Context: an optimization exercise on an open-source flow, tuned for small area, a short achievable clock period and few clock cycles. The choices shown serve that exercise and are no tape-out recipe. At most, simulation tests tie the RTL to the original design; equivalence was not proved. Some runs may be left out. An edit can pass the tests and still lose a function that they never use. For runs 12 and 13, only the layout was checked, not whether the RTL still works. In runs 7 to 13 the design's own scripts or RTL, not TritonCTS, make the clock network. The clock input has no modelled driver; a real chip could not lean on it and would need a root buffer or a full tree. No activity file was given, so power comes from the tool's default toggle rates.

==> flow/design.v <==
module MyDesign(
  input wire reset_n                      ,  
  input wire clk                          ,
  input wire dut_valid                    , 
  output wire dut_ready                   ,
  output wire                           dut__tb__sram_input_write_enable  ,
  output wire [16-1 : 0     ]   dut__tb__sram_input_write_address ,
  output wire [32-1 : 0     ]   dut__tb__sram_input_write_data    ,
  output wire [16-1 : 0     ]   dut__tb__sram_input_read_address  , 
  input  wire signed [32-1 : 0     ]   tb__dut__sram_input_read_data     ,     
  output wire                           dut__tb__sram_weight_write_enable  ,
  output wire [16-1 : 0     ]   dut__tb__sram_weight_write_address ,
  output wire [32-1 : 0     ]   dut__tb__sram_weight_write_data    ,
  output wire [16-1 : 0     ]   dut__tb__sram_weight_read_address  , 
  input  wire signed [32-1 : 0     ]   tb__dut__sram_weight_read_data     ,     
  output wire                           dut__tb__sram_result_write_enable  ,
  output wire [16-1 : 0     ]   dut__tb__sram_result_write_address ,
  output wire signed [32-1 : 0     ]   dut__tb__sram_result_write_data    ,
  output wire [16-1 : 0     ]   dut__tb__sram_result_read_address  , 
  input  wire signed [32-1 : 0     ]   tb__dut__sram_result_read_data     ,     
  output wire                           dut__tb__sram_scratchpad_write_enable  ,
  output wire [16-1 : 0     ]   dut__tb__sram_scratchpad_write_address ,
  output wire signed [32-1 : 0     ]   dut__tb__sram_scratchpad_write_data    ,
  output wire [16-1 : 0     ]   dut__tb__sram_scratchpad_read_address  , 
  input  wire signed [32-1 : 0     ]   tb__dut__sram_scratchpad_read_data  
);
localparam AW = 12;    
localparam [2:0] ST_IDLE = 3'd0, ST_HDR = 3'd1, ST_RUN = 3'd2, ST_WAIT = 3'd3, ST_FIN = 3'd4;
localparam [2:0] PH_Q = 3'd0, PH_K = 3'd1, PH_V = 3'd2, PH_S = 3'd3, PH_Z = 3'd4;
logic [2:0]    st;
logic          ready_r;
logic [2:0]    ph;
logic [1:0]    wcnt;
logic [4:0]    n1;         
logic [5:0]    d1;         
logic [5:0]    p1;         
logic [5:0]    k_cnt;      
logic [5:0]    j_cnt;      
logic [4:0]    i_cnt;      
logic          kfirst;
logic [9:0]    np;         
logic [AW-1:0] a_addr, a_row, b_addr, b_base;    
logic f0, l0, sel0, f1, l1, f2, l2;
logic [15:0] bnone, bntwo, bneg;  
logic [31:0] opb, s_r, c_r, acc;
logic        we_r;
logic [AW-1:0] waddr;
wire kl = (k_cnt == 6'd1);
wire jl = (j_cnt == 6'd1);
wire il = (i_cnt == 5'd1);
function automatic [5:0] klen(input [2:0] p, input [4:0] n1_, input [5:0] d1_, input [5:0] p1_);
  klen = (p == PH_S) ? p1_ : (p == PH_Z) ? {1'b0, n1_} : d1_;
endfunction
function automatic [5:0] jlen(input [2:0] p, input [4:0] n1_, input [5:0] p1_);
  jlen = (p == PH_S) ? {1'b0, n1_} : p1_;
endfunction
wire [AW-1:0] np2 = {1'b0, np, 1'b0};
wire [AW-1:0] np3 = {2'b0, np} + np2;
wire [AW-1:0] a_inc = a_addr + 1'b1;
wire [AW-1:0] b_nxtcol = b_base + 1'b1;
wire [AW-1:0] b_step = b_addr + ((ph == PH_Z) ? {{(AW-6){1'b0}}, p1} : {{(AW-1){1'b0}}, 1'b1});
wire          n_is1 = (n1 == 5'd1);
wire issue     = (st == ST_RUN);
wire phase_end = issue && kl && jl && il;
logic [2:0] st_nxt;
always_comb begin
  st_nxt = st;
  case (st)
    ST_IDLE: if (dut_valid) st_nxt = ST_HDR;
    ST_HDR:  st_nxt = ST_RUN;
    ST_RUN:  if (phase_end) begin
      if (ph == PH_Z)                                st_nxt = ST_FIN;
      else if ((ph == PH_V || ph == PH_S) && n_is1)  st_nxt = ST_WAIT;
    end
    ST_WAIT: if (wcnt == 2'd3) st_nxt = ST_RUN;
    ST_FIN:  if (wcnt == 2'd3) st_nxt = ST_IDLE;
    default: st_nxt = ST_IDLE;
  endcase
  if (!reset_n) st_nxt = ST_IDLE;
end
always_ff @(posedge clk) begin
  st      <= st_nxt;
  ready_r <= (st_nxt == ST_IDLE);
  f0      <= reset_n && issue && kfirst;
  l0      <= reset_n && issue && kl;
end
always_ff @(posedge clk) begin
  wcnt <= issue ? 2'd0 : wcnt + 2'd1;
  case (st)
    ST_IDLE: begin
      a_addr <= '0;
      b_addr <= '0;
    end
    ST_HDR: begin
      n1     <= tb__dut__sram_input_read_data[20:16];
      d1     <= tb__dut__sram_input_read_data[5:0];
      p1     <= tb__dut__sram_weight_read_data[5:0];
      k_cnt  <= tb__dut__sram_input_read_data[5:0];
      j_cnt  <= tb__dut__sram_weight_read_data[5:0];
      i_cnt  <= tb__dut__sram_input_read_data[20:16];
      ph     <= PH_Q;
      np     <= '0;
      a_addr <= 1; a_row <= 1;
      b_addr <= 1; b_base <= 1;
      kfirst <= 1'b1;
    end
    ST_RUN: begin
      sel0   <= (ph == PH_S) || (ph == PH_Z);
      kfirst <= kl;
      if (ph == PH_Q && kl) np <= np + 1'b1;
      if (!kl) begin
        k_cnt  <= k_cnt - 1'b1;
        a_addr <= a_inc;
        b_addr <= b_step;
      end else begin
        k_cnt <= klen(ph, n1, d1, p1);
        if (!jl) begin
          j_cnt  <= j_cnt - 1'b1;
          a_addr <= a_row;
          if (ph == PH_Z) begin
            b_addr <= b_nxtcol;
            b_base <= b_nxtcol;
          end else begin
            b_addr <= b_step;
          end
        end else begin
          j_cnt <= jlen(ph, n1, p1);
          if (!il) begin
            i_cnt  <= i_cnt - 1'b1;
            a_addr <= a_inc;
            a_row  <= a_inc;
            if (ph == PH_Z) begin
              b_addr <= np2;
              b_base <= np2;
            end else begin
              b_addr <= b_base;
            end
          end else begin
            i_cnt <= n1;
            ph    <= ph + 3'd1;
            k_cnt <= klen(ph + 3'd1, n1, d1, p1);
            j_cnt <= jlen(ph + 3'd1, n1, p1);
            case (ph)
              PH_Q, PH_K: begin
                a_addr <= 1; a_row <= 1;
                b_addr <= b_step; b_base <= b_step;
              end
              PH_V: begin
                a_addr <= '0; a_row <= '0;
                b_addr <= {2'b0, np}; b_base <= {2'b0, np};
              end
              PH_S: begin
                a_addr <= np3; a_row <= np3;
                b_addr <= np2; b_base <= np2;
              end
              default: begin
                a_addr <= '0;
                b_addr <= '0;
              end
            endcase
          end
        end
      end
    end
    ST_WAIT: begin
      a_addr <= (ph == PH_S) ? '0 : np3;
      b_addr <= (ph == PH_S) ? {2'b0, np} : np2;
    end
    default: begin
      a_addr <= '0;
      b_addr <= '0;
    end
  endcase
end
wire [31:0] a_in = sel0 ? tb__dut__sram_result_read_data : tb__dut__sram_input_read_data;
wire [15:0] enc_none, enc_ntwo, enc_neg;
booth_enc u_enc (.a(a_in), .none(enc_none), .ntwo(enc_ntwo), .neg(enc_neg));
wire [31:0] acc_in = f2 ? 32'd0 : acc;
wire [31:0] cs_s, cs_c, acc_nxt;
genvar gi;
for (gi = 0; gi < 32; gi = gi + 1) begin : g_csa
  fa_cell u_fa (.a(acc_in[gi]), .b(s_r[gi]), .c(c_r[gi]), .s(cs_s[gi]), .co(cs_c[gi]));
end
bk_add u_add (.x(cs_s), .y({cs_c[30:0], 1'b0}), .z(acc_nxt));
wire [31:0] mt_s, mt_c;
mul_tree u_mul (.none(bnone), .ntwo(bntwo), .neg(bneg), .b(opb), .s(mt_s), .c(mt_c));
always_ff @(posedge clk) begin
  if (!reset_n) begin
    f1 <= 1'b0; l1 <= 1'b0; f2 <= 1'b0; l2 <= 1'b0;
    we_r <= 1'b0;
  end else begin
    f1 <= f0; l1 <= l0;
    f2 <= f1; l2 <= l1;
    we_r <= l2;
  end
end
always_ff @(posedge clk) begin
  bnone <= enc_none;
  bntwo <= enc_ntwo;
  bneg <= enc_neg;
  opb <= sel0 ? tb__dut__sram_scratchpad_read_data : tb__dut__sram_weight_read_data;
  s_r <= mt_s;
  c_r <= mt_c;
  acc <= acc_nxt;
end
always_ff @(posedge clk) begin
  waddr <= (st == ST_HDR) ? '0 : waddr + {{(AW-1){1'b0}}, we_r};
end
assign dut_ready = ready_r;
assign dut__tb__sram_input_write_enable  = 1'b0;
assign dut__tb__sram_input_write_address = 16'b0;
assign dut__tb__sram_input_write_data    = 32'b0;
assign dut__tb__sram_input_read_address  = {{(16-AW){1'b0}}, a_addr};
assign dut__tb__sram_weight_write_enable  = 1'b0;
assign dut__tb__sram_weight_write_address = 16'b0;
assign dut__tb__sram_weight_write_data    = 32'b0;
assign dut__tb__sram_weight_read_address  = {{(16-AW){1'b0}}, b_addr};
assign dut__tb__sram_result_write_enable  = we_r;
assign dut__tb__sram_result_write_address = {{(16-AW){1'b0}}, waddr};
assign dut__tb__sram_result_write_data    = acc;
assign dut__tb__sram_result_read_address  = {{(16-AW){1'b0}}, a_addr};
assign dut__tb__sram_scratchpad_write_enable  = we_r;
assign dut__tb__sram_scratchpad_write_address = {{(16-AW){1'b0}}, waddr};
assign dut__tb__sram_scratchpad_write_data    = acc;
assign dut__tb__sram_scratchpad_read_address  = {{(16-AW){1'b0}}, b_addr};
endmodule
module booth_enc(input wire [31:0] a, output wire [15:0] none, output wire [15:0] ntwo, output wire [15:0] neg);
  wire [32:0] ax = {a, 1'b0};
  genvar i;
  for (i = 0; i < 16; i = i + 1) begin : g_enc
    assign neg[i] = ax[2*i+2] & ~(ax[2*i+1] & ax[2*i]);
    assign none[i] = ~(ax[2*i+1] ^ ax[2*i]);
    assign ntwo[i] = ~((ax[2*i+2] & ~ax[2*i+1] & ~ax[2*i]) | (~ax[2*i+2] & ax[2*i+1] & ax[2*i]));
  end
endmodule
module mul_tree(input wire [15:0] none, input wire [15:0] ntwo, input wire [15:0] neg, input wire [31:0] b, output wire [31:0] s, output wire [31:0] c);
  wire [15:0] nneg = ~neg;
  wire [31:0] xn0;
  xnor_cell u_xn0_0 (.a(b[0]), .b(neg[0]), .y(xn0[0]));
  xnor_cell u_xn0_1 (.a(b[1]), .b(neg[0]), .y(xn0[1]));
  xnor_cell u_xn0_2 (.a(b[2]), .b(neg[0]), .y(xn0[2]));
  xnor_cell u_xn0_3 (.a(b[3]), .b(neg[0]), .y(xn0[3]));
  xnor_cell u_xn0_4 (.a(b[4]), .b(neg[0]), .y(xn0[4]));
  xnor_cell u_xn0_5 (.a(b[5]), .b(neg[0]), .y(xn0[5]));
  xnor_cell u_xn0_6 (.a(b[6]), .b(neg[0]), .y(xn0[6]));
  xnor_cell u_xn0_7 (.a(b[7]), .b(neg[0]), .y(xn0[7]));
  xnor_cell u_xn0_8 (.a(b[8]), .b(neg[0]), .y(xn0[8]));
  xnor_cell u_xn0_9 (.a(b[9]), .b(neg[0]), .y(xn0[9]));
  xnor_cell u_xn0_10 (.a(b[10]), .b(neg[0]), .y(xn0[10]));
  xnor_cell u_xn0_11 (.a(b[11]), .b(neg[0]), .y(xn0[11]));
  xnor_cell u_xn0_12 (.a(b[12]), .b(neg[0]), .y(xn0[12]));
  xnor_cell u_xn0_13 (.a(b[13]), .b(neg[0]), .y(xn0[13]));
  xnor_cell u_xn0_14 (.a(b[14]), .b(neg[0]), .y(xn0[14]));
  xnor_cell u_xn0_15 (.a(b[15]), .b(neg[0]), .y(xn0[15]));
  xnor_cell u_xn0_16 (.a(b[16]), .b(neg[0]), .y(xn0[16]));
  xnor_cell u_xn0_17 (.a(b[17]), .b(neg[0]), .y(xn0[17]));
  xnor_cell u_xn0_18 (.a(b[18]), .b(neg[0]), .y(xn0[18]));
  xnor_cell u_xn0_19 (.a(b[19]), .b(neg[0]), .y(xn0[19]));
  xnor_cell u_xn0_20 (.a(b[20]), .b(neg[0]), .y(xn0[20]));
  xnor_cell u_xn0_21 (.a(b[21]), .b(neg[0]), .y(xn0[21]));
  xnor_cell u_xn0_22 (.a(b[22]), .b(neg[0]), .y(xn0[22]));
  xnor_cell u_xn0_23 (.a(b[23]), .b(neg[0]), .y(xn0[23]));
  xnor_cell u_xn0_24 (.a(b[24]), .b(neg[0]), .y(xn0[24]));
  xnor_cell u_xn0_25 (.a(b[25]), .b(neg[0]), .y(xn0[25]));
  xnor_cell u_xn0_26 (.a(b[26]), .b(neg[0]), .y(xn0[26]));
  xnor_cell u_xn0_27 (.a(b[27]), .b(neg[0]), .y(xn0[27]));
  xnor_cell u_xn0_28 (.a(b[28]), .b(neg[0]), .y(xn0[28]));
  xnor_cell u_xn0_29 (.a(b[29]), .b(neg[0]), .y(xn0[29]));
  xnor_cell u_xn0_30 (.a(b[30]), .b(neg[0]), .y(xn0[30]));
  xnor_cell u_xn0_31 (.a(b[31]), .b(neg[0]), .y(xn0[31]));
  wire pp0_0;
  bsel_cell u_pp0_0 (.n_one(none[0]), .x0(xn0[0]), .n_two(ntwo[0]), .x1(nneg[0]), .p(pp0_0));
  wire pp0_1;
  bsel_cell u_pp0_1 (.n_one(none[0]), .x0(xn0[1]), .n_two(ntwo[0]), .x1(xn0[0]), .p(pp0_1));
  wire pp0_2;
  bsel_cell u_pp0_2 (.n_one(none[0]), .x0(xn0[2]), .n_two(ntwo[0]), .x1(xn0[1]), .p(pp0_2));
  wire pp0_3;
  bsel_cell u_pp0_3 (.n_one(none[0]), .x0(xn0[3]), .n_two(ntwo[0]), .x1(xn0[2]), .p(pp0_3));
  wire pp0_4;
  bsel_cell u_pp0_4 (.n_one(none[0]), .x0(xn0[4]), .n_two(ntwo[0]), .x1(xn0[3]), .p(pp0_4));
  wire pp0_5;
  bsel_cell u_pp0_5 (.n_one(none[0]), .x0(xn0[5]), .n_two(ntwo[0]), .x1(xn0[4]), .p(pp0_5));
  wire pp0_6;
  bsel_cell u_pp0_6 (.n_one(none[0]), .x0(xn0[6]), .n_two(ntwo[0]), .x1(xn0[5]), .p(pp0_6));
  wire pp0_7;
  bsel_cell u_pp0_7 (.n_one(none[0]), .x0(xn0[7]), .n_two(ntwo[0]), .x1(xn0[6]), .p(pp0_7));
  wire pp0_8;
  bsel_cell u_pp0_8 (.n_one(none[0]), .x0(xn0[8]), .n_two(ntwo[0]), .x1(xn0[7]), .p(pp0_8));
  wire pp0_9;
  bsel_cell u_pp0_9 (.n_one(none[0]), .x0(xn0[9]), .n_two(ntwo[0]), .x1(xn0[8]), .p(pp0_9));
  wire pp0_10;
  bsel_cell u_pp0_10 (.n_one(none[0]), .x0(xn0[10]), .n_two(ntwo[0]), .x1(xn0[9]), .p(pp0_10));
  wire pp0_11;
  bsel_cell u_pp0_11 (.n_one(none[0]), .x0(xn0[11]), .n_two(ntwo[0]), .x1(xn0[10]), .p(pp0_11));
  wire pp0_12;
  bsel_cell u_pp0_12 (.n_one(none[0]), .x0(xn0[12]), .n_two(ntwo[0]), .x1(xn0[11]), .p(pp0_12));
  wire pp0_13;
  bsel_cell u_pp0_13 (.n_one(none[0]), .x0(xn0[13]), .n_two(ntwo[0]), .x1(xn0[12]), .p(pp0_13));
  wire pp0_14;
  bsel_cell u_pp0_14 (.n_one(none[0]), .x0(xn0[14]), .n_two(ntwo[0]), .x1(xn0[13]), .p(pp0_14));
  wire pp0_15;
  bsel_cell u_pp0_15 (.n_one(none[0]), .x0(xn0[15]), .n_two(ntwo[0]), .x1(xn0[14]), .p(pp0_15));
  wire pp0_16;
  bsel_cell u_pp0_16 (.n_one(none[0]), .x0(xn0[16]), .n_two(ntwo[0]), .x1(xn0[15]), .p(pp0_16));
  wire pp0_17;
  bsel_cell u_pp0_17 (.n_one(none[0]), .x0(xn0[17]), .n_two(ntwo[0]), .x1(xn0[16]), .p(pp0_17));
  wire pp0_18;
  bsel_cell u_pp0_18 (.n_one(none[0]), .x0(xn0[18]), .n_two(ntwo[0]), .x1(xn0[17]), .p(pp0_18));
  wire pp0_19;
  bsel_cell u_pp0_19 (.n_one(none[0]), .x0(xn0[19]), .n_two(ntwo[0]), .x1(xn0[18]), .p(pp0_19));
  wire pp0_20;
  bsel_cell u_pp0_20 (.n_one(none[0]), .x0(xn0[20]), .n_two(ntwo[0]), .x1(xn0[19]), .p(pp0_20));
  wire pp0_21;
  bsel_cell u_pp0_21 (.n_one(none[0]), .x0(xn0[21]), .n_two(ntwo[0]), .x1(xn0[20]), .p(pp0_21));
  wire pp0_22;
  bsel_cell u_pp0_22 (.n_one(none[0]), .x0(xn0[22]), .n_two(ntwo[0]), .x1(xn0[21]), .p(pp0_22));
  wire pp0_23;
  bsel_cell u_pp0_23 (.n_one(none[0]), .x0(xn0[23]), .n_two(ntwo[0]), .x1(xn0[22]), .p(pp0_23));
  wire pp0_24;
  bsel_cell u_pp0_24 (.n_one(none[0]), .x0(xn0[24]), .n_two(ntwo[0]), .x1(xn0[23]), .p(pp0_24));
  wire pp0_25;
  bsel_cell u_pp0_25 (.n_one(none[0]), .x0(xn0[25]), .n_two(ntwo[0]), .x1(xn0[24]), .p(pp0_25));
  wire pp0_26;
  bsel_cell u_pp0_26 (.n_one(none[0]), .x0(xn0[26]), .n_two(ntwo[0]), .x1(xn0[25]), .p(pp0_26));
  wire pp0_27;
  bsel_cell u_pp0_27 (.n_one(none[0]), .x0(xn0[27]), .n_two(ntwo[0]), .x1(xn0[26]), .p(pp0_27));
  wire pp0_28;
  bsel_cell u_pp0_28 (.n_one(none[0]), .x0(xn0[28]), .n_two(ntwo[0]), .x1(xn0[27]), .p(pp0_28));
  wire pp0_29;
  bsel_cell u_pp0_29 (.n_one(none[0]), .x0(xn0[29]), .n_two(ntwo[0]), .x1(xn0[28]), .p(pp0_29));
  wire pp0_30;
  bsel_cell u_pp0_30 (.n_one(none[0]), .x0(xn0[30]), .n_two(ntwo[0]), .x1(xn0[29]), .p(pp0_30));
  wire pp0_31;
  bsel_cell u_pp0_31 (.n_one(none[0]), .x0(xn0[31]), .n_two(ntwo[0]), .x1(xn0[30]), .p(pp0_31));
  wire [29:0] xn1;
  xnor_cell u_xn1_0 (.a(b[0]), .b(neg[1]), .y(xn1[0]));
  xnor_cell u_xn1_1 (.a(b[1]), .b(neg[1]), .y(xn1[1]));
  xnor_cell u_xn1_2 (.a(b[2]), .b(neg[1]), .y(xn1[2]));
  xnor_cell u_xn1_3 (.a(b[3]), .b(neg[1]), .y(xn1[3]));
  xnor_cell u_xn1_4 (.a(b[4]), .b(neg[1]), .y(xn1[4]));
  xnor_cell u_xn1_5 (.a(b[5]), .b(neg[1]), .y(xn1[5]));
  xnor_cell u_xn1_6 (.a(b[6]), .b(neg[1]), .y(xn1[6]));
  xnor_cell u_xn1_7 (.a(b[7]), .b(neg[1]), .y(xn1[7]));
  xnor_cell u_xn1_8 (.a(b[8]), .b(neg[1]), .y(xn1[8]));
  xnor_cell u_xn1_9 (.a(b[9]), .b(neg[1]), .y(xn1[9]));
  xnor_cell u_xn1_10 (.a(b[10]), .b(neg[1]), .y(xn1[10]));
  xnor_cell u_xn1_11 (.a(b[11]), .b(neg[1]), .y(xn1[11]));
  xnor_cell u_xn1_12 (.a(b[12]), .b(neg[1]), .y(xn1[12]));
  xnor_cell u_xn1_13 (.a(b[13]), .b(neg[1]), .y(xn1[13]));
  xnor_cell u_xn1_14 (.a(b[14]), .b(neg[1]), .y(xn1[14]));
  xnor_cell u_xn1_15 (.a(b[15]), .b(neg[1]), .y(xn1[15]));
  xnor_cell u_xn1_16 (.a(b[16]), .b(neg[1]), .y(xn1[16]));
  xnor_cell u_xn1_17 (.a(b[17]), .b(neg[1]), .y(xn1[17]));
  xnor_cell u_xn1_18 (.a(b[18]), .b(neg[1]), .y(xn1[18]));
  xnor_cell u_xn1_19 (.a(b[19]), .b(neg[1]), .y(xn1[19]));
  xnor_cell u_xn1_20 (.a(b[20]), .b(neg[1]), .y(xn1[20]));
  xnor_cell u_xn1_21 (.a(b[21]), .b(neg[1]), .y(xn1[21]));
  xnor_cell u_xn1_22 (.a(b[22]), .b(neg[1]), .y(xn1[22]));
  xnor_cell u_xn1_23 (.a(b[23]), .b(neg[1]), .y(xn1[23]));
  xnor_cell u_xn1_24 (.a(b[24]), .b(neg[1]), .y(xn1[24]));
  xnor_cell u_xn1_25 (.a(b[25]), .b(neg[1]), .y(xn1[25]));
  xnor_cell u_xn1_26 (.a(b[26]), .b(neg[1]), .y(xn1[26]));
  xnor_cell u_xn1_27 (.a(b[27]), .b(neg[1]), .y(xn1[27]));
  xnor_cell u_xn1_28 (.a(b[28]), .b(neg[1]), .y(xn1[28]));
  xnor_cell u_xn1_29 (.a(b[29]), .b(neg[1]), .y(xn1[29]));
  wire pp1_0;
  bsel_cell u_pp1_0 (.n_one(none[1]), .x0(xn1[0]), .n_two(ntwo[1]), .x1(nneg[1]), .p(pp1_0));
  wire pp1_1;
  bsel_cell u_pp1_1 (.n_one(none[1]), .x0(xn1[1]), .n_two(ntwo[1]), .x1(xn1[0]), .p(pp1_1));
  wire pp1_2;
  bsel_cell u_pp1_2 (.n_one(none[1]), .x0(xn1[2]), .n_two(ntwo[1]), .x1(xn1[1]), .p(pp1_2));
  wire pp1_3;
  bsel_cell u_pp1_3 (.n_one(none[1]), .x0(xn1[3]), .n_two(ntwo[1]), .x1(xn1[2]), .p(pp1_3));
  wire pp1_4;
  bsel_cell u_pp1_4 (.n_one(none[1]), .x0(xn1[4]), .n_two(ntwo[1]), .x1(xn1[3]), .p(pp1_4));
  wire pp1_5;
  bsel_cell u_pp1_5 (.n_one(none[1]), .x0(xn1[5]), .n_two(ntwo[1]), .x1(xn1[4]), .p(pp1_5));
  wire pp1_6;
  bsel_cell u_pp1_6 (.n_one(none[1]), .x0(xn1[6]), .n_two(ntwo[1]), .x1(xn1[5]), .p(pp1_6));
  wire pp1_7;
  bsel_cell u_pp1_7 (.n_one(none[1]), .x0(xn1[7]), .n_two(ntwo[1]), .x1(xn1[6]), .p(pp1_7));
  wire pp1_8;
  bsel_cell u_pp1_8 (.n_one(none[1]), .x0(xn1[8]), .n_two(ntwo[1]), .x1(xn1[7]), .p(pp1_8));
  wire pp1_9;
  bsel_cell u_pp1_9 (.n_one(none[1]), .x0(xn1[9]), .n_two(ntwo[1]), .x1(xn1[8]), .p(pp1_9));
  wire pp1_10;
  bsel_cell u_pp1_10 (.n_one(none[1]), .x0(xn1[10]), .n_two(ntwo[1]), .x1(xn1[9]), .p(pp1_10));
  wire pp1_11;
  bsel_cell u_pp1_11 (.n_one(none[1]), .x0(xn1[11]), .n_two(ntwo[1]), .x1(xn1[10]), .p(pp1_11));
  wire pp1_12;
  bsel_cell u_pp1_12 (.n_one(none[1]), .x0(xn1[12]), .n_two(ntwo[1]), .x1(xn1[11]), .p(pp1_12));
  wire pp1_13;
  bsel_cell u_pp1_13 (.n_one(none[1]), .x0(xn1[13]), .n_two(ntwo[1]), .x1(xn1[12]), .p(pp1_13));
  wire pp1_14;
  bsel_cell u_pp1_14 (.n_one(none[1]), .x0(xn1[14]), .n_two(ntwo[1]), .x1(xn1[13]), .p(pp1_14));
  wire pp1_15;
  bsel_cell u_pp1_15 (.n_one(none[1]), .x0(xn1[15]), .n_two(ntwo[1]), .x1(xn1[14]), .p(pp1_15));
  wire pp1_16;
  bsel_cell u_pp1_16 (.n_one(none[1]), .x0(xn1[16]), .n_two(ntwo[1]), .x1(xn1[15]), .p(pp1_16));
  wire pp1_17;
  bsel_cell u_pp1_17 (.n_one(none[1]), .x0(xn1[17]), .n_two(ntwo[1]), .x1(xn1[16]), .p(pp1_17));
  wire pp1_18;
  bsel_cell u_pp1_18 (.n_one(none[1]), .x0(xn1[18]), .n_two(ntwo[1]), .x1(xn1[17]), .p(pp1_18));
  wire pp1_19;
  bsel_cell u_pp1_19 (.n_one(none[1]), .x0(xn1[19]), .n_two(ntwo[1]), .x1(xn1[18]), .p(pp1_19));
  wire pp1_20;
  bsel_cell u_pp1_20 (.n_one(none[1]), .x0(xn1[20]), .n_two(ntwo[1]), .x1(xn1[19]), .p(pp1_20));
  wire pp1_21;
  bsel_cell u_pp1_21 (.n_one(none[1]), .x0(xn1[21]), .n_two(ntwo[1]), .x1(xn1[20]), .p(pp1_21));
  wire pp1_22;
  bsel_cell u_pp1_22 (.n_one(none[1]), .x0(xn1[22]), .n_two(ntwo[1]), .x1(xn1[21]), .p(pp1_22));
  wire pp1_23;
  bsel_cell u_pp1_23 (.n_one(none[1]), .x0(xn1[23]), .n_two(ntwo[1]), .x1(xn1[22]), .p(pp1_23));
  wire pp1_24;
  bsel_cell u_pp1_24 (.n_one(none[1]), .x0(xn1[24]), .n_two(ntwo[1]), .x1(xn1[23]), .p(pp1_24));
  wire pp1_25;
  bsel_cell u_pp1_25 (.n_one(none[1]), .x0(xn1[25]), .n_two(ntwo[1]), .x1(xn1[24]), .p(pp1_25));
  wire pp1_26;
  bsel_cell u_pp1_26 (.n_one(none[1]), .x0(xn1[26]), .n_two(ntwo[1]), .x1(xn1[25]), .p(pp1_26));
  wire pp1_27;
  bsel_cell u_pp1_27 (.n_one(none[1]), .x0(xn1[27]), .n_two(ntwo[1]), .x1(xn1[26]), .p(pp1_27));
  wire pp1_28;
  bsel_cell u_pp1_28 (.n_one(none[1]), .x0(xn1[28]), .n_two(ntwo[1]), .x1(xn1[27]), .p(pp1_28));
  wire pp1_29;
  bsel_cell u_pp1_29 (.n_one(none[1]), .x0(xn1[29]), .n_two(ntwo[1]), .x1(xn1[28]), .p(pp1_29));
  wire [27:0] xn2;
  xnor_cell u_xn2_0 (.a(b[0]), .b(neg[2]), .y(xn2[0]));
  xnor_cell u_xn2_1 (.a(b[1]), .b(neg[2]), .y(xn2[1]));
  xnor_cell u_xn2_2 (.a(b[2]), .b(neg[2]), .y(xn2[2]));
  xnor_cell u_xn2_3 (.a(b[3]), .b(neg[2]), .y(xn2[3]));
  xnor_cell u_xn2_4 (.a(b[4]), .b(neg[2]), .y(xn2[4]));
  xnor_cell u_xn2_5 (.a(b[5]), .b(neg[2]), .y(xn2[5]));
  xnor_cell u_xn2_6 (.a(b[6]), .b(neg[2]), .y(xn2[6]));
  xnor_cell u_xn2_7 (.a(b[7]), .b(neg[2]), .y(xn2[7]));
  xnor_cell u_xn2_8 (.a(b[8]), .b(neg[2]), .y(xn2[8]));
  xnor_cell u_xn2_9 (.a(b[9]), .b(neg[2]), .y(xn2[9]));
  xnor_cell u_xn2_10 (.a(b[10]), .b(neg[2]), .y(xn2[10]));
  xnor_cell u_xn2_11 (.a(b[11]), .b(neg[2]), .y(xn2[11]));
  xnor_cell u_xn2_12 (.a(b[12]), .b(neg[2]), .y(xn2[12]));
  xnor_cell u_xn2_13 (.a(b[13]), .b(neg[2]), .y(xn2[13]));
  xnor_cell u_xn2_14 (.a(b[14]), .b(neg[2]), .y(xn2[14]));
  xnor_cell u_xn2_15 (.a(b[15]), .b(neg[2]), .y(xn2[15]));
  xnor_cell u_xn2_16 (.a(b[16]), .b(neg[2]), .y(xn2[16]));
  xnor_cell u_xn2_17 (.a(b[17]), .b(neg[2]), .y(xn2[17]));
  xnor_cell u_xn2_18 (.a(b[18]), .b(neg[2]), .y(xn2[18]));
  xnor_cell u_xn2_19 (.a(b[19]), .b(neg[2]), .y(xn2[19]));
  xnor_cell u_xn2_20 (.a(b[20]), .b(neg[2]), .y(xn2[20]));
  xnor_cell u_xn2_21 (.a(b[21]), .b(neg[2]), .y(xn2[21]));
  xnor_cell u_xn2_22 (.a(b[22]), .b(neg[2]), .y(xn2[22]));
  xnor_cell u_xn2_23 (.a(b[23]), .b(neg[2]), .y(xn2[23]));
  xnor_cell u_xn2_24 (.a(b[24]), .b(neg[2]), .y(xn2[24]));
  xnor_cell u_xn2_25 (.a(b[25]), .b(neg[2]), .y(xn2[25]));
  xnor_cell u_xn2_26 (.a(b[26]), .b(neg[2]), .y(xn2[26]));
  xnor_cell u_xn2_27 (.a(b[27]), .b(neg[2]), .y(xn2[27]));
  wire pp2_0;
  bsel_cell u_pp2_0 (.n_one(none[2]), .x0(xn2[0]), .n_two(ntwo[2]), .x1(nneg[2]), .p(pp2_0));
  wire pp2_1;
  bsel_cell u_pp2_1 (.n_one(none[2]), .x0(xn2[1]), .n_two(ntwo[2]), .x1(xn2[0]), .p(pp2_1));
  wire pp2_2;
  bsel_cell u_pp2_2 (.n_one(none[2]), .x0(xn2[2]), .n_two(ntwo[2]), .x1(xn2[1]), .p(pp2_2));
  wire pp2_3;
  bsel_cell u_pp2_3 (.n_one(none[2]), .x0(xn2[3]), .n_two(ntwo[2]), .x1(xn2[2]), .p(pp2_3));
  wire pp2_4;
  bsel_cell u_pp2_4 (.n_one(none[2]), .x0(xn2[4]), .n_two(ntwo[2]), .x1(xn2[3]), .p(pp2_4));
  wire pp2_5;
  bsel_cell u_pp2_5 (.n_one(none[2]), .x0(xn2[5]), .n_two(ntwo[2]), .x1(xn2[4]), .p(pp2_5));
  wire pp2_6;
  bsel_cell u_pp2_6 (.n_one(none[2]), .x0(xn2[6]), .n_two(ntwo[2]), .x1(xn2[5]), .p(pp2_6));
  wire pp2_7;
  bsel_cell u_pp2_7 (.n_one(none[2]), .x0(xn2[7]), .n_two(ntwo[2]), .x1(xn2[6]), .p(pp2_7));
  wire pp2_8;
  bsel_cell u_pp2_8 (.n_one(none[2]), .x0(xn2[8]), .n_two(ntwo[2]), .x1(xn2[7]), .p(pp2_8));
  wire pp2_9;
  bsel_cell u_pp2_9 (.n_one(none[2]), .x0(xn2[9]), .n_two(ntwo[2]), .x1(xn2[8]), .p(pp2_9));
  wire pp2_10;
  bsel_cell u_pp2_10 (.n_one(none[2]), .x0(xn2[10]), .n_two(ntwo[2]), .x1(xn2[9]), .p(pp2_10));
  wire pp2_11;
  bsel_cell u_pp2_11 (.n_one(none[2]), .x0(xn2[11]), .n_two(ntwo[2]), .x1(xn2[10]), .p(pp2_11));
  wire pp2_12;
  bsel_cell u_pp2_12 (.n_one(none[2]), .x0(xn2[12]), .n_two(ntwo[2]), .x1(xn2[11]), .p(pp2_12));
  wire pp2_13;
  bsel_cell u_pp2_13 (.n_one(none[2]), .x0(xn2[13]), .n_two(ntwo[2]), .x1(xn2[12]), .p(pp2_13));
  wire pp2_14;
  bsel_cell u_pp2_14 (.n_one(none[2]), .x0(xn2[14]), .n_two(ntwo[2]), .x1(xn2[13]), .p(pp2_14));
  wire pp2_15;
  bsel_cell u_pp2_15 (.n_one(none[2]), .x0(xn2[15]), .n_two(ntwo[2]), .x1(xn2[14]), .p(pp2_15));
  wire pp2_16;
  bsel_cell u_pp2_16 (.n_one(none[2]), .x0(xn2[16]), .n_two(ntwo[2]), .x1(xn2[15]), .p(pp2_16));
  wire pp2_17;
  bsel_cell u_pp2_17 (.n_one(none[2]), .x0(xn2[17]), .n_two(ntwo[2]), .x1(xn2[16]), .p(pp2_17));
  wire pp2_18;
  bsel_cell u_pp2_18 (.n_one(none[2]), .x0(xn2[18]), .n_two(ntwo[2]), .x1(xn2[17]), .p(pp2_18));
  wire pp2_19;
  bsel_cell u_pp2_19 (.n_one(none[2]), .x0(xn2[19]), .n_two(ntwo[2]), .x1(xn2[18]), .p(pp2_19));
  wire pp2_20;
  bsel_cell u_pp2_20 (.n_one(none[2]), .x0(xn2[20]), .n_two(ntwo[2]), .x1(xn2[19]), .p(pp2_20));
  wire pp2_21;
  bsel_cell u_pp2_21 (.n_one(none[2]), .x0(xn2[21]), .n_two(ntwo[2]), .x1(xn2[20]), .p(pp2_21));
  wire pp2_22;
  bsel_cell u_pp2_22 (.n_one(none[2]), .x0(xn2[22]), .n_two(ntwo[2]), .x1(xn2[21]), .p(pp2_22));
  wire pp2_23;
  bsel_cell u_pp2_23 (.n_one(none[2]), .x0(xn2[23]), .n_two(ntwo[2]), .x1(xn2[22]), .p(pp2_23));
  wire pp2_24;
  bsel_cell u_pp2_24 (.n_one(none[2]), .x0(xn2[24]), .n_two(ntwo[2]), .x1(xn2[23]), .p(pp2_24));
  wire pp2_25;
  bsel_cell u_pp2_25 (.n_one(none[2]), .x0(xn2[25]), .n_two(ntwo[2]), .x1(xn2[24]), .p(pp2_25));
  wire pp2_26;
  bsel_cell u_pp2_26 (.n_one(none[2]), .x0(xn2[26]), .n_two(ntwo[2]), .x1(xn2[25]), .p(pp2_26));
  wire pp2_27;
  bsel_cell u_pp2_27 (.n_one(none[2]), .x0(xn2[27]), .n_two(ntwo[2]), .x1(xn2[26]), .p(pp2_27));
  wire [25:0] xn3;
  xnor_cell u_xn3_0 (.a(b[0]), .b(neg[3]), .y(xn3[0]));
  xnor_cell u_xn3_1 (.a(b[1]), .b(neg[3]), .y(xn3[1]));
  xnor_cell u_xn3_2 (.a(b[2]), .b(neg[3]), .y(xn3[2]));
  xnor_cell u_xn3_3 (.a(b[3]), .b(neg[3]), .y(xn3[3]));
  xnor_cell u_xn3_4 (.a(b[4]), .b(neg[3]), .y(xn3[4]));
  xnor_cell u_xn3_5 (.a(b[5]), .b(neg[3]), .y(xn3[5]));
  xnor_cell u_xn3_6 (.a(b[6]), .b(neg[3]), .y(xn3[6]));
  xnor_cell u_xn3_7 (.a(b[7]), .b(neg[3]), .y(xn3[7]));
  xnor_cell u_xn3_8 (.a(b[8]), .b(neg[3]), .y(xn3[8]));
  xnor_cell u_xn3_9 (.a(b[9]), .b(neg[3]), .y(xn3[9]));
  xnor_cell u_xn3_10 (.a(b[10]), .b(neg[3]), .y(xn3[10]));
  xnor_cell u_xn3_11 (.a(b[11]), .b(neg[3]), .y(xn3[11]));
  xnor_cell u_xn3_12 (.a(b[12]), .b(neg[3]), .y(xn3[12]));
  xnor_cell u_xn3_13 (.a(b[13]), .b(neg[3]), .y(xn3[13]));
  xnor_cell u_xn3_14 (.a(b[14]), .b(neg[3]), .y(xn3[14]));
  xnor_cell u_xn3_15 (.a(b[15]), .b(neg[3]), .y(xn3[15]));
  xnor_cell u_xn3_16 (.a(b[16]), .b(neg[3]), .y(xn3[16]));
  xnor_cell u_xn3_17 (.a(b[17]), .b(neg[3]), .y(xn3[17]));
  xnor_cell u_xn3_18 (.a(b[18]), .b(neg[3]), .y(xn3[18]));
  xnor_cell u_xn3_19 (.a(b[19]), .b(neg[3]), .y(xn3[19]));
  xnor_cell u_xn3_20 (.a(b[20]), .b(neg[3]), .y(xn3[20]));
  xnor_cell u_xn3_21 (.a(b[21]), .b(neg[3]), .y(xn3[21]));
  xnor_cell u_xn3_22 (.a(b[22]), .b(neg[3]), .y(xn3[22]));
  xnor_cell u_xn3_23 (.a(b[23]), .b(neg[3]), .y(xn3[23]));
  xnor_cell u_xn3_24 (.a(b[24]), .b(neg[3]), .y(xn3[24]));
  xnor_cell u_xn3_25 (.a(b[25]), .b(neg[3]), .y(xn3[25]));
  wire pp3_0;
  bsel_cell u_pp3_0 (.n_one(none[3]), .x0(xn3[0]), .n_two(ntwo[3]), .x1(nneg[3]), .p(pp3_0));
  wire pp3_1;
  bsel_cell u_pp3_1 (.n_one(none[3]), .x0(xn3[1]), .n_two(ntwo[3]), .x1(xn3[0]), .p(pp3_1));
  wire pp3_2;
  bsel_cell u_pp3_2 (.n_one(none[3]), .x0(xn3[2]), .n_two(ntwo[3]), .x1(xn3[1]), .p(pp3_2));
  wire pp3_3;
  bsel_cell u_pp3_3 (.n_one(none[3]), .x0(xn3[3]), .n_two(ntwo[3]), .x1(xn3[2]), .p(pp3_3));
  wire pp3_4;
  bsel_cell u_pp3_4 (.n_one(none[3]), .x0(xn3[4]), .n_two(ntwo[3]), .x1(xn3[3]), .p(pp3_4));
  wire pp3_5;
  bsel_cell u_pp3_5 (.n_one(none[3]), .x0(xn3[5]), .n_two(ntwo[3]), .x1(xn3[4]), .p(pp3_5));
  wire pp3_6;
  bsel_cell u_pp3_6 (.n_one(none[3]), .x0(xn3[6]), .n_two(ntwo[3]), .x1(xn3[5]), .p(pp3_6));
  wire pp3_7;
  bsel_cell u_pp3_7 (.n_one(none[3]), .x0(xn3[7]), .n_two(ntwo[3]), .x1(xn3[6]), .p(pp3_7));
  wire pp3_8;
  bsel_cell u_pp3_8 (.n_one(none[3]), .x0(xn3[8]), .n_two(ntwo[3]), .x1(xn3[7]), .p(pp3_8));
  wire pp3_9;
  bsel_cell u_pp3_9 (.n_one(none[3]), .x0(xn3[9]), .n_two(ntwo[3]), .x1(xn3[8]), .p(pp3_9));
  wire pp3_10;
  bsel_cell u_pp3_10 (.n_one(none[3]), .x0(xn3[10]), .n_two(ntwo[3]), .x1(xn3[9]), .p(pp3_10));
  wire pp3_11;
  bsel_cell u_pp3_11 (.n_one(none[3]), .x0(xn3[11]), .n_two(ntwo[3]), .x1(xn3[10]), .p(pp3_11));
  wire pp3_12;
  bsel_cell u_pp3_12 (.n_one(none[3]), .x0(xn3[12]), .n_two(ntwo[3]), .x1(xn3[11]), .p(pp3_12));
  wire pp3_13;
  bsel_cell u_pp3_13 (.n_one(none[3]), .x0(xn3[13]), .n_two(ntwo[3]), .x1(xn3[12]), .p(pp3_13));
  wire pp3_14;
  bsel_cell u_pp3_14 (.n_one(none[3]), .x0(xn3[14]), .n_two(ntwo[3]), .x1(xn3[13]), .p(pp3_14));
  wire pp3_15;
  bsel_cell u_pp3_15 (.n_one(none[3]), .x0(xn3[15]), .n_two(ntwo[3]), .x1(xn3[14]), .p(pp3_15));
  wire pp3_16;
  bsel_cell u_pp3_16 (.n_one(none[3]), .x0(xn3[16]), .n_two(ntwo[3]), .x1(xn3[15]), .p(pp3_16));
  wire pp3_17;
  bsel_cell u_pp3_17 (.n_one(none[3]), .x0(xn3[17]), .n_two(ntwo[3]), .x1(xn3[16]), .p(pp3_17));
  wire pp3_18;
  bsel_cell u_pp3_18 (.n_one(none[3]), .x0(xn3[18]), .n_two(ntwo[3]), .x1(xn3[17]), .p(pp3_18));
  wire pp3_19;
  bsel_cell u_pp3_19 (.n_one(none[3]), .x0(xn3[19]), .n_two(ntwo[3]), .x1(xn3[18]), .p(pp3_19));
  wire pp3_20;
  bsel_cell u_pp3_20 (.n_one(none[3]), .x0(xn3[20]), .n_two(ntwo[3]), .x1(xn3[19]), .p(pp3_20));
  wire pp3_21;
  bsel_cell u_pp3_21 (.n_one(none[3]), .x0(xn3[21]), .n_two(ntwo[3]), .x1(xn3[20]), .p(pp3_21));
  wire pp3_22;
  bsel_cell u_pp3_22 (.n_one(none[3]), .x0(xn3[22]), .n_two(ntwo[3]), .x1(xn3[21]), .p(pp3_22));
  wire pp3_23;
  bsel_cell u_pp3_23 (.n_one(none[3]), .x0(xn3[23]), .n_two(ntwo[3]), .x1(xn3[22]), .p(pp3_23));
  wire pp3_24;
  bsel_cell u_pp3_24 (.n_one(none[3]), .x0(xn3[24]), .n_two(ntwo[3]), .x1(xn3[23]), .p(pp3_24));
  wire pp3_25;
  bsel_cell u_pp3_25 (.n_one(none[3]), .x0(xn3[25]), .n_two(ntwo[3]), .x1(xn3[24]), .p(pp3_25));
  wire [23:0] xn4;
  xnor_cell u_xn4_0 (.a(b[0]), .b(neg[4]), .y(xn4[0]));
  xnor_cell u_xn4_1 (.a(b[1]), .b(neg[4]), .y(xn4[1]));
  xnor_cell u_xn4_2 (.a(b[2]), .b(neg[4]), .y(xn4[2]));
  xnor_cell u_xn4_3 (.a(b[3]), .b(neg[4]), .y(xn4[3]));
  xnor_cell u_xn4_4 (.a(b[4]), .b(neg[4]), .y(xn4[4]));
  xnor_cell u_xn4_5 (.a(b[5]), .b(neg[4]), .y(xn4[5]));
  xnor_cell u_xn4_6 (.a(b[6]), .b(neg[4]), .y(xn4[6]));
  xnor_cell u_xn4_7 (.a(b[7]), .b(neg[4]), .y(xn4[7]));
  xnor_cell u_xn4_8 (.a(b[8]), .b(neg[4]), .y(xn4[8]));
  xnor_cell u_xn4_9 (.a(b[9]), .b(neg[4]), .y(xn4[9]));
  xnor_cell u_xn4_10 (.a(b[10]), .b(neg[4]), .y(xn4[10]));
  xnor_cell u_xn4_11 (.a(b[11]), .b(neg[4]), .y(xn4[11]));
  xnor_cell u_xn4_12 (.a(b[12]), .b(neg[4]), .y(xn4[12]));
  xnor_cell u_xn4_13 (.a(b[13]), .b(neg[4]), .y(xn4[13]));
  xnor_cell u_xn4_14 (.a(b[14]), .b(neg[4]), .y(xn4[14]));
  xnor_cell u_xn4_15 (.a(b[15]), .b(neg[4]), .y(xn4[15]));
  xnor_cell u_xn4_16 (.a(b[16]), .b(neg[4]), .y(xn4[16]));
  xnor_cell u_xn4_17 (.a(b[17]), .b(neg[4]), .y(xn4[17]));
  xnor_cell u_xn4_18 (.a(b[18]), .b(neg[4]), .y(xn4[18]));
  xnor_cell u_xn4_19 (.a(b[19]), .b(neg[4]), .y(xn4[19]));
  xnor_cell u_xn4_20 (.a(b[20]), .b(neg[4]), .y(xn4[20]));
  xnor_cell u_xn4_21 (.a(b[21]), .b(neg[4]), .y(xn4[21]));
  xnor_cell u_xn4_22 (.a(b[22]), .b(neg[4]), .y(xn4[22]));
  xnor_cell u_xn4_23 (.a(b[23]), .b(neg[4]), .y(xn4[23]));
  wire pp4_0;
  bsel_cell u_pp4_0 (.n_one(none[4]), .x0(xn4[0]), .n_two(ntwo[4]), .x1(nneg[4]), .p(pp4_0));
  wire pp4_1;
  bsel_cell u_pp4_1 (.n_one(none[4]), .x0(xn4[1]), .n_two(ntwo[4]), .x1(xn4[0]), .p(pp4_1));
  wire pp4_2;
  bsel_cell u_pp4_2 (.n_one(none[4]), .x0(xn4[2]), .n_two(ntwo[4]), .x1(xn4[1]), .p(pp4_2));
  wire pp4_3;
  bsel_cell u_pp4_3 (.n_one(none[4]), .x0(xn4[3]), .n_two(ntwo[4]), .x1(xn4[2]), .p(pp4_3));
  wire pp4_4;
  bsel_cell u_pp4_4 (.n_one(none[4]), .x0(xn4[4]), .n_two(ntwo[4]), .x1(xn4[3]), .p(pp4_4));
  wire pp4_5;
  bsel_cell u_pp4_5 (.n_one(none[4]), .x0(xn4[5]), .n_two(ntwo[4]), .x1(xn4[4]), .p(pp4_5));
  wire pp4_6;
  bsel_cell u_pp4_6 (.n_one(none[4]), .x0(xn4[6]), .n_two(ntwo[4]), .x1(xn4[5]), .p(pp4_6));
  wire pp4_7;
  bsel_cell u_pp4_7 (.n_one(none[4]), .x0(xn4[7]), .n_two(ntwo[4]), .x1(xn4[6]), .p(pp4_7));
  wire pp4_8;
  bsel_cell u_pp4_8 (.n_one(none[4]), .x0(xn4[8]), .n_two(ntwo[4]), .x1(xn4[7]), .p(pp4_8));
  wire pp4_9;
  bsel_cell u_pp4_9 (.n_one(none[4]), .x0(xn4[9]), .n_two(ntwo[4]), .x1(xn4[8]), .p(pp4_9));
  wire pp4_10;
  bsel_cell u_pp4_10 (.n_one(none[4]), .x0(xn4[10]), .n_two(ntwo[4]), .x1(xn4[9]), .p(pp4_10));
  wire pp4_11;
  bsel_cell u_pp4_11 (.n_one(none[4]), .x0(xn4[11]), .n_two(ntwo[4]), .x1(xn4[10]), .p(pp4_11));
  wire pp4_12;
  bsel_cell u_pp4_12 (.n_one(none[4]), .x0(xn4[12]), .n_two(ntwo[4]), .x1(xn4[11]), .p(pp4_12));
  wire pp4_13;
  bsel_cell u_pp4_13 (.n_one(none[4]), .x0(xn4[13]), .n_two(ntwo[4]), .x1(xn4[12]), .p(pp4_13));
  wire pp4_14;
  bsel_cell u_pp4_14 (.n_one(none[4]), .x0(xn4[14]), .n_two(ntwo[4]), .x1(xn4[13]), .p(pp4_14));
  wire pp4_15;
  bsel_cell u_pp4_15 (.n_one(none[4]), .x0(xn4[15]), .n_two(ntwo[4]), .x1(xn4[14]), .p(pp4_15));
  wire pp4_16;
  bsel_cell u_pp4_16 (.n_one(none[4]), .x0(xn4[16]), .n_two(ntwo[4]), .x1(xn4[15]), .p(pp4_16));
  wire pp4_17;
  bsel_cell u_pp4_17 (.n_one(none[4]), .x0(xn4[17]), .n_two(ntwo[4]), .x1(xn4[16]), .p(pp4_17));
  wire pp4_18;
  bsel_cell u_pp4_18 (.n_one(none[4]), .x0(xn4[18]), .n_two(ntwo[4]), .x1(xn4[17]), .p(pp4_18));
  wire pp4_19;
  bsel_cell u_pp4_19 (.n_one(none[4]), .x0(xn4[19]), .n_two(ntwo[4]), .x1(xn4[18]), .p(pp4_19));
  wire pp4_20;
  bsel_cell u_pp4_20 (.n_one(none[4]), .x0(xn4[20]), .n_two(ntwo[4]), .x1(xn4[19]), .p(pp4_20));
  wire pp4_21;
  bsel_cell u_pp4_21 (.n_one(none[4]), .x0(xn4[21]), .n_two(ntwo[4]), .x1(xn4[20]), .p(pp4_21));
  wire pp4_22;
  bsel_cell u_pp4_22 (.n_one(none[4]), .x0(xn4[22]), .n_two(ntwo[4]), .x1(xn4[21]), .p(pp4_22));
  wire pp4_23;
  bsel_cell u_pp4_23 (.n_one(none[4]), .x0(xn4[23]), .n_two(ntwo[4]), .x1(xn4[22]), .p(pp4_23));
  wire [21:0] xn5;
  xnor_cell u_xn5_0 (.a(b[0]), .b(neg[5]), .y(xn5[0]));
  xnor_cell u_xn5_1 (.a(b[1]), .b(neg[5]), .y(xn5[1]));
  xnor_cell u_xn5_2 (.a(b[2]), .b(neg[5]), .y(xn5[2]));
  xnor_cell u_xn5_3 (.a(b[3]), .b(neg[5]), .y(xn5[3]));
  xnor_cell u_xn5_4 (.a(b[4]), .b(neg[5]), .y(xn5[4]));
  xnor_cell u_xn5_5 (.a(b[5]), .b(neg[5]), .y(xn5[5]));
  xnor_cell u_xn5_6 (.a(b[6]), .b(neg[5]), .y(xn5[6]));
  xnor_cell u_xn5_7 (.a(b[7]), .b(neg[5]), .y(xn5[7]));
  xnor_cell u_xn5_8 (.a(b[8]), .b(neg[5]), .y(xn5[8]));
  xnor_cell u_xn5_9 (.a(b[9]), .b(neg[5]), .y(xn5[9]));
  xnor_cell u_xn5_10 (.a(b[10]), .b(neg[5]), .y(xn5[10]));
  xnor_cell u_xn5_11 (.a(b[11]), .b(neg[5]), .y(xn5[11]));
  xnor_cell u_xn5_12 (.a(b[12]), .b(neg[5]), .y(xn5[12]));
  xnor_cell u_xn5_13 (.a(b[13]), .b(neg[5]), .y(xn5[13]));
  xnor_cell u_xn5_14 (.a(b[14]), .b(neg[5]), .y(xn5[14]));
  xnor_cell u_xn5_15 (.a(b[15]), .b(neg[5]), .y(xn5[15]));
  xnor_cell u_xn5_16 (.a(b[16]), .b(neg[5]), .y(xn5[16]));
  xnor_cell u_xn5_17 (.a(b[17]), .b(neg[5]), .y(xn5[17]));
  xnor_cell u_xn5_18 (.a(b[18]), .b(neg[5]), .y(xn5[18]));
  xnor_cell u_xn5_19 (.a(b[19]), .b(neg[5]), .y(xn5[19]));
  xnor_cell u_xn5_20 (.a(b[20]), .b(neg[5]), .y(xn5[20]));
  xnor_cell u_xn5_21 (.a(b[21]), .b(neg[5]), .y(xn5[21]));
  wire pp5_0;
  bsel_cell u_pp5_0 (.n_one(none[5]), .x0(xn5[0]), .n_two(ntwo[5]), .x1(nneg[5]), .p(pp5_0));
  wire pp5_1;
  bsel_cell u_pp5_1 (.n_one(none[5]), .x0(xn5[1]), .n_two(ntwo[5]), .x1(xn5[0]), .p(pp5_1));
  wire pp5_2;
  bsel_cell u_pp5_2 (.n_one(none[5]), .x0(xn5[2]), .n_two(ntwo[5]), .x1(xn5[1]), .p(pp5_2));
  wire pp5_3;
  bsel_cell u_pp5_3 (.n_one(none[5]), .x0(xn5[3]), .n_two(ntwo[5]), .x1(xn5[2]), .p(pp5_3));
  wire pp5_4;
  bsel_cell u_pp5_4 (.n_one(none[5]), .x0(xn5[4]), .n_two(ntwo[5]), .x1(xn5[3]), .p(pp5_4));
  wire pp5_5;
  bsel_cell u_pp5_5 (.n_one(none[5]), .x0(xn5[5]), .n_two(ntwo[5]), .x1(xn5[4]), .p(pp5_5));
  wire pp5_6;
  bsel_cell u_pp5_6 (.n_one(none[5]), .x0(xn5[6]), .n_two(ntwo[5]), .x1(xn5[5]), .p(pp5_6));
  wire pp5_7;
  bsel_cell u_pp5_7 (.n_one(none[5]), .x0(xn5[7]), .n_two(ntwo[5]), .x1(xn5[6]), .p(pp5_7));
  wire pp5_8;
  bsel_cell u_pp5_8 (.n_one(none[5]), .x0(xn5[8]), .n_two(ntwo[5]), .x1(xn5[7]), .p(pp5_8));
  wire pp5_9;
  bsel_cell u_pp5_9 (.n_one(none[5]), .x0(xn5[9]), .n_two(ntwo[5]), .x1(xn5[8]), .p(pp5_9));
  wire pp5_10;
  bsel_cell u_pp5_10 (.n_one(none[5]), .x0(xn5[10]), .n_two(ntwo[5]), .x1(xn5[9]), .p(pp5_10));
  wire pp5_11;
  bsel_cell u_pp5_11 (.n_one(none[5]), .x0(xn5[11]), .n_two(ntwo[5]), .x1(xn5[10]), .p(pp5_11));
  wire pp5_12;
  bsel_cell u_pp5_12 (.n_one(none[5]), .x0(xn5[12]), .n_two(ntwo[5]), .x1(xn5[11]), .p(pp5_12));
  wire pp5_13;
  bsel_cell u_pp5_13 (.n_one(none[5]), .x0(xn5[13]), .n_two(ntwo[5]), .x1(xn5[12]), .p(pp5_13));
  wire pp5_14;
  bsel_cell u_pp5_14 (.n_one(none[5]), .x0(xn5[14]), .n_two(ntwo[5]), .x1(xn5[13]), .p(pp5_14));
  wire pp5_15;
  bsel_cell u_pp5_15 (.n_one(none[5]), .x0(xn5[15]), .n_two(ntwo[5]), .x1(xn5[14]), .p(pp5_15));
  wire pp5_16;
  bsel_cell u_pp5_16 (.n_one(none[5]), .x0(xn5[16]), .n_two(ntwo[5]), .x1(xn5[15]), .p(pp5_16));
  wire pp5_17;
  bsel_cell u_pp5_17 (.n_one(none[5]), .x0(xn5[17]), .n_two(ntwo[5]), .x1(xn5[16]), .p(pp5_17));
  wire pp5_18;
  bsel_cell u_pp5_18 (.n_one(none[5]), .x0(xn5[18]), .n_two(ntwo[5]), .x1(xn5[17]), .p(pp5_18));
  wire pp5_19;
  bsel_cell u_pp5_19 (.n_one(none[5]), .x0(xn5[19]), .n_two(ntwo[5]), .x1(xn5[18]), .p(pp5_19));
  wire pp5_20;
  bsel_cell u_pp5_20 (.n_one(none[5]), .x0(xn5[20]), .n_two(ntwo[5]), .x1(xn5[19]), .p(pp5_20));
  wire pp5_21;
  bsel_cell u_pp5_21 (.n_one(none[5]), .x0(xn5[21]), .n_two(ntwo[5]), .x1(xn5[20]), .p(pp5_21));
  wire [19:0] xn6;
  xnor_cell u_xn6_0 (.a(b[0]), .b(neg[6]), .y(xn6[0]));
  xnor_cell u_xn6_1 (.a(b[1]), .b(neg[6]), .y(xn6[1]));
  xnor_cell u_xn6_2 (.a(b[2]), .b(neg[6]), .y(xn6[2]));
  xnor_cell u_xn6_3 (.a(b[3]), .b(neg[6]), .y(xn6[3]));
  xnor_cell u_xn6_4 (.a(b[4]), .b(neg[6]), .y(xn6[4]));
  xnor_cell u_xn6_5 (.a(b[5]), .b(neg[6]), .y(xn6[5]));
  xnor_cell u_xn6_6 (.a(b[6]), .b(neg[6]), .y(xn6[6]));
  xnor_cell u_xn6_7 (.a(b[7]), .b(neg[6]), .y(xn6[7]));
  xnor_cell u_xn6_8 (.a(b[8]), .b(neg[6]), .y(xn6[8]));
  xnor_cell u_xn6_9 (.a(b[9]), .b(neg[6]), .y(xn6[9]));
  xnor_cell u_xn6_10 (.a(b[10]), .b(neg[6]), .y(xn6[10]));
  xnor_cell u_xn6_11 (.a(b[11]), .b(neg[6]), .y(xn6[11]));
  xnor_cell u_xn6_12 (.a(b[12]), .b(neg[6]), .y(xn6[12]));
  xnor_cell u_xn6_13 (.a(b[13]), .b(neg[6]), .y(xn6[13]));
  xnor_cell u_xn6_14 (.a(b[14]), .b(neg[6]), .y(xn6[14]));
  xnor_cell u_xn6_15 (.a(b[15]), .b(neg[6]), .y(xn6[15]));
  xnor_cell u_xn6_16 (.a(b[16]), .b(neg[6]), .y(xn6[16]));
  xnor_cell u_xn6_17 (.a(b[17]), .b(neg[6]), .y(xn6[17]));
  xnor_cell u_xn6_18 (.a(b[18]), .b(neg[6]), .y(xn6[18]));
  xnor_cell u_xn6_19 (.a(b[19]), .b(neg[6]), .y(xn6[19]));
  wire pp6_0;
  bsel_cell u_pp6_0 (.n_one(none[6]), .x0(xn6[0]), .n_two(ntwo[6]), .x1(nneg[6]), .p(pp6_0));
  wire pp6_1;
  bsel_cell u_pp6_1 (.n_one(none[6]), .x0(xn6[1]), .n_two(ntwo[6]), .x1(xn6[0]), .p(pp6_1));
  wire pp6_2;
  bsel_cell u_pp6_2 (.n_one(none[6]), .x0(xn6[2]), .n_two(ntwo[6]), .x1(xn6[1]), .p(pp6_2));
  wire pp6_3;
  bsel_cell u_pp6_3 (.n_one(none[6]), .x0(xn6[3]), .n_two(ntwo[6]), .x1(xn6[2]), .p(pp6_3));
  wire pp6_4;
  bsel_cell u_pp6_4 (.n_one(none[6]), .x0(xn6[4]), .n_two(ntwo[6]), .x1(xn6[3]), .p(pp6_4));
  wire pp6_5;
  bsel_cell u_pp6_5 (.n_one(none[6]), .x0(xn6[5]), .n_two(ntwo[6]), .x1(xn6[4]), .p(pp6_5));
  wire pp6_6;
  bsel_cell u_pp6_6 (.n_one(none[6]), .x0(xn6[6]), .n_two(ntwo[6]), .x1(xn6[5]), .p(pp6_6));
  wire pp6_7;
  bsel_cell u_pp6_7 (.n_one(none[6]), .x0(xn6[7]), .n_two(ntwo[6]), .x1(xn6[6]), .p(pp6_7));
  wire pp6_8;
  bsel_cell u_pp6_8 (.n_one(none[6]), .x0(xn6[8]), .n_two(ntwo[6]), .x1(xn6[7]), .p(pp6_8));
  wire pp6_9;
  bsel_cell u_pp6_9 (.n_one(none[6]), .x0(xn6[9]), .n_two(ntwo[6]), .x1(xn6[8]), .p(pp6_9));
  wire pp6_10;
  bsel_cell u_pp6_10 (.n_one(none[6]), .x0(xn6[10]), .n_two(ntwo[6]), .x1(xn6[9]), .p(pp6_10));
  wire pp6_11;
  bsel_cell u_pp6_11 (.n_one(none[6]), .x0(xn6[11]), .n_two(ntwo[6]), .x1(xn6[10]), .p(pp6_11));
  wire pp6_12;
  bsel_cell u_pp6_12 (.n_one(none[6]), .x0(xn6[12]), .n_two(ntwo[6]), .x1(xn6[11]), .p(pp6_12));
  wire pp6_13;
  bsel_cell u_pp6_13 (.n_one(none[6]), .x0(xn6[13]), .n_two(ntwo[6]), .x1(xn6[12]), .p(pp6_13));
  wire pp6_14;
  bsel_cell u_pp6_14 (.n_one(none[6]), .x0(xn6[14]), .n_two(ntwo[6]), .x1(xn6[13]), .p(pp6_14));
  wire pp6_15;
  bsel_cell u_pp6_15 (.n_one(none[6]), .x0(xn6[15]), .n_two(ntwo[6]), .x1(xn6[14]), .p(pp6_15));
  wire pp6_16;
  bsel_cell u_pp6_16 (.n_one(none[6]), .x0(xn6[16]), .n_two(ntwo[6]), .x1(xn6[15]), .p(pp6_16));
  wire pp6_17;
  bsel_cell u_pp6_17 (.n_one(none[6]), .x0(xn6[17]), .n_two(ntwo[6]), .x1(xn6[16]), .p(pp6_17));
  wire pp6_18;
  bsel_cell u_pp6_18 (.n_one(none[6]), .x0(xn6[18]), .n_two(ntwo[6]), .x1(xn6[17]), .p(pp6_18));
  wire pp6_19;
  bsel_cell u_pp6_19 (.n_one(none[6]), .x0(xn6[19]), .n_two(ntwo[6]), .x1(xn6[18]), .p(pp6_19));
  wire [17:0] xn7;
  xnor_cell u_xn7_0 (.a(b[0]), .b(neg[7]), .y(xn7[0]));
  xnor_cell u_xn7_1 (.a(b[1]), .b(neg[7]), .y(xn7[1]));
  xnor_cell u_xn7_2 (.a(b[2]), .b(neg[7]), .y(xn7[2]));
  xnor_cell u_xn7_3 (.a(b[3]), .b(neg[7]), .y(xn7[3]));
  xnor_cell u_xn7_4 (.a(b[4]), .b(neg[7]), .y(xn7[4]));
  xnor_cell u_xn7_5 (.a(b[5]), .b(neg[7]), .y(xn7[5]));
  xnor_cell u_xn7_6 (.a(b[6]), .b(neg[7]), .y(xn7[6]));
  xnor_cell u_xn7_7 (.a(b[7]), .b(neg[7]), .y(xn7[7]));
  xnor_cell u_xn7_8 (.a(b[8]), .b(neg[7]), .y(xn7[8]));
  xnor_cell u_xn7_9 (.a(b[9]), .b(neg[7]), .y(xn7[9]));
  xnor_cell u_xn7_10 (.a(b[10]), .b(neg[7]), .y(xn7[10]));
  xnor_cell u_xn7_11 (.a(b[11]), .b(neg[7]), .y(xn7[11]));
  xnor_cell u_xn7_12 (.a(b[12]), .b(neg[7]), .y(xn7[12]));
  xnor_cell u_xn7_13 (.a(b[13]), .b(neg[7]), .y(xn7[13]));
  xnor_cell u_xn7_14 (.a(b[14]), .b(neg[7]), .y(xn7[14]));
  xnor_cell u_xn7_15 (.a(b[15]), .b(neg[7]), .y(xn7[15]));
  xnor_cell u_xn7_16 (.a(b[16]), .b(neg[7]), .y(xn7[16]));
  xnor_cell u_xn7_17 (.a(b[17]), .b(neg[7]), .y(xn7[17]));
  wire pp7_0;
  bsel_cell u_pp7_0 (.n_one(none[7]), .x0(xn7[0]), .n_two(ntwo[7]), .x1(nneg[7]), .p(pp7_0));
  wire pp7_1;
  bsel_cell u_pp7_1 (.n_one(none[7]), .x0(xn7[1]), .n_two(ntwo[7]), .x1(xn7[0]), .p(pp7_1));
  wire pp7_2;
  bsel_cell u_pp7_2 (.n_one(none[7]), .x0(xn7[2]), .n_two(ntwo[7]), .x1(xn7[1]), .p(pp7_2));
  wire pp7_3;
  bsel_cell u_pp7_3 (.n_one(none[7]), .x0(xn7[3]), .n_two(ntwo[7]), .x1(xn7[2]), .p(pp7_3));
  wire pp7_4;
  bsel_cell u_pp7_4 (.n_one(none[7]), .x0(xn7[4]), .n_two(ntwo[7]), .x1(xn7[3]), .p(pp7_4));
  wire pp7_5;
  bsel_cell u_pp7_5 (.n_one(none[7]), .x0(xn7[5]), .n_two(ntwo[7]), .x1(xn7[4]), .p(pp7_5));
  wire pp7_6;
  bsel_cell u_pp7_6 (.n_one(none[7]), .x0(xn7[6]), .n_two(ntwo[7]), .x1(xn7[5]), .p(pp7_6));
  wire pp7_7;
  bsel_cell u_pp7_7 (.n_one(none[7]), .x0(xn7[7]), .n_two(ntwo[7]), .x1(xn7[6]), .p(pp7_7));
  wire pp7_8;
  bsel_cell u_pp7_8 (.n_one(none[7]), .x0(xn7[8]), .n_two(ntwo[7]), .x1(xn7[7]), .p(pp7_8));
  wire pp7_9;
  bsel_cell u_pp7_9 (.n_one(none[7]), .x0(xn7[9]), .n_two(ntwo[7]), .x1(xn7[8]), .p(pp7_9));
  wire pp7_10;
  bsel_cell u_pp7_10 (.n_one(none[7]), .x0(xn7[10]), .n_two(ntwo[7]), .x1(xn7[9]), .p(pp7_10));
  wire pp7_11;
  bsel_cell u_pp7_11 (.n_one(none[7]), .x0(xn7[11]), .n_two(ntwo[7]), .x1(xn7[10]), .p(pp7_11));
  wire pp7_12;
  bsel_cell u_pp7_12 (.n_one(none[7]), .x0(xn7[12]), .n_two(ntwo[7]), .x1(xn7[11]), .p(pp7_12));
  wire pp7_13;
  bsel_cell u_pp7_13 (.n_one(none[7]), .x0(xn7[13]), .n_two(ntwo[7]), .x1(xn7[12]), .p(pp7_13));
  wire pp7_14;
  bsel_cell u_pp7_14 (.n_one(none[7]), .x0(xn7[14]), .n_two(ntwo[7]), .x1(xn7[13]), .p(pp7_14));
  wire pp7_15;
  bsel_cell u_pp7_15 (.n_one(none[7]), .x0(xn7[15]), .n_two(ntwo[7]), .x1(xn7[14]), .p(pp7_15));
  wire pp7_16;
  bsel_cell u_pp7_16 (.n_one(none[7]), .x0(xn7[16]), .n_two(ntwo[7]), .x1(xn7[15]), .p(pp7_16));
  wire pp7_17;
  bsel_cell u_pp7_17 (.n_one(none[7]), .x0(xn7[17]), .n_two(ntwo[7]), .x1(xn7[16]), .p(pp7_17));
  wire [15:0] xn8;
  xnor_cell u_xn8_0 (.a(b[0]), .b(neg[8]), .y(xn8[0]));
  xnor_cell u_xn8_1 (.a(b[1]), .b(neg[8]), .y(xn8[1]));
  xnor_cell u_xn8_2 (.a(b[2]), .b(neg[8]), .y(xn8[2]));
  xnor_cell u_xn8_3 (.a(b[3]), .b(neg[8]), .y(xn8[3]));
  xnor_cell u_xn8_4 (.a(b[4]), .b(neg[8]), .y(xn8[4]));
  xnor_cell u_xn8_5 (.a(b[5]), .b(neg[8]), .y(xn8[5]));
  xnor_cell u_xn8_6 (.a(b[6]), .b(neg[8]), .y(xn8[6]));
  xnor_cell u_xn8_7 (.a(b[7]), .b(neg[8]), .y(xn8[7]));
  xnor_cell u_xn8_8 (.a(b[8]), .b(neg[8]), .y(xn8[8]));
  xnor_cell u_xn8_9 (.a(b[9]), .b(neg[8]), .y(xn8[9]));
  xnor_cell u_xn8_10 (.a(b[10]), .b(neg[8]), .y(xn8[10]));
  xnor_cell u_xn8_11 (.a(b[11]), .b(neg[8]), .y(xn8[11]));
  xnor_cell u_xn8_12 (.a(b[12]), .b(neg[8]), .y(xn8[12]));
  xnor_cell u_xn8_13 (.a(b[13]), .b(neg[8]), .y(xn8[13]));
  xnor_cell u_xn8_14 (.a(b[14]), .b(neg[8]), .y(xn8[14]));
  xnor_cell u_xn8_15 (.a(b[15]), .b(neg[8]), .y(xn8[15]));
  wire pp8_0;
  bsel_cell u_pp8_0 (.n_one(none[8]), .x0(xn8[0]), .n_two(ntwo[8]), .x1(nneg[8]), .p(pp8_0));
  wire pp8_1;
  bsel_cell u_pp8_1 (.n_one(none[8]), .x0(xn8[1]), .n_two(ntwo[8]), .x1(xn8[0]), .p(pp8_1));
  wire pp8_2;
  bsel_cell u_pp8_2 (.n_one(none[8]), .x0(xn8[2]), .n_two(ntwo[8]), .x1(xn8[1]), .p(pp8_2));
  wire pp8_3;
  bsel_cell u_pp8_3 (.n_one(none[8]), .x0(xn8[3]), .n_two(ntwo[8]), .x1(xn8[2]), .p(pp8_3));
  wire pp8_4;
  bsel_cell u_pp8_4 (.n_one(none[8]), .x0(xn8[4]), .n_two(ntwo[8]), .x1(xn8[3]), .p(pp8_4));
  wire pp8_5;
  bsel_cell u_pp8_5 (.n_one(none[8]), .x0(xn8[5]), .n_two(ntwo[8]), .x1(xn8[4]), .p(pp8_5));
  wire pp8_6;
  bsel_cell u_pp8_6 (.n_one(none[8]), .x0(xn8[6]), .n_two(ntwo[8]), .x1(xn8[5]), .p(pp8_6));
  wire pp8_7;
  bsel_cell u_pp8_7 (.n_one(none[8]), .x0(xn8[7]), .n_two(ntwo[8]), .x1(xn8[6]), .p(pp8_7));
  wire pp8_8;
  bsel_cell u_pp8_8 (.n_one(none[8]), .x0(xn8[8]), .n_two(ntwo[8]), .x1(xn8[7]), .p(pp8_8));
  wire pp8_9;
  bsel_cell u_pp8_9 (.n_one(none[8]), .x0(xn8[9]), .n_two(ntwo[8]), .x1(xn8[8]), .p(pp8_9));
  wire pp8_10;
  bsel_cell u_pp8_10 (.n_one(none[8]), .x0(xn8[10]), .n_two(ntwo[8]), .x1(xn8[9]), .p(pp8_10));
  wire pp8_11;
  bsel_cell u_pp8_11 (.n_one(none[8]), .x0(xn8[11]), .n_two(ntwo[8]), .x1(xn8[10]), .p(pp8_11));
  wire pp8_12;
  bsel_cell u_pp8_12 (.n_one(none[8]), .x0(xn8[12]), .n_two(ntwo[8]), .x1(xn8[11]), .p(pp8_12));
  wire pp8_13;
  bsel_cell u_pp8_13 (.n_one(none[8]), .x0(xn8[13]), .n_two(ntwo[8]), .x1(xn8[12]), .p(pp8_13));
  wire pp8_14;
  bsel_cell u_pp8_14 (.n_one(none[8]), .x0(xn8[14]), .n_two(ntwo[8]), .x1(xn8[13]), .p(pp8_14));
  wire pp8_15;
  bsel_cell u_pp8_15 (.n_one(none[8]), .x0(xn8[15]), .n_two(ntwo[8]), .x1(xn8[14]), .p(pp8_15));
  wire [13:0] xn9;
  xnor_cell u_xn9_0 (.a(b[0]), .b(neg[9]), .y(xn9[0]));
  xnor_cell u_xn9_1 (.a(b[1]), .b(neg[9]), .y(xn9[1]));
  xnor_cell u_xn9_2 (.a(b[2]), .b(neg[9]), .y(xn9[2]));
  xnor_cell u_xn9_3 (.a(b[3]), .b(neg[9]), .y(xn9[3]));
  xnor_cell u_xn9_4 (.a(b[4]), .b(neg[9]), .y(xn9[4]));
  xnor_cell u_xn9_5 (.a(b[5]), .b(neg[9]), .y(xn9[5]));
  xnor_cell u_xn9_6 (.a(b[6]), .b(neg[9]), .y(xn9[6]));
  xnor_cell u_xn9_7 (.a(b[7]), .b(neg[9]), .y(xn9[7]));
  xnor_cell u_xn9_8 (.a(b[8]), .b(neg[9]), .y(xn9[8]));
  xnor_cell u_xn9_9 (.a(b[9]), .b(neg[9]), .y(xn9[9]));
  xnor_cell u_xn9_10 (.a(b[10]), .b(neg[9]), .y(xn9[10]));
  xnor_cell u_xn9_11 (.a(b[11]), .b(neg[9]), .y(xn9[11]));
  xnor_cell u_xn9_12 (.a(b[12]), .b(neg[9]), .y(xn9[12]));
  xnor_cell u_xn9_13 (.a(b[13]), .b(neg[9]), .y(xn9[13]));
  wire pp9_0;
  bsel_cell u_pp9_0 (.n_one(none[9]), .x0(xn9[0]), .n_two(ntwo[9]), .x1(nneg[9]), .p(pp9_0));
  wire pp9_1;
  bsel_cell u_pp9_1 (.n_one(none[9]), .x0(xn9[1]), .n_two(ntwo[9]), .x1(xn9[0]), .p(pp9_1));
  wire pp9_2;
  bsel_cell u_pp9_2 (.n_one(none[9]), .x0(xn9[2]), .n_two(ntwo[9]), .x1(xn9[1]), .p(pp9_2));
  wire pp9_3;
  bsel_cell u_pp9_3 (.n_one(none[9]), .x0(xn9[3]), .n_two(ntwo[9]), .x1(xn9[2]), .p(pp9_3));
  wire pp9_4;
  bsel_cell u_pp9_4 (.n_one(none[9]), .x0(xn9[4]), .n_two(ntwo[9]), .x1(xn9[3]), .p(pp9_4));
  wire pp9_5;
  bsel_cell u_pp9_5 (.n_one(none[9]), .x0(xn9[5]), .n_two(ntwo[9]), .x1(xn9[4]), .p(pp9_5));
  wire pp9_6;
  bsel_cell u_pp9_6 (.n_one(none[9]), .x0(xn9[6]), .n_two(ntwo[9]), .x1(xn9[5]), .p(pp9_6));
  wire pp9_7;
  bsel_cell u_pp9_7 (.n_one(none[9]), .x0(xn9[7]), .n_two(ntwo[9]), .x1(xn9[6]), .p(pp9_7));
  wire pp9_8;
  bsel_cell u_pp9_8 (.n_one(none[9]), .x0(xn9[8]), .n_two(ntwo[9]), .x1(xn9[7]), .p(pp9_8));
  wire pp9_9;
  bsel_cell u_pp9_9 (.n_one(none[9]), .x0(xn9[9]), .n_two(ntwo[9]), .x1(xn9[8]), .p(pp9_9));
  wire pp9_10;
  bsel_cell u_pp9_10 (.n_one(none[9]), .x0(xn9[10]), .n_two(ntwo[9]), .x1(xn9[9]), .p(pp9_10));
  wire pp9_11;
  bsel_cell u_pp9_11 (.n_one(none[9]), .x0(xn9[11]), .n_two(ntwo[9]), .x1(xn9[10]), .p(pp9_11));
  wire pp9_12;
  bsel_cell u_pp9_12 (.n_one(none[9]), .x0(xn9[12]), .n_two(ntwo[9]), .x1(xn9[11]), .p(pp9_12));
  wire pp9_13;
  bsel_cell u_pp9_13 (.n_one(none[9]), .x0(xn9[13]), .n_two(ntwo[9]), .x1(xn9[12]), .p(pp9_13));
  wire [11:0] xn10;
  xnor_cell u_xn10_0 (.a(b[0]), .b(neg[10]), .y(xn10[0]));
  xnor_cell u_xn10_1 (.a(b[1]), .b(neg[10]), .y(xn10[1]));
  xnor_cell u_xn10_2 (.a(b[2]), .b(neg[10]), .y(xn10[2]));
  xnor_cell u_xn10_3 (.a(b[3]), .b(neg[10]), .y(xn10[3]));
  xnor_cell u_xn10_4 (.a(b[4]), .b(neg[10]), .y(xn10[4]));
  xnor_cell u_xn10_5 (.a(b[5]), .b(neg[10]), .y(xn10[5]));
  xnor_cell u_xn10_6 (.a(b[6]), .b(neg[10]), .y(xn10[6]));
  xnor_cell u_xn10_7 (.a(b[7]), .b(neg[10]), .y(xn10[7]));
  xnor_cell u_xn10_8 (.a(b[8]), .b(neg[10]), .y(xn10[8]));
  xnor_cell u_xn10_9 (.a(b[9]), .b(neg[10]), .y(xn10[9]));
  xnor_cell u_xn10_10 (.a(b[10]), .b(neg[10]), .y(xn10[10]));
  xnor_cell u_xn10_11 (.a(b[11]), .b(neg[10]), .y(xn10[11]));
  wire pp10_0;
  bsel_cell u_pp10_0 (.n_one(none[10]), .x0(xn10[0]), .n_two(ntwo[10]), .x1(nneg[10]), .p(pp10_0));
  wire pp10_1;
  bsel_cell u_pp10_1 (.n_one(none[10]), .x0(xn10[1]), .n_two(ntwo[10]), .x1(xn10[0]), .p(pp10_1));
  wire pp10_2;
  bsel_cell u_pp10_2 (.n_one(none[10]), .x0(xn10[2]), .n_two(ntwo[10]), .x1(xn10[1]), .p(pp10_2));
  wire pp10_3;
  bsel_cell u_pp10_3 (.n_one(none[10]), .x0(xn10[3]), .n_two(ntwo[10]), .x1(xn10[2]), .p(pp10_3));
  wire pp10_4;
  bsel_cell u_pp10_4 (.n_one(none[10]), .x0(xn10[4]), .n_two(ntwo[10]), .x1(xn10[3]), .p(pp10_4));
  wire pp10_5;
  bsel_cell u_pp10_5 (.n_one(none[10]), .x0(xn10[5]), .n_two(ntwo[10]), .x1(xn10[4]), .p(pp10_5));
  wire pp10_6;
  bsel_cell u_pp10_6 (.n_one(none[10]), .x0(xn10[6]), .n_two(ntwo[10]), .x1(xn10[5]), .p(pp10_6));
  wire pp10_7;
  bsel_cell u_pp10_7 (.n_one(none[10]), .x0(xn10[7]), .n_two(ntwo[10]), .x1(xn10[6]), .p(pp10_7));
  wire pp10_8;
  bsel_cell u_pp10_8 (.n_one(none[10]), .x0(xn10[8]), .n_two(ntwo[10]), .x1(xn10[7]), .p(pp10_8));
  wire pp10_9;
  bsel_cell u_pp10_9 (.n_one(none[10]), .x0(xn10[9]), .n_two(ntwo[10]), .x1(xn10[8]), .p(pp10_9));
  wire pp10_10;
  bsel_cell u_pp10_10 (.n_one(none[10]), .x0(xn10[10]), .n_two(ntwo[10]), .x1(xn10[9]), .p(pp10_10));
  wire pp10_11;
  bsel_cell u_pp10_11 (.n_one(none[10]), .x0(xn10[11]), .n_two(ntwo[10]), .x1(xn10[10]), .p(pp10_11));
  wire [9:0] xn11;
  xnor_cell u_xn11_0 (.a(b[0]), .b(neg[11]), .y(xn11[0]));
  xnor_cell u_xn11_1 (.a(b[1]), .b(neg[11]), .y(xn11[1]));
  xnor_cell u_xn11_2 (.a(b[2]), .b(neg[11]), .y(xn11[2]));
  xnor_cell u_xn11_3 (.a(b[3]), .b(neg[11]), .y(xn11[3]));
  xnor_cell u_xn11_4 (.a(b[4]), .b(neg[11]), .y(xn11[4]));
  xnor_cell u_xn11_5 (.a(b[5]), .b(neg[11]), .y(xn11[5]));
  xnor_cell u_xn11_6 (.a(b[6]), .b(neg[11]), .y(xn11[6]));
  xnor_cell u_xn11_7 (.a(b[7]), .b(neg[11]), .y(xn11[7]));
  xnor_cell u_xn11_8 (.a(b[8]), .b(neg[11]), .y(xn11[8]));
  xnor_cell u_xn11_9 (.a(b[9]), .b(neg[11]), .y(xn11[9]));
  wire pp11_0;
  bsel_cell u_pp11_0 (.n_one(none[11]), .x0(xn11[0]), .n_two(ntwo[11]), .x1(nneg[11]), .p(pp11_0));
  wire pp11_1;
  bsel_cell u_pp11_1 (.n_one(none[11]), .x0(xn11[1]), .n_two(ntwo[11]), .x1(xn11[0]), .p(pp11_1));
  wire pp11_2;
  bsel_cell u_pp11_2 (.n_one(none[11]), .x0(xn11[2]), .n_two(ntwo[11]), .x1(xn11[1]), .p(pp11_2));
  wire pp11_3;
  bsel_cell u_pp11_3 (.n_one(none[11]), .x0(xn11[3]), .n_two(ntwo[11]), .x1(xn11[2]), .p(pp11_3));
  wire pp11_4;
  bsel_cell u_pp11_4 (.n_one(none[11]), .x0(xn11[4]), .n_two(ntwo[11]), .x1(xn11[3]), .p(pp11_4));
  wire pp11_5;
  bsel_cell u_pp11_5 (.n_one(none[11]), .x0(xn11[5]), .n_two(ntwo[11]), .x1(xn11[4]), .p(pp11_5));
  wire pp11_6;
  bsel_cell u_pp11_6 (.n_one(none[11]), .x0(xn11[6]), .n_two(ntwo[11]), .x1(xn11[5]), .p(pp11_6));
  wire pp11_7;
  bsel_cell u_pp11_7 (.n_one(none[11]), .x0(xn11[7]), .n_two(ntwo[11]), .x1(xn11[6]), .p(pp11_7));
  wire pp11_8;
  bsel_cell u_pp11_8 (.n_one(none[11]), .x0(xn11[8]), .n_two(ntwo[11]), .x1(xn11[7]), .p(pp11_8));
  wire pp11_9;
  bsel_cell u_pp11_9 (.n_one(none[11]), .x0(xn11[9]), .n_two(ntwo[11]), .x1(xn11[8]), .p(pp11_9));
  wire [7:0] xn12;
  xnor_cell u_xn12_0 (.a(b[0]), .b(neg[12]), .y(xn12[0]));
  xnor_cell u_xn12_1 (.a(b[1]), .b(neg[12]), .y(xn12[1]));
  xnor_cell u_xn12_2 (.a(b[2]), .b(neg[12]), .y(xn12[2]));
  xnor_cell u_xn12_3 (.a(b[3]), .b(neg[12]), .y(xn12[3]));
  xnor_cell u_xn12_4 (.a(b[4]), .b(neg[12]), .y(xn12[4]));
  xnor_cell u_xn12_5 (.a(b[5]), .b(neg[12]), .y(xn12[5]));
  xnor_cell u_xn12_6 (.a(b[6]), .b(neg[12]), .y(xn12[6]));
  xnor_cell u_xn12_7 (.a(b[7]), .b(neg[12]), .y(xn12[7]));
  wire pp12_0;
  bsel_cell u_pp12_0 (.n_one(none[12]), .x0(xn12[0]), .n_two(ntwo[12]), .x1(nneg[12]), .p(pp12_0));
  wire pp12_1;
  bsel_cell u_pp12_1 (.n_one(none[12]), .x0(xn12[1]), .n_two(ntwo[12]), .x1(xn12[0]), .p(pp12_1));
  wire pp12_2;
  bsel_cell u_pp12_2 (.n_one(none[12]), .x0(xn12[2]), .n_two(ntwo[12]), .x1(xn12[1]), .p(pp12_2));
  wire pp12_3;
  bsel_cell u_pp12_3 (.n_one(none[12]), .x0(xn12[3]), .n_two(ntwo[12]), .x1(xn12[2]), .p(pp12_3));
  wire pp12_4;
  bsel_cell u_pp12_4 (.n_one(none[12]), .x0(xn12[4]), .n_two(ntwo[12]), .x1(xn12[3]), .p(pp12_4));
  wire pp12_5;
  bsel_cell u_pp12_5 (.n_one(none[12]), .x0(xn12[5]), .n_two(ntwo[12]), .x1(xn12[4]), .p(pp12_5));
  wire pp12_6;
  bsel_cell u_pp12_6 (.n_one(none[12]), .x0(xn12[6]), .n_two(ntwo[12]), .x1(xn12[5]), .p(pp12_6));
  wire pp12_7;
  bsel_cell u_pp12_7 (.n_one(none[12]), .x0(xn12[7]), .n_two(ntwo[12]), .x1(xn12[6]), .p(pp12_7));
  wire [5:0] xn13;
  xnor_cell u_xn13_0 (.a(b[0]), .b(neg[13]), .y(xn13[0]));
  xnor_cell u_xn13_1 (.a(b[1]), .b(neg[13]), .y(xn13[1]));
  xnor_cell u_xn13_2 (.a(b[2]), .b(neg[13]), .y(xn13[2]));
  xnor_cell u_xn13_3 (.a(b[3]), .b(neg[13]), .y(xn13[3]));
  xnor_cell u_xn13_4 (.a(b[4]), .b(neg[13]), .y(xn13[4]));
  xnor_cell u_xn13_5 (.a(b[5]), .b(neg[13]), .y(xn13[5]));
  wire pp13_0;
  bsel_cell u_pp13_0 (.n_one(none[13]), .x0(xn13[0]), .n_two(ntwo[13]), .x1(nneg[13]), .p(pp13_0));
  wire pp13_1;
  bsel_cell u_pp13_1 (.n_one(none[13]), .x0(xn13[1]), .n_two(ntwo[13]), .x1(xn13[0]), .p(pp13_1));
  wire pp13_2;
  bsel_cell u_pp13_2 (.n_one(none[13]), .x0(xn13[2]), .n_two(ntwo[13]), .x1(xn13[1]), .p(pp13_2));
  wire pp13_3;
  bsel_cell u_pp13_3 (.n_one(none[13]), .x0(xn13[3]), .n_two(ntwo[13]), .x1(xn13[2]), .p(pp13_3));
  wire pp13_4;
  bsel_cell u_pp13_4 (.n_one(none[13]), .x0(xn13[4]), .n_two(ntwo[13]), .x1(xn13[3]), .p(pp13_4));
  wire pp13_5;
  bsel_cell u_pp13_5 (.n_one(none[13]), .x0(xn13[5]), .n_two(ntwo[13]), .x1(xn13[4]), .p(pp13_5));
  wire [3:0] xn14;
  xnor_cell u_xn14_0 (.a(b[0]), .b(neg[14]), .y(xn14[0]));
  xnor_cell u_xn14_1 (.a(b[1]), .b(neg[14]), .y(xn14[1]));
  xnor_cell u_xn14_2 (.a(b[2]), .b(neg[14]), .y(xn14[2]));
  xnor_cell u_xn14_3 (.a(b[3]), .b(neg[14]), .y(xn14[3]));
  wire pp14_0;
  bsel_cell u_pp14_0 (.n_one(none[14]), .x0(xn14[0]), .n_two(ntwo[14]), .x1(nneg[14]), .p(pp14_0));
  wire pp14_1;
  bsel_cell u_pp14_1 (.n_one(none[14]), .x0(xn14[1]), .n_two(ntwo[14]), .x1(xn14[0]), .p(pp14_1));
  wire pp14_2;
  bsel_cell u_pp14_2 (.n_one(none[14]), .x0(xn14[2]), .n_two(ntwo[14]), .x1(xn14[1]), .p(pp14_2));
  wire pp14_3;
  bsel_cell u_pp14_3 (.n_one(none[14]), .x0(xn14[3]), .n_two(ntwo[14]), .x1(xn14[2]), .p(pp14_3));
  wire [1:0] xn15;
  xnor_cell u_xn15_0 (.a(b[0]), .b(neg[15]), .y(xn15[0]));
  xnor_cell u_xn15_1 (.a(b[1]), .b(neg[15]), .y(xn15[1]));
  wire pp15_0;
  bsel_cell u_pp15_0 (.n_one(none[15]), .x0(xn15[0]), .n_two(ntwo[15]), .x1(nneg[15]), .p(pp15_0));
  wire pp15_1;
  bsel_cell u_pp15_1 (.n_one(none[15]), .x0(xn15[1]), .n_two(ntwo[15]), .x1(xn15[0]), .p(pp15_1));
  wire hs1, hc2;
  ha_cell u_hs1 (.a(neg[12]), .b(pp0_24), .s(hs1), .co(hc2));
  wire hs3, hc4;
  ha_cell u_hs3 (.a(pp0_25), .b(pp1_23), .s(hs3), .co(hc4));
  wire fs5, fc6;
  fa_cell u_fs5 (.a(neg[13]), .b(pp0_26), .c(pp1_24), .s(fs5), .co(fc6));
  wire hs7, hc8;
  ha_cell u_hs7 (.a(pp2_22), .b(pp3_20), .s(hs7), .co(hc8));
  wire fs9, fc10;
  fa_cell u_fs9 (.a(pp0_27), .b(pp1_25), .c(pp2_23), .s(fs9), .co(fc10));
  wire hs11, hc12;
  ha_cell u_hs11 (.a(pp3_21), .b(pp4_19), .s(hs11), .co(hc12));
  wire fs13, fc14;
  fa_cell u_fs13 (.a(neg[14]), .b(pp0_28), .c(pp1_26), .s(fs13), .co(fc14));
  wire fs15, fc16;
  fa_cell u_fs15 (.a(pp2_24), .b(pp3_22), .c(pp4_20), .s(fs15), .co(fc16));
  wire hs17, hc18;
  ha_cell u_hs17 (.a(pp5_18), .b(pp6_16), .s(hs17), .co(hc18));
  wire fs19, fc20;
  fa_cell u_fs19 (.a(pp0_29), .b(pp1_27), .c(pp2_25), .s(fs19), .co(fc20));
  wire fs21, fc22;
  fa_cell u_fs21 (.a(pp3_23), .b(pp4_21), .c(pp5_19), .s(fs21), .co(fc22));
  wire hs23, hc24;
  ha_cell u_hs23 (.a(pp6_17), .b(pp7_15), .s(hs23), .co(hc24));
  wire fs25, fc26;
  fa_cell u_fs25 (.a(neg[15]), .b(pp0_30), .c(pp1_28), .s(fs25), .co(fc26));
  wire fs27, fc28;
  fa_cell u_fs27 (.a(pp2_26), .b(pp3_24), .c(pp4_22), .s(fs27), .co(fc28));
  wire fs29, fc30;
  fa_cell u_fs29 (.a(pp5_20), .b(pp6_18), .c(pp7_16), .s(fs29), .co(fc30));
  wire hs31, hc32;
  ha_cell u_hs31 (.a(pp8_14), .b(pp9_12), .s(hs31), .co(hc32));
  wire fs33, fc34;
  fa_cell u_fs33 (.a(pp0_31), .b(pp1_29), .c(pp2_27), .s(fs33), .co(fc34));
  wire fs35, fc36;
  fa_cell u_fs35 (.a(pp3_25), .b(pp4_23), .c(pp5_21), .s(fs35), .co(fc36));
  wire fs37, fc38;
  fa_cell u_fs37 (.a(pp6_19), .b(pp7_17), .c(pp8_15), .s(fs37), .co(fc38));
  wire hs39, hc40;
  ha_cell u_hs39 (.a(pp9_13), .b(pp10_11), .s(hs39), .co(hc40));
  wire hs41, hc42;
  ha_cell u_hs41 (.a(neg[8]), .b(pp0_16), .s(hs41), .co(hc42));
  wire hs43, hc44;
  ha_cell u_hs43 (.a(pp0_17), .b(pp1_15), .s(hs43), .co(hc44));
  wire fs45, fc46;
  fa_cell u_fs45 (.a(neg[9]), .b(pp0_18), .c(pp1_16), .s(fs45), .co(fc46));
  wire hs47, hc48;
  ha_cell u_hs47 (.a(pp2_14), .b(pp3_12), .s(hs47), .co(hc48));
  wire fs49, fc50;
  fa_cell u_fs49 (.a(pp0_19), .b(pp1_17), .c(pp2_15), .s(fs49), .co(fc50));
  wire hs51, hc52;
  ha_cell u_hs51 (.a(pp3_13), .b(pp4_11), .s(hs51), .co(hc52));
  wire fs53, fc54;
  fa_cell u_fs53 (.a(neg[10]), .b(pp0_20), .c(pp1_18), .s(fs53), .co(fc54));
  wire fs55, fc56;
  fa_cell u_fs55 (.a(pp2_16), .b(pp3_14), .c(pp4_12), .s(fs55), .co(fc56));
  wire hs57, hc58;
  ha_cell u_hs57 (.a(pp5_10), .b(pp6_8), .s(hs57), .co(hc58));
  wire fs59, fc60;
  fa_cell u_fs59 (.a(pp0_21), .b(pp1_19), .c(pp2_17), .s(fs59), .co(fc60));
  wire fs61, fc62;
  fa_cell u_fs61 (.a(pp3_15), .b(pp4_13), .c(pp5_11), .s(fs61), .co(fc62));
  wire hs63, hc64;
  ha_cell u_hs63 (.a(pp6_9), .b(pp7_7), .s(hs63), .co(hc64));
  wire fs65, fc66;
  fa_cell u_fs65 (.a(neg[11]), .b(pp0_22), .c(pp1_20), .s(fs65), .co(fc66));
  wire fs67, fc68;
  fa_cell u_fs67 (.a(pp2_18), .b(pp3_16), .c(pp4_14), .s(fs67), .co(fc68));
  wire fs69, fc70;
  fa_cell u_fs69 (.a(pp5_12), .b(pp6_10), .c(pp7_8), .s(fs69), .co(fc70));
  wire hs71, hc72;
  ha_cell u_hs71 (.a(pp8_6), .b(pp9_4), .s(hs71), .co(hc72));
  wire fs73, fc74;
  fa_cell u_fs73 (.a(pp0_23), .b(pp1_21), .c(pp2_19), .s(fs73), .co(fc74));
  wire fs75, fc76;
  fa_cell u_fs75 (.a(pp3_17), .b(pp4_15), .c(pp5_13), .s(fs75), .co(fc76));
  wire fs77, fc78;
  fa_cell u_fs77 (.a(pp6_11), .b(pp7_9), .c(pp8_7), .s(fs77), .co(fc78));
  wire hs79, hc80;
  ha_cell u_hs79 (.a(pp9_5), .b(pp10_3), .s(hs79), .co(hc80));
  wire fs81, fc82;
  fa_cell u_fs81 (.a(pp1_22), .b(pp2_20), .c(pp3_18), .s(fs81), .co(fc82));
  wire fs83, fc84;
  fa_cell u_fs83 (.a(pp4_16), .b(pp5_14), .c(pp6_12), .s(fs83), .co(fc84));
  wire fs85, fc86;
  fa_cell u_fs85 (.a(pp7_10), .b(pp8_8), .c(pp9_6), .s(fs85), .co(fc86));
  wire fs87, fc88;
  fa_cell u_fs87 (.a(pp10_4), .b(pp11_2), .c(pp12_0), .s(fs87), .co(fc88));
  wire fs89, fc90;
  fa_cell u_fs89 (.a(pp2_21), .b(pp3_19), .c(pp4_17), .s(fs89), .co(fc90));
  wire fs91, fc92;
  fa_cell u_fs91 (.a(pp5_15), .b(pp6_13), .c(pp7_11), .s(fs91), .co(fc92));
  wire fs93, fc94;
  fa_cell u_fs93 (.a(pp8_9), .b(pp9_7), .c(pp10_5), .s(fs93), .co(fc94));
  wire fs95, fc96;
  fa_cell u_fs95 (.a(pp11_3), .b(pp12_1), .c(hc2), .s(fs95), .co(fc96));
  wire fs97, fc98;
  fa_cell u_fs97 (.a(pp4_18), .b(pp5_16), .c(pp6_14), .s(fs97), .co(fc98));
  wire fs99, fc100;
  fa_cell u_fs99 (.a(pp7_12), .b(pp8_10), .c(pp9_8), .s(fs99), .co(fc100));
  wire fs101, fc102;
  fa_cell u_fs101 (.a(pp10_6), .b(pp11_4), .c(pp12_2), .s(fs101), .co(fc102));
  wire fs103, fc104;
  fa_cell u_fs103 (.a(pp13_0), .b(hc4), .c(hs7), .s(fs103), .co(fc104));
  wire fs105, fc106;
  fa_cell u_fs105 (.a(pp5_17), .b(pp6_15), .c(pp7_13), .s(fs105), .co(fc106));
  wire fs107, fc108;
  fa_cell u_fs107 (.a(pp8_11), .b(pp9_9), .c(pp10_7), .s(fs107), .co(fc108));
  wire fs109, fc110;
  fa_cell u_fs109 (.a(pp11_5), .b(pp12_3), .c(pp13_1), .s(fs109), .co(fc110));
  wire fs111, fc112;
  fa_cell u_fs111 (.a(hc8), .b(hs11), .c(fc6), .s(fs111), .co(fc112));
  wire fs113, fc114;
  fa_cell u_fs113 (.a(pp7_14), .b(pp8_12), .c(pp9_10), .s(fs113), .co(fc114));
  wire fs115, fc116;
  fa_cell u_fs115 (.a(pp10_8), .b(pp11_6), .c(pp12_4), .s(fs115), .co(fc116));
  wire fs117, fc118;
  fa_cell u_fs117 (.a(pp13_2), .b(pp14_0), .c(hc12), .s(fs117), .co(fc118));
  wire fs119, fc120;
  fa_cell u_fs119 (.a(hs17), .b(fc10), .c(fs13), .s(fs119), .co(fc120));
  wire fs121, fc122;
  fa_cell u_fs121 (.a(pp8_13), .b(pp9_11), .c(pp10_9), .s(fs121), .co(fc122));
  wire fs123, fc124;
  fa_cell u_fs123 (.a(pp11_7), .b(pp12_5), .c(pp13_3), .s(fs123), .co(fc124));
  wire fs125, fc126;
  fa_cell u_fs125 (.a(pp14_1), .b(hc18), .c(hs23), .s(fs125), .co(fc126));
  wire fs127, fc128;
  fa_cell u_fs127 (.a(fc14), .b(fc16), .c(fs19), .s(fs127), .co(fc128));
  wire fs129, fc130;
  fa_cell u_fs129 (.a(pp10_10), .b(pp11_8), .c(pp12_6), .s(fs129), .co(fc130));
  wire fs131, fc132;
  fa_cell u_fs131 (.a(pp13_4), .b(pp14_2), .c(pp15_0), .s(fs131), .co(fc132));
  wire fs133, fc134;
  fa_cell u_fs133 (.a(hc24), .b(hs31), .c(fc20), .s(fs133), .co(fc134));
  wire fs135, fc136;
  fa_cell u_fs135 (.a(fc22), .b(fs25), .c(fs27), .s(fs135), .co(fc136));
  wire fs137, fc138;
  fa_cell u_fs137 (.a(pp11_9), .b(pp12_7), .c(pp13_5), .s(fs137), .co(fc138));
  wire fs139, fc140;
  fa_cell u_fs139 (.a(pp14_3), .b(pp15_1), .c(hc32), .s(fs139), .co(fc140));
  wire fs141, fc142;
  fa_cell u_fs141 (.a(hs39), .b(fc26), .c(fc28), .s(fs141), .co(fc142));
  wire fs143, fc144;
  fa_cell u_fs143 (.a(fc30), .b(fs33), .c(fs35), .s(fs143), .co(fc144));
  wire hs145, hc146;
  ha_cell u_hs145 (.a(neg[5]), .b(pp0_10), .s(hs145), .co(hc146));
  wire hs147, hc148;
  ha_cell u_hs147 (.a(pp0_11), .b(pp1_9), .s(hs147), .co(hc148));
  wire fs149, fc150;
  fa_cell u_fs149 (.a(neg[6]), .b(pp0_12), .c(pp1_10), .s(fs149), .co(fc150));
  wire hs151, hc152;
  ha_cell u_hs151 (.a(pp2_8), .b(pp3_6), .s(hs151), .co(hc152));
  wire fs153, fc154;
  fa_cell u_fs153 (.a(pp0_13), .b(pp1_11), .c(pp2_9), .s(fs153), .co(fc154));
  wire hs155, hc156;
  ha_cell u_hs155 (.a(pp3_7), .b(pp4_5), .s(hs155), .co(hc156));
  wire fs157, fc158;
  fa_cell u_fs157 (.a(neg[7]), .b(pp0_14), .c(pp1_12), .s(fs157), .co(fc158));
  wire fs159, fc160;
  fa_cell u_fs159 (.a(pp2_10), .b(pp3_8), .c(pp4_6), .s(fs159), .co(fc160));
  wire hs161, hc162;
  ha_cell u_hs161 (.a(pp5_4), .b(pp6_2), .s(hs161), .co(hc162));
  wire fs163, fc164;
  fa_cell u_fs163 (.a(pp0_15), .b(pp1_13), .c(pp2_11), .s(fs163), .co(fc164));
  wire fs165, fc166;
  fa_cell u_fs165 (.a(pp3_9), .b(pp4_7), .c(pp5_5), .s(fs165), .co(fc166));
  wire hs167, hc168;
  ha_cell u_hs167 (.a(pp6_3), .b(pp7_1), .s(hs167), .co(hc168));
  wire fs169, fc170;
  fa_cell u_fs169 (.a(pp1_14), .b(pp2_12), .c(pp3_10), .s(fs169), .co(fc170));
  wire fs171, fc172;
  fa_cell u_fs171 (.a(pp4_8), .b(pp5_6), .c(pp6_4), .s(fs171), .co(fc172));
  wire fs173, fc174;
  fa_cell u_fs173 (.a(pp7_2), .b(pp8_0), .c(hs41), .s(fs173), .co(fc174));
  wire fs175, fc176;
  fa_cell u_fs175 (.a(pp2_13), .b(pp3_11), .c(pp4_9), .s(fs175), .co(fc176));
  wire fs177, fc178;
  fa_cell u_fs177 (.a(pp5_7), .b(pp6_5), .c(pp7_3), .s(fs177), .co(fc178));
  wire fs179, fc180;
  fa_cell u_fs179 (.a(pp8_1), .b(hc42), .c(hs43), .s(fs179), .co(fc180));
  wire fs181, fc182;
  fa_cell u_fs181 (.a(pp4_10), .b(pp5_8), .c(pp6_6), .s(fs181), .co(fc182));
  wire fs183, fc184;
  fa_cell u_fs183 (.a(pp7_4), .b(pp8_2), .c(pp9_0), .s(fs183), .co(fc184));
  wire fs185, fc186;
  fa_cell u_fs185 (.a(hc44), .b(hs47), .c(fs45), .s(fs185), .co(fc186));
  wire fs187, fc188;
  fa_cell u_fs187 (.a(pp5_9), .b(pp6_7), .c(pp7_5), .s(fs187), .co(fc188));
  wire fs189, fc190;
  fa_cell u_fs189 (.a(pp8_3), .b(pp9_1), .c(hc48), .s(fs189), .co(fc190));
  wire fs191, fc192;
  fa_cell u_fs191 (.a(hs51), .b(fc46), .c(fs49), .s(fs191), .co(fc192));
  wire fs193, fc194;
  fa_cell u_fs193 (.a(pp7_6), .b(pp8_4), .c(pp9_2), .s(fs193), .co(fc194));
  wire fs195, fc196;
  fa_cell u_fs195 (.a(pp10_0), .b(hc52), .c(hs57), .s(fs195), .co(fc196));
  wire fs197, fc198;
  fa_cell u_fs197 (.a(fc50), .b(fs53), .c(fs55), .s(fs197), .co(fc198));
  wire fs199, fc200;
  fa_cell u_fs199 (.a(pp8_5), .b(pp9_3), .c(pp10_1), .s(fs199), .co(fc200));
  wire fs201, fc202;
  fa_cell u_fs201 (.a(hc58), .b(hs63), .c(fc54), .s(fs201), .co(fc202));
  wire fs203, fc204;
  fa_cell u_fs203 (.a(fc56), .b(fs59), .c(fs61), .s(fs203), .co(fc204));
  wire fs205, fc206;
  fa_cell u_fs205 (.a(pp10_2), .b(pp11_0), .c(hc64), .s(fs205), .co(fc206));
  wire fs207, fc208;
  fa_cell u_fs207 (.a(hs71), .b(fc60), .c(fc62), .s(fs207), .co(fc208));
  wire fs209, fc210;
  fa_cell u_fs209 (.a(fs65), .b(fs67), .c(fs69), .s(fs209), .co(fc210));
  wire fs211, fc212;
  fa_cell u_fs211 (.a(pp11_1), .b(hc72), .c(hs79), .s(fs211), .co(fc212));
  wire fs213, fc214;
  fa_cell u_fs213 (.a(fc66), .b(fc68), .c(fc70), .s(fs213), .co(fc214));
  wire fs215, fc216;
  fa_cell u_fs215 (.a(fs73), .b(fs75), .c(fs77), .s(fs215), .co(fc216));
  wire fs217, fc218;
  fa_cell u_fs217 (.a(hc80), .b(hs1), .c(fc74), .s(fs217), .co(fc218));
  wire fs219, fc220;
  fa_cell u_fs219 (.a(fc76), .b(fc78), .c(fs81), .s(fs219), .co(fc220));
  wire fs221, fc222;
  fa_cell u_fs221 (.a(fs83), .b(fs85), .c(fs87), .s(fs221), .co(fc222));
  wire fs223, fc224;
  fa_cell u_fs223 (.a(hs3), .b(fc82), .c(fc84), .s(fs223), .co(fc224));
  wire fs225, fc226;
  fa_cell u_fs225 (.a(fc86), .b(fc88), .c(fs89), .s(fs225), .co(fc226));
  wire fs227, fc228;
  fa_cell u_fs227 (.a(fs91), .b(fs93), .c(fs95), .s(fs227), .co(fc228));
  wire fs229, fc230;
  fa_cell u_fs229 (.a(fc90), .b(fc92), .c(fc94), .s(fs229), .co(fc230));
  wire fs231, fc232;
  fa_cell u_fs231 (.a(fs97), .b(fs99), .c(fs101), .s(fs231), .co(fc232));
  wire fs233, fc234;
  fa_cell u_fs233 (.a(fs5), .b(fc96), .c(fs103), .s(fs233), .co(fc234));
  wire fs235, fc236;
  fa_cell u_fs235 (.a(fc98), .b(fc100), .c(fc102), .s(fs235), .co(fc236));
  wire fs237, fc238;
  fa_cell u_fs237 (.a(fs105), .b(fs107), .c(fs109), .s(fs237), .co(fc238));
  wire fs239, fc240;
  fa_cell u_fs239 (.a(fs9), .b(fc104), .c(fs111), .s(fs239), .co(fc240));
  wire fs241, fc242;
  fa_cell u_fs241 (.a(fc106), .b(fc108), .c(fc110), .s(fs241), .co(fc242));
  wire fs243, fc244;
  fa_cell u_fs243 (.a(fs113), .b(fs115), .c(fs15), .s(fs243), .co(fc244));
  wire fs245, fc246;
  fa_cell u_fs245 (.a(fs117), .b(fc112), .c(fs119), .s(fs245), .co(fc246));
  wire fs247, fc248;
  fa_cell u_fs247 (.a(fc114), .b(fc116), .c(fs121), .s(fs247), .co(fc248));
  wire fs249, fc250;
  fa_cell u_fs249 (.a(fs123), .b(fs21), .c(fc118), .s(fs249), .co(fc250));
  wire fs251, fc252;
  fa_cell u_fs251 (.a(fs125), .b(fc120), .c(fs127), .s(fs251), .co(fc252));
  wire fs253, fc254;
  fa_cell u_fs253 (.a(fc122), .b(fc124), .c(fs129), .s(fs253), .co(fc254));
  wire fs255, fc256;
  fa_cell u_fs255 (.a(fs131), .b(fs29), .c(fc126), .s(fs255), .co(fc256));
  wire fs257, fc258;
  fa_cell u_fs257 (.a(fc128), .b(fs133), .c(fs135), .s(fs257), .co(fc258));
  wire fs259, fc260;
  fa_cell u_fs259 (.a(fc130), .b(fc132), .c(fs137), .s(fs259), .co(fc260));
  wire fs261, fc262;
  fa_cell u_fs261 (.a(fs37), .b(fs139), .c(fc134), .s(fs261), .co(fc262));
  wire fs263, fc264;
  fa_cell u_fs263 (.a(fc136), .b(fs141), .c(fs143), .s(fs263), .co(fc264));
  wire hs265, hc266;
  ha_cell u_hs265 (.a(neg[3]), .b(pp0_6), .s(hs265), .co(hc266));
  wire hs267, hc268;
  ha_cell u_hs267 (.a(pp0_7), .b(pp1_5), .s(hs267), .co(hc268));
  wire fs269, fc270;
  fa_cell u_fs269 (.a(neg[4]), .b(pp0_8), .c(pp1_6), .s(fs269), .co(fc270));
  wire hs271, hc272;
  ha_cell u_hs271 (.a(pp2_4), .b(pp3_2), .s(hs271), .co(hc272));
  wire fs273, fc274;
  fa_cell u_fs273 (.a(pp0_9), .b(pp1_7), .c(pp2_5), .s(fs273), .co(fc274));
  wire hs275, hc276;
  ha_cell u_hs275 (.a(pp3_3), .b(pp4_1), .s(hs275), .co(hc276));
  wire fs277, fc278;
  fa_cell u_fs277 (.a(pp1_8), .b(pp2_6), .c(pp3_4), .s(fs277), .co(fc278));
  wire fs279, fc280;
  fa_cell u_fs279 (.a(pp4_2), .b(pp5_0), .c(hs145), .s(fs279), .co(fc280));
  wire fs281, fc282;
  fa_cell u_fs281 (.a(pp2_7), .b(pp3_5), .c(pp4_3), .s(fs281), .co(fc282));
  wire fs283, fc284;
  fa_cell u_fs283 (.a(pp5_1), .b(hc146), .c(hs147), .s(fs283), .co(fc284));
  wire fs285, fc286;
  fa_cell u_fs285 (.a(pp4_4), .b(pp5_2), .c(pp6_0), .s(fs285), .co(fc286));
  wire fs287, fc288;
  fa_cell u_fs287 (.a(hc148), .b(hs151), .c(fs149), .s(fs287), .co(fc288));
  wire fs289, fc290;
  fa_cell u_fs289 (.a(pp5_3), .b(pp6_1), .c(hc152), .s(fs289), .co(fc290));
  wire fs291, fc292;
  fa_cell u_fs291 (.a(hs155), .b(fc150), .c(fs153), .s(fs291), .co(fc292));
  wire fs293, fc294;
  fa_cell u_fs293 (.a(pp7_0), .b(hc156), .c(hs161), .s(fs293), .co(fc294));
  wire fs295, fc296;
  fa_cell u_fs295 (.a(fc154), .b(fs157), .c(fs159), .s(fs295), .co(fc296));
  wire fs297, fc298;
  fa_cell u_fs297 (.a(hc162), .b(hs167), .c(fc158), .s(fs297), .co(fc298));
  wire fs299, fc300;
  fa_cell u_fs299 (.a(fc160), .b(fs163), .c(fs165), .s(fs299), .co(fc300));
  wire fs301, fc302;
  fa_cell u_fs301 (.a(hc168), .b(fc164), .c(fc166), .s(fs301), .co(fc302));
  wire fs303, fc304;
  fa_cell u_fs303 (.a(fs169), .b(fs171), .c(fs173), .s(fs303), .co(fc304));
  wire fs305, fc306;
  fa_cell u_fs305 (.a(fc170), .b(fc172), .c(fs175), .s(fs305), .co(fc306));
  wire fs307, fc308;
  fa_cell u_fs307 (.a(fs177), .b(fc174), .c(fs179), .s(fs307), .co(fc308));
  wire fs309, fc310;
  fa_cell u_fs309 (.a(fc176), .b(fc178), .c(fs181), .s(fs309), .co(fc310));
  wire fs311, fc312;
  fa_cell u_fs311 (.a(fs183), .b(fc180), .c(fs185), .s(fs311), .co(fc312));
  wire fs313, fc314;
  fa_cell u_fs313 (.a(fc182), .b(fc184), .c(fs187), .s(fs313), .co(fc314));
  wire fs315, fc316;
  fa_cell u_fs315 (.a(fs189), .b(fc186), .c(fs191), .s(fs315), .co(fc316));
  wire fs317, fc318;
  fa_cell u_fs317 (.a(fc188), .b(fs193), .c(fc190), .s(fs317), .co(fc318));
  wire fs319, fc320;
  fa_cell u_fs319 (.a(fs195), .b(fc192), .c(fs197), .s(fs319), .co(fc320));
  wire fs321, fc322;
  fa_cell u_fs321 (.a(fc194), .b(fs199), .c(fc196), .s(fs321), .co(fc322));
  wire fs323, fc324;
  fa_cell u_fs323 (.a(fc198), .b(fs201), .c(fs203), .s(fs323), .co(fc324));
  wire fs325, fc326;
  fa_cell u_fs325 (.a(fc200), .b(fs205), .c(fc202), .s(fs325), .co(fc326));
  wire fs327, fc328;
  fa_cell u_fs327 (.a(fc204), .b(fs207), .c(fs209), .s(fs327), .co(fc328));
  wire fs329, fc330;
  fa_cell u_fs329 (.a(fc206), .b(fs211), .c(fc208), .s(fs329), .co(fc330));
  wire fs331, fc332;
  fa_cell u_fs331 (.a(fc210), .b(fs213), .c(fs215), .s(fs331), .co(fc332));
  wire fs333, fc334;
  fa_cell u_fs333 (.a(fc212), .b(fc214), .c(fc216), .s(fs333), .co(fc334));
  wire fs335, fc336;
  fa_cell u_fs335 (.a(fs217), .b(fs219), .c(fs221), .s(fs335), .co(fc336));
  wire fs337, fc338;
  fa_cell u_fs337 (.a(fc218), .b(fc220), .c(fc222), .s(fs337), .co(fc338));
  wire fs339, fc340;
  fa_cell u_fs339 (.a(fs223), .b(fs225), .c(fs227), .s(fs339), .co(fc340));
  wire fs341, fc342;
  fa_cell u_fs341 (.a(fc224), .b(fc226), .c(fs229), .s(fs341), .co(fc342));
  wire fs343, fc344;
  fa_cell u_fs343 (.a(fs231), .b(fc228), .c(fs233), .s(fs343), .co(fc344));
  wire fs345, fc346;
  fa_cell u_fs345 (.a(fc230), .b(fc232), .c(fs235), .s(fs345), .co(fc346));
  wire fs347, fc348;
  fa_cell u_fs347 (.a(fs237), .b(fc234), .c(fs239), .s(fs347), .co(fc348));
  wire fs349, fc350;
  fa_cell u_fs349 (.a(fc236), .b(fc238), .c(fs241), .s(fs349), .co(fc350));
  wire fs351, fc352;
  fa_cell u_fs351 (.a(fs243), .b(fc240), .c(fs245), .s(fs351), .co(fc352));
  wire fs353, fc354;
  fa_cell u_fs353 (.a(fc242), .b(fc244), .c(fs247), .s(fs353), .co(fc354));
  wire fs355, fc356;
  fa_cell u_fs355 (.a(fs249), .b(fc246), .c(fs251), .s(fs355), .co(fc356));
  wire fs357, fc358;
  fa_cell u_fs357 (.a(fc248), .b(fs253), .c(fc250), .s(fs357), .co(fc358));
  wire fs359, fc360;
  fa_cell u_fs359 (.a(fs255), .b(fc252), .c(fs257), .s(fs359), .co(fc360));
  wire fs361, fc362;
  fa_cell u_fs361 (.a(fc254), .b(fs259), .c(fc256), .s(fs361), .co(fc362));
  wire fs363, fc364;
  fa_cell u_fs363 (.a(fc258), .b(fs261), .c(fs263), .s(fs363), .co(fc364));
  wire hs365, hc366;
  ha_cell u_hs365 (.a(neg[2]), .b(pp0_4), .s(hs365), .co(hc366));
  wire hs367, hc368;
  ha_cell u_hs367 (.a(pp0_5), .b(pp1_3), .s(hs367), .co(hc368));
  wire fs369, fc370;
  fa_cell u_fs369 (.a(pp1_4), .b(pp2_2), .c(pp3_0), .s(fs369), .co(fc370));
  wire fs371, fc372;
  fa_cell u_fs371 (.a(pp2_3), .b(pp3_1), .c(hc266), .s(fs371), .co(fc372));
  wire fs373, fc374;
  fa_cell u_fs373 (.a(pp4_0), .b(hc268), .c(hs271), .s(fs373), .co(fc374));
  wire fs375, fc376;
  fa_cell u_fs375 (.a(hc272), .b(hs275), .c(fc270), .s(fs375), .co(fc376));
  wire fs377, fc378;
  fa_cell u_fs377 (.a(hc276), .b(fc274), .c(fs277), .s(fs377), .co(fc378));
  wire fs379, fc380;
  fa_cell u_fs379 (.a(fc278), .b(fs281), .c(fc280), .s(fs379), .co(fc380));
  wire fs381, fc382;
  fa_cell u_fs381 (.a(fc282), .b(fs285), .c(fc284), .s(fs381), .co(fc382));
  wire fs383, fc384;
  fa_cell u_fs383 (.a(fc286), .b(fs289), .c(fc288), .s(fs383), .co(fc384));
  wire fs385, fc386;
  fa_cell u_fs385 (.a(fc290), .b(fs293), .c(fc292), .s(fs385), .co(fc386));
  wire fs387, fc388;
  fa_cell u_fs387 (.a(fc294), .b(fc296), .c(fs297), .s(fs387), .co(fc388));
  wire fs389, fc390;
  fa_cell u_fs389 (.a(fc298), .b(fc300), .c(fs301), .s(fs389), .co(fc390));
  wire fs391, fc392;
  fa_cell u_fs391 (.a(fc302), .b(fs305), .c(fc304), .s(fs391), .co(fc392));
  wire fs393, fc394;
  fa_cell u_fs393 (.a(fc306), .b(fs309), .c(fc308), .s(fs393), .co(fc394));
  wire fs395, fc396;
  fa_cell u_fs395 (.a(fc310), .b(fs313), .c(fc312), .s(fs395), .co(fc396));
  wire fs397, fc398;
  fa_cell u_fs397 (.a(fc314), .b(fs317), .c(fc316), .s(fs397), .co(fc398));
  wire fs399, fc400;
  fa_cell u_fs399 (.a(fc318), .b(fs321), .c(fc320), .s(fs399), .co(fc400));
  wire fs401, fc402;
  fa_cell u_fs401 (.a(fc322), .b(fc324), .c(fs325), .s(fs401), .co(fc402));
  wire fs403, fc404;
  fa_cell u_fs403 (.a(fc326), .b(fc328), .c(fs329), .s(fs403), .co(fc404));
  wire fs405, fc406;
  fa_cell u_fs405 (.a(fc330), .b(fc332), .c(fs333), .s(fs405), .co(fc406));
  wire fs407, fc408;
  fa_cell u_fs407 (.a(fc334), .b(fc336), .c(fs337), .s(fs407), .co(fc408));
  wire fs409, fc410;
  fa_cell u_fs409 (.a(fc338), .b(fs341), .c(fc340), .s(fs409), .co(fc410));
  wire fs411, fc412;
  fa_cell u_fs411 (.a(fc342), .b(fs345), .c(fc344), .s(fs411), .co(fc412));
  wire fs413, fc414;
  fa_cell u_fs413 (.a(fc346), .b(fs349), .c(fc348), .s(fs413), .co(fc414));
  wire fs415, fc416;
  fa_cell u_fs415 (.a(fc350), .b(fs353), .c(fc352), .s(fs415), .co(fc416));
  wire fs417, fc418;
  fa_cell u_fs417 (.a(fc354), .b(fs357), .c(fc356), .s(fs417), .co(fc418));
  wire fs419, fc420;
  fa_cell u_fs419 (.a(fc358), .b(fs361), .c(fc360), .s(fs419), .co(fc420));
  wire hs421, hc422;
  ha_cell u_hs421 (.a(neg[1]), .b(pp0_2), .s(hs421), .co(hc422));
  wire hs423, hc424;
  ha_cell u_hs423 (.a(pp0_3), .b(pp1_1), .s(hs423), .co(hc424));
  wire fs425, fc426;
  fa_cell u_fs425 (.a(pp1_2), .b(pp2_0), .c(hs365), .s(fs425), .co(fc426));
  wire fs427, fc428;
  fa_cell u_fs427 (.a(pp2_1), .b(hc366), .c(hs367), .s(fs427), .co(fc428));
  wire fs429, fc430;
  fa_cell u_fs429 (.a(hc368), .b(hs265), .c(fs369), .s(fs429), .co(fc430));
  wire fs431, fc432;
  fa_cell u_fs431 (.a(hs267), .b(fc370), .c(fs371), .s(fs431), .co(fc432));
  wire fs433, fc434;
  fa_cell u_fs433 (.a(fs269), .b(fc372), .c(fs373), .s(fs433), .co(fc434));
  wire fs435, fc436;
  fa_cell u_fs435 (.a(fs273), .b(fc374), .c(fs375), .s(fs435), .co(fc436));
  wire fs437, fc438;
  fa_cell u_fs437 (.a(fs279), .b(fc376), .c(fs377), .s(fs437), .co(fc438));
  wire fs439, fc440;
  fa_cell u_fs439 (.a(fs283), .b(fc378), .c(fs379), .s(fs439), .co(fc440));
  wire fs441, fc442;
  fa_cell u_fs441 (.a(fs287), .b(fc380), .c(fs381), .s(fs441), .co(fc442));
  wire fs443, fc444;
  fa_cell u_fs443 (.a(fs291), .b(fc382), .c(fs383), .s(fs443), .co(fc444));
  wire fs445, fc446;
  fa_cell u_fs445 (.a(fs295), .b(fc384), .c(fs385), .s(fs445), .co(fc446));
  wire fs447, fc448;
  fa_cell u_fs447 (.a(fs299), .b(fc386), .c(fs387), .s(fs447), .co(fc448));
  wire fs449, fc450;
  fa_cell u_fs449 (.a(fs303), .b(fc388), .c(fs389), .s(fs449), .co(fc450));
  wire fs451, fc452;
  fa_cell u_fs451 (.a(fs307), .b(fc390), .c(fs391), .s(fs451), .co(fc452));
  wire fs453, fc454;
  fa_cell u_fs453 (.a(fs311), .b(fc392), .c(fs393), .s(fs453), .co(fc454));
  wire fs455, fc456;
  fa_cell u_fs455 (.a(fs315), .b(fc394), .c(fs395), .s(fs455), .co(fc456));
  wire fs457, fc458;
  fa_cell u_fs457 (.a(fs319), .b(fc396), .c(fs397), .s(fs457), .co(fc458));
  wire fs459, fc460;
  fa_cell u_fs459 (.a(fs323), .b(fc398), .c(fs399), .s(fs459), .co(fc460));
  wire fs461, fc462;
  fa_cell u_fs461 (.a(fs327), .b(fc400), .c(fs401), .s(fs461), .co(fc462));
  wire fs463, fc464;
  fa_cell u_fs463 (.a(fs331), .b(fc402), .c(fs403), .s(fs463), .co(fc464));
  wire fs465, fc466;
  fa_cell u_fs465 (.a(fs335), .b(fc404), .c(fs405), .s(fs465), .co(fc466));
  wire fs467, fc468;
  fa_cell u_fs467 (.a(fs339), .b(fc406), .c(fs407), .s(fs467), .co(fc468));
  wire fs469, fc470;
  fa_cell u_fs469 (.a(fs343), .b(fc408), .c(fs409), .s(fs469), .co(fc470));
  wire fs471, fc472;
  fa_cell u_fs471 (.a(fs347), .b(fc410), .c(fs411), .s(fs471), .co(fc472));
  wire fs473, fc474;
  fa_cell u_fs473 (.a(fs351), .b(fc412), .c(fs413), .s(fs473), .co(fc474));
  wire fs475, fc476;
  fa_cell u_fs475 (.a(fs355), .b(fc414), .c(fs415), .s(fs475), .co(fc476));
  wire fs477, fc478;
  fa_cell u_fs477 (.a(fs359), .b(fc416), .c(fs417), .s(fs477), .co(fc478));
  wire fs479, fc480;
  fa_cell u_fs479 (.a(fs363), .b(fc418), .c(fs419), .s(fs479), .co(fc480));
  assign s[0] = neg[0];
  assign c[0] = pp0_0;
  assign s[1] = pp0_1;
  assign c[1] = 1'b0;
  assign s[2] = hs421;
  assign c[2] = pp1_0;
  assign s[3] = hc422;
  assign c[3] = hs423;
  assign s[4] = hc424;
  assign c[4] = fs425;
  assign s[5] = fc426;
  assign c[5] = fs427;
  assign s[6] = fc428;
  assign c[6] = fs429;
  assign s[7] = fc430;
  assign c[7] = fs431;
  assign s[8] = fc432;
  assign c[8] = fs433;
  assign s[9] = fc434;
  assign c[9] = fs435;
  assign s[10] = fc436;
  assign c[10] = fs437;
  assign s[11] = fc438;
  assign c[11] = fs439;
  assign s[12] = fc440;
  assign c[12] = fs441;
  assign s[13] = fc442;
  assign c[13] = fs443;
  assign s[14] = fc444;
  assign c[14] = fs445;
  assign s[15] = fc446;
  assign c[15] = fs447;
  assign s[16] = fc448;
  assign c[16] = fs449;
  assign s[17] = fc450;
  assign c[17] = fs451;
  assign s[18] = fc452;
  assign c[18] = fs453;
  assign s[19] = fc454;
  assign c[19] = fs455;
  assign s[20] = fc456;
  assign c[20] = fs457;
  assign s[21] = fc458;
  assign c[21] = fs459;
  assign s[22] = fc460;
  assign c[22] = fs461;
  assign s[23] = fc462;
  assign c[23] = fs463;
  assign s[24] = fc464;
  assign c[24] = fs465;
  assign s[25] = fc466;
  assign c[25] = fs467;
  assign s[26] = fc468;
  assign c[26] = fs469;
  assign s[27] = fc470;
  assign c[27] = fs471;
  assign s[28] = fc472;
  assign c[28] = fs473;
  assign s[29] = fc474;
  assign c[29] = fs475;
  assign s[30] = fc476;
  assign c[30] = fs477;
  assign s[31] = fc478;
  assign c[31] = fs479;
endmodule
module fa_cell(input wire a, input wire b, input wire c, output wire s, output wire co);
  assign s = a ^ b ^ c;
  assign co = (a & b) | (a & c) | (b & c);
endmodule
module xnor_cell(input wire a, input wire b, output wire y);
  assign y = ~(a ^ b);
endmodule
module bsel_cell(input wire n_one, input wire x0, input wire n_two, input wire x1, output wire p);
  assign p = ~((n_one | x0) & (n_two | x1));
endmodule
module ha_cell(input wire a, input wire b, output wire s, output wire co);
  assign s = a ^ b;
  assign co = a & b;
endmodule
module bk_add(input wire [31:0] x, input wire [31:0] y, output wire [31:0] z);
  wire [31:0] g0 = x & y;
  wire [31:0] p0 = x ^ y;
  wire gg1 = g0[1] | (p0[1] & g0[0]);
  wire pp1 = p0[1] & p0[0];
  wire gg2 = g0[3] | (p0[3] & g0[2]);
  wire pp2 = p0[3] & p0[2];
  wire gg3 = g0[5] | (p0[5] & g0[4]);
  wire pp3 = p0[5] & p0[4];
  wire gg4 = g0[7] | (p0[7] & g0[6]);
  wire pp4 = p0[7] & p0[6];
  wire gg5 = g0[9] | (p0[9] & g0[8]);
  wire pp5 = p0[9] & p0[8];
  wire gg6 = g0[11] | (p0[11] & g0[10]);
  wire pp6 = p0[11] & p0[10];
  wire gg7 = g0[13] | (p0[13] & g0[12]);
  wire pp7 = p0[13] & p0[12];
  wire gg8 = g0[15] | (p0[15] & g0[14]);
  wire pp8 = p0[15] & p0[14];
  wire gg9 = g0[17] | (p0[17] & g0[16]);
  wire pp9 = p0[17] & p0[16];
  wire gg10 = g0[19] | (p0[19] & g0[18]);
  wire pp10 = p0[19] & p0[18];
  wire gg11 = g0[21] | (p0[21] & g0[20]);
  wire pp11 = p0[21] & p0[20];
  wire gg12 = g0[23] | (p0[23] & g0[22]);
  wire pp12 = p0[23] & p0[22];
  wire gg13 = g0[25] | (p0[25] & g0[24]);
  wire pp13 = p0[25] & p0[24];
  wire gg14 = g0[27] | (p0[27] & g0[26]);
  wire pp14 = p0[27] & p0[26];
  wire gg15 = g0[29] | (p0[29] & g0[28]);
  wire pp15 = p0[29] & p0[28];
  wire gg16 = g0[31] | (p0[31] & g0[30]);
  wire pp16 = p0[31] & p0[30];
  wire gg17 = gg2 | (pp2 & gg1);
  wire pp17 = pp2 & pp1;
  wire gg18 = gg4 | (pp4 & gg3);
  wire pp18 = pp4 & pp3;
  wire gg19 = gg6 | (pp6 & gg5);
  wire pp19 = pp6 & pp5;
  wire gg20 = gg8 | (pp8 & gg7);
  wire pp20 = pp8 & pp7;
  wire gg21 = gg10 | (pp10 & gg9);
  wire pp21 = pp10 & pp9;
  wire gg22 = gg12 | (pp12 & gg11);
  wire pp22 = pp12 & pp11;
  wire gg23 = gg14 | (pp14 & gg13);
  wire pp23 = pp14 & pp13;
  wire gg24 = gg16 | (pp16 & gg15);
  wire pp24 = pp16 & pp15;
  wire gg25 = gg18 | (pp18 & gg17);
  wire pp25 = pp18 & pp17;
  wire gg26 = gg20 | (pp20 & gg19);
  wire pp26 = pp20 & pp19;
  wire gg27 = gg22 | (pp22 & gg21);
  wire pp27 = pp22 & pp21;
  wire gg28 = gg24 | (pp24 & gg23);
  wire pp28 = pp24 & pp23;
  wire gg29 = gg26 | (pp26 & gg25);
  wire pp29 = pp26 & pp25;
  wire gg30 = gg28 | (pp28 & gg27);
  wire pp30 = pp28 & pp27;
  wire gg31 = gg30 | (pp30 & gg29);
  wire pp31 = pp30 & pp29;
  wire gg32 = gg27 | (pp27 & gg29);
  wire pp32 = pp27 & pp29;
  wire gg33 = gg19 | (pp19 & gg25);
  wire pp33 = pp19 & pp25;
  wire gg34 = gg21 | (pp21 & gg29);
  wire pp34 = pp21 & pp29;
  wire gg35 = gg23 | (pp23 & gg32);
  wire pp35 = pp23 & pp32;
  wire gg36 = gg3 | (pp3 & gg17);
  wire pp36 = pp3 & pp17;
  wire gg37 = gg5 | (pp5 & gg25);
  wire pp37 = pp5 & pp25;
  wire gg38 = gg7 | (pp7 & gg33);
  wire pp38 = pp7 & pp33;
  wire gg39 = gg9 | (pp9 & gg29);
  wire pp39 = pp9 & pp29;
  wire gg40 = gg11 | (pp11 & gg34);
  wire pp40 = pp11 & pp34;
  wire gg41 = gg13 | (pp13 & gg32);
  wire pp41 = pp13 & pp32;
  wire gg42 = gg15 | (pp15 & gg35);
  wire pp42 = pp15 & pp35;
  wire gg43 = g0[2] | (p0[2] & gg1);
  wire pp43 = p0[2] & pp1;
  wire gg44 = g0[4] | (p0[4] & gg17);
  wire pp44 = p0[4] & pp17;
  wire gg45 = g0[6] | (p0[6] & gg36);
  wire pp45 = p0[6] & pp36;
  wire gg46 = g0[8] | (p0[8] & gg25);
  wire pp46 = p0[8] & pp25;
  wire gg47 = g0[10] | (p0[10] & gg37);
  wire pp47 = p0[10] & pp37;
  wire gg48 = g0[12] | (p0[12] & gg33);
  wire pp48 = p0[12] & pp33;
  wire gg49 = g0[14] | (p0[14] & gg38);
  wire pp49 = p0[14] & pp38;
  wire gg50 = g0[16] | (p0[16] & gg29);
  wire pp50 = p0[16] & pp29;
  wire gg51 = g0[18] | (p0[18] & gg39);
  wire pp51 = p0[18] & pp39;
  wire gg52 = g0[20] | (p0[20] & gg34);
  wire pp52 = p0[20] & pp34;
  wire gg53 = g0[22] | (p0[22] & gg40);
  wire pp53 = p0[22] & pp40;
  wire gg54 = g0[24] | (p0[24] & gg32);
  wire pp54 = p0[24] & pp32;
  wire gg55 = g0[26] | (p0[26] & gg41);
  wire pp55 = p0[26] & pp41;
  wire gg56 = g0[28] | (p0[28] & gg35);
  wire pp56 = p0[28] & pp35;
  wire gg57 = g0[30] | (p0[30] & gg42);
  wire pp57 = p0[30] & pp42;
  assign z[0] = p0[0];
  assign z[1] = p0[1] ^ g0[0];
  assign z[2] = p0[2] ^ gg1;
  assign z[3] = p0[3] ^ gg43;
  assign z[4] = p0[4] ^ gg17;
  assign z[5] = p0[5] ^ gg44;
  assign z[6] = p0[6] ^ gg36;
  assign z[7] = p0[7] ^ gg45;
  assign z[8] = p0[8] ^ gg25;
  assign z[9] = p0[9] ^ gg46;
  assign z[10] = p0[10] ^ gg37;
  assign z[11] = p0[11] ^ gg47;
  assign z[12] = p0[12] ^ gg33;
  assign z[13] = p0[13] ^ gg48;
  assign z[14] = p0[14] ^ gg38;
  assign z[15] = p0[15] ^ gg49;
  assign z[16] = p0[16] ^ gg29;
  assign z[17] = p0[17] ^ gg50;
  assign z[18] = p0[18] ^ gg39;
  assign z[19] = p0[19] ^ gg51;
  assign z[20] = p0[20] ^ gg34;
  assign z[21] = p0[21] ^ gg52;
  assign z[22] = p0[22] ^ gg40;
  assign z[23] = p0[23] ^ gg53;
  assign z[24] = p0[24] ^ gg32;
  assign z[25] = p0[25] ^ gg54;
  assign z[26] = p0[26] ^ gg41;
  assign z[27] = p0[27] ^ gg55;
  assign z[28] = p0[28] ^ gg35;
  assign z[29] = p0[29] ^ gg56;
  assign z[30] = p0[30] ^ gg42;
  assign z[31] = p0[31] ^ gg57;
endmodule
==> flow/flow/run.sh <==
#!/bin/bash
# Layout flow: the standard flow (standard.sh) with two changes to how the
# layout is made: port buffers use the small sky130_fd_sc_hd__buf_1 cell, and
# timing repair aims for extra setup slack so that the achieved period shrinks.
# The clock period and constraints are the standard flow's own (constraint.sdc).
set -euo pipefail
bash standard.sh finish \
  "BUFFER_PORTS_ARGS=-buffer_cell sky130_fd_sc_hd__buf_1" \
  "SETUP_SLACK_MARGIN=11.6" \
  > standard.log 2>&1
==> flow/standard.sh <==
#!/bin/bash
# synth_recipe.tcl (not shown) runs the flow's synth.tcl, then flattens the netlist and writes it again
# the make line also repeats each setting of config.mk as NAME=value (left out here)
make -C /OpenROAD-flow-scripts/flow DESIGN_CONFIG=/design/flow/config.mk WORK_HOME=/design/flow/orfs CLKGATE_MAP_FILE= SYNTH_SCRIPT=/design/flow/synth_recipe.tcl "${@:-finish}"
==> flow/config.mk <==
export PLATFORM = sky130hd
export DESIGN_NAME = MyDesign
export DESIGN_NICKNAME = MyDesign
export VERILOG_FILES = /design/flow/design.v
export SDC_FILE = /design/flow/constraint.sdc
export NUM_CORES = 4
export LEC_CHECK = 0
export CAP_MARGIN = 20
export CORE_MARGIN = 2
export CORE_UTILIZATION = 60
export CTS_CLUSTER_DIAMETER = 100
export CTS_CLUSTER_SIZE = 20
export SLEW_MARGIN = 20
export SYNTH_HIERARCHICAL = 1
export SYNTH_MINIMUM_KEEP_SIZE = 0
==> flow/constraint.sdc <==
create_clock -name core_clock -period 16.0 [get_ports {clk}]
set_input_delay 3.2000 -clock core_clock [delete_from_list [all_inputs] [get_ports {clk}]]
set_output_delay 3.2000 -clock core_clock [all_outputs]
set_load 0.01 [all_outputs]
==> metrics.md, run 1 <==
| Metric | Value |
|---|---|
| Status | `no timing/DRC/antenna violations` |
| Synth cell count leaders | `xnor2_1 (308), o22ai_1 (280), fa_1 (260), buf_4 (257), dfxtp_1 (225)` |
| Seq/Total Area, Yosys | `26.09%` |
| Critical path arrival | `1170 ps` |
| FF+latch count, synth | `298` |
| Grt met3 use | `5.650%` |
| Final Cycle Share | `27.28%` |
| Core Util, Final | `63.16%` |
| Clock sink count | `298` |
| Routed wl met2 | `31,500 µm` |
| Multi-input gate area | `16,950 µm²` |
| R2R setup slack | `11,800 ps` |
| Comb power frac | `65.5%` |
| Async S/R FF share, synth | `0%` |
| Fin nets | `3,146` |
| Seq pwr share | `24.1%` |
| Top cell type's share of synthesized area | `20.28%` |
| Area Overhead vs Synth | `3.441%` |
| DRT iter0 DRCs | `2,107` |
| Post-synthesis compound-gate area fraction | `14.58%` |
| EDFF count, synth | `73` |
| Critical path's top delay family | `flip-flops` |
| Post-DP HPWL | `53,950 µm` |
| Crit path time final | `4366 ps` |
| Data required, critical path | `12,800 ps` |
| Routed vias | `19.69k` |
| Worst-path cell chain | `buf_1` |
| # fillers | `3,563` |
| Register area | `6738 µm²` |
| Max-area cell class | `multi-input combinational cells` |
| Cell Area, Synth | `25,670 µm²` |
| Setup WS post-layout | `11,630 ps` |
| GRT overflow | `0` |
| Critical path depth | `1` |
| LEAKAGE | `10.09 nW` |
| CP max stage delay | `450 ps` |
| N_diodes | `2` |
| I/O pin count | `392` |
| Highest fanout seen on the critical path | `3` |
| Standard-cell rows | `75` |
| Fraction of layout cells with a size suffix above 1 | `6.769%` |
| Clk root buf | `clkbuf_16` |
| Fraction of area in multi-input gates | `63.83%` |
| Met1 WL | `30,380 µm` |
| DRT antenna net count | `0` |
| P_comb | `3.23 mW` |
| Synth area leader | `fa_1` |
| P_seq | `1.19 mW` |
| Clock tree buffer depth | `3` |
| Internal power | `2.726 mW` |
| CP bufs+invs | `1` |
| Placed Instances | `3,167` |
| Antenna violations before repair | `2` |
| Termination of the worst setup path | `dut__tb__sram_weight_read_address[5]` |
| P per Cell Area | `185.8 nW/µm²` |
| First-pass detailed-route iteration total | `5` |
| Non-CTS buffers | `310` |
| Clock share of power | `10.4%` |
| Ys flop type | `dfxtp_1` |
| Total power | `4.934 mW` |
| Signal inverters | `80` |
| Xor/xnor share of the synthesized area | `11.77%` |
| Final Wtd Congestion | `0.9549` |
| Adder-cell area share of the yosys netlist | `25.44%` |
| P_sw | `2.208 mW` |
| Clock transition at path regs | `100 ps` |
| VDD IR max | `0.1169 mV` |
| Die X-Extent | `210.8 µm` |
| Warnings, synthesis | `7` |
| RSZ-0062 raised after global routing | `no` |
| Simple-gate share of the synthesized area | `8.316%` |
| Max-slew violations | `0` |
| Area contributors post-synth | `fa_1 (20%), dfxtp_1 (18%), xnor2_1 (11%), edfxtp_1 (8.5%), buf_4 (7.5%)` |
| Worst reg2reg path depth | `8` |
| Worst skew pair latency | `550 ps` |
| Min-delay src | `wcnt[0]` |
| Final setup fails | `0` |
| Final Cell Area | `26,550 µm²` |
| Die outline height | `210.8 µm` |
| Hold Crit Class | `reg -> reg` |
| Setup Buffers After CTS | `0` |
| Grt peak-use layer | `met2` |
| Synth cell types | `77` |
| Buffering overhead | `4.962%` |
| Main combinational cell family by area after synthesis | `adder cells` |
| Critical path launch point type | `flop` |
| Rel. slew slack | `25.45%` |
| Initial Util | `61.06%` |
| Worst Setup End Kind | `primary output` |
| Most common cell after layout, fill and taps aside | `xnor2_1` |
| Final Skew | `29.86 ps` |
| CTS Hold Bufs | `0` |
| Worst Hold Path EP | `wcnt[0]` |
| Commonest cells after routing, fill and taps aside | `xnor2_1 (308), o22ai_1 (280), buf_1 (269), fa_1 (260), dfxtp_1 (202)` |
| Final hold vios | `0` |
| Area post-placement | `25,940 µm²` |
| Worst R2R End | `c_r[31]` |
| Met1 usage | `47.00%` |
| Clock group | `0.513 mW` |
| Mux contribution to synthesized area | `3.958%` |
| Crit path launch | `b_addr[5]` |
| Hold depth | `1` |
| Syn_area_per_cell | `10.19 µm²` |
| Max-Cap Viols | `0` |
| Full die area | `44,450 µm²` |
| Highest metal used | `met4` |
| Resized cells post-CTS | `12` |
| Port buffer count | `269` |
Testbench counts for the RTL of run 1, summed over its fixed seeds: cycles 88,723.
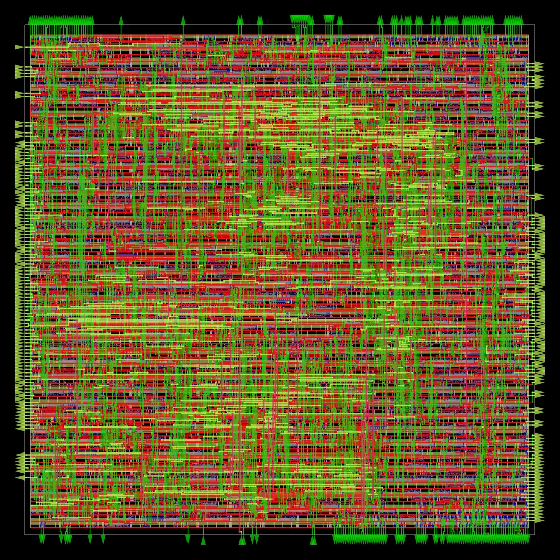
Fig. 1. The routed nets (run 1).
Total Wirelength: 71,280 µm
DR WL met3: 7524 µm
Overall Global Routing Usage: 32.00%
drt wl/cell: 22.28 µm

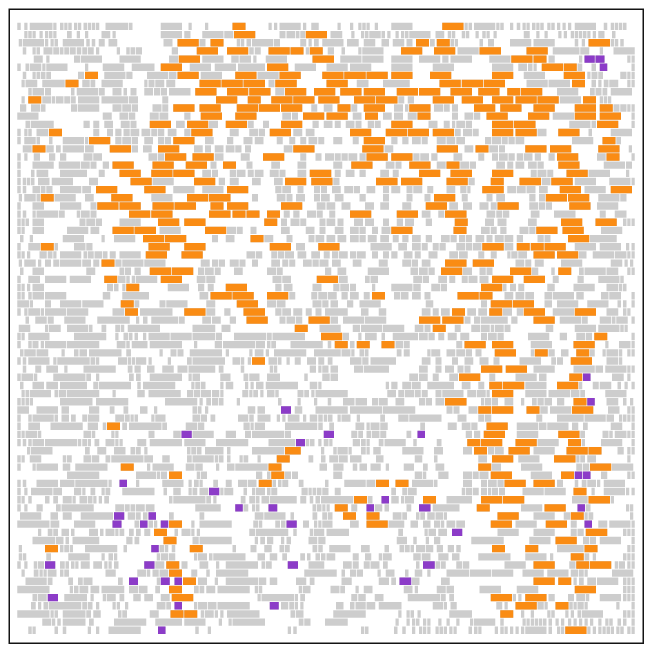
Fig. 2. Logic cells by family (run 1).
(3 px per µm)
family	color	cells
fa/ha/maj cells	orange	366
non-inverting ao/oa cells	purple	41

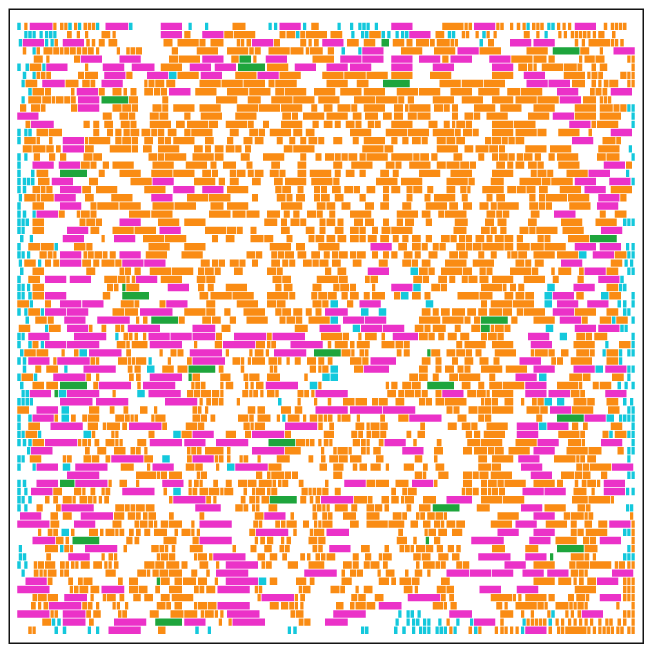
Fig. 3. Cell classes on the final placement (run 1).
(3 px per µm)
class	color	cells
remaining logic cells	orange	2,020
registers	magenta	298
clock drivers and dummy loads	green	31
remaining buffers and delay cells	cyan	310

==> run 1 -> run 2 <==
--- a/flow/flow/run.sh
+++ b/flow/flow/run.sh
@@ -7,4 +7,5 @@
 bash standard.sh finish \
   "BUFFER_PORTS_ARGS=-buffer_cell sky130_fd_sc_hd__buf_1" \
   "SETUP_SLACK_MARGIN=11.6" \
+  "SKIP_REPAIR_TIE_FANOUT=1" \
   > standard.log 2>&1
--- a/flow/config.mk
+++ b/flow/config.mk
@@ -7,7 +7,7 @@
 export LEC_CHECK = 0
 export CAP_MARGIN = 20
 export CORE_MARGIN = 2
-export CORE_UTILIZATION = 60
+export CORE_UTILIZATION = 40
 export CTS_CLUSTER_DIAMETER = 100
 export CTS_CLUSTER_SIZE = 20
 export SLEW_MARGIN = 20
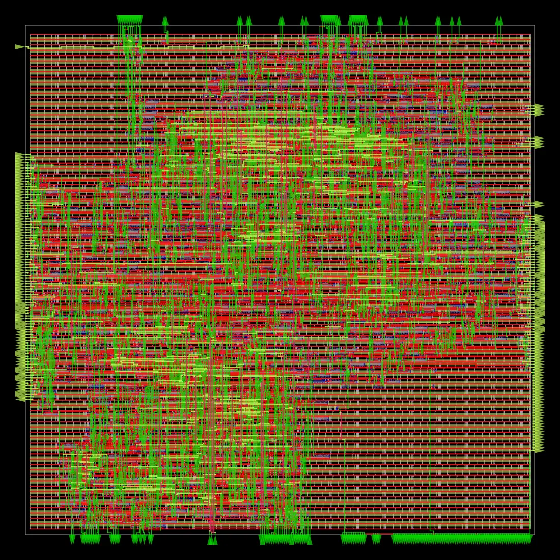
Fig. 4. The routed nets (run 2).
drt wl/cell: 21.24 µm
routed wl met2: 31,770 µm
highest metal used: met4
met1 WL: 31,540 µm
Overall Global Routing Usage: 21.34%

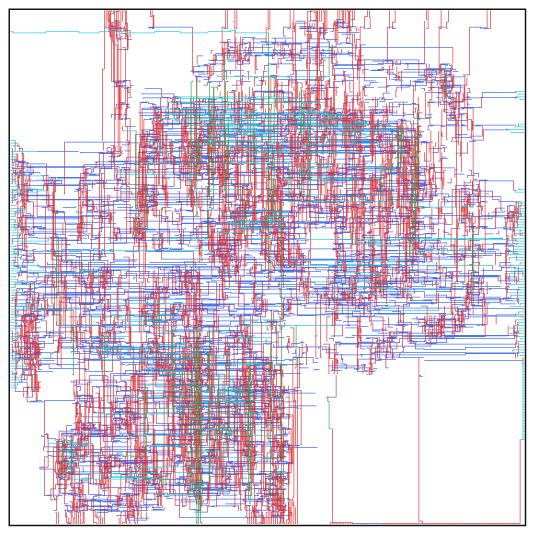
Fig. 5. Metal layers overlaid (run 2).
(2 px per µm)
layer	color	wire length
M1	blue	31.5 mm
M2	red	31.8 mm
M3	cyan	6,100 µm
M4	green	2,270 µm
Total Wirelength: 71,690 µm
routed vias: 19.01k

==> run 2 against run 1 <==
- critical endpoint is now dut__tb__sram_scratchpad_write_data[5]
- combinational power fell by 2%
- routed wire length rose by 0.57%
- highest routed layer unchanged
- synthesized cell count did not move
- worst hold slack improved by 1.4 ps
- first-iteration DRC count fell by 19%
- critical path depth did not move
- setup slack improved by 4.3 ps
- critical path type unchanged
- die area rose by 49%
- clock power rose by 11%
- sequential cell count did not move
- utilization fell by 21 points
==> metrics.md, run 2 <==
| Metric | Value |
|---|---|
| DR WL met3 | `6099 µm (-19%)` |
| Mux contribution to synthesized area | `3.958% (unchanged)` |
| Status | `no timing/DRC/antenna violations` |
| Xor/xnor share of the synthesized area | `11.77% (unchanged)` |
| Async S/R FF share, synth | `0% (unchanged)` |
| DRT iter0 DRCs | `1,717 (-19%)` |
| P_sw | `2.210 mW (about the same)` |
| Grt met3 use | `4.137% (-1.5 points)` |
| Area contributors post-synth | `fa_1 (20%), dfxtp_1 (18%), xnor2_1 (11%), edfxtp_1 (8.5%), buf_4 (7.5%)` |
| Port buffer count | `269 (unchanged)` |
| Non-CTS buffers | `293 (-5.5%)` |
| CP bufs+invs | `1 (unchanged)` |
| Hold Crit Class | `reg -> reg` |
| Internal power | `2.736 mW (+0.37%)` |
| Resized cells post-CTS | `24 (+12)` |
| Setup WS post-layout | `11,640 ps (+4.300 ps)` |
| Termination of the worst setup path | `dut__tb__sram_scratchpad_write_data[5]` |
| Buffering overhead | `4.515% (-0.45 points)` |
| DRT antenna net count | `0 (unchanged)` |
| Full die area | `66,210 µm² (+49%)` |
| Clock transition at path regs | `80 ps (-20 ps)` |
| P per Cell Area | `186.7 nW/µm² (+0.46%)` |
| Setup Buffers After CTS | `0 (unchanged)` |
| Synth cell types | `77 (unchanged)` |
| Fin nets | `3,010 (-4.3%)` |
| Final Cycle Share | `27.26% (about the same)` |
| Max-area cell class | `multi-input combinational cells` |
| Die outline height | `257.3 µm (+22%)` |
| Critical path launch point type | `flop` |
| EDFF count, synth | `73 (unchanged)` |
| Main combinational cell family by area after synthesis | `adder cells` |
| First-pass detailed-route iteration total | `6 (+1)` |
| Total power | `4.946 mW (+0.24%)` |
| Clock group | `0.569 mW (+11%)` |
| Worst-path cell chain | `buf_1` |
| Seq/Total Area, Yosys | `26.09% (unchanged)` |
| Top cell type's share of synthesized area | `20.28% (unchanged)` |
| Synth area leader | `fa_1` |
| Comb power frac | `63.6% (-1.9 points)` |
| RSZ-0062 raised after global routing | `yes` |
| Post-DP HPWL | `54,480 µm (+0.99%)` |
| Final Wtd Congestion | `0.9168 (-4.0%)` |
| Ys flop type | `dfxtp_1` |
| Seq pwr share | `24.9% (+0.8 points)` |
| # fillers | `6,139 (+72%)` |
| Syn_area_per_cell | `10.19 µm² (unchanged)` |
| Crit path launch | `acc[5]` |
| Most common cell after layout, fill and taps aside | `xnor2_1` |
| Final hold vios | `0 (unchanged)` |
| Max-Cap Viols | `0 (unchanged)` |
| Final Skew | `35.82 ps (+5.963 ps)` |
| Clock sink count | `298 (unchanged)` |
| Post-synthesis compound-gate area fraction | `14.58% (unchanged)` |
| Fraction of layout cells with a size suffix above 1 | `7.403% (+0.63 points)` |
| Worst Setup End Kind | `primary output` |
| Worst reg2reg path depth | `7 (-1)` |
| Synth cell count leaders | `xnor2_1 (308), o22ai_1 (280), fa_1 (260), buf_4 (257), dfxtp_1 (225)` |
| Critical path arrival | `1160 ps (about the same)` |
| Rel. slew slack | `24.11% (-1.3 points)` |
| Worst R2R End | `c_r[31]` |
| Highest fanout seen on the critical path | `3 (unchanged)` |
| Warnings, synthesis | `7 (unchanged)` |
| Crit path time final | `4361 ps (-4.300 ps)` |
| Clock tree buffer depth | `3 (unchanged)` |
| Placed Instances | `3,334 (+5.3%)` |
| Standard-cell rows | `92 (+23%)` |
| Worst skew pair latency | `570 ps (+20 ps)` |
| CTS Hold Bufs | `0 (unchanged)` |
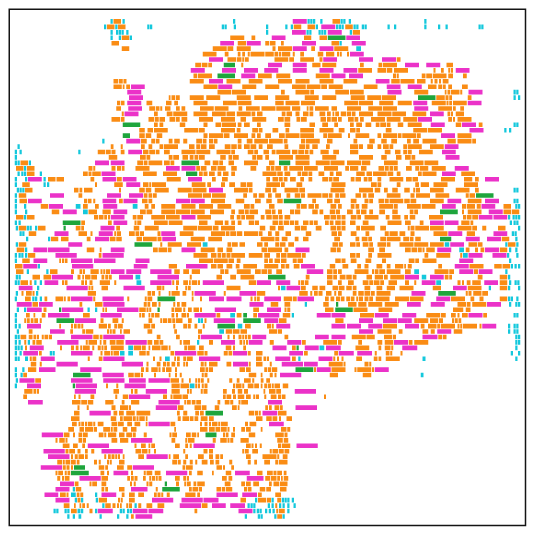
Fig. 6. Cell classes on the final placement (run 2).
(2 px per µm)
class	color	cells
remaining buffers and delay cells	cyan	293
remaining logic cells	orange	1,898
clock drivers and dummy loads	green	37
registers	magenta	298

==> run 2 -> run 3 <==
--- a/flow/flow/run.sh
+++ b/flow/flow/run.sh
@@ -7,5 +7,4 @@
 bash standard.sh finish \
   "BUFFER_PORTS_ARGS=-buffer_cell sky130_fd_sc_hd__buf_1" \
   "SETUP_SLACK_MARGIN=11.6" \
-  "SKIP_REPAIR_TIE_FANOUT=1" \
   > standard.log 2>&1
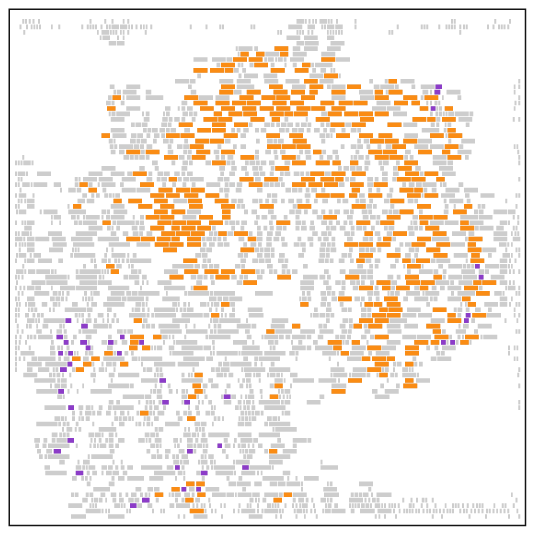
Fig. 7. Logic cells by family (run 3).
(2 px per µm)
family	color	cells
fa/ha/maj cells	orange	366
non-inverting ao/oa cells	purple	41

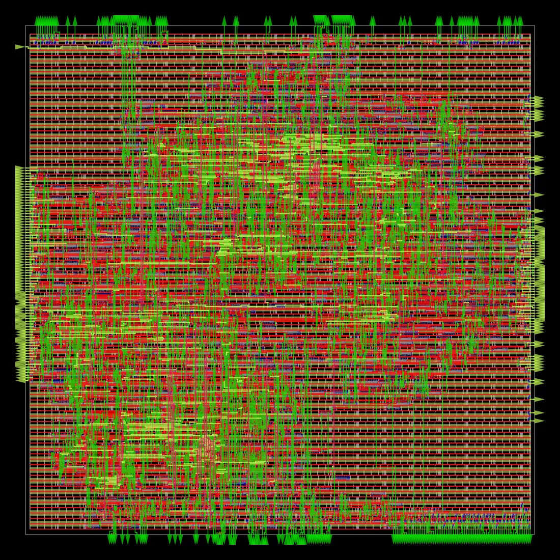
Fig. 8. The routed nets (run 3).
drt wl/cell: 20.73 µm
met1 WL: 31,810 µm
routed wl met2: 32,870 µm
Overall Global Routing Usage: 21.33%
routed vias: 19.42k

==> run 3 against run 2 <==
- routed wire length is 1.3% higher
- combinational power is 1% higher
- clock power is 1% lower
- synthesized cell count stayed put
- worst hold slack worse by 5.8 ps
- non-clock buffer count is 11 higher
- clock-buffer cell count is 1 lower
- die area stayed put
- sequential power hardly changed
- global-route usage hardly changed
- cell count is 3.8% higher
==> metrics.md, run 3 <==
| Metric | Value |
|---|---|
| Status | `no timing/DRC/antenna violations` |
| Crit path time final | `4365 ps (+3.700 ps)` |
| Seq/Total Area, Yosys | `26.09% (unchanged)` |
| P per Cell Area | `183.7 nW/µm² (-1.6%)` |
| Comb power frac | `64.4% (+0.8 points)` |
| DRT antenna net count | `0 (unchanged)` |
| Final hold vios | `0 (unchanged)` |
| Async S/R FF share, synth | `0% (unchanged)` |
| Highest metal used | `met4` |
| RSZ-0062 raised after global routing | `no` |
| Clock group | `0.562 mW (-1%)` |
| Full die area | `66,210 µm² (unchanged)` |
| Fraction of layout cells with a size suffix above 1 | `6.963% (-0.44 points)` |
| Termination of the worst setup path | `dut__tb__sram_result_read_address[0]` |
| Total power | `4.957 mW (+0.21%)` |
| CTS Hold Bufs | `0 (unchanged)` |
| Fin nets | `3,142 (+4.4%)` |
| Resized cells post-CTS | `20 (-17%)` |
| Grt met3 use | `3.014% (-1.1 points)` |
| Buffering overhead | `4.731% (+0.22 points)` |
| EDFF count, synth | `73 (unchanged)` |
| Total Wirelength | `72,640 µm (+1.3%)` |
| Max-area cell class | `multi-input combinational cells` |
| Synth cell types | `77 (unchanged)` |
| Die outline height | `257.3 µm (unchanged)` |
| Area contributors post-synth | `fa_1 (20%), dfxtp_1 (18%), xnor2_1 (11%), edfxtp_1 (8.5%), buf_4 (7.5%)` |
| Port buffer count | `269 (unchanged)` |
| Highest fanout seen on the critical path | `9 (+6)` |
| Warnings, synthesis | `7 (unchanged)` |
| Worst reg2reg path depth | `8 (+1)` |
| Worst Setup End Kind | `primary output` |
| Setup WS post-layout | `11,640 ps (-3.700 ps)` |
| Main combinational cell family by area after synthesis | `adder cells` |
| Final Cycle Share | `27.28% (about the same)` |
| Clock tree buffer depth | `3 (unchanged)` |
| Top cell type's share of synthesized area | `20.28% (unchanged)` |
| Final Skew | `63.27 ps (+27.45 ps)` |
| CP bufs+invs | `1 (unchanged)` |
| Clock sink count | `298 (unchanged)` |
| DR WL met3 | `5449 µm (-11%)` |
| Hold Crit Class | `reg -> reg` |
| Seq pwr share | `24.3% (-0.6 points)` |
| Post-synthesis compound-gate area fraction | `14.58% (unchanged)` |
| Critical path arrival | `1160 ps (about the same)` |
| Final Wtd Congestion | `0.9181 (+0.14%)` |
| Xor/xnor share of the synthesized area | `11.77% (unchanged)` |
| Setup Buffers After CTS | `0 (unchanged)` |
| Synth area leader | `fa_1` |
| Most common cell after layout, fill and taps aside | `xnor2_1` |
| Placed Instances | `3,468 (+4.0%)` |
| Critical path launch point type | `flop` |
| DRT iter0 DRCs | `1,681 (-2.1%)` |
| Worst R2R End | `c_r[31]` |
| First-pass detailed-route iteration total | `7 (+1)` |
| Synth cell count leaders | `xnor2_1 (308), o22ai_1 (280), fa_1 (260), buf_4 (257), dfxtp_1 (225)` |
| Crit path launch | `a_addr[0]` |
| Syn_area_per_cell | `10.19 µm² (unchanged)` |
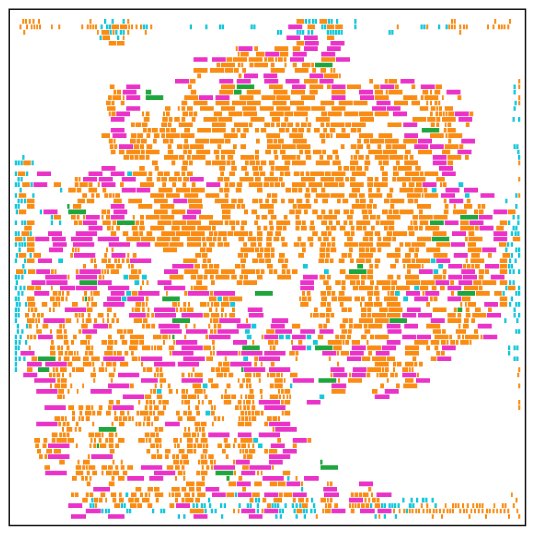
Fig. 9. Cell classes on the final placement (run 3).
(2 px per µm)
class	color	cells
clock drivers and dummy loads	green	35
remaining logic cells	orange	2,020
remaining buffers and delay cells	cyan	304
registers	magenta	298

==> run 3 -> run 4 <==
==> flow/flow/run.sh (replaced) <==
#!/bin/bash
# Layout flow: the standard flow (standard.sh) with three changes to how the
# layout is made: port buffers use the small sky130_fd_sc_hd__buf_1 cell, and
# timing repair aims for extra setup slack so that the achieved period shrinks,
# and the constant outputs share one tie cell (SKIP_REPAIR_TIE_FANOUT).
# The clock period and constraints are the standard flow's own (constraint.sdc).
set -euo pipefail
bash standard.sh finish \
  "BUFFER_PORTS_ARGS=-buffer_cell sky130_fd_sc_hd__buf_1" \
  "SETUP_SLACK_MARGIN=11.7" \
  "SKIP_REPAIR_TIE_FANOUT=1" \
  > standard.log 2>&1
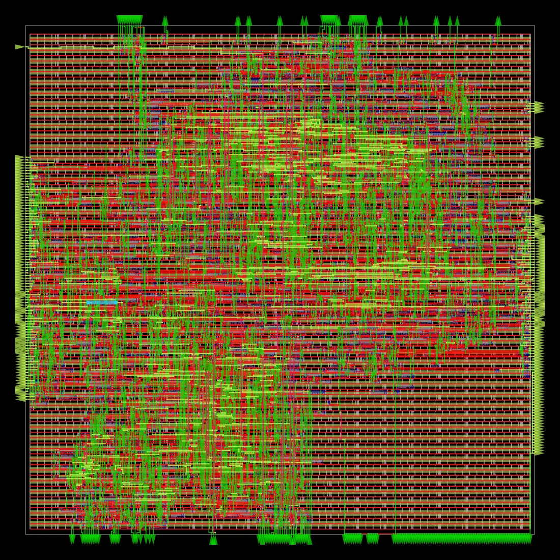
Fig. 10. The routed nets (run 4).
highest metal used: met5
Overall Global Routing Usage: 21.43%
drt wl/cell: 21.41 µm

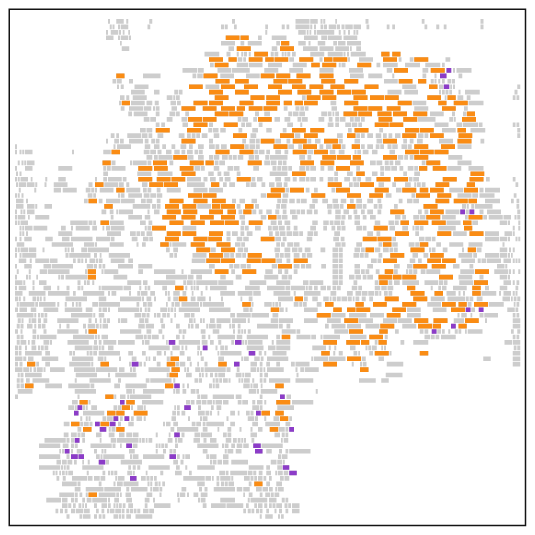
Fig. 11. Logic cells by family (run 4).
(2 px per µm)
family	color	cells
non-inverting ao/oa cells	purple	41
fa/ha/maj cells	orange	366
Final Instance Count excl. Fillers: 3,396
most common cell after layout, fill and taps aside: xnor2_1
fraction of area in multi-input gates: 60.84%

==> run 4 against run 3 <==
- synthesized area did not move
- combinational power barely moved
- register-to-register slack improved by 160 ps
- highest routed layer is now met5
- setup slack improved by 79 ps
- still clean
- critical endpoint is now dut__tb__sram_input_read_address[0]
- final area rose by 0.41%
- routed wire length barely moved
- sequential share of layout area rose by 0.38 points
==> metrics.md, run 4 <==
| Metric | Value |
|---|---|
| P_sw | `2.235 mW` |
| Crit path time final | `4286 ps (-78.80 ps)` |
| Buffering overhead | `6.092% (+1.4 points)` |
| Full die area | `66,210 µm² (unchanged)` |
| Crit path launch | `a_addr[0]` |
| Mux contribution to synthesized area | `3.958%` |
| Port buffer count | `269 (unchanged)` |
| Fraction of layout cells with a size suffix above 1 | `15.08% (+8.1 points)` |
| Critical path launch point type | `flop` |
| Total Wirelength | `72,710 µm (about the same)` |
| Core area | `63,310 µm²` |
| Standard-cell rows | `92` |
| Clock transition at path regs | `100 ps` |
| P per Cell Area | `186.1 nW/µm² (+1.3%)` |
| Grt met3 use | `4.098% (+1.1 points)` |
| Synth cell types | `77 (unchanged)` |
| Warnings, synthesis | `7 (unchanged)` |
| Setup Buffers After CTS | `12 (+12)` |
| DRT iter0 DRCs | `1,901 (+13%)` |
| Min-delay src | `wcnt[0]` |
| Met1 WL | `32,060 µm (+0.78%)` |
| Main combinational cell family by area after synthesis | `adder cells` |
| Worst Setup End Kind | `primary output` |
| First-pass GRT wire length | `111,800 µm` |
| Area contributors post-synth | `fa_1 (20%), dfxtp_1 (18%), xnor2_1 (11%), edfxtp_1 (8.5%), buf_4 (7.5%)` |
| Top cell type's share of synthesized area | `20.28% (unchanged)` |
| Critical path arrival | `1090 ps (-70 ps)` |
| Setup WS post-layout | `11,710 ps (+78.80 ps)` |
| Termination of the worst setup path | `dut__tb__sram_input_read_address[0]` |
| Synth area leader | `fa_1` |
| Clock tree buffer depth | `3 (unchanged)` |
| Status | `no timing/DRC/antenna violations` |
| DR WL met3 | `6527 µm (+20%)` |
| Die outline height | `257.3 µm (unchanged)` |
| Async S/R FF share, synth | `0% (unchanged)` |
| Routed vias | `19.24k (-0.96%)` |
| Routed wl met2 | `32,290 µm (-1.8%)` |
| CTS Hold Bufs | `0 (unchanged)` |
| Syn_area_per_cell | `10.19 µm² (unchanged)` |
| Final Cycle Share | `26.79% (-0.49 points)` |
| Resized cells post-CTS | `200 (+900%)` |
| Hold Crit Class | `reg -> reg` |
| Synth cell count leaders | `xnor2_1 (308), o22ai_1 (280), fa_1 (260), buf_4 (257), dfxtp_1 (225)` |
| DRT antenna net count | `0 (unchanged)` |
| Total power | `5.041 mW (+1.7%)` |
| CP bufs+invs | `1 (unchanged)` |
| Adder-cell area share of the yosys netlist | `25.44%` |
| EDFF count, synth | `73 (unchanged)` |
| Worst reg2reg path depth | `7 (-1)` |
| First-pass detailed-route iteration total | `8 (+1)` |
| RSZ-0062 raised after global routing | `yes` |
| Fin nets | `3,031 (-3.5%)` |
| Antenna violations before repair | `7` |
| Post-synthesis compound-gate area fraction | `14.58% (unchanged)` |
| Placed Instances | `3,336 (-3.8%)` |
| Clock sink count | `298 (unchanged)` |
| Highest fanout seen on the critical path | `4 (-5)` |
| Final hold vios | `0 (unchanged)` |
| Max-area cell class | `multi-input combinational cells` |
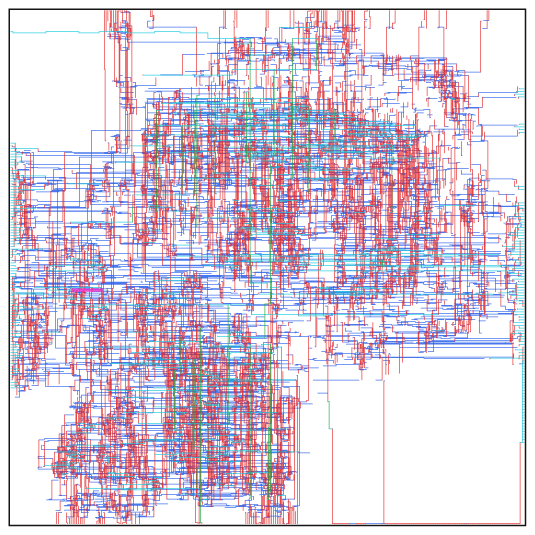
Fig. 12. Metal layers overlaid (run 4).
(2 px per µm)
layer	color	wire length
M5	magenta	13.8 µm
M2	red	32.3 mm
M4	green	1,820 µm
M1	blue	32.1 mm
M3	cyan	6,530 µm

==> run 4 -> run 5 <==
--- a/flow/flow/run.sh
+++ b/flow/flow/run.sh
@@ -7,6 +7,6 @@
 set -euo pipefail
 bash standard.sh finish \
   "BUFFER_PORTS_ARGS=-buffer_cell sky130_fd_sc_hd__buf_1" \
-  "SETUP_SLACK_MARGIN=11.7" \
+  "SETUP_SLACK_MARGIN=11.6" \
   "SKIP_REPAIR_TIE_FANOUT=1" \
   > standard.log 2>&1
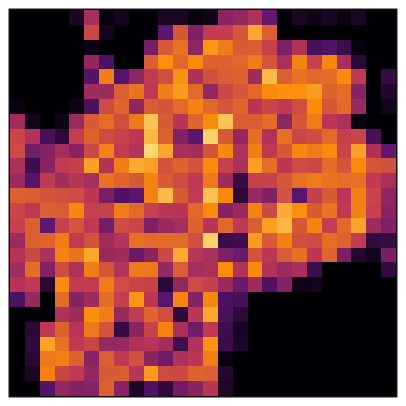
Fig. 13. Cell area per tile (run 5).
(1.5 px per µm) The die is cut into 26 by 26 equal tiles; black is low, pale yellow is high, 0 to 100% covered.
mean over tiles	38%
nearly empty tiles	23%
emptiest ninth of the die	lower right
fullest tile	92%
tiles over 75% full	5.6%
core area: 63,310 µm²
Initial Util: 40.54%
Core Util, Final: 41.85%

==> run 5 against run 4 <==
- via count decreased by 1.2%
- sequential power barely moved
- synthesized area stayed put
- first-iteration DRC count decreased by 9.7%
- final area down 2.2%
- clock-buffer cell count decreased by 2
- combinational power fell by 2%
- synthesized cell count did not move
- critical path type unchanged
- largest power group unchanged
- highest routed layer is now met4
==> metrics.md, run 5 <==
| Metric | Value |
|---|---|
| P per Cell Area | `186.7 nW/µm² (+0.32%)` |
| Termination of the worst setup path | `dut__tb__sram_scratchpad_write_data[5]` |
| Area contributors post-synth | `fa_1 (20%), dfxtp_1 (18%), xnor2_1 (11%), edfxtp_1 (8.5%), buf_4 (7.5%)` |
| DRT antenna net count | `0 (unchanged)` |
| Total power | `4.946 mW (-1.9%)` |
| Status | `no timing/DRC/antenna violations` |
| Placed Instances | `3,334 (-0.060%)` |
| First-pass GRT wire length | `112,100 µm (+0.24%)` |
| P_sw | `2.210 mW (-1.1%)` |
| Critical path arrival | `1160 ps (+70 ps)` |
| Routed vias | `19.01k (-1.2%)` |
| Resized cells post-CTS | `24 (-88%)` |
| Met1 WL | `31,540 µm (-1.6%)` |
| Most common cell after layout, fill and taps aside | `xnor2_1` |
| CTS Hold Bufs | `0 (unchanged)` |
| Standard-cell rows | `92 (unchanged)` |
| Clock tree buffer depth | `3 (unchanged)` |
| Routed wl met2 | `31,770 µm (-1.6%)` |
| Clock transition at path regs | `80 ps (-20 ps)` |
| Setup WS post-layout | `11,640 ps (-75.10 ps)` |
| RSZ-0062 raised after global routing | `yes` |
| Warnings, synthesis | `7 (unchanged)` |
| Highest fanout seen on the critical path | `3 (-1)` |
| Adder-cell area share of the yosys netlist | `25.44% (unchanged)` |
| Total Wirelength | `71,690 µm (-1.4%)` |
| Synth area leader | `fa_1` |
| CP bufs+invs | `1 (unchanged)` |
| Top cell type's share of synthesized area | `20.28% (unchanged)` |
| Highest metal used | `met4` |
| Final Cycle Share | `27.26% (+0.47 points)` |
| Die outline height | `257.3 µm (unchanged)` |
| Crit path time final | `4361 ps (+75.10 ps)` |
| Port buffer count | `269 (unchanged)` |
| Post-synthesis compound-gate area fraction | `14.58% (unchanged)` |
| Max-area cell class | `multi-input combinational cells` |
| Setup Buffers After CTS | `0 (-12)` |
| Critical path launch point type | `flop` |
| Synth cell count leaders | `xnor2_1 (308), o22ai_1 (280), fa_1 (260), buf_4 (257), dfxtp_1 (225)` |
| Grt met3 use | `4.137% (+0.039 points)` |
| Mux contribution to synthesized area | `3.958% (unchanged)` |
| Main combinational cell family by area after synthesis | `adder cells` |
| Drt wl/cell | `21.24 µm (-0.80%)` |
| Full die area | `66,210 µm² (unchanged)` |
| DR WL met3 | `6099 µm (-6.6%)` |
| EDFF count, synth | `73 (unchanged)` |
| Buffering overhead | `4.515% (-1.6 points)` |
| DRT iter0 DRCs | `1,717 (-9.7%)` |
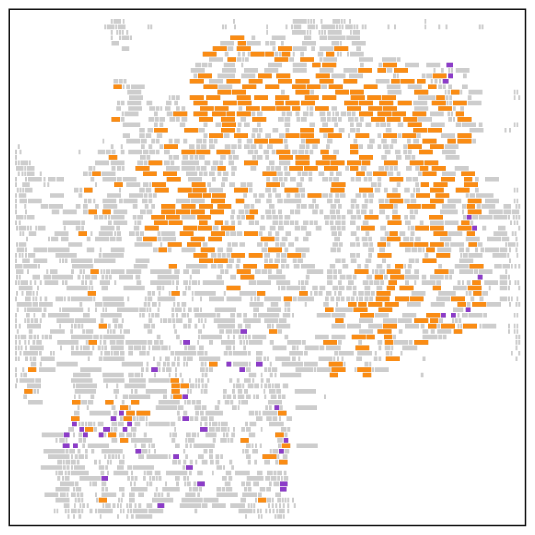
Fig. 14. Logic cells by family (run 5).
(2 px per µm)
family	color	cells
non-inverting ao/oa cells	purple	41
fa/ha/maj cells	orange	366
Final Instance Count excl. Fillers: 3,375
fraction of area in multi-input gates: 62.19%

==> run 5 -> run 6 <==
==> flow/flow/run.sh (replaced) <==
#!/bin/bash
# Layout flow: the standard flow (standard.sh) with these changes to how the
# layout is made:
# - port buffers use the small sky130_fd_sc_hd__buf_1 cell;
# - timing repair aims for extra setup slack so that the achieved period shrinks;
# - the constant outputs share one tie cell (SKIP_REPAIR_TIE_FANOUT);
# - the clock tree is built by flow/manual_cts.tcl (root buffer plus one level
#   of leaf buffers, no intended skew) before ORFS's CTS step, which then adds
#   nothing (it is limited to the clock port's net, already buffered).
# The clock period and constraints are the standard flow's own (constraint.sdc).
set -euo pipefail
here="$(pwd)"
bash standard.sh finish \
  "BUFFER_PORTS_ARGS=-buffer_cell sky130_fd_sc_hd__buf_1" \
  "SETUP_SLACK_MARGIN=11.6" \
  "SKIP_REPAIR_TIE_FANOUT=1" \
  "PRE_CTS_TCL=${here}/flow/manual_cts.tcl" \
  "CTS_ARGS=-clk_nets clk -sink_clustering_enable -repair_clock_nets" \
  > standard.log 2>&1
==> flow/flow/manual_cts.tcl (new file) <==
# Clock tree built by hand before ORFS's CTS step (PRE_CTS_TCL): the clock port
# drives one root clkbuf_16, which drives NX*NY leaf clkbuf_16 cells, each
# feeding the flip-flops of one region of the placement (regions of equal
# flip-flop count, NX columns by NY rows). Every flip-flop sees the same two
# buffers, so the tree has no intended skew; it only has one level fewer than
# TritonCTS's H-tree. ORFS's CTS step then runs with -clk_nets clk, finds the
# clock port already buffered and adds nothing; its timing repair and
# placement legalisation run as usual.
set NX 3
set NY 4
set db [ord::get_db]
set block [[$db getChip] getBlock]
set clknet [$block findNet clk]
set pts {}
foreach it [$clknet getITerms] {
  set b [[$it getInst] getBBox]
  lappend pts [list $it [expr {([$b xMin] + [$b xMax]) / 2}] [expr {([$b yMin] + [$b yMax]) / 2}]]
}
puts "manual CTS: [llength $pts] clock sinks"
set pts [lsort -integer -index 1 $pts]
set per [expr {int(ceil([llength $pts] / double($NX)))}]
set clusters {}
for {set c 0} {$c < $NX} {incr c} {
  set col [lsort -integer -index 2 [lrange $pts [expr {$c * $per}] [expr {($c + 1) * $per - 1}]]]
  set per2 [expr {int(ceil([llength $col] / double($NY)))}]
  for {set r 0} {$r < $NY} {incr r} {
    set cl [lrange $col [expr {$r * $per2}] [expr {($r + 1) * $per2 - 1}]]
    if {[llength $cl]} { lappend clusters $cl }
  }
}
set buf [$db findMaster sky130_fd_sc_hd__clkbuf_16]
set root [odb::dbInst_create $block $buf "ctsm_root"]
set rootnet [odb::dbNet_create $block "ctsm_root_net"]
$rootnet setSigType CLOCK
set sx 0
set sy 0
foreach p $pts {
  set sx [expr {$sx + [lindex $p 1]}]
  set sy [expr {$sy + [lindex $p 2]}]
}
$root setLocation [expr {$sx / [llength $pts]}] [expr {$sy / [llength $pts]}]
$root setPlacementStatus PLACED
[$root findITerm A] connect $clknet
[$root findITerm X] connect $rootnet
set i 0
foreach cl $clusters {
  set lb [odb::dbInst_create $block $buf "ctsm_leaf_$i"]
  set ln [odb::dbNet_create $block "ctsm_leaf_net_$i"]
  $ln setSigType CLOCK
  set sx 0
  set sy 0
  foreach p $cl {
    set sx [expr {$sx + [lindex $p 1]}]
    set sy [expr {$sy + [lindex $p 2]}]
  }
  $lb setLocation [expr {$sx / [llength $cl]}] [expr {$sy / [llength $cl]}]
  $lb setPlacementStatus PLACED
  [$lb findITerm A] connect $rootnet
  [$lb findITerm X] connect $ln
  foreach p $cl {
    set it [lindex $p 0]
    $it disconnect
    $it connect $ln
  }
  incr i
}
puts "manual CTS: 1 root and $i leaf buffers"
detailed_placement
set_propagated_clock [all_clocks]
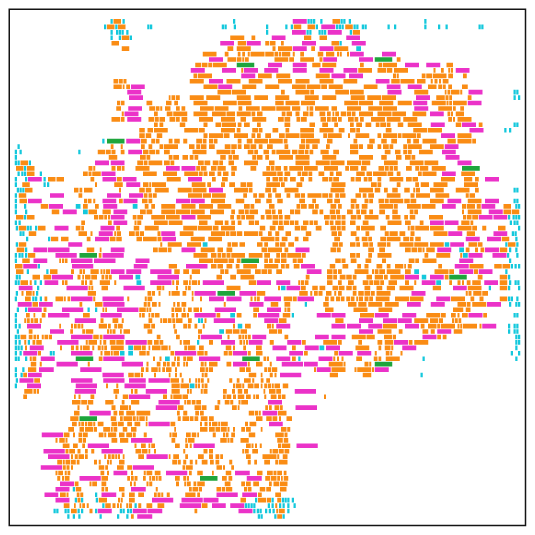
Fig. 15. Cell classes on the final placement (run 6).
(2 px per µm)
class	color	cells
registers	magenta	298
remaining logic cells	orange	1,898
remaining buffers and delay cells	cyan	292
clock-net drivers	green	13

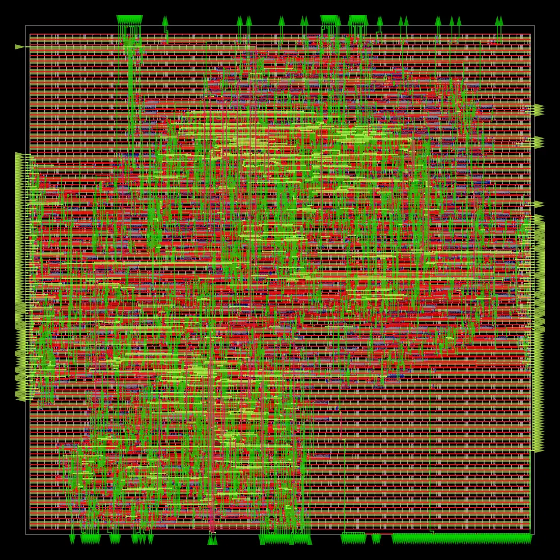
Fig. 16. The routed nets (run 6).
Total Wirelength: 71,340 µm
highest metal used: met4
DR WL met3: 6162 µm

==> run 6 against run 5 <==
- sequential cell count is the same
- first-iteration DRC count shrank 3.7%
- global-route usage shrank 0.32 points
==> metrics.md, run 6 <==
| Metric | Value |
|---|---|
| Setup WS post-layout | `11,650 ps (+7.900 ps)` |
| Initial Util | `40.54% (unchanged)` |
| Top cell type's share of synthesized area | `20.28% (unchanged)` |
| Largest net degree at the start of global routing | `124` |
| Termination of the worst setup path | `dut__tb__sram_scratchpad_read_address[0]` |
| GRT overflow | `0` |
| Synth area leader | `fa_1` |
| Resized cells post-CTS | `8 (-67%)` |
| RSZ-0062 raised after global routing | `yes` |
| Placed Instances | `3,334 (unchanged)` |
| Core area | `63,310 µm² (unchanged)` |
| Post-Syn Instances | `2,518` |
| First-pass GRT wire length | `111,400 µm (-0.60%)` |
| Standard-cell rows | `92 (unchanged)` |
| Critical path arrival | `1150 ps (about the same)` |
| Mux contribution to synthesized area | `3.958% (unchanged)` |
| GR Util met2 | `33.20%` |
| Grt met3 use | `3.605% (-0.53 points)` |
| Final Instance Count excl. Fillers | `3,350 (-0.74%)` |
| Final Cycle Share | `27.21% (-0.049 points)` |
| Clock transition at path regs | `110 ps (+30 ps)` |
| CP bufs+invs | `1 (unchanged)` |
| Area contributors post-synth | `fa_1 (20%), dfxtp_1 (18%), xnor2_1 (11%), edfxtp_1 (8.5%), buf_4 (7.5%)` |
| P per Cell Area | `182.7 nW/µm² (-2.1%)` |
| Maximum clock frequency | `229.7 MHz` |
| Total power | `4.766 mW (-3.6%)` |
| Routed wl met2 | `31,790 µm (about the same)` |
| Die outline height | `257.3 µm (unchanged)` |
| Comb power frac | `66.0%` |
| Critical path depth | `1` |
| Routed vias | `18.92k (-0.47%)` |
| Status | `no timing/DRC/antenna violations` |
| Fraction of area in multi-input gates | `63.18% (+0.99 points)` |
| Area post-placement | `25,720 µm²` |
| Critical path launch point type | `flop` |
| Crit path time final | `4353 ps (-7.900 ps)` |
| Synth cell count leaders | `xnor2_1 (308), o22ai_1 (280), fa_1 (260), buf_4 (257), dfxtp_1 (225)` |
| Met1 WL | `31,420 µm (-0.39%)` |
| P_sw | `2.155 mW (-2.5%)` |
| EDFF count, synth | `73 (unchanged)` |
| Hold depth | `1` |
| Num sequential | `298` |
| Warnings, synthesis | `7 (unchanged)` |
| Drt wl/cell | `21.30 µm (+0.26%)` |
| Worst Tran Pin Value | `1181 ps` |
| Signal inverters | `80` |
| Most common cell after layout, fill and taps aside | `xnor2_1` |
| Setup Buffers After CTS | `0 (unchanged)` |
| Final setup fails | `0` |
| Highest fanout seen on the critical path | `3 (unchanged)` |
| CTS Hold Bufs | `0 (unchanged)` |
| Sw Ratio | `45.21%` |
| Adder-cell area share of the yosys netlist | `25.44% (unchanged)` |
| Hold Crit Class | `reg -> reg` |
| Main combinational cell family by area after synthesis | `adder cells` |
| Full die area | `66,210 µm² (unchanged)` |
| Core Util, Final | `41.19% (-0.66 points)` |
| Post-synthesis compound-gate area fraction | `14.58% (unchanged)` |
| Sequential share of cell area | `25.80%` |
| Max-area cell class | `multi-input combinational cells` |
| Syn_area_per_cell | `10.19 µm²` |
| DRT antenna net count | `0 (unchanged)` |
| Max-slew violations | `0` |
| Post-DP HPWL | `54,480 µm` |
| DRT iter0 DRCs | `1,653 (-3.7%)` |
| Final hold vios | `0` |
| Port buffer count | `269 (unchanged)` |
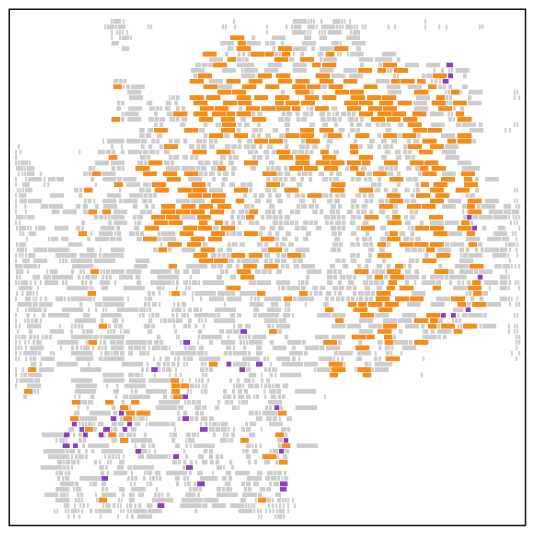
Fig. 17. Logic cells by family (run 6).
(2 px per µm)
family	color	cells
fa/ha/maj cells	orange	366
non-inverting ao/oa cells	purple	41

==> run 6 -> run 7 <==
==> flow/flow/run.sh (replaced) <==
#!/bin/bash
# Layout flow: the standard flow (standard.sh) with these changes to how the
# layout is made:
# - port buffers use the small sky130_fd_sc_hd__buf_1 cell;
# - timing repair aims for extra setup slack so that the achieved period shrinks;
# - the constant outputs share one tie cell (SKIP_REPAIR_TIE_FANOUT);
# - after ORFS's CTS step, flow/manual_cts.tcl replaces TritonCTS's clock tree
#   with a flatter one (root buffers plus one level of leaf buffers, no
#   intended skew), then legalises placement and repairs timing again.
# The clock period and constraints are the standard flow's own (constraint.sdc).
set -euo pipefail
here="$(pwd)"
bash standard.sh finish \
  "BUFFER_PORTS_ARGS=-buffer_cell sky130_fd_sc_hd__buf_1" \
  "SETUP_SLACK_MARGIN=11.8" \
  "SKIP_REPAIR_TIE_FANOUT=1" \
  "POST_CTS_TCL=${here}/flow/manual_cts.tcl" \
  > standard.log 2>&1
==> flow/flow/manual_cts.tcl (replaced) <==
# Clock tree rebuilt by hand after ORFS's CTS step (POST_CTS_TCL). The tree
# TritonCTS built (an H-tree: root, branch and leaf buffers, plus dummy loads)
# is taken out, and the clock port instead drives NROOT root clkbuf_16 cells;
# each root drives the leaf clkbuf_16 cells of NX/NROOT columns of regions, and
# each leaf feeds the flip-flops of one region of the placement (regions of
# equal flip-flop count, NX columns by NY rows). Every flip-flop sees the same
# two buffers, so the tree has no intended skew; it has one level fewer than
# the H-tree. Then placement is legalised and timing repaired again, as the
# CTS step does after its own tree.
set NX 4
set NY 4
set NROOT 4
set db [ord::get_db]
set block [[$db getChip] getBlock]
set clknet [$block findNet clk]
# take out the tree TritonCTS built: every buffer or inverter reached from the
# clock port, and the nets they drive; collect the flip-flop clock pins
set sinks {}
set todo [list $clknet]
set tree_insts {}
set tree_nets {}
while {[llength $todo]} {
  set net [lindex $todo 0]
  set todo [lrange $todo 1 end]
  foreach it [$net getITerms] {
    if {![$it isInputSignal]} { continue }
    set inst [$it getInst]
    set mname [[$inst getMaster] getName]
    set is_buf 0
    foreach pat {clkbuf_* clkinv* clkdlybuf* buf_* bufbuf_* bufinv_* inv_* dlygate* dlymetal*} {
      if {[string match "sky130_fd_sc_hd__$pat" $mname]} { set is_buf 1 }
    }
    if {$is_buf} {
      lappend tree_insts $inst
      foreach ot [$inst getITerms] {
        if {[$ot isOutputSignal] && [$ot getNet] ne "NULL"} {
          lappend todo [$ot getNet]
          lappend tree_nets [$ot getNet]
        }
      }
    } else {
      lappend sinks $it
    }
  }
}
puts "manual CTS: removing [llength $tree_insts] clock tree cells, [llength $sinks] clock sinks"
foreach it $sinks { $it disconnect }
foreach inst $tree_insts { odb::dbInst_destroy $inst }
foreach net $tree_nets { odb::dbNet_destroy $net }
set pts {}
foreach it $sinks {
  set b [[$it getInst] getBBox]
  lappend pts [list $it [expr {([$b xMin] + [$b xMax]) / 2}] [expr {([$b yMin] + [$b yMax]) / 2}]]
}
puts "manual CTS: [llength $pts] clock sinks"
set pts [lsort -integer -index 1 $pts]
set per [expr {int(ceil([llength $pts] / double($NX)))}]
set clusters {}
for {set c 0} {$c < $NX} {incr c} {
  set col [lsort -integer -index 2 [lrange $pts [expr {$c * $per}] [expr {($c + 1) * $per - 1}]]]
  set per2 [expr {int(ceil([llength $col] / double($NY)))}]
  for {set r 0} {$r < $NY} {incr r} {
    set cl [lrange $col [expr {$r * $per2}] [expr {($r + 1) * $per2 - 1}]]
    if {[llength $cl]} { lappend clusters $cl }
  }
}
set buf [$db findMaster sky130_fd_sc_hd__clkbuf_16]
# leaf locations: centroids of the regions
set leaves {}
foreach cl $clusters {
  set sx 0
  set sy 0
  foreach p $cl {
    set sx [expr {$sx + [lindex $p 1]}]
    set sy [expr {$sy + [lindex $p 2]}]
  }
  lappend leaves [list [expr {$sx / [llength $cl]}] [expr {$sy / [llength $cl]}] $cl]
}
# regions come column by column, NY per column; root r takes NX/NROOT columns
set per_root [expr {[llength $leaves] / $NROOT}]
set i 0
for {set r 0} {$r < $NROOT} {incr r} {
  set group [lrange $leaves [expr {$r * $per_root}] [expr {($r + 1) * $per_root - 1}]]
  set root [odb::dbInst_create $block $buf "ctsm_root_$r"]
  set rootnet [odb::dbNet_create $block "ctsm_root_net_$r"]
  $rootnet setSigType CLOCK
  set sx 0
  set sy 0
  foreach l $group {
    set sx [expr {$sx + [lindex $l 0]}]
    set sy [expr {$sy + [lindex $l 1]}]
  }
  $root setLocation [expr {$sx / [llength $group]}] [expr {$sy / [llength $group]}]
  $root setPlacementStatus PLACED
  [$root findITerm A] connect $clknet
  [$root findITerm X] connect $rootnet
  foreach l $group {
    set lb [odb::dbInst_create $block $buf "ctsm_leaf_$i"]
    set ln [odb::dbNet_create $block "ctsm_leaf_net_$i"]
    $ln setSigType CLOCK
    $lb setLocation [lindex $l 0] [lindex $l 1]
    $lb setPlacementStatus PLACED
    [$lb findITerm A] connect $rootnet
    [$lb findITerm X] connect $ln
    foreach p [lindex $l 2] {
      [lindex $p 0] connect $ln
    }
    incr i
  }
}
puts "manual CTS: $NROOT root and $i leaf buffers"
set_propagated_clock [all_clocks]
detailed_placement
estimate_parasitics -placement
repair_timing_helper
detailed_placement
check_placement -verbose
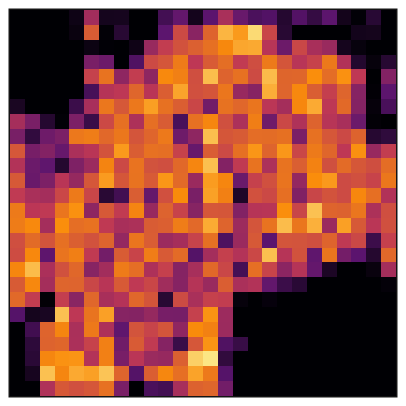
Fig. 18. Cell area per tile (run 7).
(1.5 px per µm) The die is cut into 26 by 26 equal tiles; black is low, pale yellow is high, 0 to 100% covered.
fullest tile	95%
mean over tiles	40%
nearly empty tiles	22%
tiles over 75% full	7.1%
emptiest ninth of the die	lower right

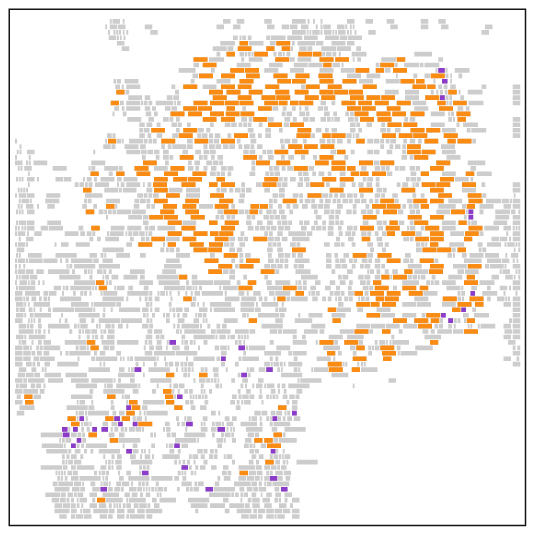
Fig. 19. Logic cells by family (run 7).
(2 px per µm)
family	color	cells
fa/ha/maj cells	orange	366
non-inverting ao/oa cells	purple	41
fraction of area in multi-input gates: 59.48%
Final Instance Count excl. Fillers: 3,396

==> run 7 against run 6 <==
- clock skew increased by 21 ps
- power up 5.5%
- worst hold slack got worse by 10 ps
- via count grew 1.8%
- synthesized cell count unchanged
- cell count up 1.4%
- utilization up 2.6 points
- setup slack gained 190 ps
- fmax grew 4.5%
- routed wire length up 3.4%
- synthesized area stayed put
- clock power is 22% higher
- critical path type is now reg -> reg
- largest cell class unchanged
==> metrics.md, run 7 <==
| Metric | Value |
|---|---|
| Area contributors post-synth | `fa_1 (20%), dfxtp_1 (18%), xnor2_1 (11%), edfxtp_1 (8.5%), buf_4 (7.5%)` |
| Max-area cell class | `multi-input combinational cells` |
| CP bufs+invs | `0 (-1)` |
| DRT antenna net count | `0 (unchanged)` |
| Grt met3 use | `3.182% (-0.42 points)` |
| Sequential share of cell area | `24.88% (-0.92 points)` |
| Top cell type's share of synthesized area | `20.28% (unchanged)` |
| Post-synthesis compound-gate area fraction | `14.58% (unchanged)` |
| Final Cycle Share | `26.04% (-1.2 points)` |
| Max-slew violations | `0 (unchanged)` |
| Most common cell after layout, fill and taps aside | `xnor2_1` |
| Routed wl met2 | `32,920 µm (+3.5%)` |
| GRT overflow | `0 (unchanged)` |
| EDFF count, synth | `73 (unchanged)` |
| First-pass GRT wire length | `113,900 µm (+2.2%)` |
| Synth cell count leaders | `xnor2_1 (308), o22ai_1 (280), fa_1 (260), buf_4 (257), dfxtp_1 (225)` |
| Termination of the worst setup path | `c_r[31]` |
| Warnings, synthesis | `7 (unchanged)` |
| Signal inverters | `80 (unchanged)` |
| Placed Instances | `3,334 (unchanged)` |
| Clock transition at path regs | `90 ps (-20 ps)` |
| Critical path arrival | `4370 ps (+3220 ps)` |
| Port buffer count | `269 (unchanged)` |
| Standard-cell rows | `92 (unchanged)` |
| Hold depth | `1 (unchanged)` |
| Maximum clock frequency | `240.1 MHz (+4.5%)` |
| Total Wirelength | `73,760 µm (+3.4%)` |
| Met1 WL | `32,860 µm (+4.6%)` |
| RSZ-0062 raised after global routing | `yes` |
| Mux contribution to synthesized area | `3.958% (unchanged)` |
| P per Cell Area | `181.4 nW/µm² (-0.71%)` |
| Core Util, Final | `43.75% (+2.6 points)` |
| Status | `no timing/DRC/antenna violations` |
| Worst Tran Pin Value | `1134 ps (-47.29 ps)` |
| Setup WS post-layout | `11,830 ps (+187.5 ps)` |
| Full die area | `66,210 µm² (unchanged)` |
| Comb power frac | `65.3% (-0.7 points)` |
| DRT iter0 DRCs | `1,711 (+3.5%)` |
| Post-Syn Instances | `2,518 (unchanged)` |
| Initial Util | `40.54% (unchanged)` |
| Syn_area_per_cell | `10.19 µm² (unchanged)` |
| Highest metal used | `met5` |
| Sw Ratio | `43.65% (-1.6 points)` |
| Area post-placement | `25,720 µm² (unchanged)` |
| Crit path time final | `4166 ps (-187.5 ps)` |
| Post-DP HPWL | `54,500 µm (about the same)` |
| Total power | `5.026 mW (+5.5%)` |
| Adder-cell area share of the yosys netlist | `25.44% (unchanged)` |
| Num sequential | `298 (unchanged)` |
| Critical path depth | `8 (+7)` |
| Core area | `63,310 µm² (unchanged)` |
| Critical path launch point type | `flop` |
| Main combinational cell family by area after synthesis | `adder cells` |
| Final setup fails | `0 (unchanged)` |
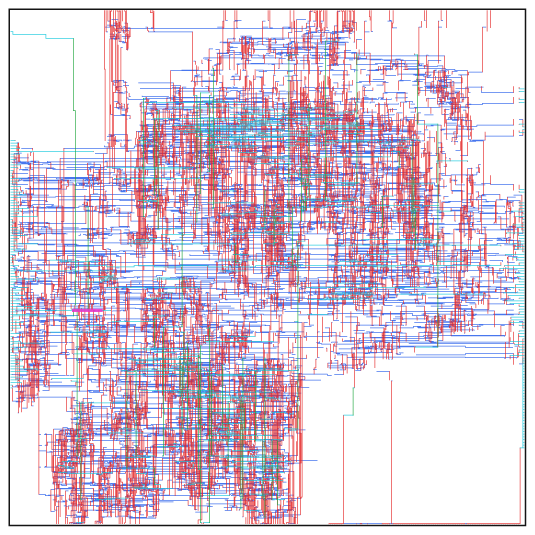
Fig. 20. Metal layers overlaid (run 7).
(2 px per µm)
layer	color	wire length
M1	blue	32.9 mm
M2	red	32.9 mm
M5	magenta	13.8 µm
M4	green	2,490 µm
M3	cyan	5,490 µm
drt wl/cell: 21.72 µm
Overall Global Routing Usage: 21.79%
routed vias: 19.26k

==> run 7 -> run 8 <==
--- a/flow/flow/run.sh
+++ b/flow/flow/run.sh
@@ -12,7 +12,7 @@
 here="$(pwd)"
 bash standard.sh finish \
   "BUFFER_PORTS_ARGS=-buffer_cell sky130_fd_sc_hd__buf_1" \
-  "SETUP_SLACK_MARGIN=11.8" \
+  "SETUP_SLACK_MARGIN=11.7" \
   "SKIP_REPAIR_TIE_FANOUT=1" \
   "POST_CTS_TCL=${here}/flow/manual_cts.tcl" \
   > standard.log 2>&1
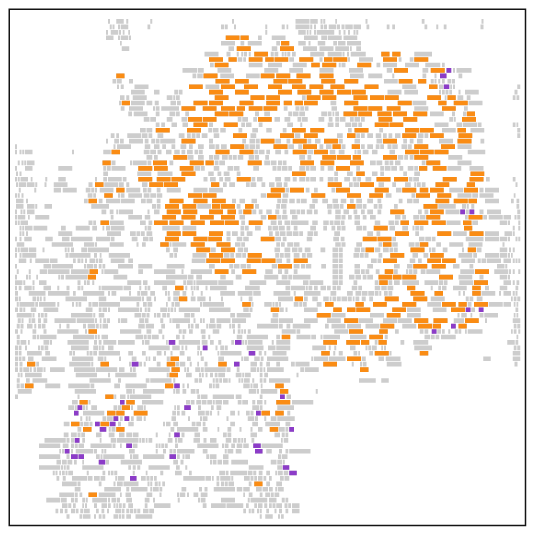
Fig. 21. Logic cells by family (run 8).
(2 px per µm)
family	color	cells
fa/ha/maj cells	orange	366
non-inverting ao/oa cells	purple	41

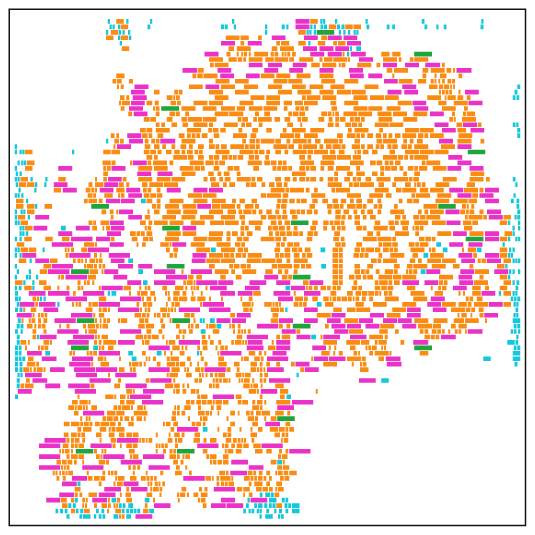
Fig. 22. Cell classes on the final placement (run 8).
(2 px per µm)
class	color	cells
remaining buffers and delay cells	cyan	306
clock-net drivers	green	20
registers	magenta	298
remaining logic cells	orange	1,898
sequential share of cell area: 25.62%
Final Cell Area: 26,690 µm²

==> run 8 against run 7 <==
- via count is 0.44% lower
- combinational power fell by 2%
- power shrank 2.2%
- utilization is 1.6 points lower
- largest cell class unchanged
- final area fell by 3.6%
- sequential share of layout area grew 0.74 points
- critical path depth fell by 1
- synthesized cell count stayed put
- routed wire length down 1.6%
- first-iteration DRC count grew 9.6%
- die area did not move
==> metrics.md, run 8 <==
| Metric | Value |
|---|---|
| Top cell type's share of synthesized area | `20.28% (unchanged)` |
| Post-DP HPWL | `55,020 µm (+0.95%)` |
| Core Util, Final | `42.16% (-1.6 points)` |
| Critical path depth | `7 (-1)` |
| Syn_area_per_cell | `10.19 µm² (unchanged)` |
| Sum of negative setup slack | `0 ps` |
| Main combinational cell family by area after synthesis | `adder cells` |
| Worst Tran Pin Value | `1181 ps (+46.56 ps)` |
| Crit path time final | `4124 ps (-42.10 ps)` |
| Critical path launch point type | `flop` |
| Placed Instances | `3,336 (+0.060%)` |
| VDD IR max | `0.1088 mV` |
| Drt wl/cell | `21.53 µm (-0.89%)` |
| Clock group | `0.481 mW` |
| Area contributors post-synth | `fa_1 (20%), dfxtp_1 (18%), xnor2_1 (11%), edfxtp_1 (8.5%), buf_4 (7.5%)` |
| Max-Cap Viols | `0` |
| EDFF count, synth | `73 (unchanged)` |
| Comb power frac | `65.1% (-0.2 points)` |
| Max-slew violations | `0 (unchanged)` |
| Highest fanout seen on the critical path | `14` |
| Clock share of power | `9.8%` |
| Core area | `63,310 µm² (unchanged)` |
| DRT antenna net count | `0 (unchanged)` |
| Sw Ratio | `44.43% (+0.78 points)` |
| Final setup fails | `0 (unchanged)` |
| Rel. slew slack | `21.18%` |
| Status | `no timing/DRC/antenna violations` |
| Cell Area, Synth | `25,670 µm²` |
| Full die area | `66,210 µm² (unchanged)` |
| Num sequential | `298 (unchanged)` |
| First-pass detailed-route iteration total | `6` |
| Final Cycle Share | `25.77% (-0.26 points)` |
| Clock sink count | `298` |
| Multi-input gate area | `16,480 µm²` |
| Port buffer count | `269 (unchanged)` |
| FF+latch count, synth | `298` |
| Synth cell count leaders | `xnor2_1 (308), o22ai_1 (280), fa_1 (260), buf_4 (257), dfxtp_1 (225)` |
| Final Wtd Congestion | `0.9304` |
| Area Overhead vs Synth | `3.997%` |
| Max-area cell class | `multi-input combinational cells` |
| Setup WS pre-CTS | `11,600 ps` |
| Seq/Total Area, Yosys | `26.09%` |
| Maximum clock frequency | `242.5 MHz (+1.0%)` |
| Post-Syn Instances | `2,518 (unchanged)` |
| Data required, critical path | `16,200 ps` |
| Antenna violations before repair | `7` |
| Warnings, synthesis | `7 (unchanged)` |
| Termination of the worst setup path | `c_r[31]` |
| Initial Util | `40.54% (unchanged)` |
| P per Cell Area | `184.2 nW/µm² (+1.5%)` |
| Min-delay src | `wcnt[0]` |
| Post-synthesis compound-gate area fraction | `14.58% (unchanged)` |
| Overall Global Routing Usage | `21.42% (-0.38 points)` |
| Mux contribution to synthesized area | `3.958% (unchanged)` |
| Clock transition at path regs | `80 ps (about the same)` |
| Setup WS post-layout | `11,880 ps (+42.10 ps)` |
| Worst Setup End Kind | `flop` |
| Met1 WL | `32,370 µm (-1.5%)` |
| Worst-path cell chain | `xnor2_1 -> o22ai_1 -> fa_1 -> fa_1 -> fa_1 -> fa_1 -> fa_1` |
| Routed wl met2 | `32,290 µm (-1.9%)` |
| Critical path arrival | `4330 ps (-40 ps)` |
| Most used cell, CP | `fa_1` |
| R2R setup slack | `11,880 ps` |
| Commonest cells after routing, fill and taps aside | `xnor2_1 (308), o22ai_1 (280), fa_1 (260), dfxtp_1 (164), buf_1 (154)` |
| Fraction of area in multi-input gates | `61.74% (+2.3 points)` |
| Final Instance Count excl. Fillers | `3,373 (-0.68%)` |
| Grt met3 use | `3.359% (+0.18 points)` |
| RSZ-0062 raised after global routing | `no` |
| Multi-input gate count | `1,818` |
| Total power | `4.916 mW (-2.2%)` |
| Most common cell after layout, fill and taps aside | `xnor2_1` |
| CP bufs+invs | `0 (unchanged)` |
| DRT iter0 DRCs | `1,875 (+9.6%)` |
| GR Util met2 | `33.57%` |
| Area post-placement | `25,730 µm² (about the same)` |
| GRT overflow | `0 (unchanged)` |
| Standard-cell rows | `92 (unchanged)` |
| Adder-cell area share of the yosys netlist | `25.44% (unchanged)` |
| Hold depth | `1 (unchanged)` |
| Top Consumer | `combinational cells` |
| Signal inverters | `80 (unchanged)` |
| First-pass GRT wire length | `111,700 µm (-1.9%)` |
| Die X-Extent | `257.3 µm` |
| DR vias/cell | `5.685` |
| Highest metal used | `met4` |
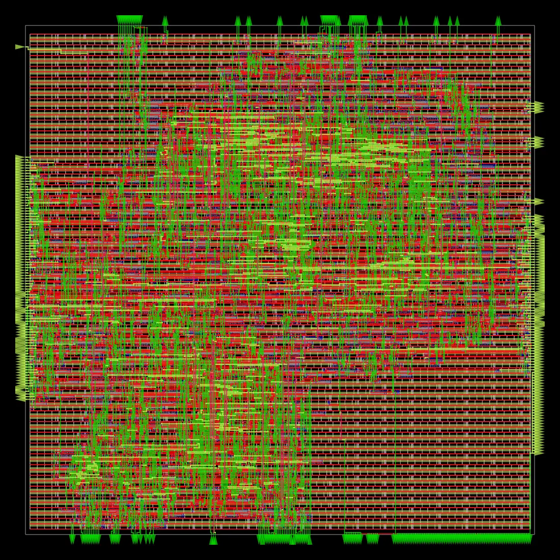
Fig. 23. The routed nets (run 8).
routed vias: 19.17k
Total Wirelength: 72,610 µm

==> run 8 -> run 9 <==
--- a/flow/flow/run.sh
+++ b/flow/flow/run.sh
@@ -12,7 +12,7 @@
 here="$(pwd)"
 bash standard.sh finish \
   "BUFFER_PORTS_ARGS=-buffer_cell sky130_fd_sc_hd__buf_1" \
-  "SETUP_SLACK_MARGIN=11.7" \
+  "SETUP_SLACK_MARGIN=11.75" \
   "SKIP_REPAIR_TIE_FANOUT=1" \
   "POST_CTS_TCL=${here}/flow/manual_cts.tcl" \
   > standard.log 2>&1
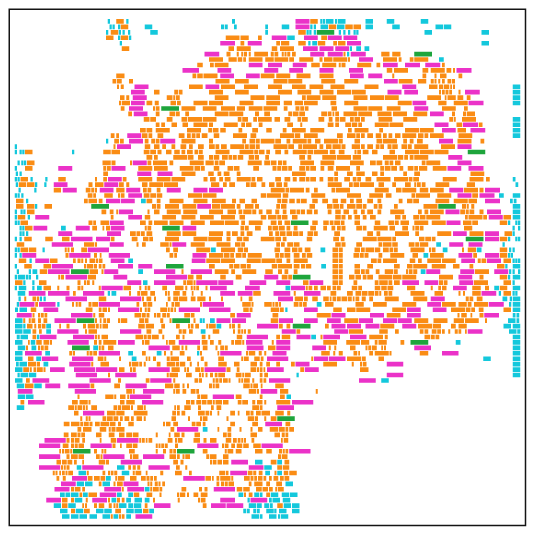
Fig. 24. Cell classes on the final placement (run 9).
(2 px per µm)
class	color	cells
registers	magenta	298
clock-net drivers	green	20
remaining buffers and delay cells	cyan	334
remaining logic cells	orange	1,898

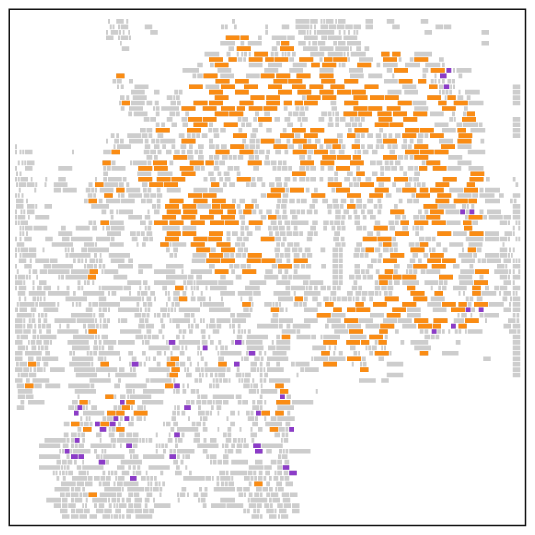
Fig. 25. Logic cells by family (run 9).
(2 px per µm)
family	color	cells
fa/ha/maj cells	orange	366
non-inverting ao/oa cells	purple	41

==> run 9 against run 8 <==
- clock power about the same
- worst hold slack about the same
- highest routed layer unchanged
- largest power group unchanged
- global-route usage rose by 0.34 points
- first-iteration DRC count is 4.7% higher
- synthesized cell count unchanged
- sequential power barely moved
- critical path type unchanged
- largest cell class unchanged
- utilization rose by 1.5 points
- sequential cell count is the same
- synthesized area unchanged
==> metrics.md, run 9 <==
| Metric | Value |
|---|---|
| Comb power frac | `65.5% (+0.4 points)` |
| Fraction of layout cells with a size suffix above 1 | `15.65%` |
| Termination of the worst setup path | `c_r[31]` |
| Initial Util | `40.54% (unchanged)` |
| VDD IR max | `0.1093 mV (+0.54%)` |
| Worst-path cell chain | `xnor2_1 -> o22ai_1 -> fa_1 -> fa_1 -> fa_1 -> fa_1 -> fa_1` |
| Core area | `63,310 µm² (unchanged)` |
| Mux contribution to synthesized area | `3.958% (unchanged)` |
| FF+latch count, synth | `298 (unchanged)` |
| Sw Ratio | `43.77% (-0.65 points)` |
| Top cell type's share of synthesized area | `20.28% (unchanged)` |
| GRT overflow | `0 (unchanged)` |
| Final setup fails | `0 (unchanged)` |
| Post-synthesis compound-gate area fraction | `14.58% (unchanged)` |
| Fraction of area in multi-input gates | `59.65% (-2.1 points)` |
| Clock group | `0.479 mW (about the same)` |
| Hold depth | `1 (unchanged)` |
| Routed wl met2 | `33,170 µm (+2.7%)` |
| Warnings, synthesis | `7 (unchanged)` |
| Clock transition at path regs | `80 ps (about the same)` |
| Max-slew violations | `0 (unchanged)` |
| Crit-path slowest cell | `dfxtp_1` |
| Antenna violations before repair | `7 (unchanged)` |
| Total Wirelength | `73,700 µm (+1.5%)` |
| Max-area cell class | `multi-input combinational cells` |
| Final Cycle Share | `25.66% (-0.11 points)` |
| Overall Global Routing Usage | `21.76% (+0.34 points)` |
| Critical path arrival | `4310 ps (-20 ps)` |
| Post-DP HPWL | `55,020 µm (unchanged)` |
| Met1 WL | `32,510 µm (+0.42%)` |
| Max-Cap Viols | `0 (unchanged)` |
| Setup WS pre-CTS | `11,600 ps (unchanged)` |
| First-pass detailed-route iteration total | `6 (unchanged)` |
| Sum of negative setup slack | `0 ps (unchanged)` |
| Core Util, Final | `43.64% (+1.5 points)` |
| Crit path time final | `4106 ps (-17.70 ps)` |
| Full die area | `66,210 µm² (unchanged)` |
| DR vias/cell | `5.704 (+0.34%)` |
| Worst Tran Pin Value | `1166 ps (-14.88 ps)` |
| Clock share of power | `9.5% (-0.3 points)` |
| LEAKAGE | `10.47 nW` |
| Port buffer count | `269 (unchanged)` |
| Fin nets | `3,049` |
| Most common cell after layout, fill and taps aside | `xnor2_1` |
| GR Util met2 | `34.40% (+0.82 points)` |
| Adder-cell area share of the yosys netlist | `25.44% (unchanged)` |
| Min-delay src | `wcnt[0]` |
| Routed vias | `19.40k (+1.2%)` |
| Die X-Extent | `257.3 µm (unchanged)` |
| Commonest cells after routing, fill and taps aside | `xnor2_1 (308), o22ai_1 (280), fa_1 (260), dfxtp_1 (143), buf_1 (130)` |
| Final Cell Area | `27,630 µm² (+3.5%)` |
| Final Wtd Congestion | `0.9304 (unchanged)` |
| Drt wl/cell | `21.67 µm (+0.67%)` |
| Main combinational cell family by area after synthesis | `adder cells` |
| Grt met3 use | `3.339% (-0.020 points)` |
| Critical path depth | `7 (unchanged)` |
| Most used cell, CP | `fa_1` |
| EDFF count, synth | `73 (unchanged)` |
| Sequential share of cell area | `24.94% (-0.68 points)` |
| Worst skew pair latency | `340 ps` |
| First-pass GRT wire length | `113,600 µm (+1.7%)` |
| Clock sink count | `298 (unchanged)` |
| Syn_area_per_cell | `10.19 µm² (unchanged)` |
| DRT iter0 DRCs | `1,963 (+4.7%)` |
| Seq/Total Area, Yosys | `26.09% (unchanged)` |
| Worst Setup End Kind | `flop` |
| Area Overhead vs Synth | `7.643%` |
| Synth cell types | `77` |
| Standard-cell rows | `92 (unchanged)` |
| Top Consumer | `combinational cells` |
| Placed Instances | `3,336 (unchanged)` |
| Multi-input gate count | `1,818 (unchanged)` |
| Post-Syn Instances | `2,518 (unchanged)` |
| Residual DRC | `0` |
| CP bufs+invs | `0 (unchanged)` |
| Status | `no timing/DRC/antenna violations` |
| Signal inverters | `80 (unchanged)` |
| Rel. slew slack | `22.17% (+0.99 points)` |
| Highest metal used | `met4` |
| R2R setup slack | `11,890 ps (+20 ps)` |
| Synth cell count leaders | `xnor2_1 (308), o22ai_1 (280), fa_1 (260), buf_4 (257), dfxtp_1 (225)` |
| Maximum clock frequency | `243.5 MHz (+0.43%)` |
| Area contributors post-synth | `fa_1 (20%), dfxtp_1 (18%), xnor2_1 (11%), edfxtp_1 (8.5%), buf_4 (7.5%)` |
| Cell Area, Synth | `25,670 µm² (unchanged)` |
| P per Cell Area | `181.8 nW/µm² (-1.3%)` |
| Critical path launch point type | `flop` |
| Final Instance Count excl. Fillers | `3,401 (+0.83%)` |
| Data required, critical path | `16,200 ps (about the same)` |
| RSZ-0062 raised after global routing | `yes` |
| Setup WS post-layout | `11,890 ps (+17.70 ps)` |
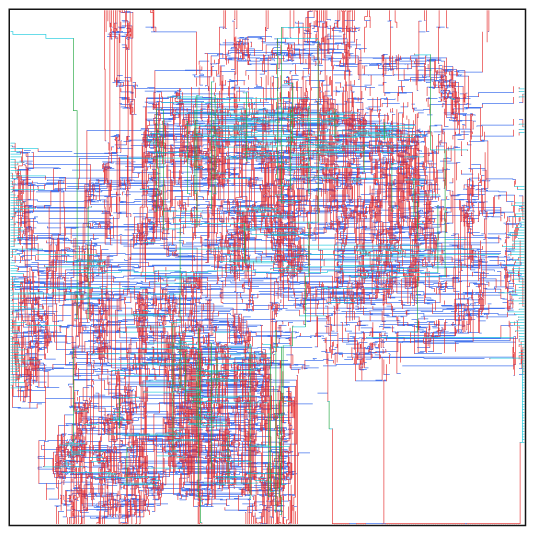
Fig. 26. Metal layers overlaid (run 9).
(2 px per µm)
layer	color	wire length
M4	green	2,310 µm
M3	cyan	5,710 µm
M1	blue	32.5 mm
M2	red	33.2 mm

==> run 9 -> run 10 <==
--- a/flow/flow/run.sh
+++ b/flow/flow/run.sh
@@ -12,7 +12,7 @@
 here="$(pwd)"
 bash standard.sh finish \
   "BUFFER_PORTS_ARGS=-buffer_cell sky130_fd_sc_hd__buf_1" \
-  "SETUP_SLACK_MARGIN=11.75" \
+  "SETUP_SLACK_MARGIN=11.6" \
   "SKIP_REPAIR_TIE_FANOUT=1" \
   "POST_CTS_TCL=${here}/flow/manual_cts.tcl" \
   > standard.log 2>&1
--- a/flow/config.mk
+++ b/flow/config.mk
@@ -10,6 +10,7 @@
 export CORE_UTILIZATION = 40
 export CTS_CLUSTER_DIAMETER = 100
 export CTS_CLUSTER_SIZE = 20
+export PLACE_DENSITY = 0.8
 export SLEW_MARGIN = 20
 export SYNTH_HIERARCHICAL = 1
 export SYNTH_MINIMUM_KEEP_SIZE = 0
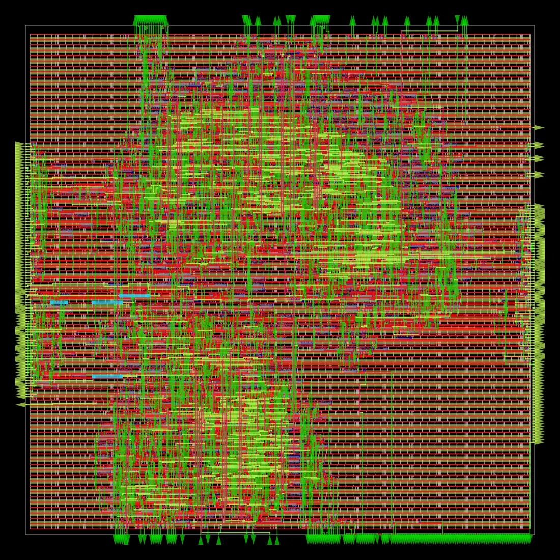
Fig. 27. The routed nets (run 10).
DR WL met3: 7363 µm
routed vias: 19.16k
drt wl/cell: 20.45 µm
met1 WL: 29,000 µm
routed wl met2: 29,380 µm

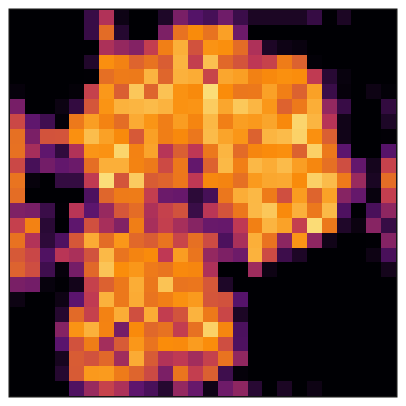
Fig. 28. Cell area per tile (run 10).
(1.5 px per µm) The die is cut into 26 by 26 equal tiles; black is low, pale yellow is high, 0 to 100% covered.
tiles over 75% full	17%
fullest tile	93%
emptiest ninth of the die	lower right
mean over tiles	38%
Core Util, Final: 41.46%

==> run 10 against run 9 <==
- sequential share of layout area grew 0.69 points
- combinational power is 4% lower
- setup slack worse by 130 ps
- global-route usage fell by 1.7 points
- first-iteration DRC count fell by 1.7%
- worst hold slack got worse by 12 ps
- synthesized cell count is the same
- highest routed layer is now met5
- still clean on timing, DRC and antenna
- largest power group unchanged
- fmax decreased by 3.1%
- critical path depth increased by 1
==> metrics.md, run 10 <==
| Metric | Value |
|---|---|
| Status | `no timing/DRC/antenna violations` |
| Post-DP HPWL | `52,440 µm (-4.7%)` |
| Area Overhead vs Synth | `2.257%` |
| Hold depth | `1 (unchanged)` |
| Final Cycle Share | `26.48% (+0.82 points)` |
| Overall Global Routing Usage | `20.10% (-1.7 points)` |
| Placed Instances | `3,334 (-0.060%)` |
| FF+latch count, synth | `298 (unchanged)` |
| Clock share of power | `9.8% (+0.3 points)` |
| LEAKAGE | `9.579 nW (-8.5%)` |
| Synth cell types | `77 (unchanged)` |
| Total Wirelength | `68,630 µm (-6.9%)` |
| Residual DRC | `0 (unchanged)` |
| CP bufs+invs | `0 (unchanged)` |
| Commonest cells after routing, fill and taps aside | `xnor2_1 (308), o22ai_1 (280), buf_1 (269), fa_1 (260), dfxtp_1 (207)` |
| Die X-Extent | `257.3 µm (unchanged)` |
| First-pass GRT wire length | `105,700 µm (-6.9%)` |
| Data required, critical path | `16,220 ps (+20 ps)` |
| Antenna violations before repair | `7 (unchanged)` |
| Cell Area, Synth | `25,670 µm² (unchanged)` |
| Setup WS post-layout | `11,760 ps (-131.1 ps)` |
| Fraction of layout cells with a size suffix above 1 | `6.021% (-9.6 points)` |
| Max-slew violations | `0 (unchanged)` |
| Synth cell count leaders | `xnor2_1 (308), o22ai_1 (280), fa_1 (260), buf_4 (257), dfxtp_1 (225)` |
| Post-Syn Instances | `2,518 (unchanged)` |
| Critical path launch point type | `flop` |
| Fin nets | `3,007 (-1.4%)` |
| Syn_area_per_cell | `10.19 µm² (unchanged)` |
| Warnings, synthesis | `7 (unchanged)` |
| Post-synthesis compound-gate area fraction | `14.58% (unchanged)` |
| Area contributors post-synth | `fa_1 (20%), dfxtp_1 (18%), xnor2_1 (11%), edfxtp_1 (8.5%), buf_4 (7.5%)` |
| GRT overflow | `0 (unchanged)` |
| Final Wtd Congestion | `0.9303 (about the same)` |
| Adder-cell area share of the yosys netlist | `25.44% (unchanged)` |
| First-pass detailed-route iteration total | `6 (unchanged)` |
| Final setup fails | `0 (unchanged)` |
| Worst skew pair latency | `340 ps (about the same)` |
| Worst Setup End Kind | `flop` |
| Critical path arrival | `4460 ps (+150 ps)` |
| Main combinational cell family by area after synthesis | `adder cells` |
| P per Cell Area | `186.3 nW/µm² (+2.4%)` |
| RSZ-0062 raised after global routing | `yes` |
| Multi-input gate count | `1,818 (unchanged)` |
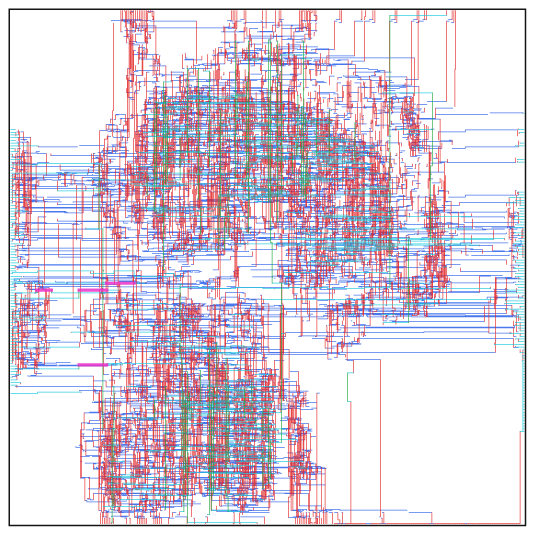
Fig. 29. Metal layers overlaid (run 10).
(2 px per µm)
layer	color	wire length
M3	cyan	7,360 µm
M1	blue	29.0 mm
M5	magenta	48.8 µm
M4	green	2,840 µm
M2	red	29.4 mm

==> run 10 -> run 11 <==
--- a/flow/config.mk
+++ b/flow/config.mk
@@ -10,7 +10,6 @@
 export CORE_UTILIZATION = 40
 export CTS_CLUSTER_DIAMETER = 100
 export CTS_CLUSTER_SIZE = 20
-export PLACE_DENSITY = 0.8
 export SLEW_MARGIN = 20
 export SYNTH_HIERARCHICAL = 1
 export SYNTH_MINIMUM_KEEP_SIZE = 0
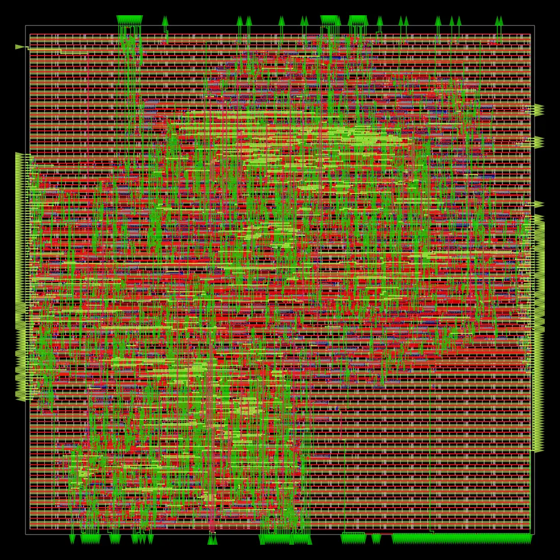
Fig. 30. The routed nets (run 11).
drt wl/cell: 21.35 µm
routed wl met2: 31,840 µm
Overall Global Routing Usage: 21.34%

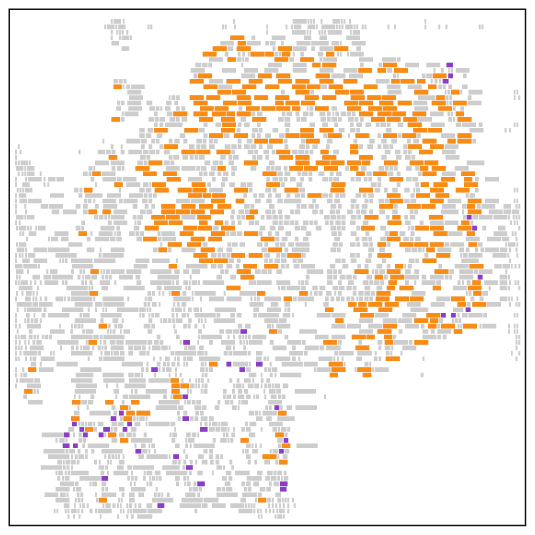
Fig. 31. Logic cells by family (run 11).
(2 px per µm)
family	color	cells
non-inverting ao/oa cells	purple	41
fa/ha/maj cells	orange	366
fraction of area in multi-input gates: 62.71%
Final Instance Count excl. Fillers: 3,358

==> run 11 against run 10 <==
- via count decreased by 0.96%
- still clean on timing, DRC and antenna
- critical path depth decreased by 1
- sequential cell count unchanged
- fmax increased by 1.1%
- utilization about the same
- clock power about the same
- synthesized area unchanged
- cell count about the same
- worst hold slack improved by 12 ps
==> metrics.md, run 11 <==
| Metric | Value |
|---|---|
| Status | `no timing/DRC/antenna violations` |
| VDD IR max | `0.1067 mV` |
| CP max stage delay | `970 ps` |
| Cell Area, Synth | `25,670 µm² (unchanged)` |
| GRT overflow | `0 (unchanged)` |
| Highest metal used | `met4` |
| Fin nets | `3,007 (unchanged)` |
| Post-synthesis compound-gate area fraction | `14.58% (unchanged)` |
| Worst Hold Path EP | `l2` |
| Signal inverters | `80` |
| Syn_area_per_cell | `10.19 µm² (unchanged)` |
| Sequential share of cell area | `25.67%` |
| DRT iter0 DRCs | `1,656` |
| Placed Instances | `3,334 (unchanged)` |
| Max-slew violations | `0 (unchanged)` |
| Post-Syn Instances | `2,518 (unchanged)` |
| Clock share of power | `9.8% (about the same)` |
| GR Util met2 | `33.28%` |
| N_diodes | `4` |
| LEAKAGE | `9.585 nW (about the same)` |
| Residual DRC | `0 (unchanged)` |
| Post-DP HPWL | `54,480 µm (+3.9%)` |
| Hold depth | `1 (unchanged)` |
| Met1 WL | `31,550 µm (+8.8%)` |
| DR WL met3 | `5784 µm (-21%)` |
| Grt peak-use layer | `met2` |
| Critical path launch point type | `flop` |
| Multi-input gate count | `1,818 (unchanged)` |
| Setup WS post-layout | `11,810 ps (+45.20 ps)` |
| Adder-cell area share of the yosys netlist | `25.44% (unchanged)` |
| Top Consumer | `combinational cells` |
| Final Skew | `26.36 ps` |
| Sum of negative setup slack | `0 ps` |
| Data required, critical path | `16,200 ps (-20 ps)` |
| Mux contribution to synthesized area | `3.958%` |
| Worst reg2reg path depth | `7` |
| Sw Ratio | `44.49%` |
| Final hold slack | `434.4 ps` |
| Antenna violations before repair | `5 (-2)` |
| Crit Path Category | `reg -> reg` |
| Total power | `4.849 mW` |
| Area contributors post-synth | `fa_1 (20%), dfxtp_1 (18%), xnor2_1 (11%), edfxtp_1 (8.5%), buf_4 (7.5%)` |
| Fraction of layout cells with a size suffix above 1 | `6.579% (+0.56 points)` |
| Final Cycle Share | `26.20% (-0.28 points)` |
| Rel. slew slack | `21.80%` |
| Clock transition at path regs | `90 ps` |
| Worst Setup End Kind | `flop` |
| Routed vias | `18.97k (-0.96%)` |
| Synth cell types | `77 (unchanged)` |
| First-pass GRT wire length | `112,000 µm (+5.9%)` |
| N_taps | `846` |
| Multi-input gate area | `16,480 µm²` |
| Standard-cell rows | `92` |
| Commonest cells after routing, fill and taps aside | `xnor2_1 (308), o22ai_1 (280), buf_1 (268), fa_1 (260), dfxtp_1 (196)` |
| Final Wtd Congestion | `0.9168 (-1.5%)` |
| FF+latch count, synth | `298 (unchanged)` |
| Worst skew pair latency | `330 ps (about the same)` |
| Main combinational cell family by area after synthesis | `adder cells` |
| Critical path arrival | `4390 ps (-70 ps)` |
| Largest net degree at the start of global routing | `124` |
| Warnings, synthesis | `7 (unchanged)` |
| Core area | `63,310 µm²` |
| Area Overhead vs Synth | `2.364%` |
| Worst R2R End | `c_r[31]` |
| Die X-Extent | `257.3 µm (unchanged)` |
| Setup WS pre-CTS | `11,640 ps` |
| Final setup fails | `0 (unchanged)` |
| Most common cell in the netlist | `xnor2_1` |
| P per Cell Area | `184.5 nW/µm² (-0.92%)` |
| Grt met3 use | `3.920%` |
| RSZ-0062 raised after global routing | `no` |
| First-pass detailed-route iteration total | `6 (unchanged)` |
| Async S/R FF share, synth | `0%` |
| Total Wirelength | `71,690 µm (+4.4%)` |
| Synth cell count leaders | `xnor2_1 (308), o22ai_1 (280), fa_1 (260), buf_4 (257), dfxtp_1 (225)` |
| Ys flop type | `dfxtp_1` |
| CP bufs+invs | `0 (unchanged)` |
| P_comb | `3.14 mW` |
| Met1 usage | `29.82%` |
| Worst-path cell chain | `o22ai_1 -> fa_1 -> fa_1 -> fa_1 -> fa_1 -> fa_1 -> fa_1` |
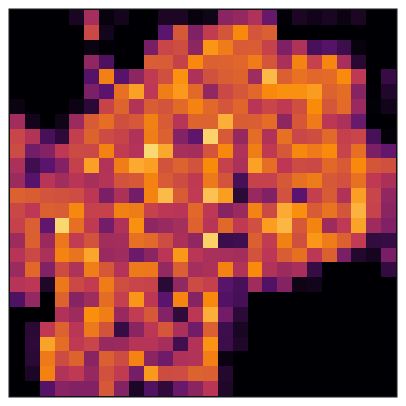
Fig. 32. Cell area per tile (run 11).
(1.5 px per µm) The die is cut into 26 by 26 equal tiles; black is low, pale yellow is high, 0 to 100% covered.
emptiest ninth of the die	lower right
tiles over 75% full	5.6%
mean over tiles	38%
nearly empty tiles	23%
fullest tile	92%
Core Util, Final: 41.50%

## Run 12: large edit since run 11, in outline
flow/design.v: 1778 -> 1778 lines; modules unchanged: 7
  mul_tree: edited, 1379 -> 1379 lines
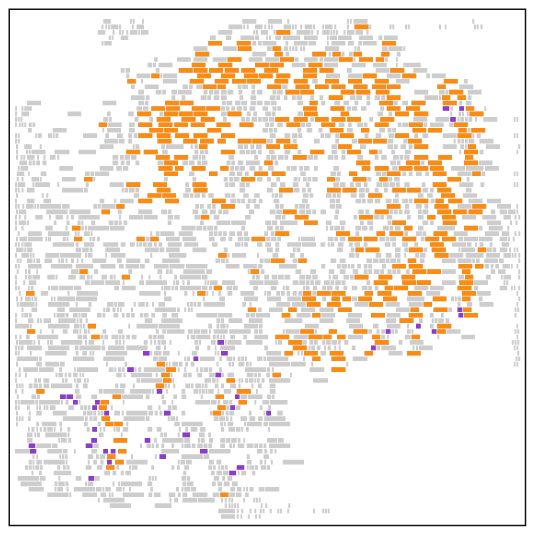
Fig. 33. Logic cells by family (run 12).
(2 px per µm)
family	color	cells
non-inverting ao/oa cells	purple	41
fa/ha/maj cells	orange	366

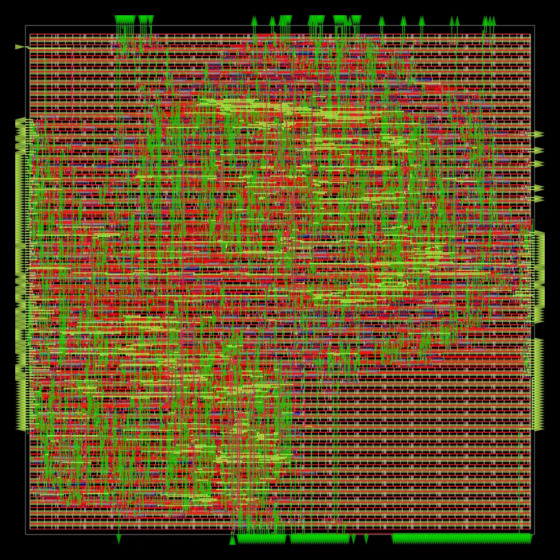
Fig. 34. The routed nets (run 12).
drt wl/cell: 22.13 µm
Total Wirelength: 74,500 µm
Overall Global Routing Usage: 22.02%

==> run 12 against run 11 <==
- sequential share of layout area about the same
- combinational power up 3%
- first-iteration DRC count up 6.3%
- still clean on timing, DRC and antenna
- fmax down 1.3%
==> metrics.md, run 12 <==
| Metric | Value |
|---|---|
| Status | `no timing/DRC/antenna violations` |
| Met1 usage | `31.82% (+2.0 points)` |
| Multi-input gate area | `16,470 µm² (about the same)` |
| Hold depth | `1 (unchanged)` |
| Fraction of layout cells with a size suffix above 1 | `7.310% (+0.73 points)` |
| Placed Instances | `3,343 (+0.27%)` |
| Setup WS post-layout | `11,750 ps (-55.30 ps)` |
| Post-synthesis compound-gate area fraction | `14.58% (unchanged)` |
| Adder-cell area share of the yosys netlist | `25.44% (unchanged)` |
| Final Cycle Share | `26.54% (+0.35 points)` |
| Top Consumer | `combinational cells` |
| Syn_area_per_cell | `10.19 µm² (unchanged)` |
| Rel. slew slack | `30.80% (+9.0 points)` |
| Standard-cell rows | `92 (unchanged)` |
| Multi-input gate count | `1,818 (unchanged)` |
| Worst Setup End Kind | `flop` |
| Total power | `4.927 mW (+1.6%)` |
| CP bufs+invs | `0 (unchanged)` |
| DRT iter0 DRCs | `1,761 (+6.3%)` |
| Largest net degree at the start of global routing | `124 (unchanged)` |
| Sum of negative setup slack | `0 ps (unchanged)` |
| Sw Ratio | `44.75% (+0.27 points)` |
| Fraction of area in multi-input gates | `62.52% (-0.19 points)` |
| GRT overflow | `0 (unchanged)` |
| Grt peak-use layer | `met2` |
| Final hold slack | `429.7 ps (-4.692 ps)` |
| Final Wtd Congestion | `0.9605 (+4.8%)` |
| Worst-path cell chain | `xnor2_1 -> o22ai_1 -> fa_1 -> fa_1 -> fa_1 -> fa_1 -> fa_1 -> fa_1` |
| Cell Area, Synth | `25,670 µm² (unchanged)` |
| Async S/R FF share, synth | `0% (unchanged)` |
| Crit Path Category | `reg -> reg` |
| Fin nets | `3,016 (+0.30%)` |
| P per Cell Area | `187.0 nW/µm² (+1.3%)` |
| Ys flop type | `dfxtp_1` |
| Data required, critical path | `16,200 ps (about the same)` |
| DR WL met3 | `5790 µm (+0.10%)` |
| Main combinational cell family by area after synthesis | `adder cells` |
| Area contributors post-synth | `fa_1 (20%), dfxtp_1 (18%), xnor2_1 (11%), edfxtp_1 (8.5%), buf_4 (7.5%)` |
| Worst reg2reg path depth | `8 (+1)` |
| Critical path arrival | `4450 ps (+60 ps)` |
| Critical path launch point type | `flop` |
| Highest metal used | `met4` |
| FF+latch count, synth | `298 (unchanged)` |
| First-pass GRT wire length | `114,700 µm (+2.4%)` |
| Max-slew violations | `0 (unchanged)` |
| LEAKAGE | `9.630 nW (+0.47%)` |
| N_diodes | `3 (-1)` |
| Final Skew | `22.67 ps (-3.691 ps)` |
| Most common cell in the netlist | `xnor2_1` |
| Worst R2R End | `c_r[31]` |
| N_taps | `846 (unchanged)` |
| Synth cell count leaders | `xnor2_1 (308), o22ai_1 (280), fa_1 (260), buf_4 (257), dfxtp_1 (225)` |
| Clock transition at path regs | `90 ps (about the same)` |
| Post-Syn Instances | `2,518 (unchanged)` |
| Synth cell types | `77 (unchanged)` |
| Warnings, synthesis | `7 (unchanged)` |
| CP max stage delay | `930 ps (-40 ps)` |
| Signal inverters | `80 (unchanged)` |
| Worst Hold Path EP | `wcnt[0]` |
| Grt met3 use | `3.487% (-0.43 points)` |
| Routed wl met2 | `32,630 µm (+2.5%)` |
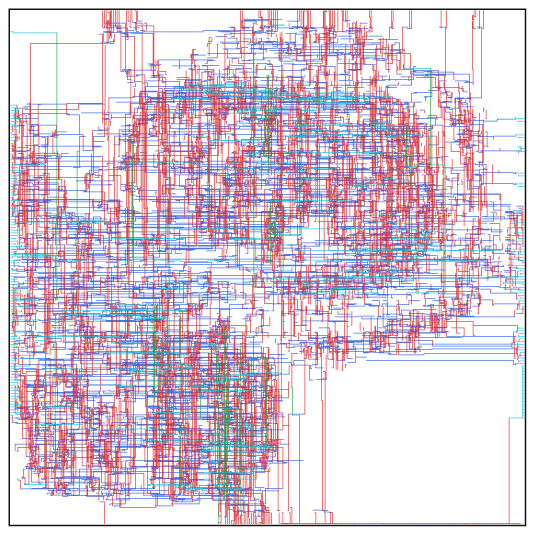
Fig. 35. Metal layers overlaid (run 12).
(2 px per µm)
layer	color	wire length
M3	cyan	5,790 µm
M4	green	2,240 µm
M2	red	32.6 mm
M1	blue	33.8 mm

==> run 12 -> run 13 <==
--- a/flow/flow/run.sh
+++ b/flow/flow/run.sh
@@ -12,7 +12,7 @@
 here="$(pwd)"
 bash standard.sh finish \
   "BUFFER_PORTS_ARGS=-buffer_cell sky130_fd_sc_hd__buf_1" \
-  "SETUP_SLACK_MARGIN=11.6" \
+  "SETUP_SLACK_MARGIN=11.75" \
   "SKIP_REPAIR_TIE_FANOUT=1" \
   "POST_CTS_TCL=${here}/flow/manual_cts.tcl" \
   > standard.log 2>&1
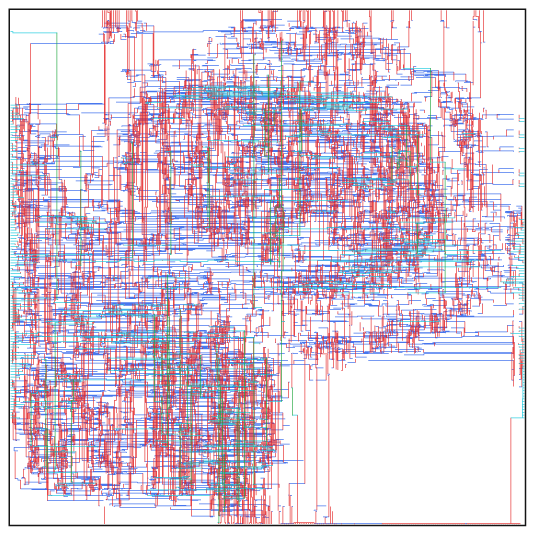
Fig. 36. Metal layers overlaid (run 13).
(2 px per µm)
layer	color	wire length
M3	cyan	5,920 µm
M2	red	33.6 mm
M4	green	2,280 µm
M1	blue	33.9 mm
routed vias: 19.41k
drt wl/cell: 22.30 µm
Total Wirelength: 75,720 µm
Overall Global Routing Usage: 22.41%

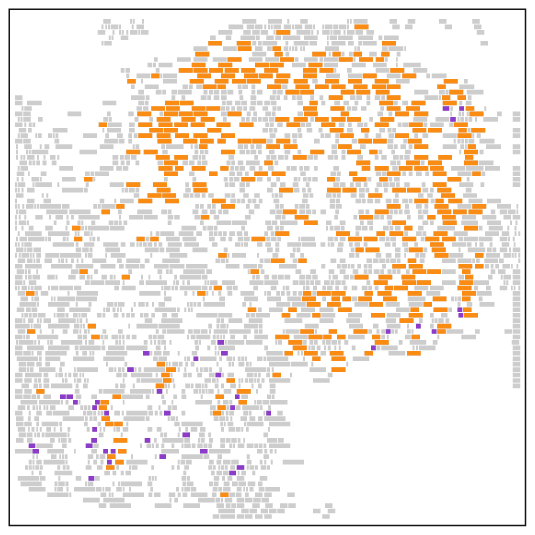
Fig. 37. Logic cells by family (run 13).
(2 px per µm)
family	color	cells
fa/ha/maj cells	orange	366
non-inverting ao/oa cells	purple	41

==> run 13 against run 12 <==
- via count is 1.3% higher
- die area stayed put
- synthesized area stayed put
- synthesized cell count stayed put
==> metrics.md, run 13 <==
| Metric | Value |
|---|---|
| Status | `no timing/DRC/antenna violations` |
| Fin nets | `3,047 (+1.0%)` |
| Total power | `5.099 mW (+3.5%)` |
| Xor/xnor share of the synthesized area | `11.77%` |
| EDFF count, synth | `73` |
| Final Skew | `25.83 ps (+3.162 ps)` |
| Placed Instances | `3,343 (unchanged)` |
| Worst skew pair latency | `330 ps` |
| Post-Syn Instances | `2,518 (unchanged)` |
| Reg-to-Reg Start | `bneg[11]` |
| I/O pin count | `392` |
| Hold Crit Class | `reg -> reg` |
| Critical path arrival | `4290 ps (-160 ps)` |
| DRT antenna net count | `0` |
| Final Cell Area | `27,780 µm²` |
| GRT overflow | `0 (unchanged)` |
| Num sequential | `298` |
| DR WL met3 | `5924 µm (+2.3%)` |
| Clock transition at path regs | `90 ps (about the same)` |
| Worst reg2reg path depth | `8 (unchanged)` |
| Synth cell types | `77 (unchanged)` |
| VDD IR max | `0.1319 mV` |
| Worst Tran Pin Value | `1040 ps` |
| Port buffer count | `269` |
| Ys flop type | `dfxtp_1` |
| Top Consumer | `combinational cells` |
| Register area | `6913 µm²` |
| Async S/R FF share, synth | `0% (unchanged)` |
| P_comb | `3.39 mW` |
| Final hold slack | `430.2 ps (+0.4450 ps)` |
| Worst-path cell chain | `xnor2_1 -> o22ai_1 -> fa_1 -> fa_1 -> fa_1 -> fa_1 -> fa_1 -> fa_1` |
| Seq/Total Area, Yosys | `26.09%` |
| Antenna violations before repair | `3` |
| DR vias/cell | `5.716` |
| Syn_area_per_cell | `10.19 µm² (unchanged)` |
| Multi-input gate area | `16,480 µm² (about the same)` |
| Highest fanout seen on the critical path | `12` |
| Most common cell in the netlist | `xnor2_1` |
| Clock share of power | `9.4%` |
| Worst R2R End | `c_r[31]` |
| Warnings, synthesis | `7 (unchanged)` |
| Vias in the first global route | `19.75k` |
| Maximum clock frequency | `244.2 MHz` |
| Cell Area, Synth | `25,670 µm² (unchanged)` |
| First-pass detailed-route iteration total | `5` |
| Max-Cap Viols | `0` |
| Commonest cells after routing, fill and taps aside | `xnor2_1 (308), o22ai_1 (280), fa_1 (260), dfxtp_1 (140), buf_6 (139)` |
| Critical path's top delay family | `adder cells` |
| Crit Path Category | `reg -> reg` |
| Sw Ratio | `43.76% (-1.0 points)` |
| Multi-input gate count | `1,818 (unchanged)` |
| Fraction of layout cells with a size suffix above 1 | `15.66% (+8.3 points)` |
| CP max stage delay | `750 ps (-180 ps)` |
| Crit path time final | `4095 ps` |
| DRT iter0 DRCs | `1,906 (+8.2%)` |
| N_diodes | `2 (-1)` |
| Die outline height | `257.3 µm` |
| Residual DRC | `0` |
| Sum of negative setup slack | `0 ps (unchanged)` |
| Final Wtd Congestion | `0.9605 (unchanged)` |
| FF+latch count, synth | `298 (unchanged)` |
| Area Overhead vs Synth | `8.238%` |
| Adder-cell area share of the yosys netlist | `25.44% (unchanged)` |
| P_seq | `1.23 mW` |
| Setup WS post-layout | `11,910 ps (+152.5 ps)` |
| Critical path launch point type | `flop` |
| Post-DP HPWL | `56,240 µm` |
| Seq pwr share | `24.2%` |
| Area contributors post-synth | `fa_1 (20%), dfxtp_1 (18%), xnor2_1 (11%), edfxtp_1 (8.5%), buf_4 (7.5%)` |
| R2R setup slack | `11,910 ps` |
| Final hold vios | `0` |
| Termination of the worst setup path | `c_r[31]` |
| Signal inverters | `80 (unchanged)` |
| Grt met3 use | `3.743% (+0.26 points)` |
| Most used cell, CP | `fa_1` |
| P per Cell Area | `183.5 nW/µm² (-1.8%)` |
| Fraction of area in multi-input gates | `59.32% (-3.2 points)` |
| Routed wl met2 | `33,630 µm (+3.1%)` |
| RSZ-0062 raised after global routing | `yes` |
| Grt peak-use layer | `met2` |
| First-pass GRT wire length | `116,800 µm (+1.9%)` |
| Worst Setup End Kind | `flop` |
| Crit-path slowest cell | `dfxtp_1` |
| N_taps | `846 (unchanged)` |
| CP bufs+invs | `0 (unchanged)` |
| Final setup fails | `0` |
| Data required, critical path | `16,200 ps (about the same)` |
| Internal power | `2.868 mW` |
| Post-synthesis compound-gate area fraction | `14.58% (unchanged)` |
| Rel. slew slack | `30.44% (-0.36 points)` |
| Largest net degree at the start of global routing | `124 (unchanged)` |
| LEAKAGE | `10.50 nW (+9.0%)` |
| GR Util met2 | `34.73%` |
| Highest metal used | `met4` |
| Max-slew violations | `0 (unchanged)` |
| Min-delay src | `wcnt[0]` |
| Main combinational cell family by area after synthesis | `adder cells` |
| Synth cell count leaders | `xnor2_1 (308), o22ai_1 (280), fa_1 (260), buf_4 (257), dfxtp_1 (225)` |
| Final Cycle Share | `25.59% (-0.95 points)` |
| Worst Hold Path EP | `wcnt[0]` |
| Met1 usage | `31.98% (+0.16 points)` |
| Most common cell after layout, fill and taps aside | `xnor2_1` |
| Crit path launch | `bneg[11]` |
| Initial Util | `40.54%` |
| Hold depth | `1 (unchanged)` |
| Simple-gate share of the synthesized area | `8.316%` |
| P_sw | `2.231 mW` |
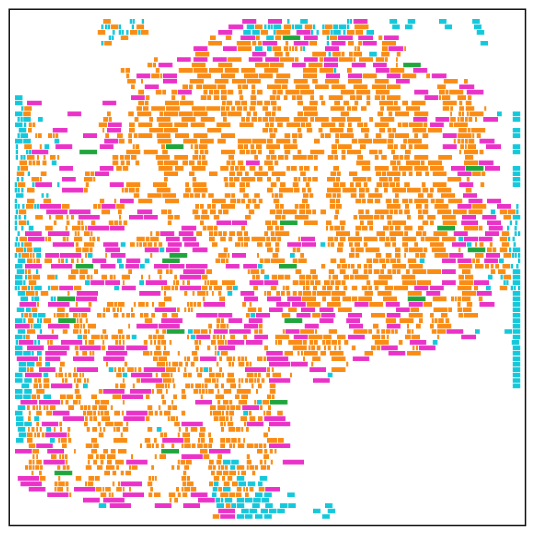
Fig. 38. Cell classes on the final placement (run 13).
(2 px per µm)
class	color	cells
registers	magenta	298
remaining logic cells	orange	1,898
remaining buffers and delay cells	cyan	332
clock-net drivers	green	20
Core Util, Final: 43.88%
sequential share of cell area: 24.88%
standard-cell rows: 92

==> what the ideal ports hide <==
No port has a modelled driver above. Below, the same layouts with a new extraction and two added sets of constraints. Step 1 assumes that a clkbuf_16 drives the clock port and a buf_2 every other input. Step 2 times the ports against the registers' clock, not the clock port: input delays grow and output delays shrink by t, the midpoint of the rising clock arrivals with the driver on. Slacks: no drivers / after step 1 / after step 2; pairs: no drivers / after step 1.
run	shift t [ns]	slack for setup (ns)	latest minus earliest clock arrival (ns)	worst data-port slew with drivers (ns)
run 1	0.602	11.634 / 11.573 / 11.804	0.032 / 0.032	0.09
run 2	0.619	11.639 / 11.575 / 11.801	0.036 / 0.037	0.12
run 3	0.611	11.635 / 11.573 / 11.715	0.065 / 0.065	0.07
run 4	0.613	11.714 / 11.651 / 11.852	0.034 / 0.034	0.12
run 5	0.619	11.639 / 11.575 / 11.801	0.036 / 0.037	0.12
run 6	0.565	11.647 / 11.588 / 11.747	0.023 / 0.023	0.12
run 7	0.435	11.834 / 11.832 / 11.806	0.039 / 0.038	0.12
run 8	0.441	11.876 / 11.810 / 11.850	0.038 / 0.038	0.12
run 9	0.438	11.894 / 11.828 / 11.855	0.035 / 0.035	0.12
run 10	0.425	11.763 / 11.705 / 11.763	0.034 / 0.033	0.11
run 11	0.433	11.808 / 11.734 / 11.808	0.026 / 0.026	0.12
run 12	0.429	11.753 / 11.753 / 11.753	0.023 / 0.023	0.09
run 13	0.429	11.905 / 11.812 / 11.841	0.026 / 0.026	0.10
After both steps every run listed still meets setup and hold. The setup slack of run 13, which loses most, moves by -0.093 ns with the drivers and by -0.064 ns with both steps.
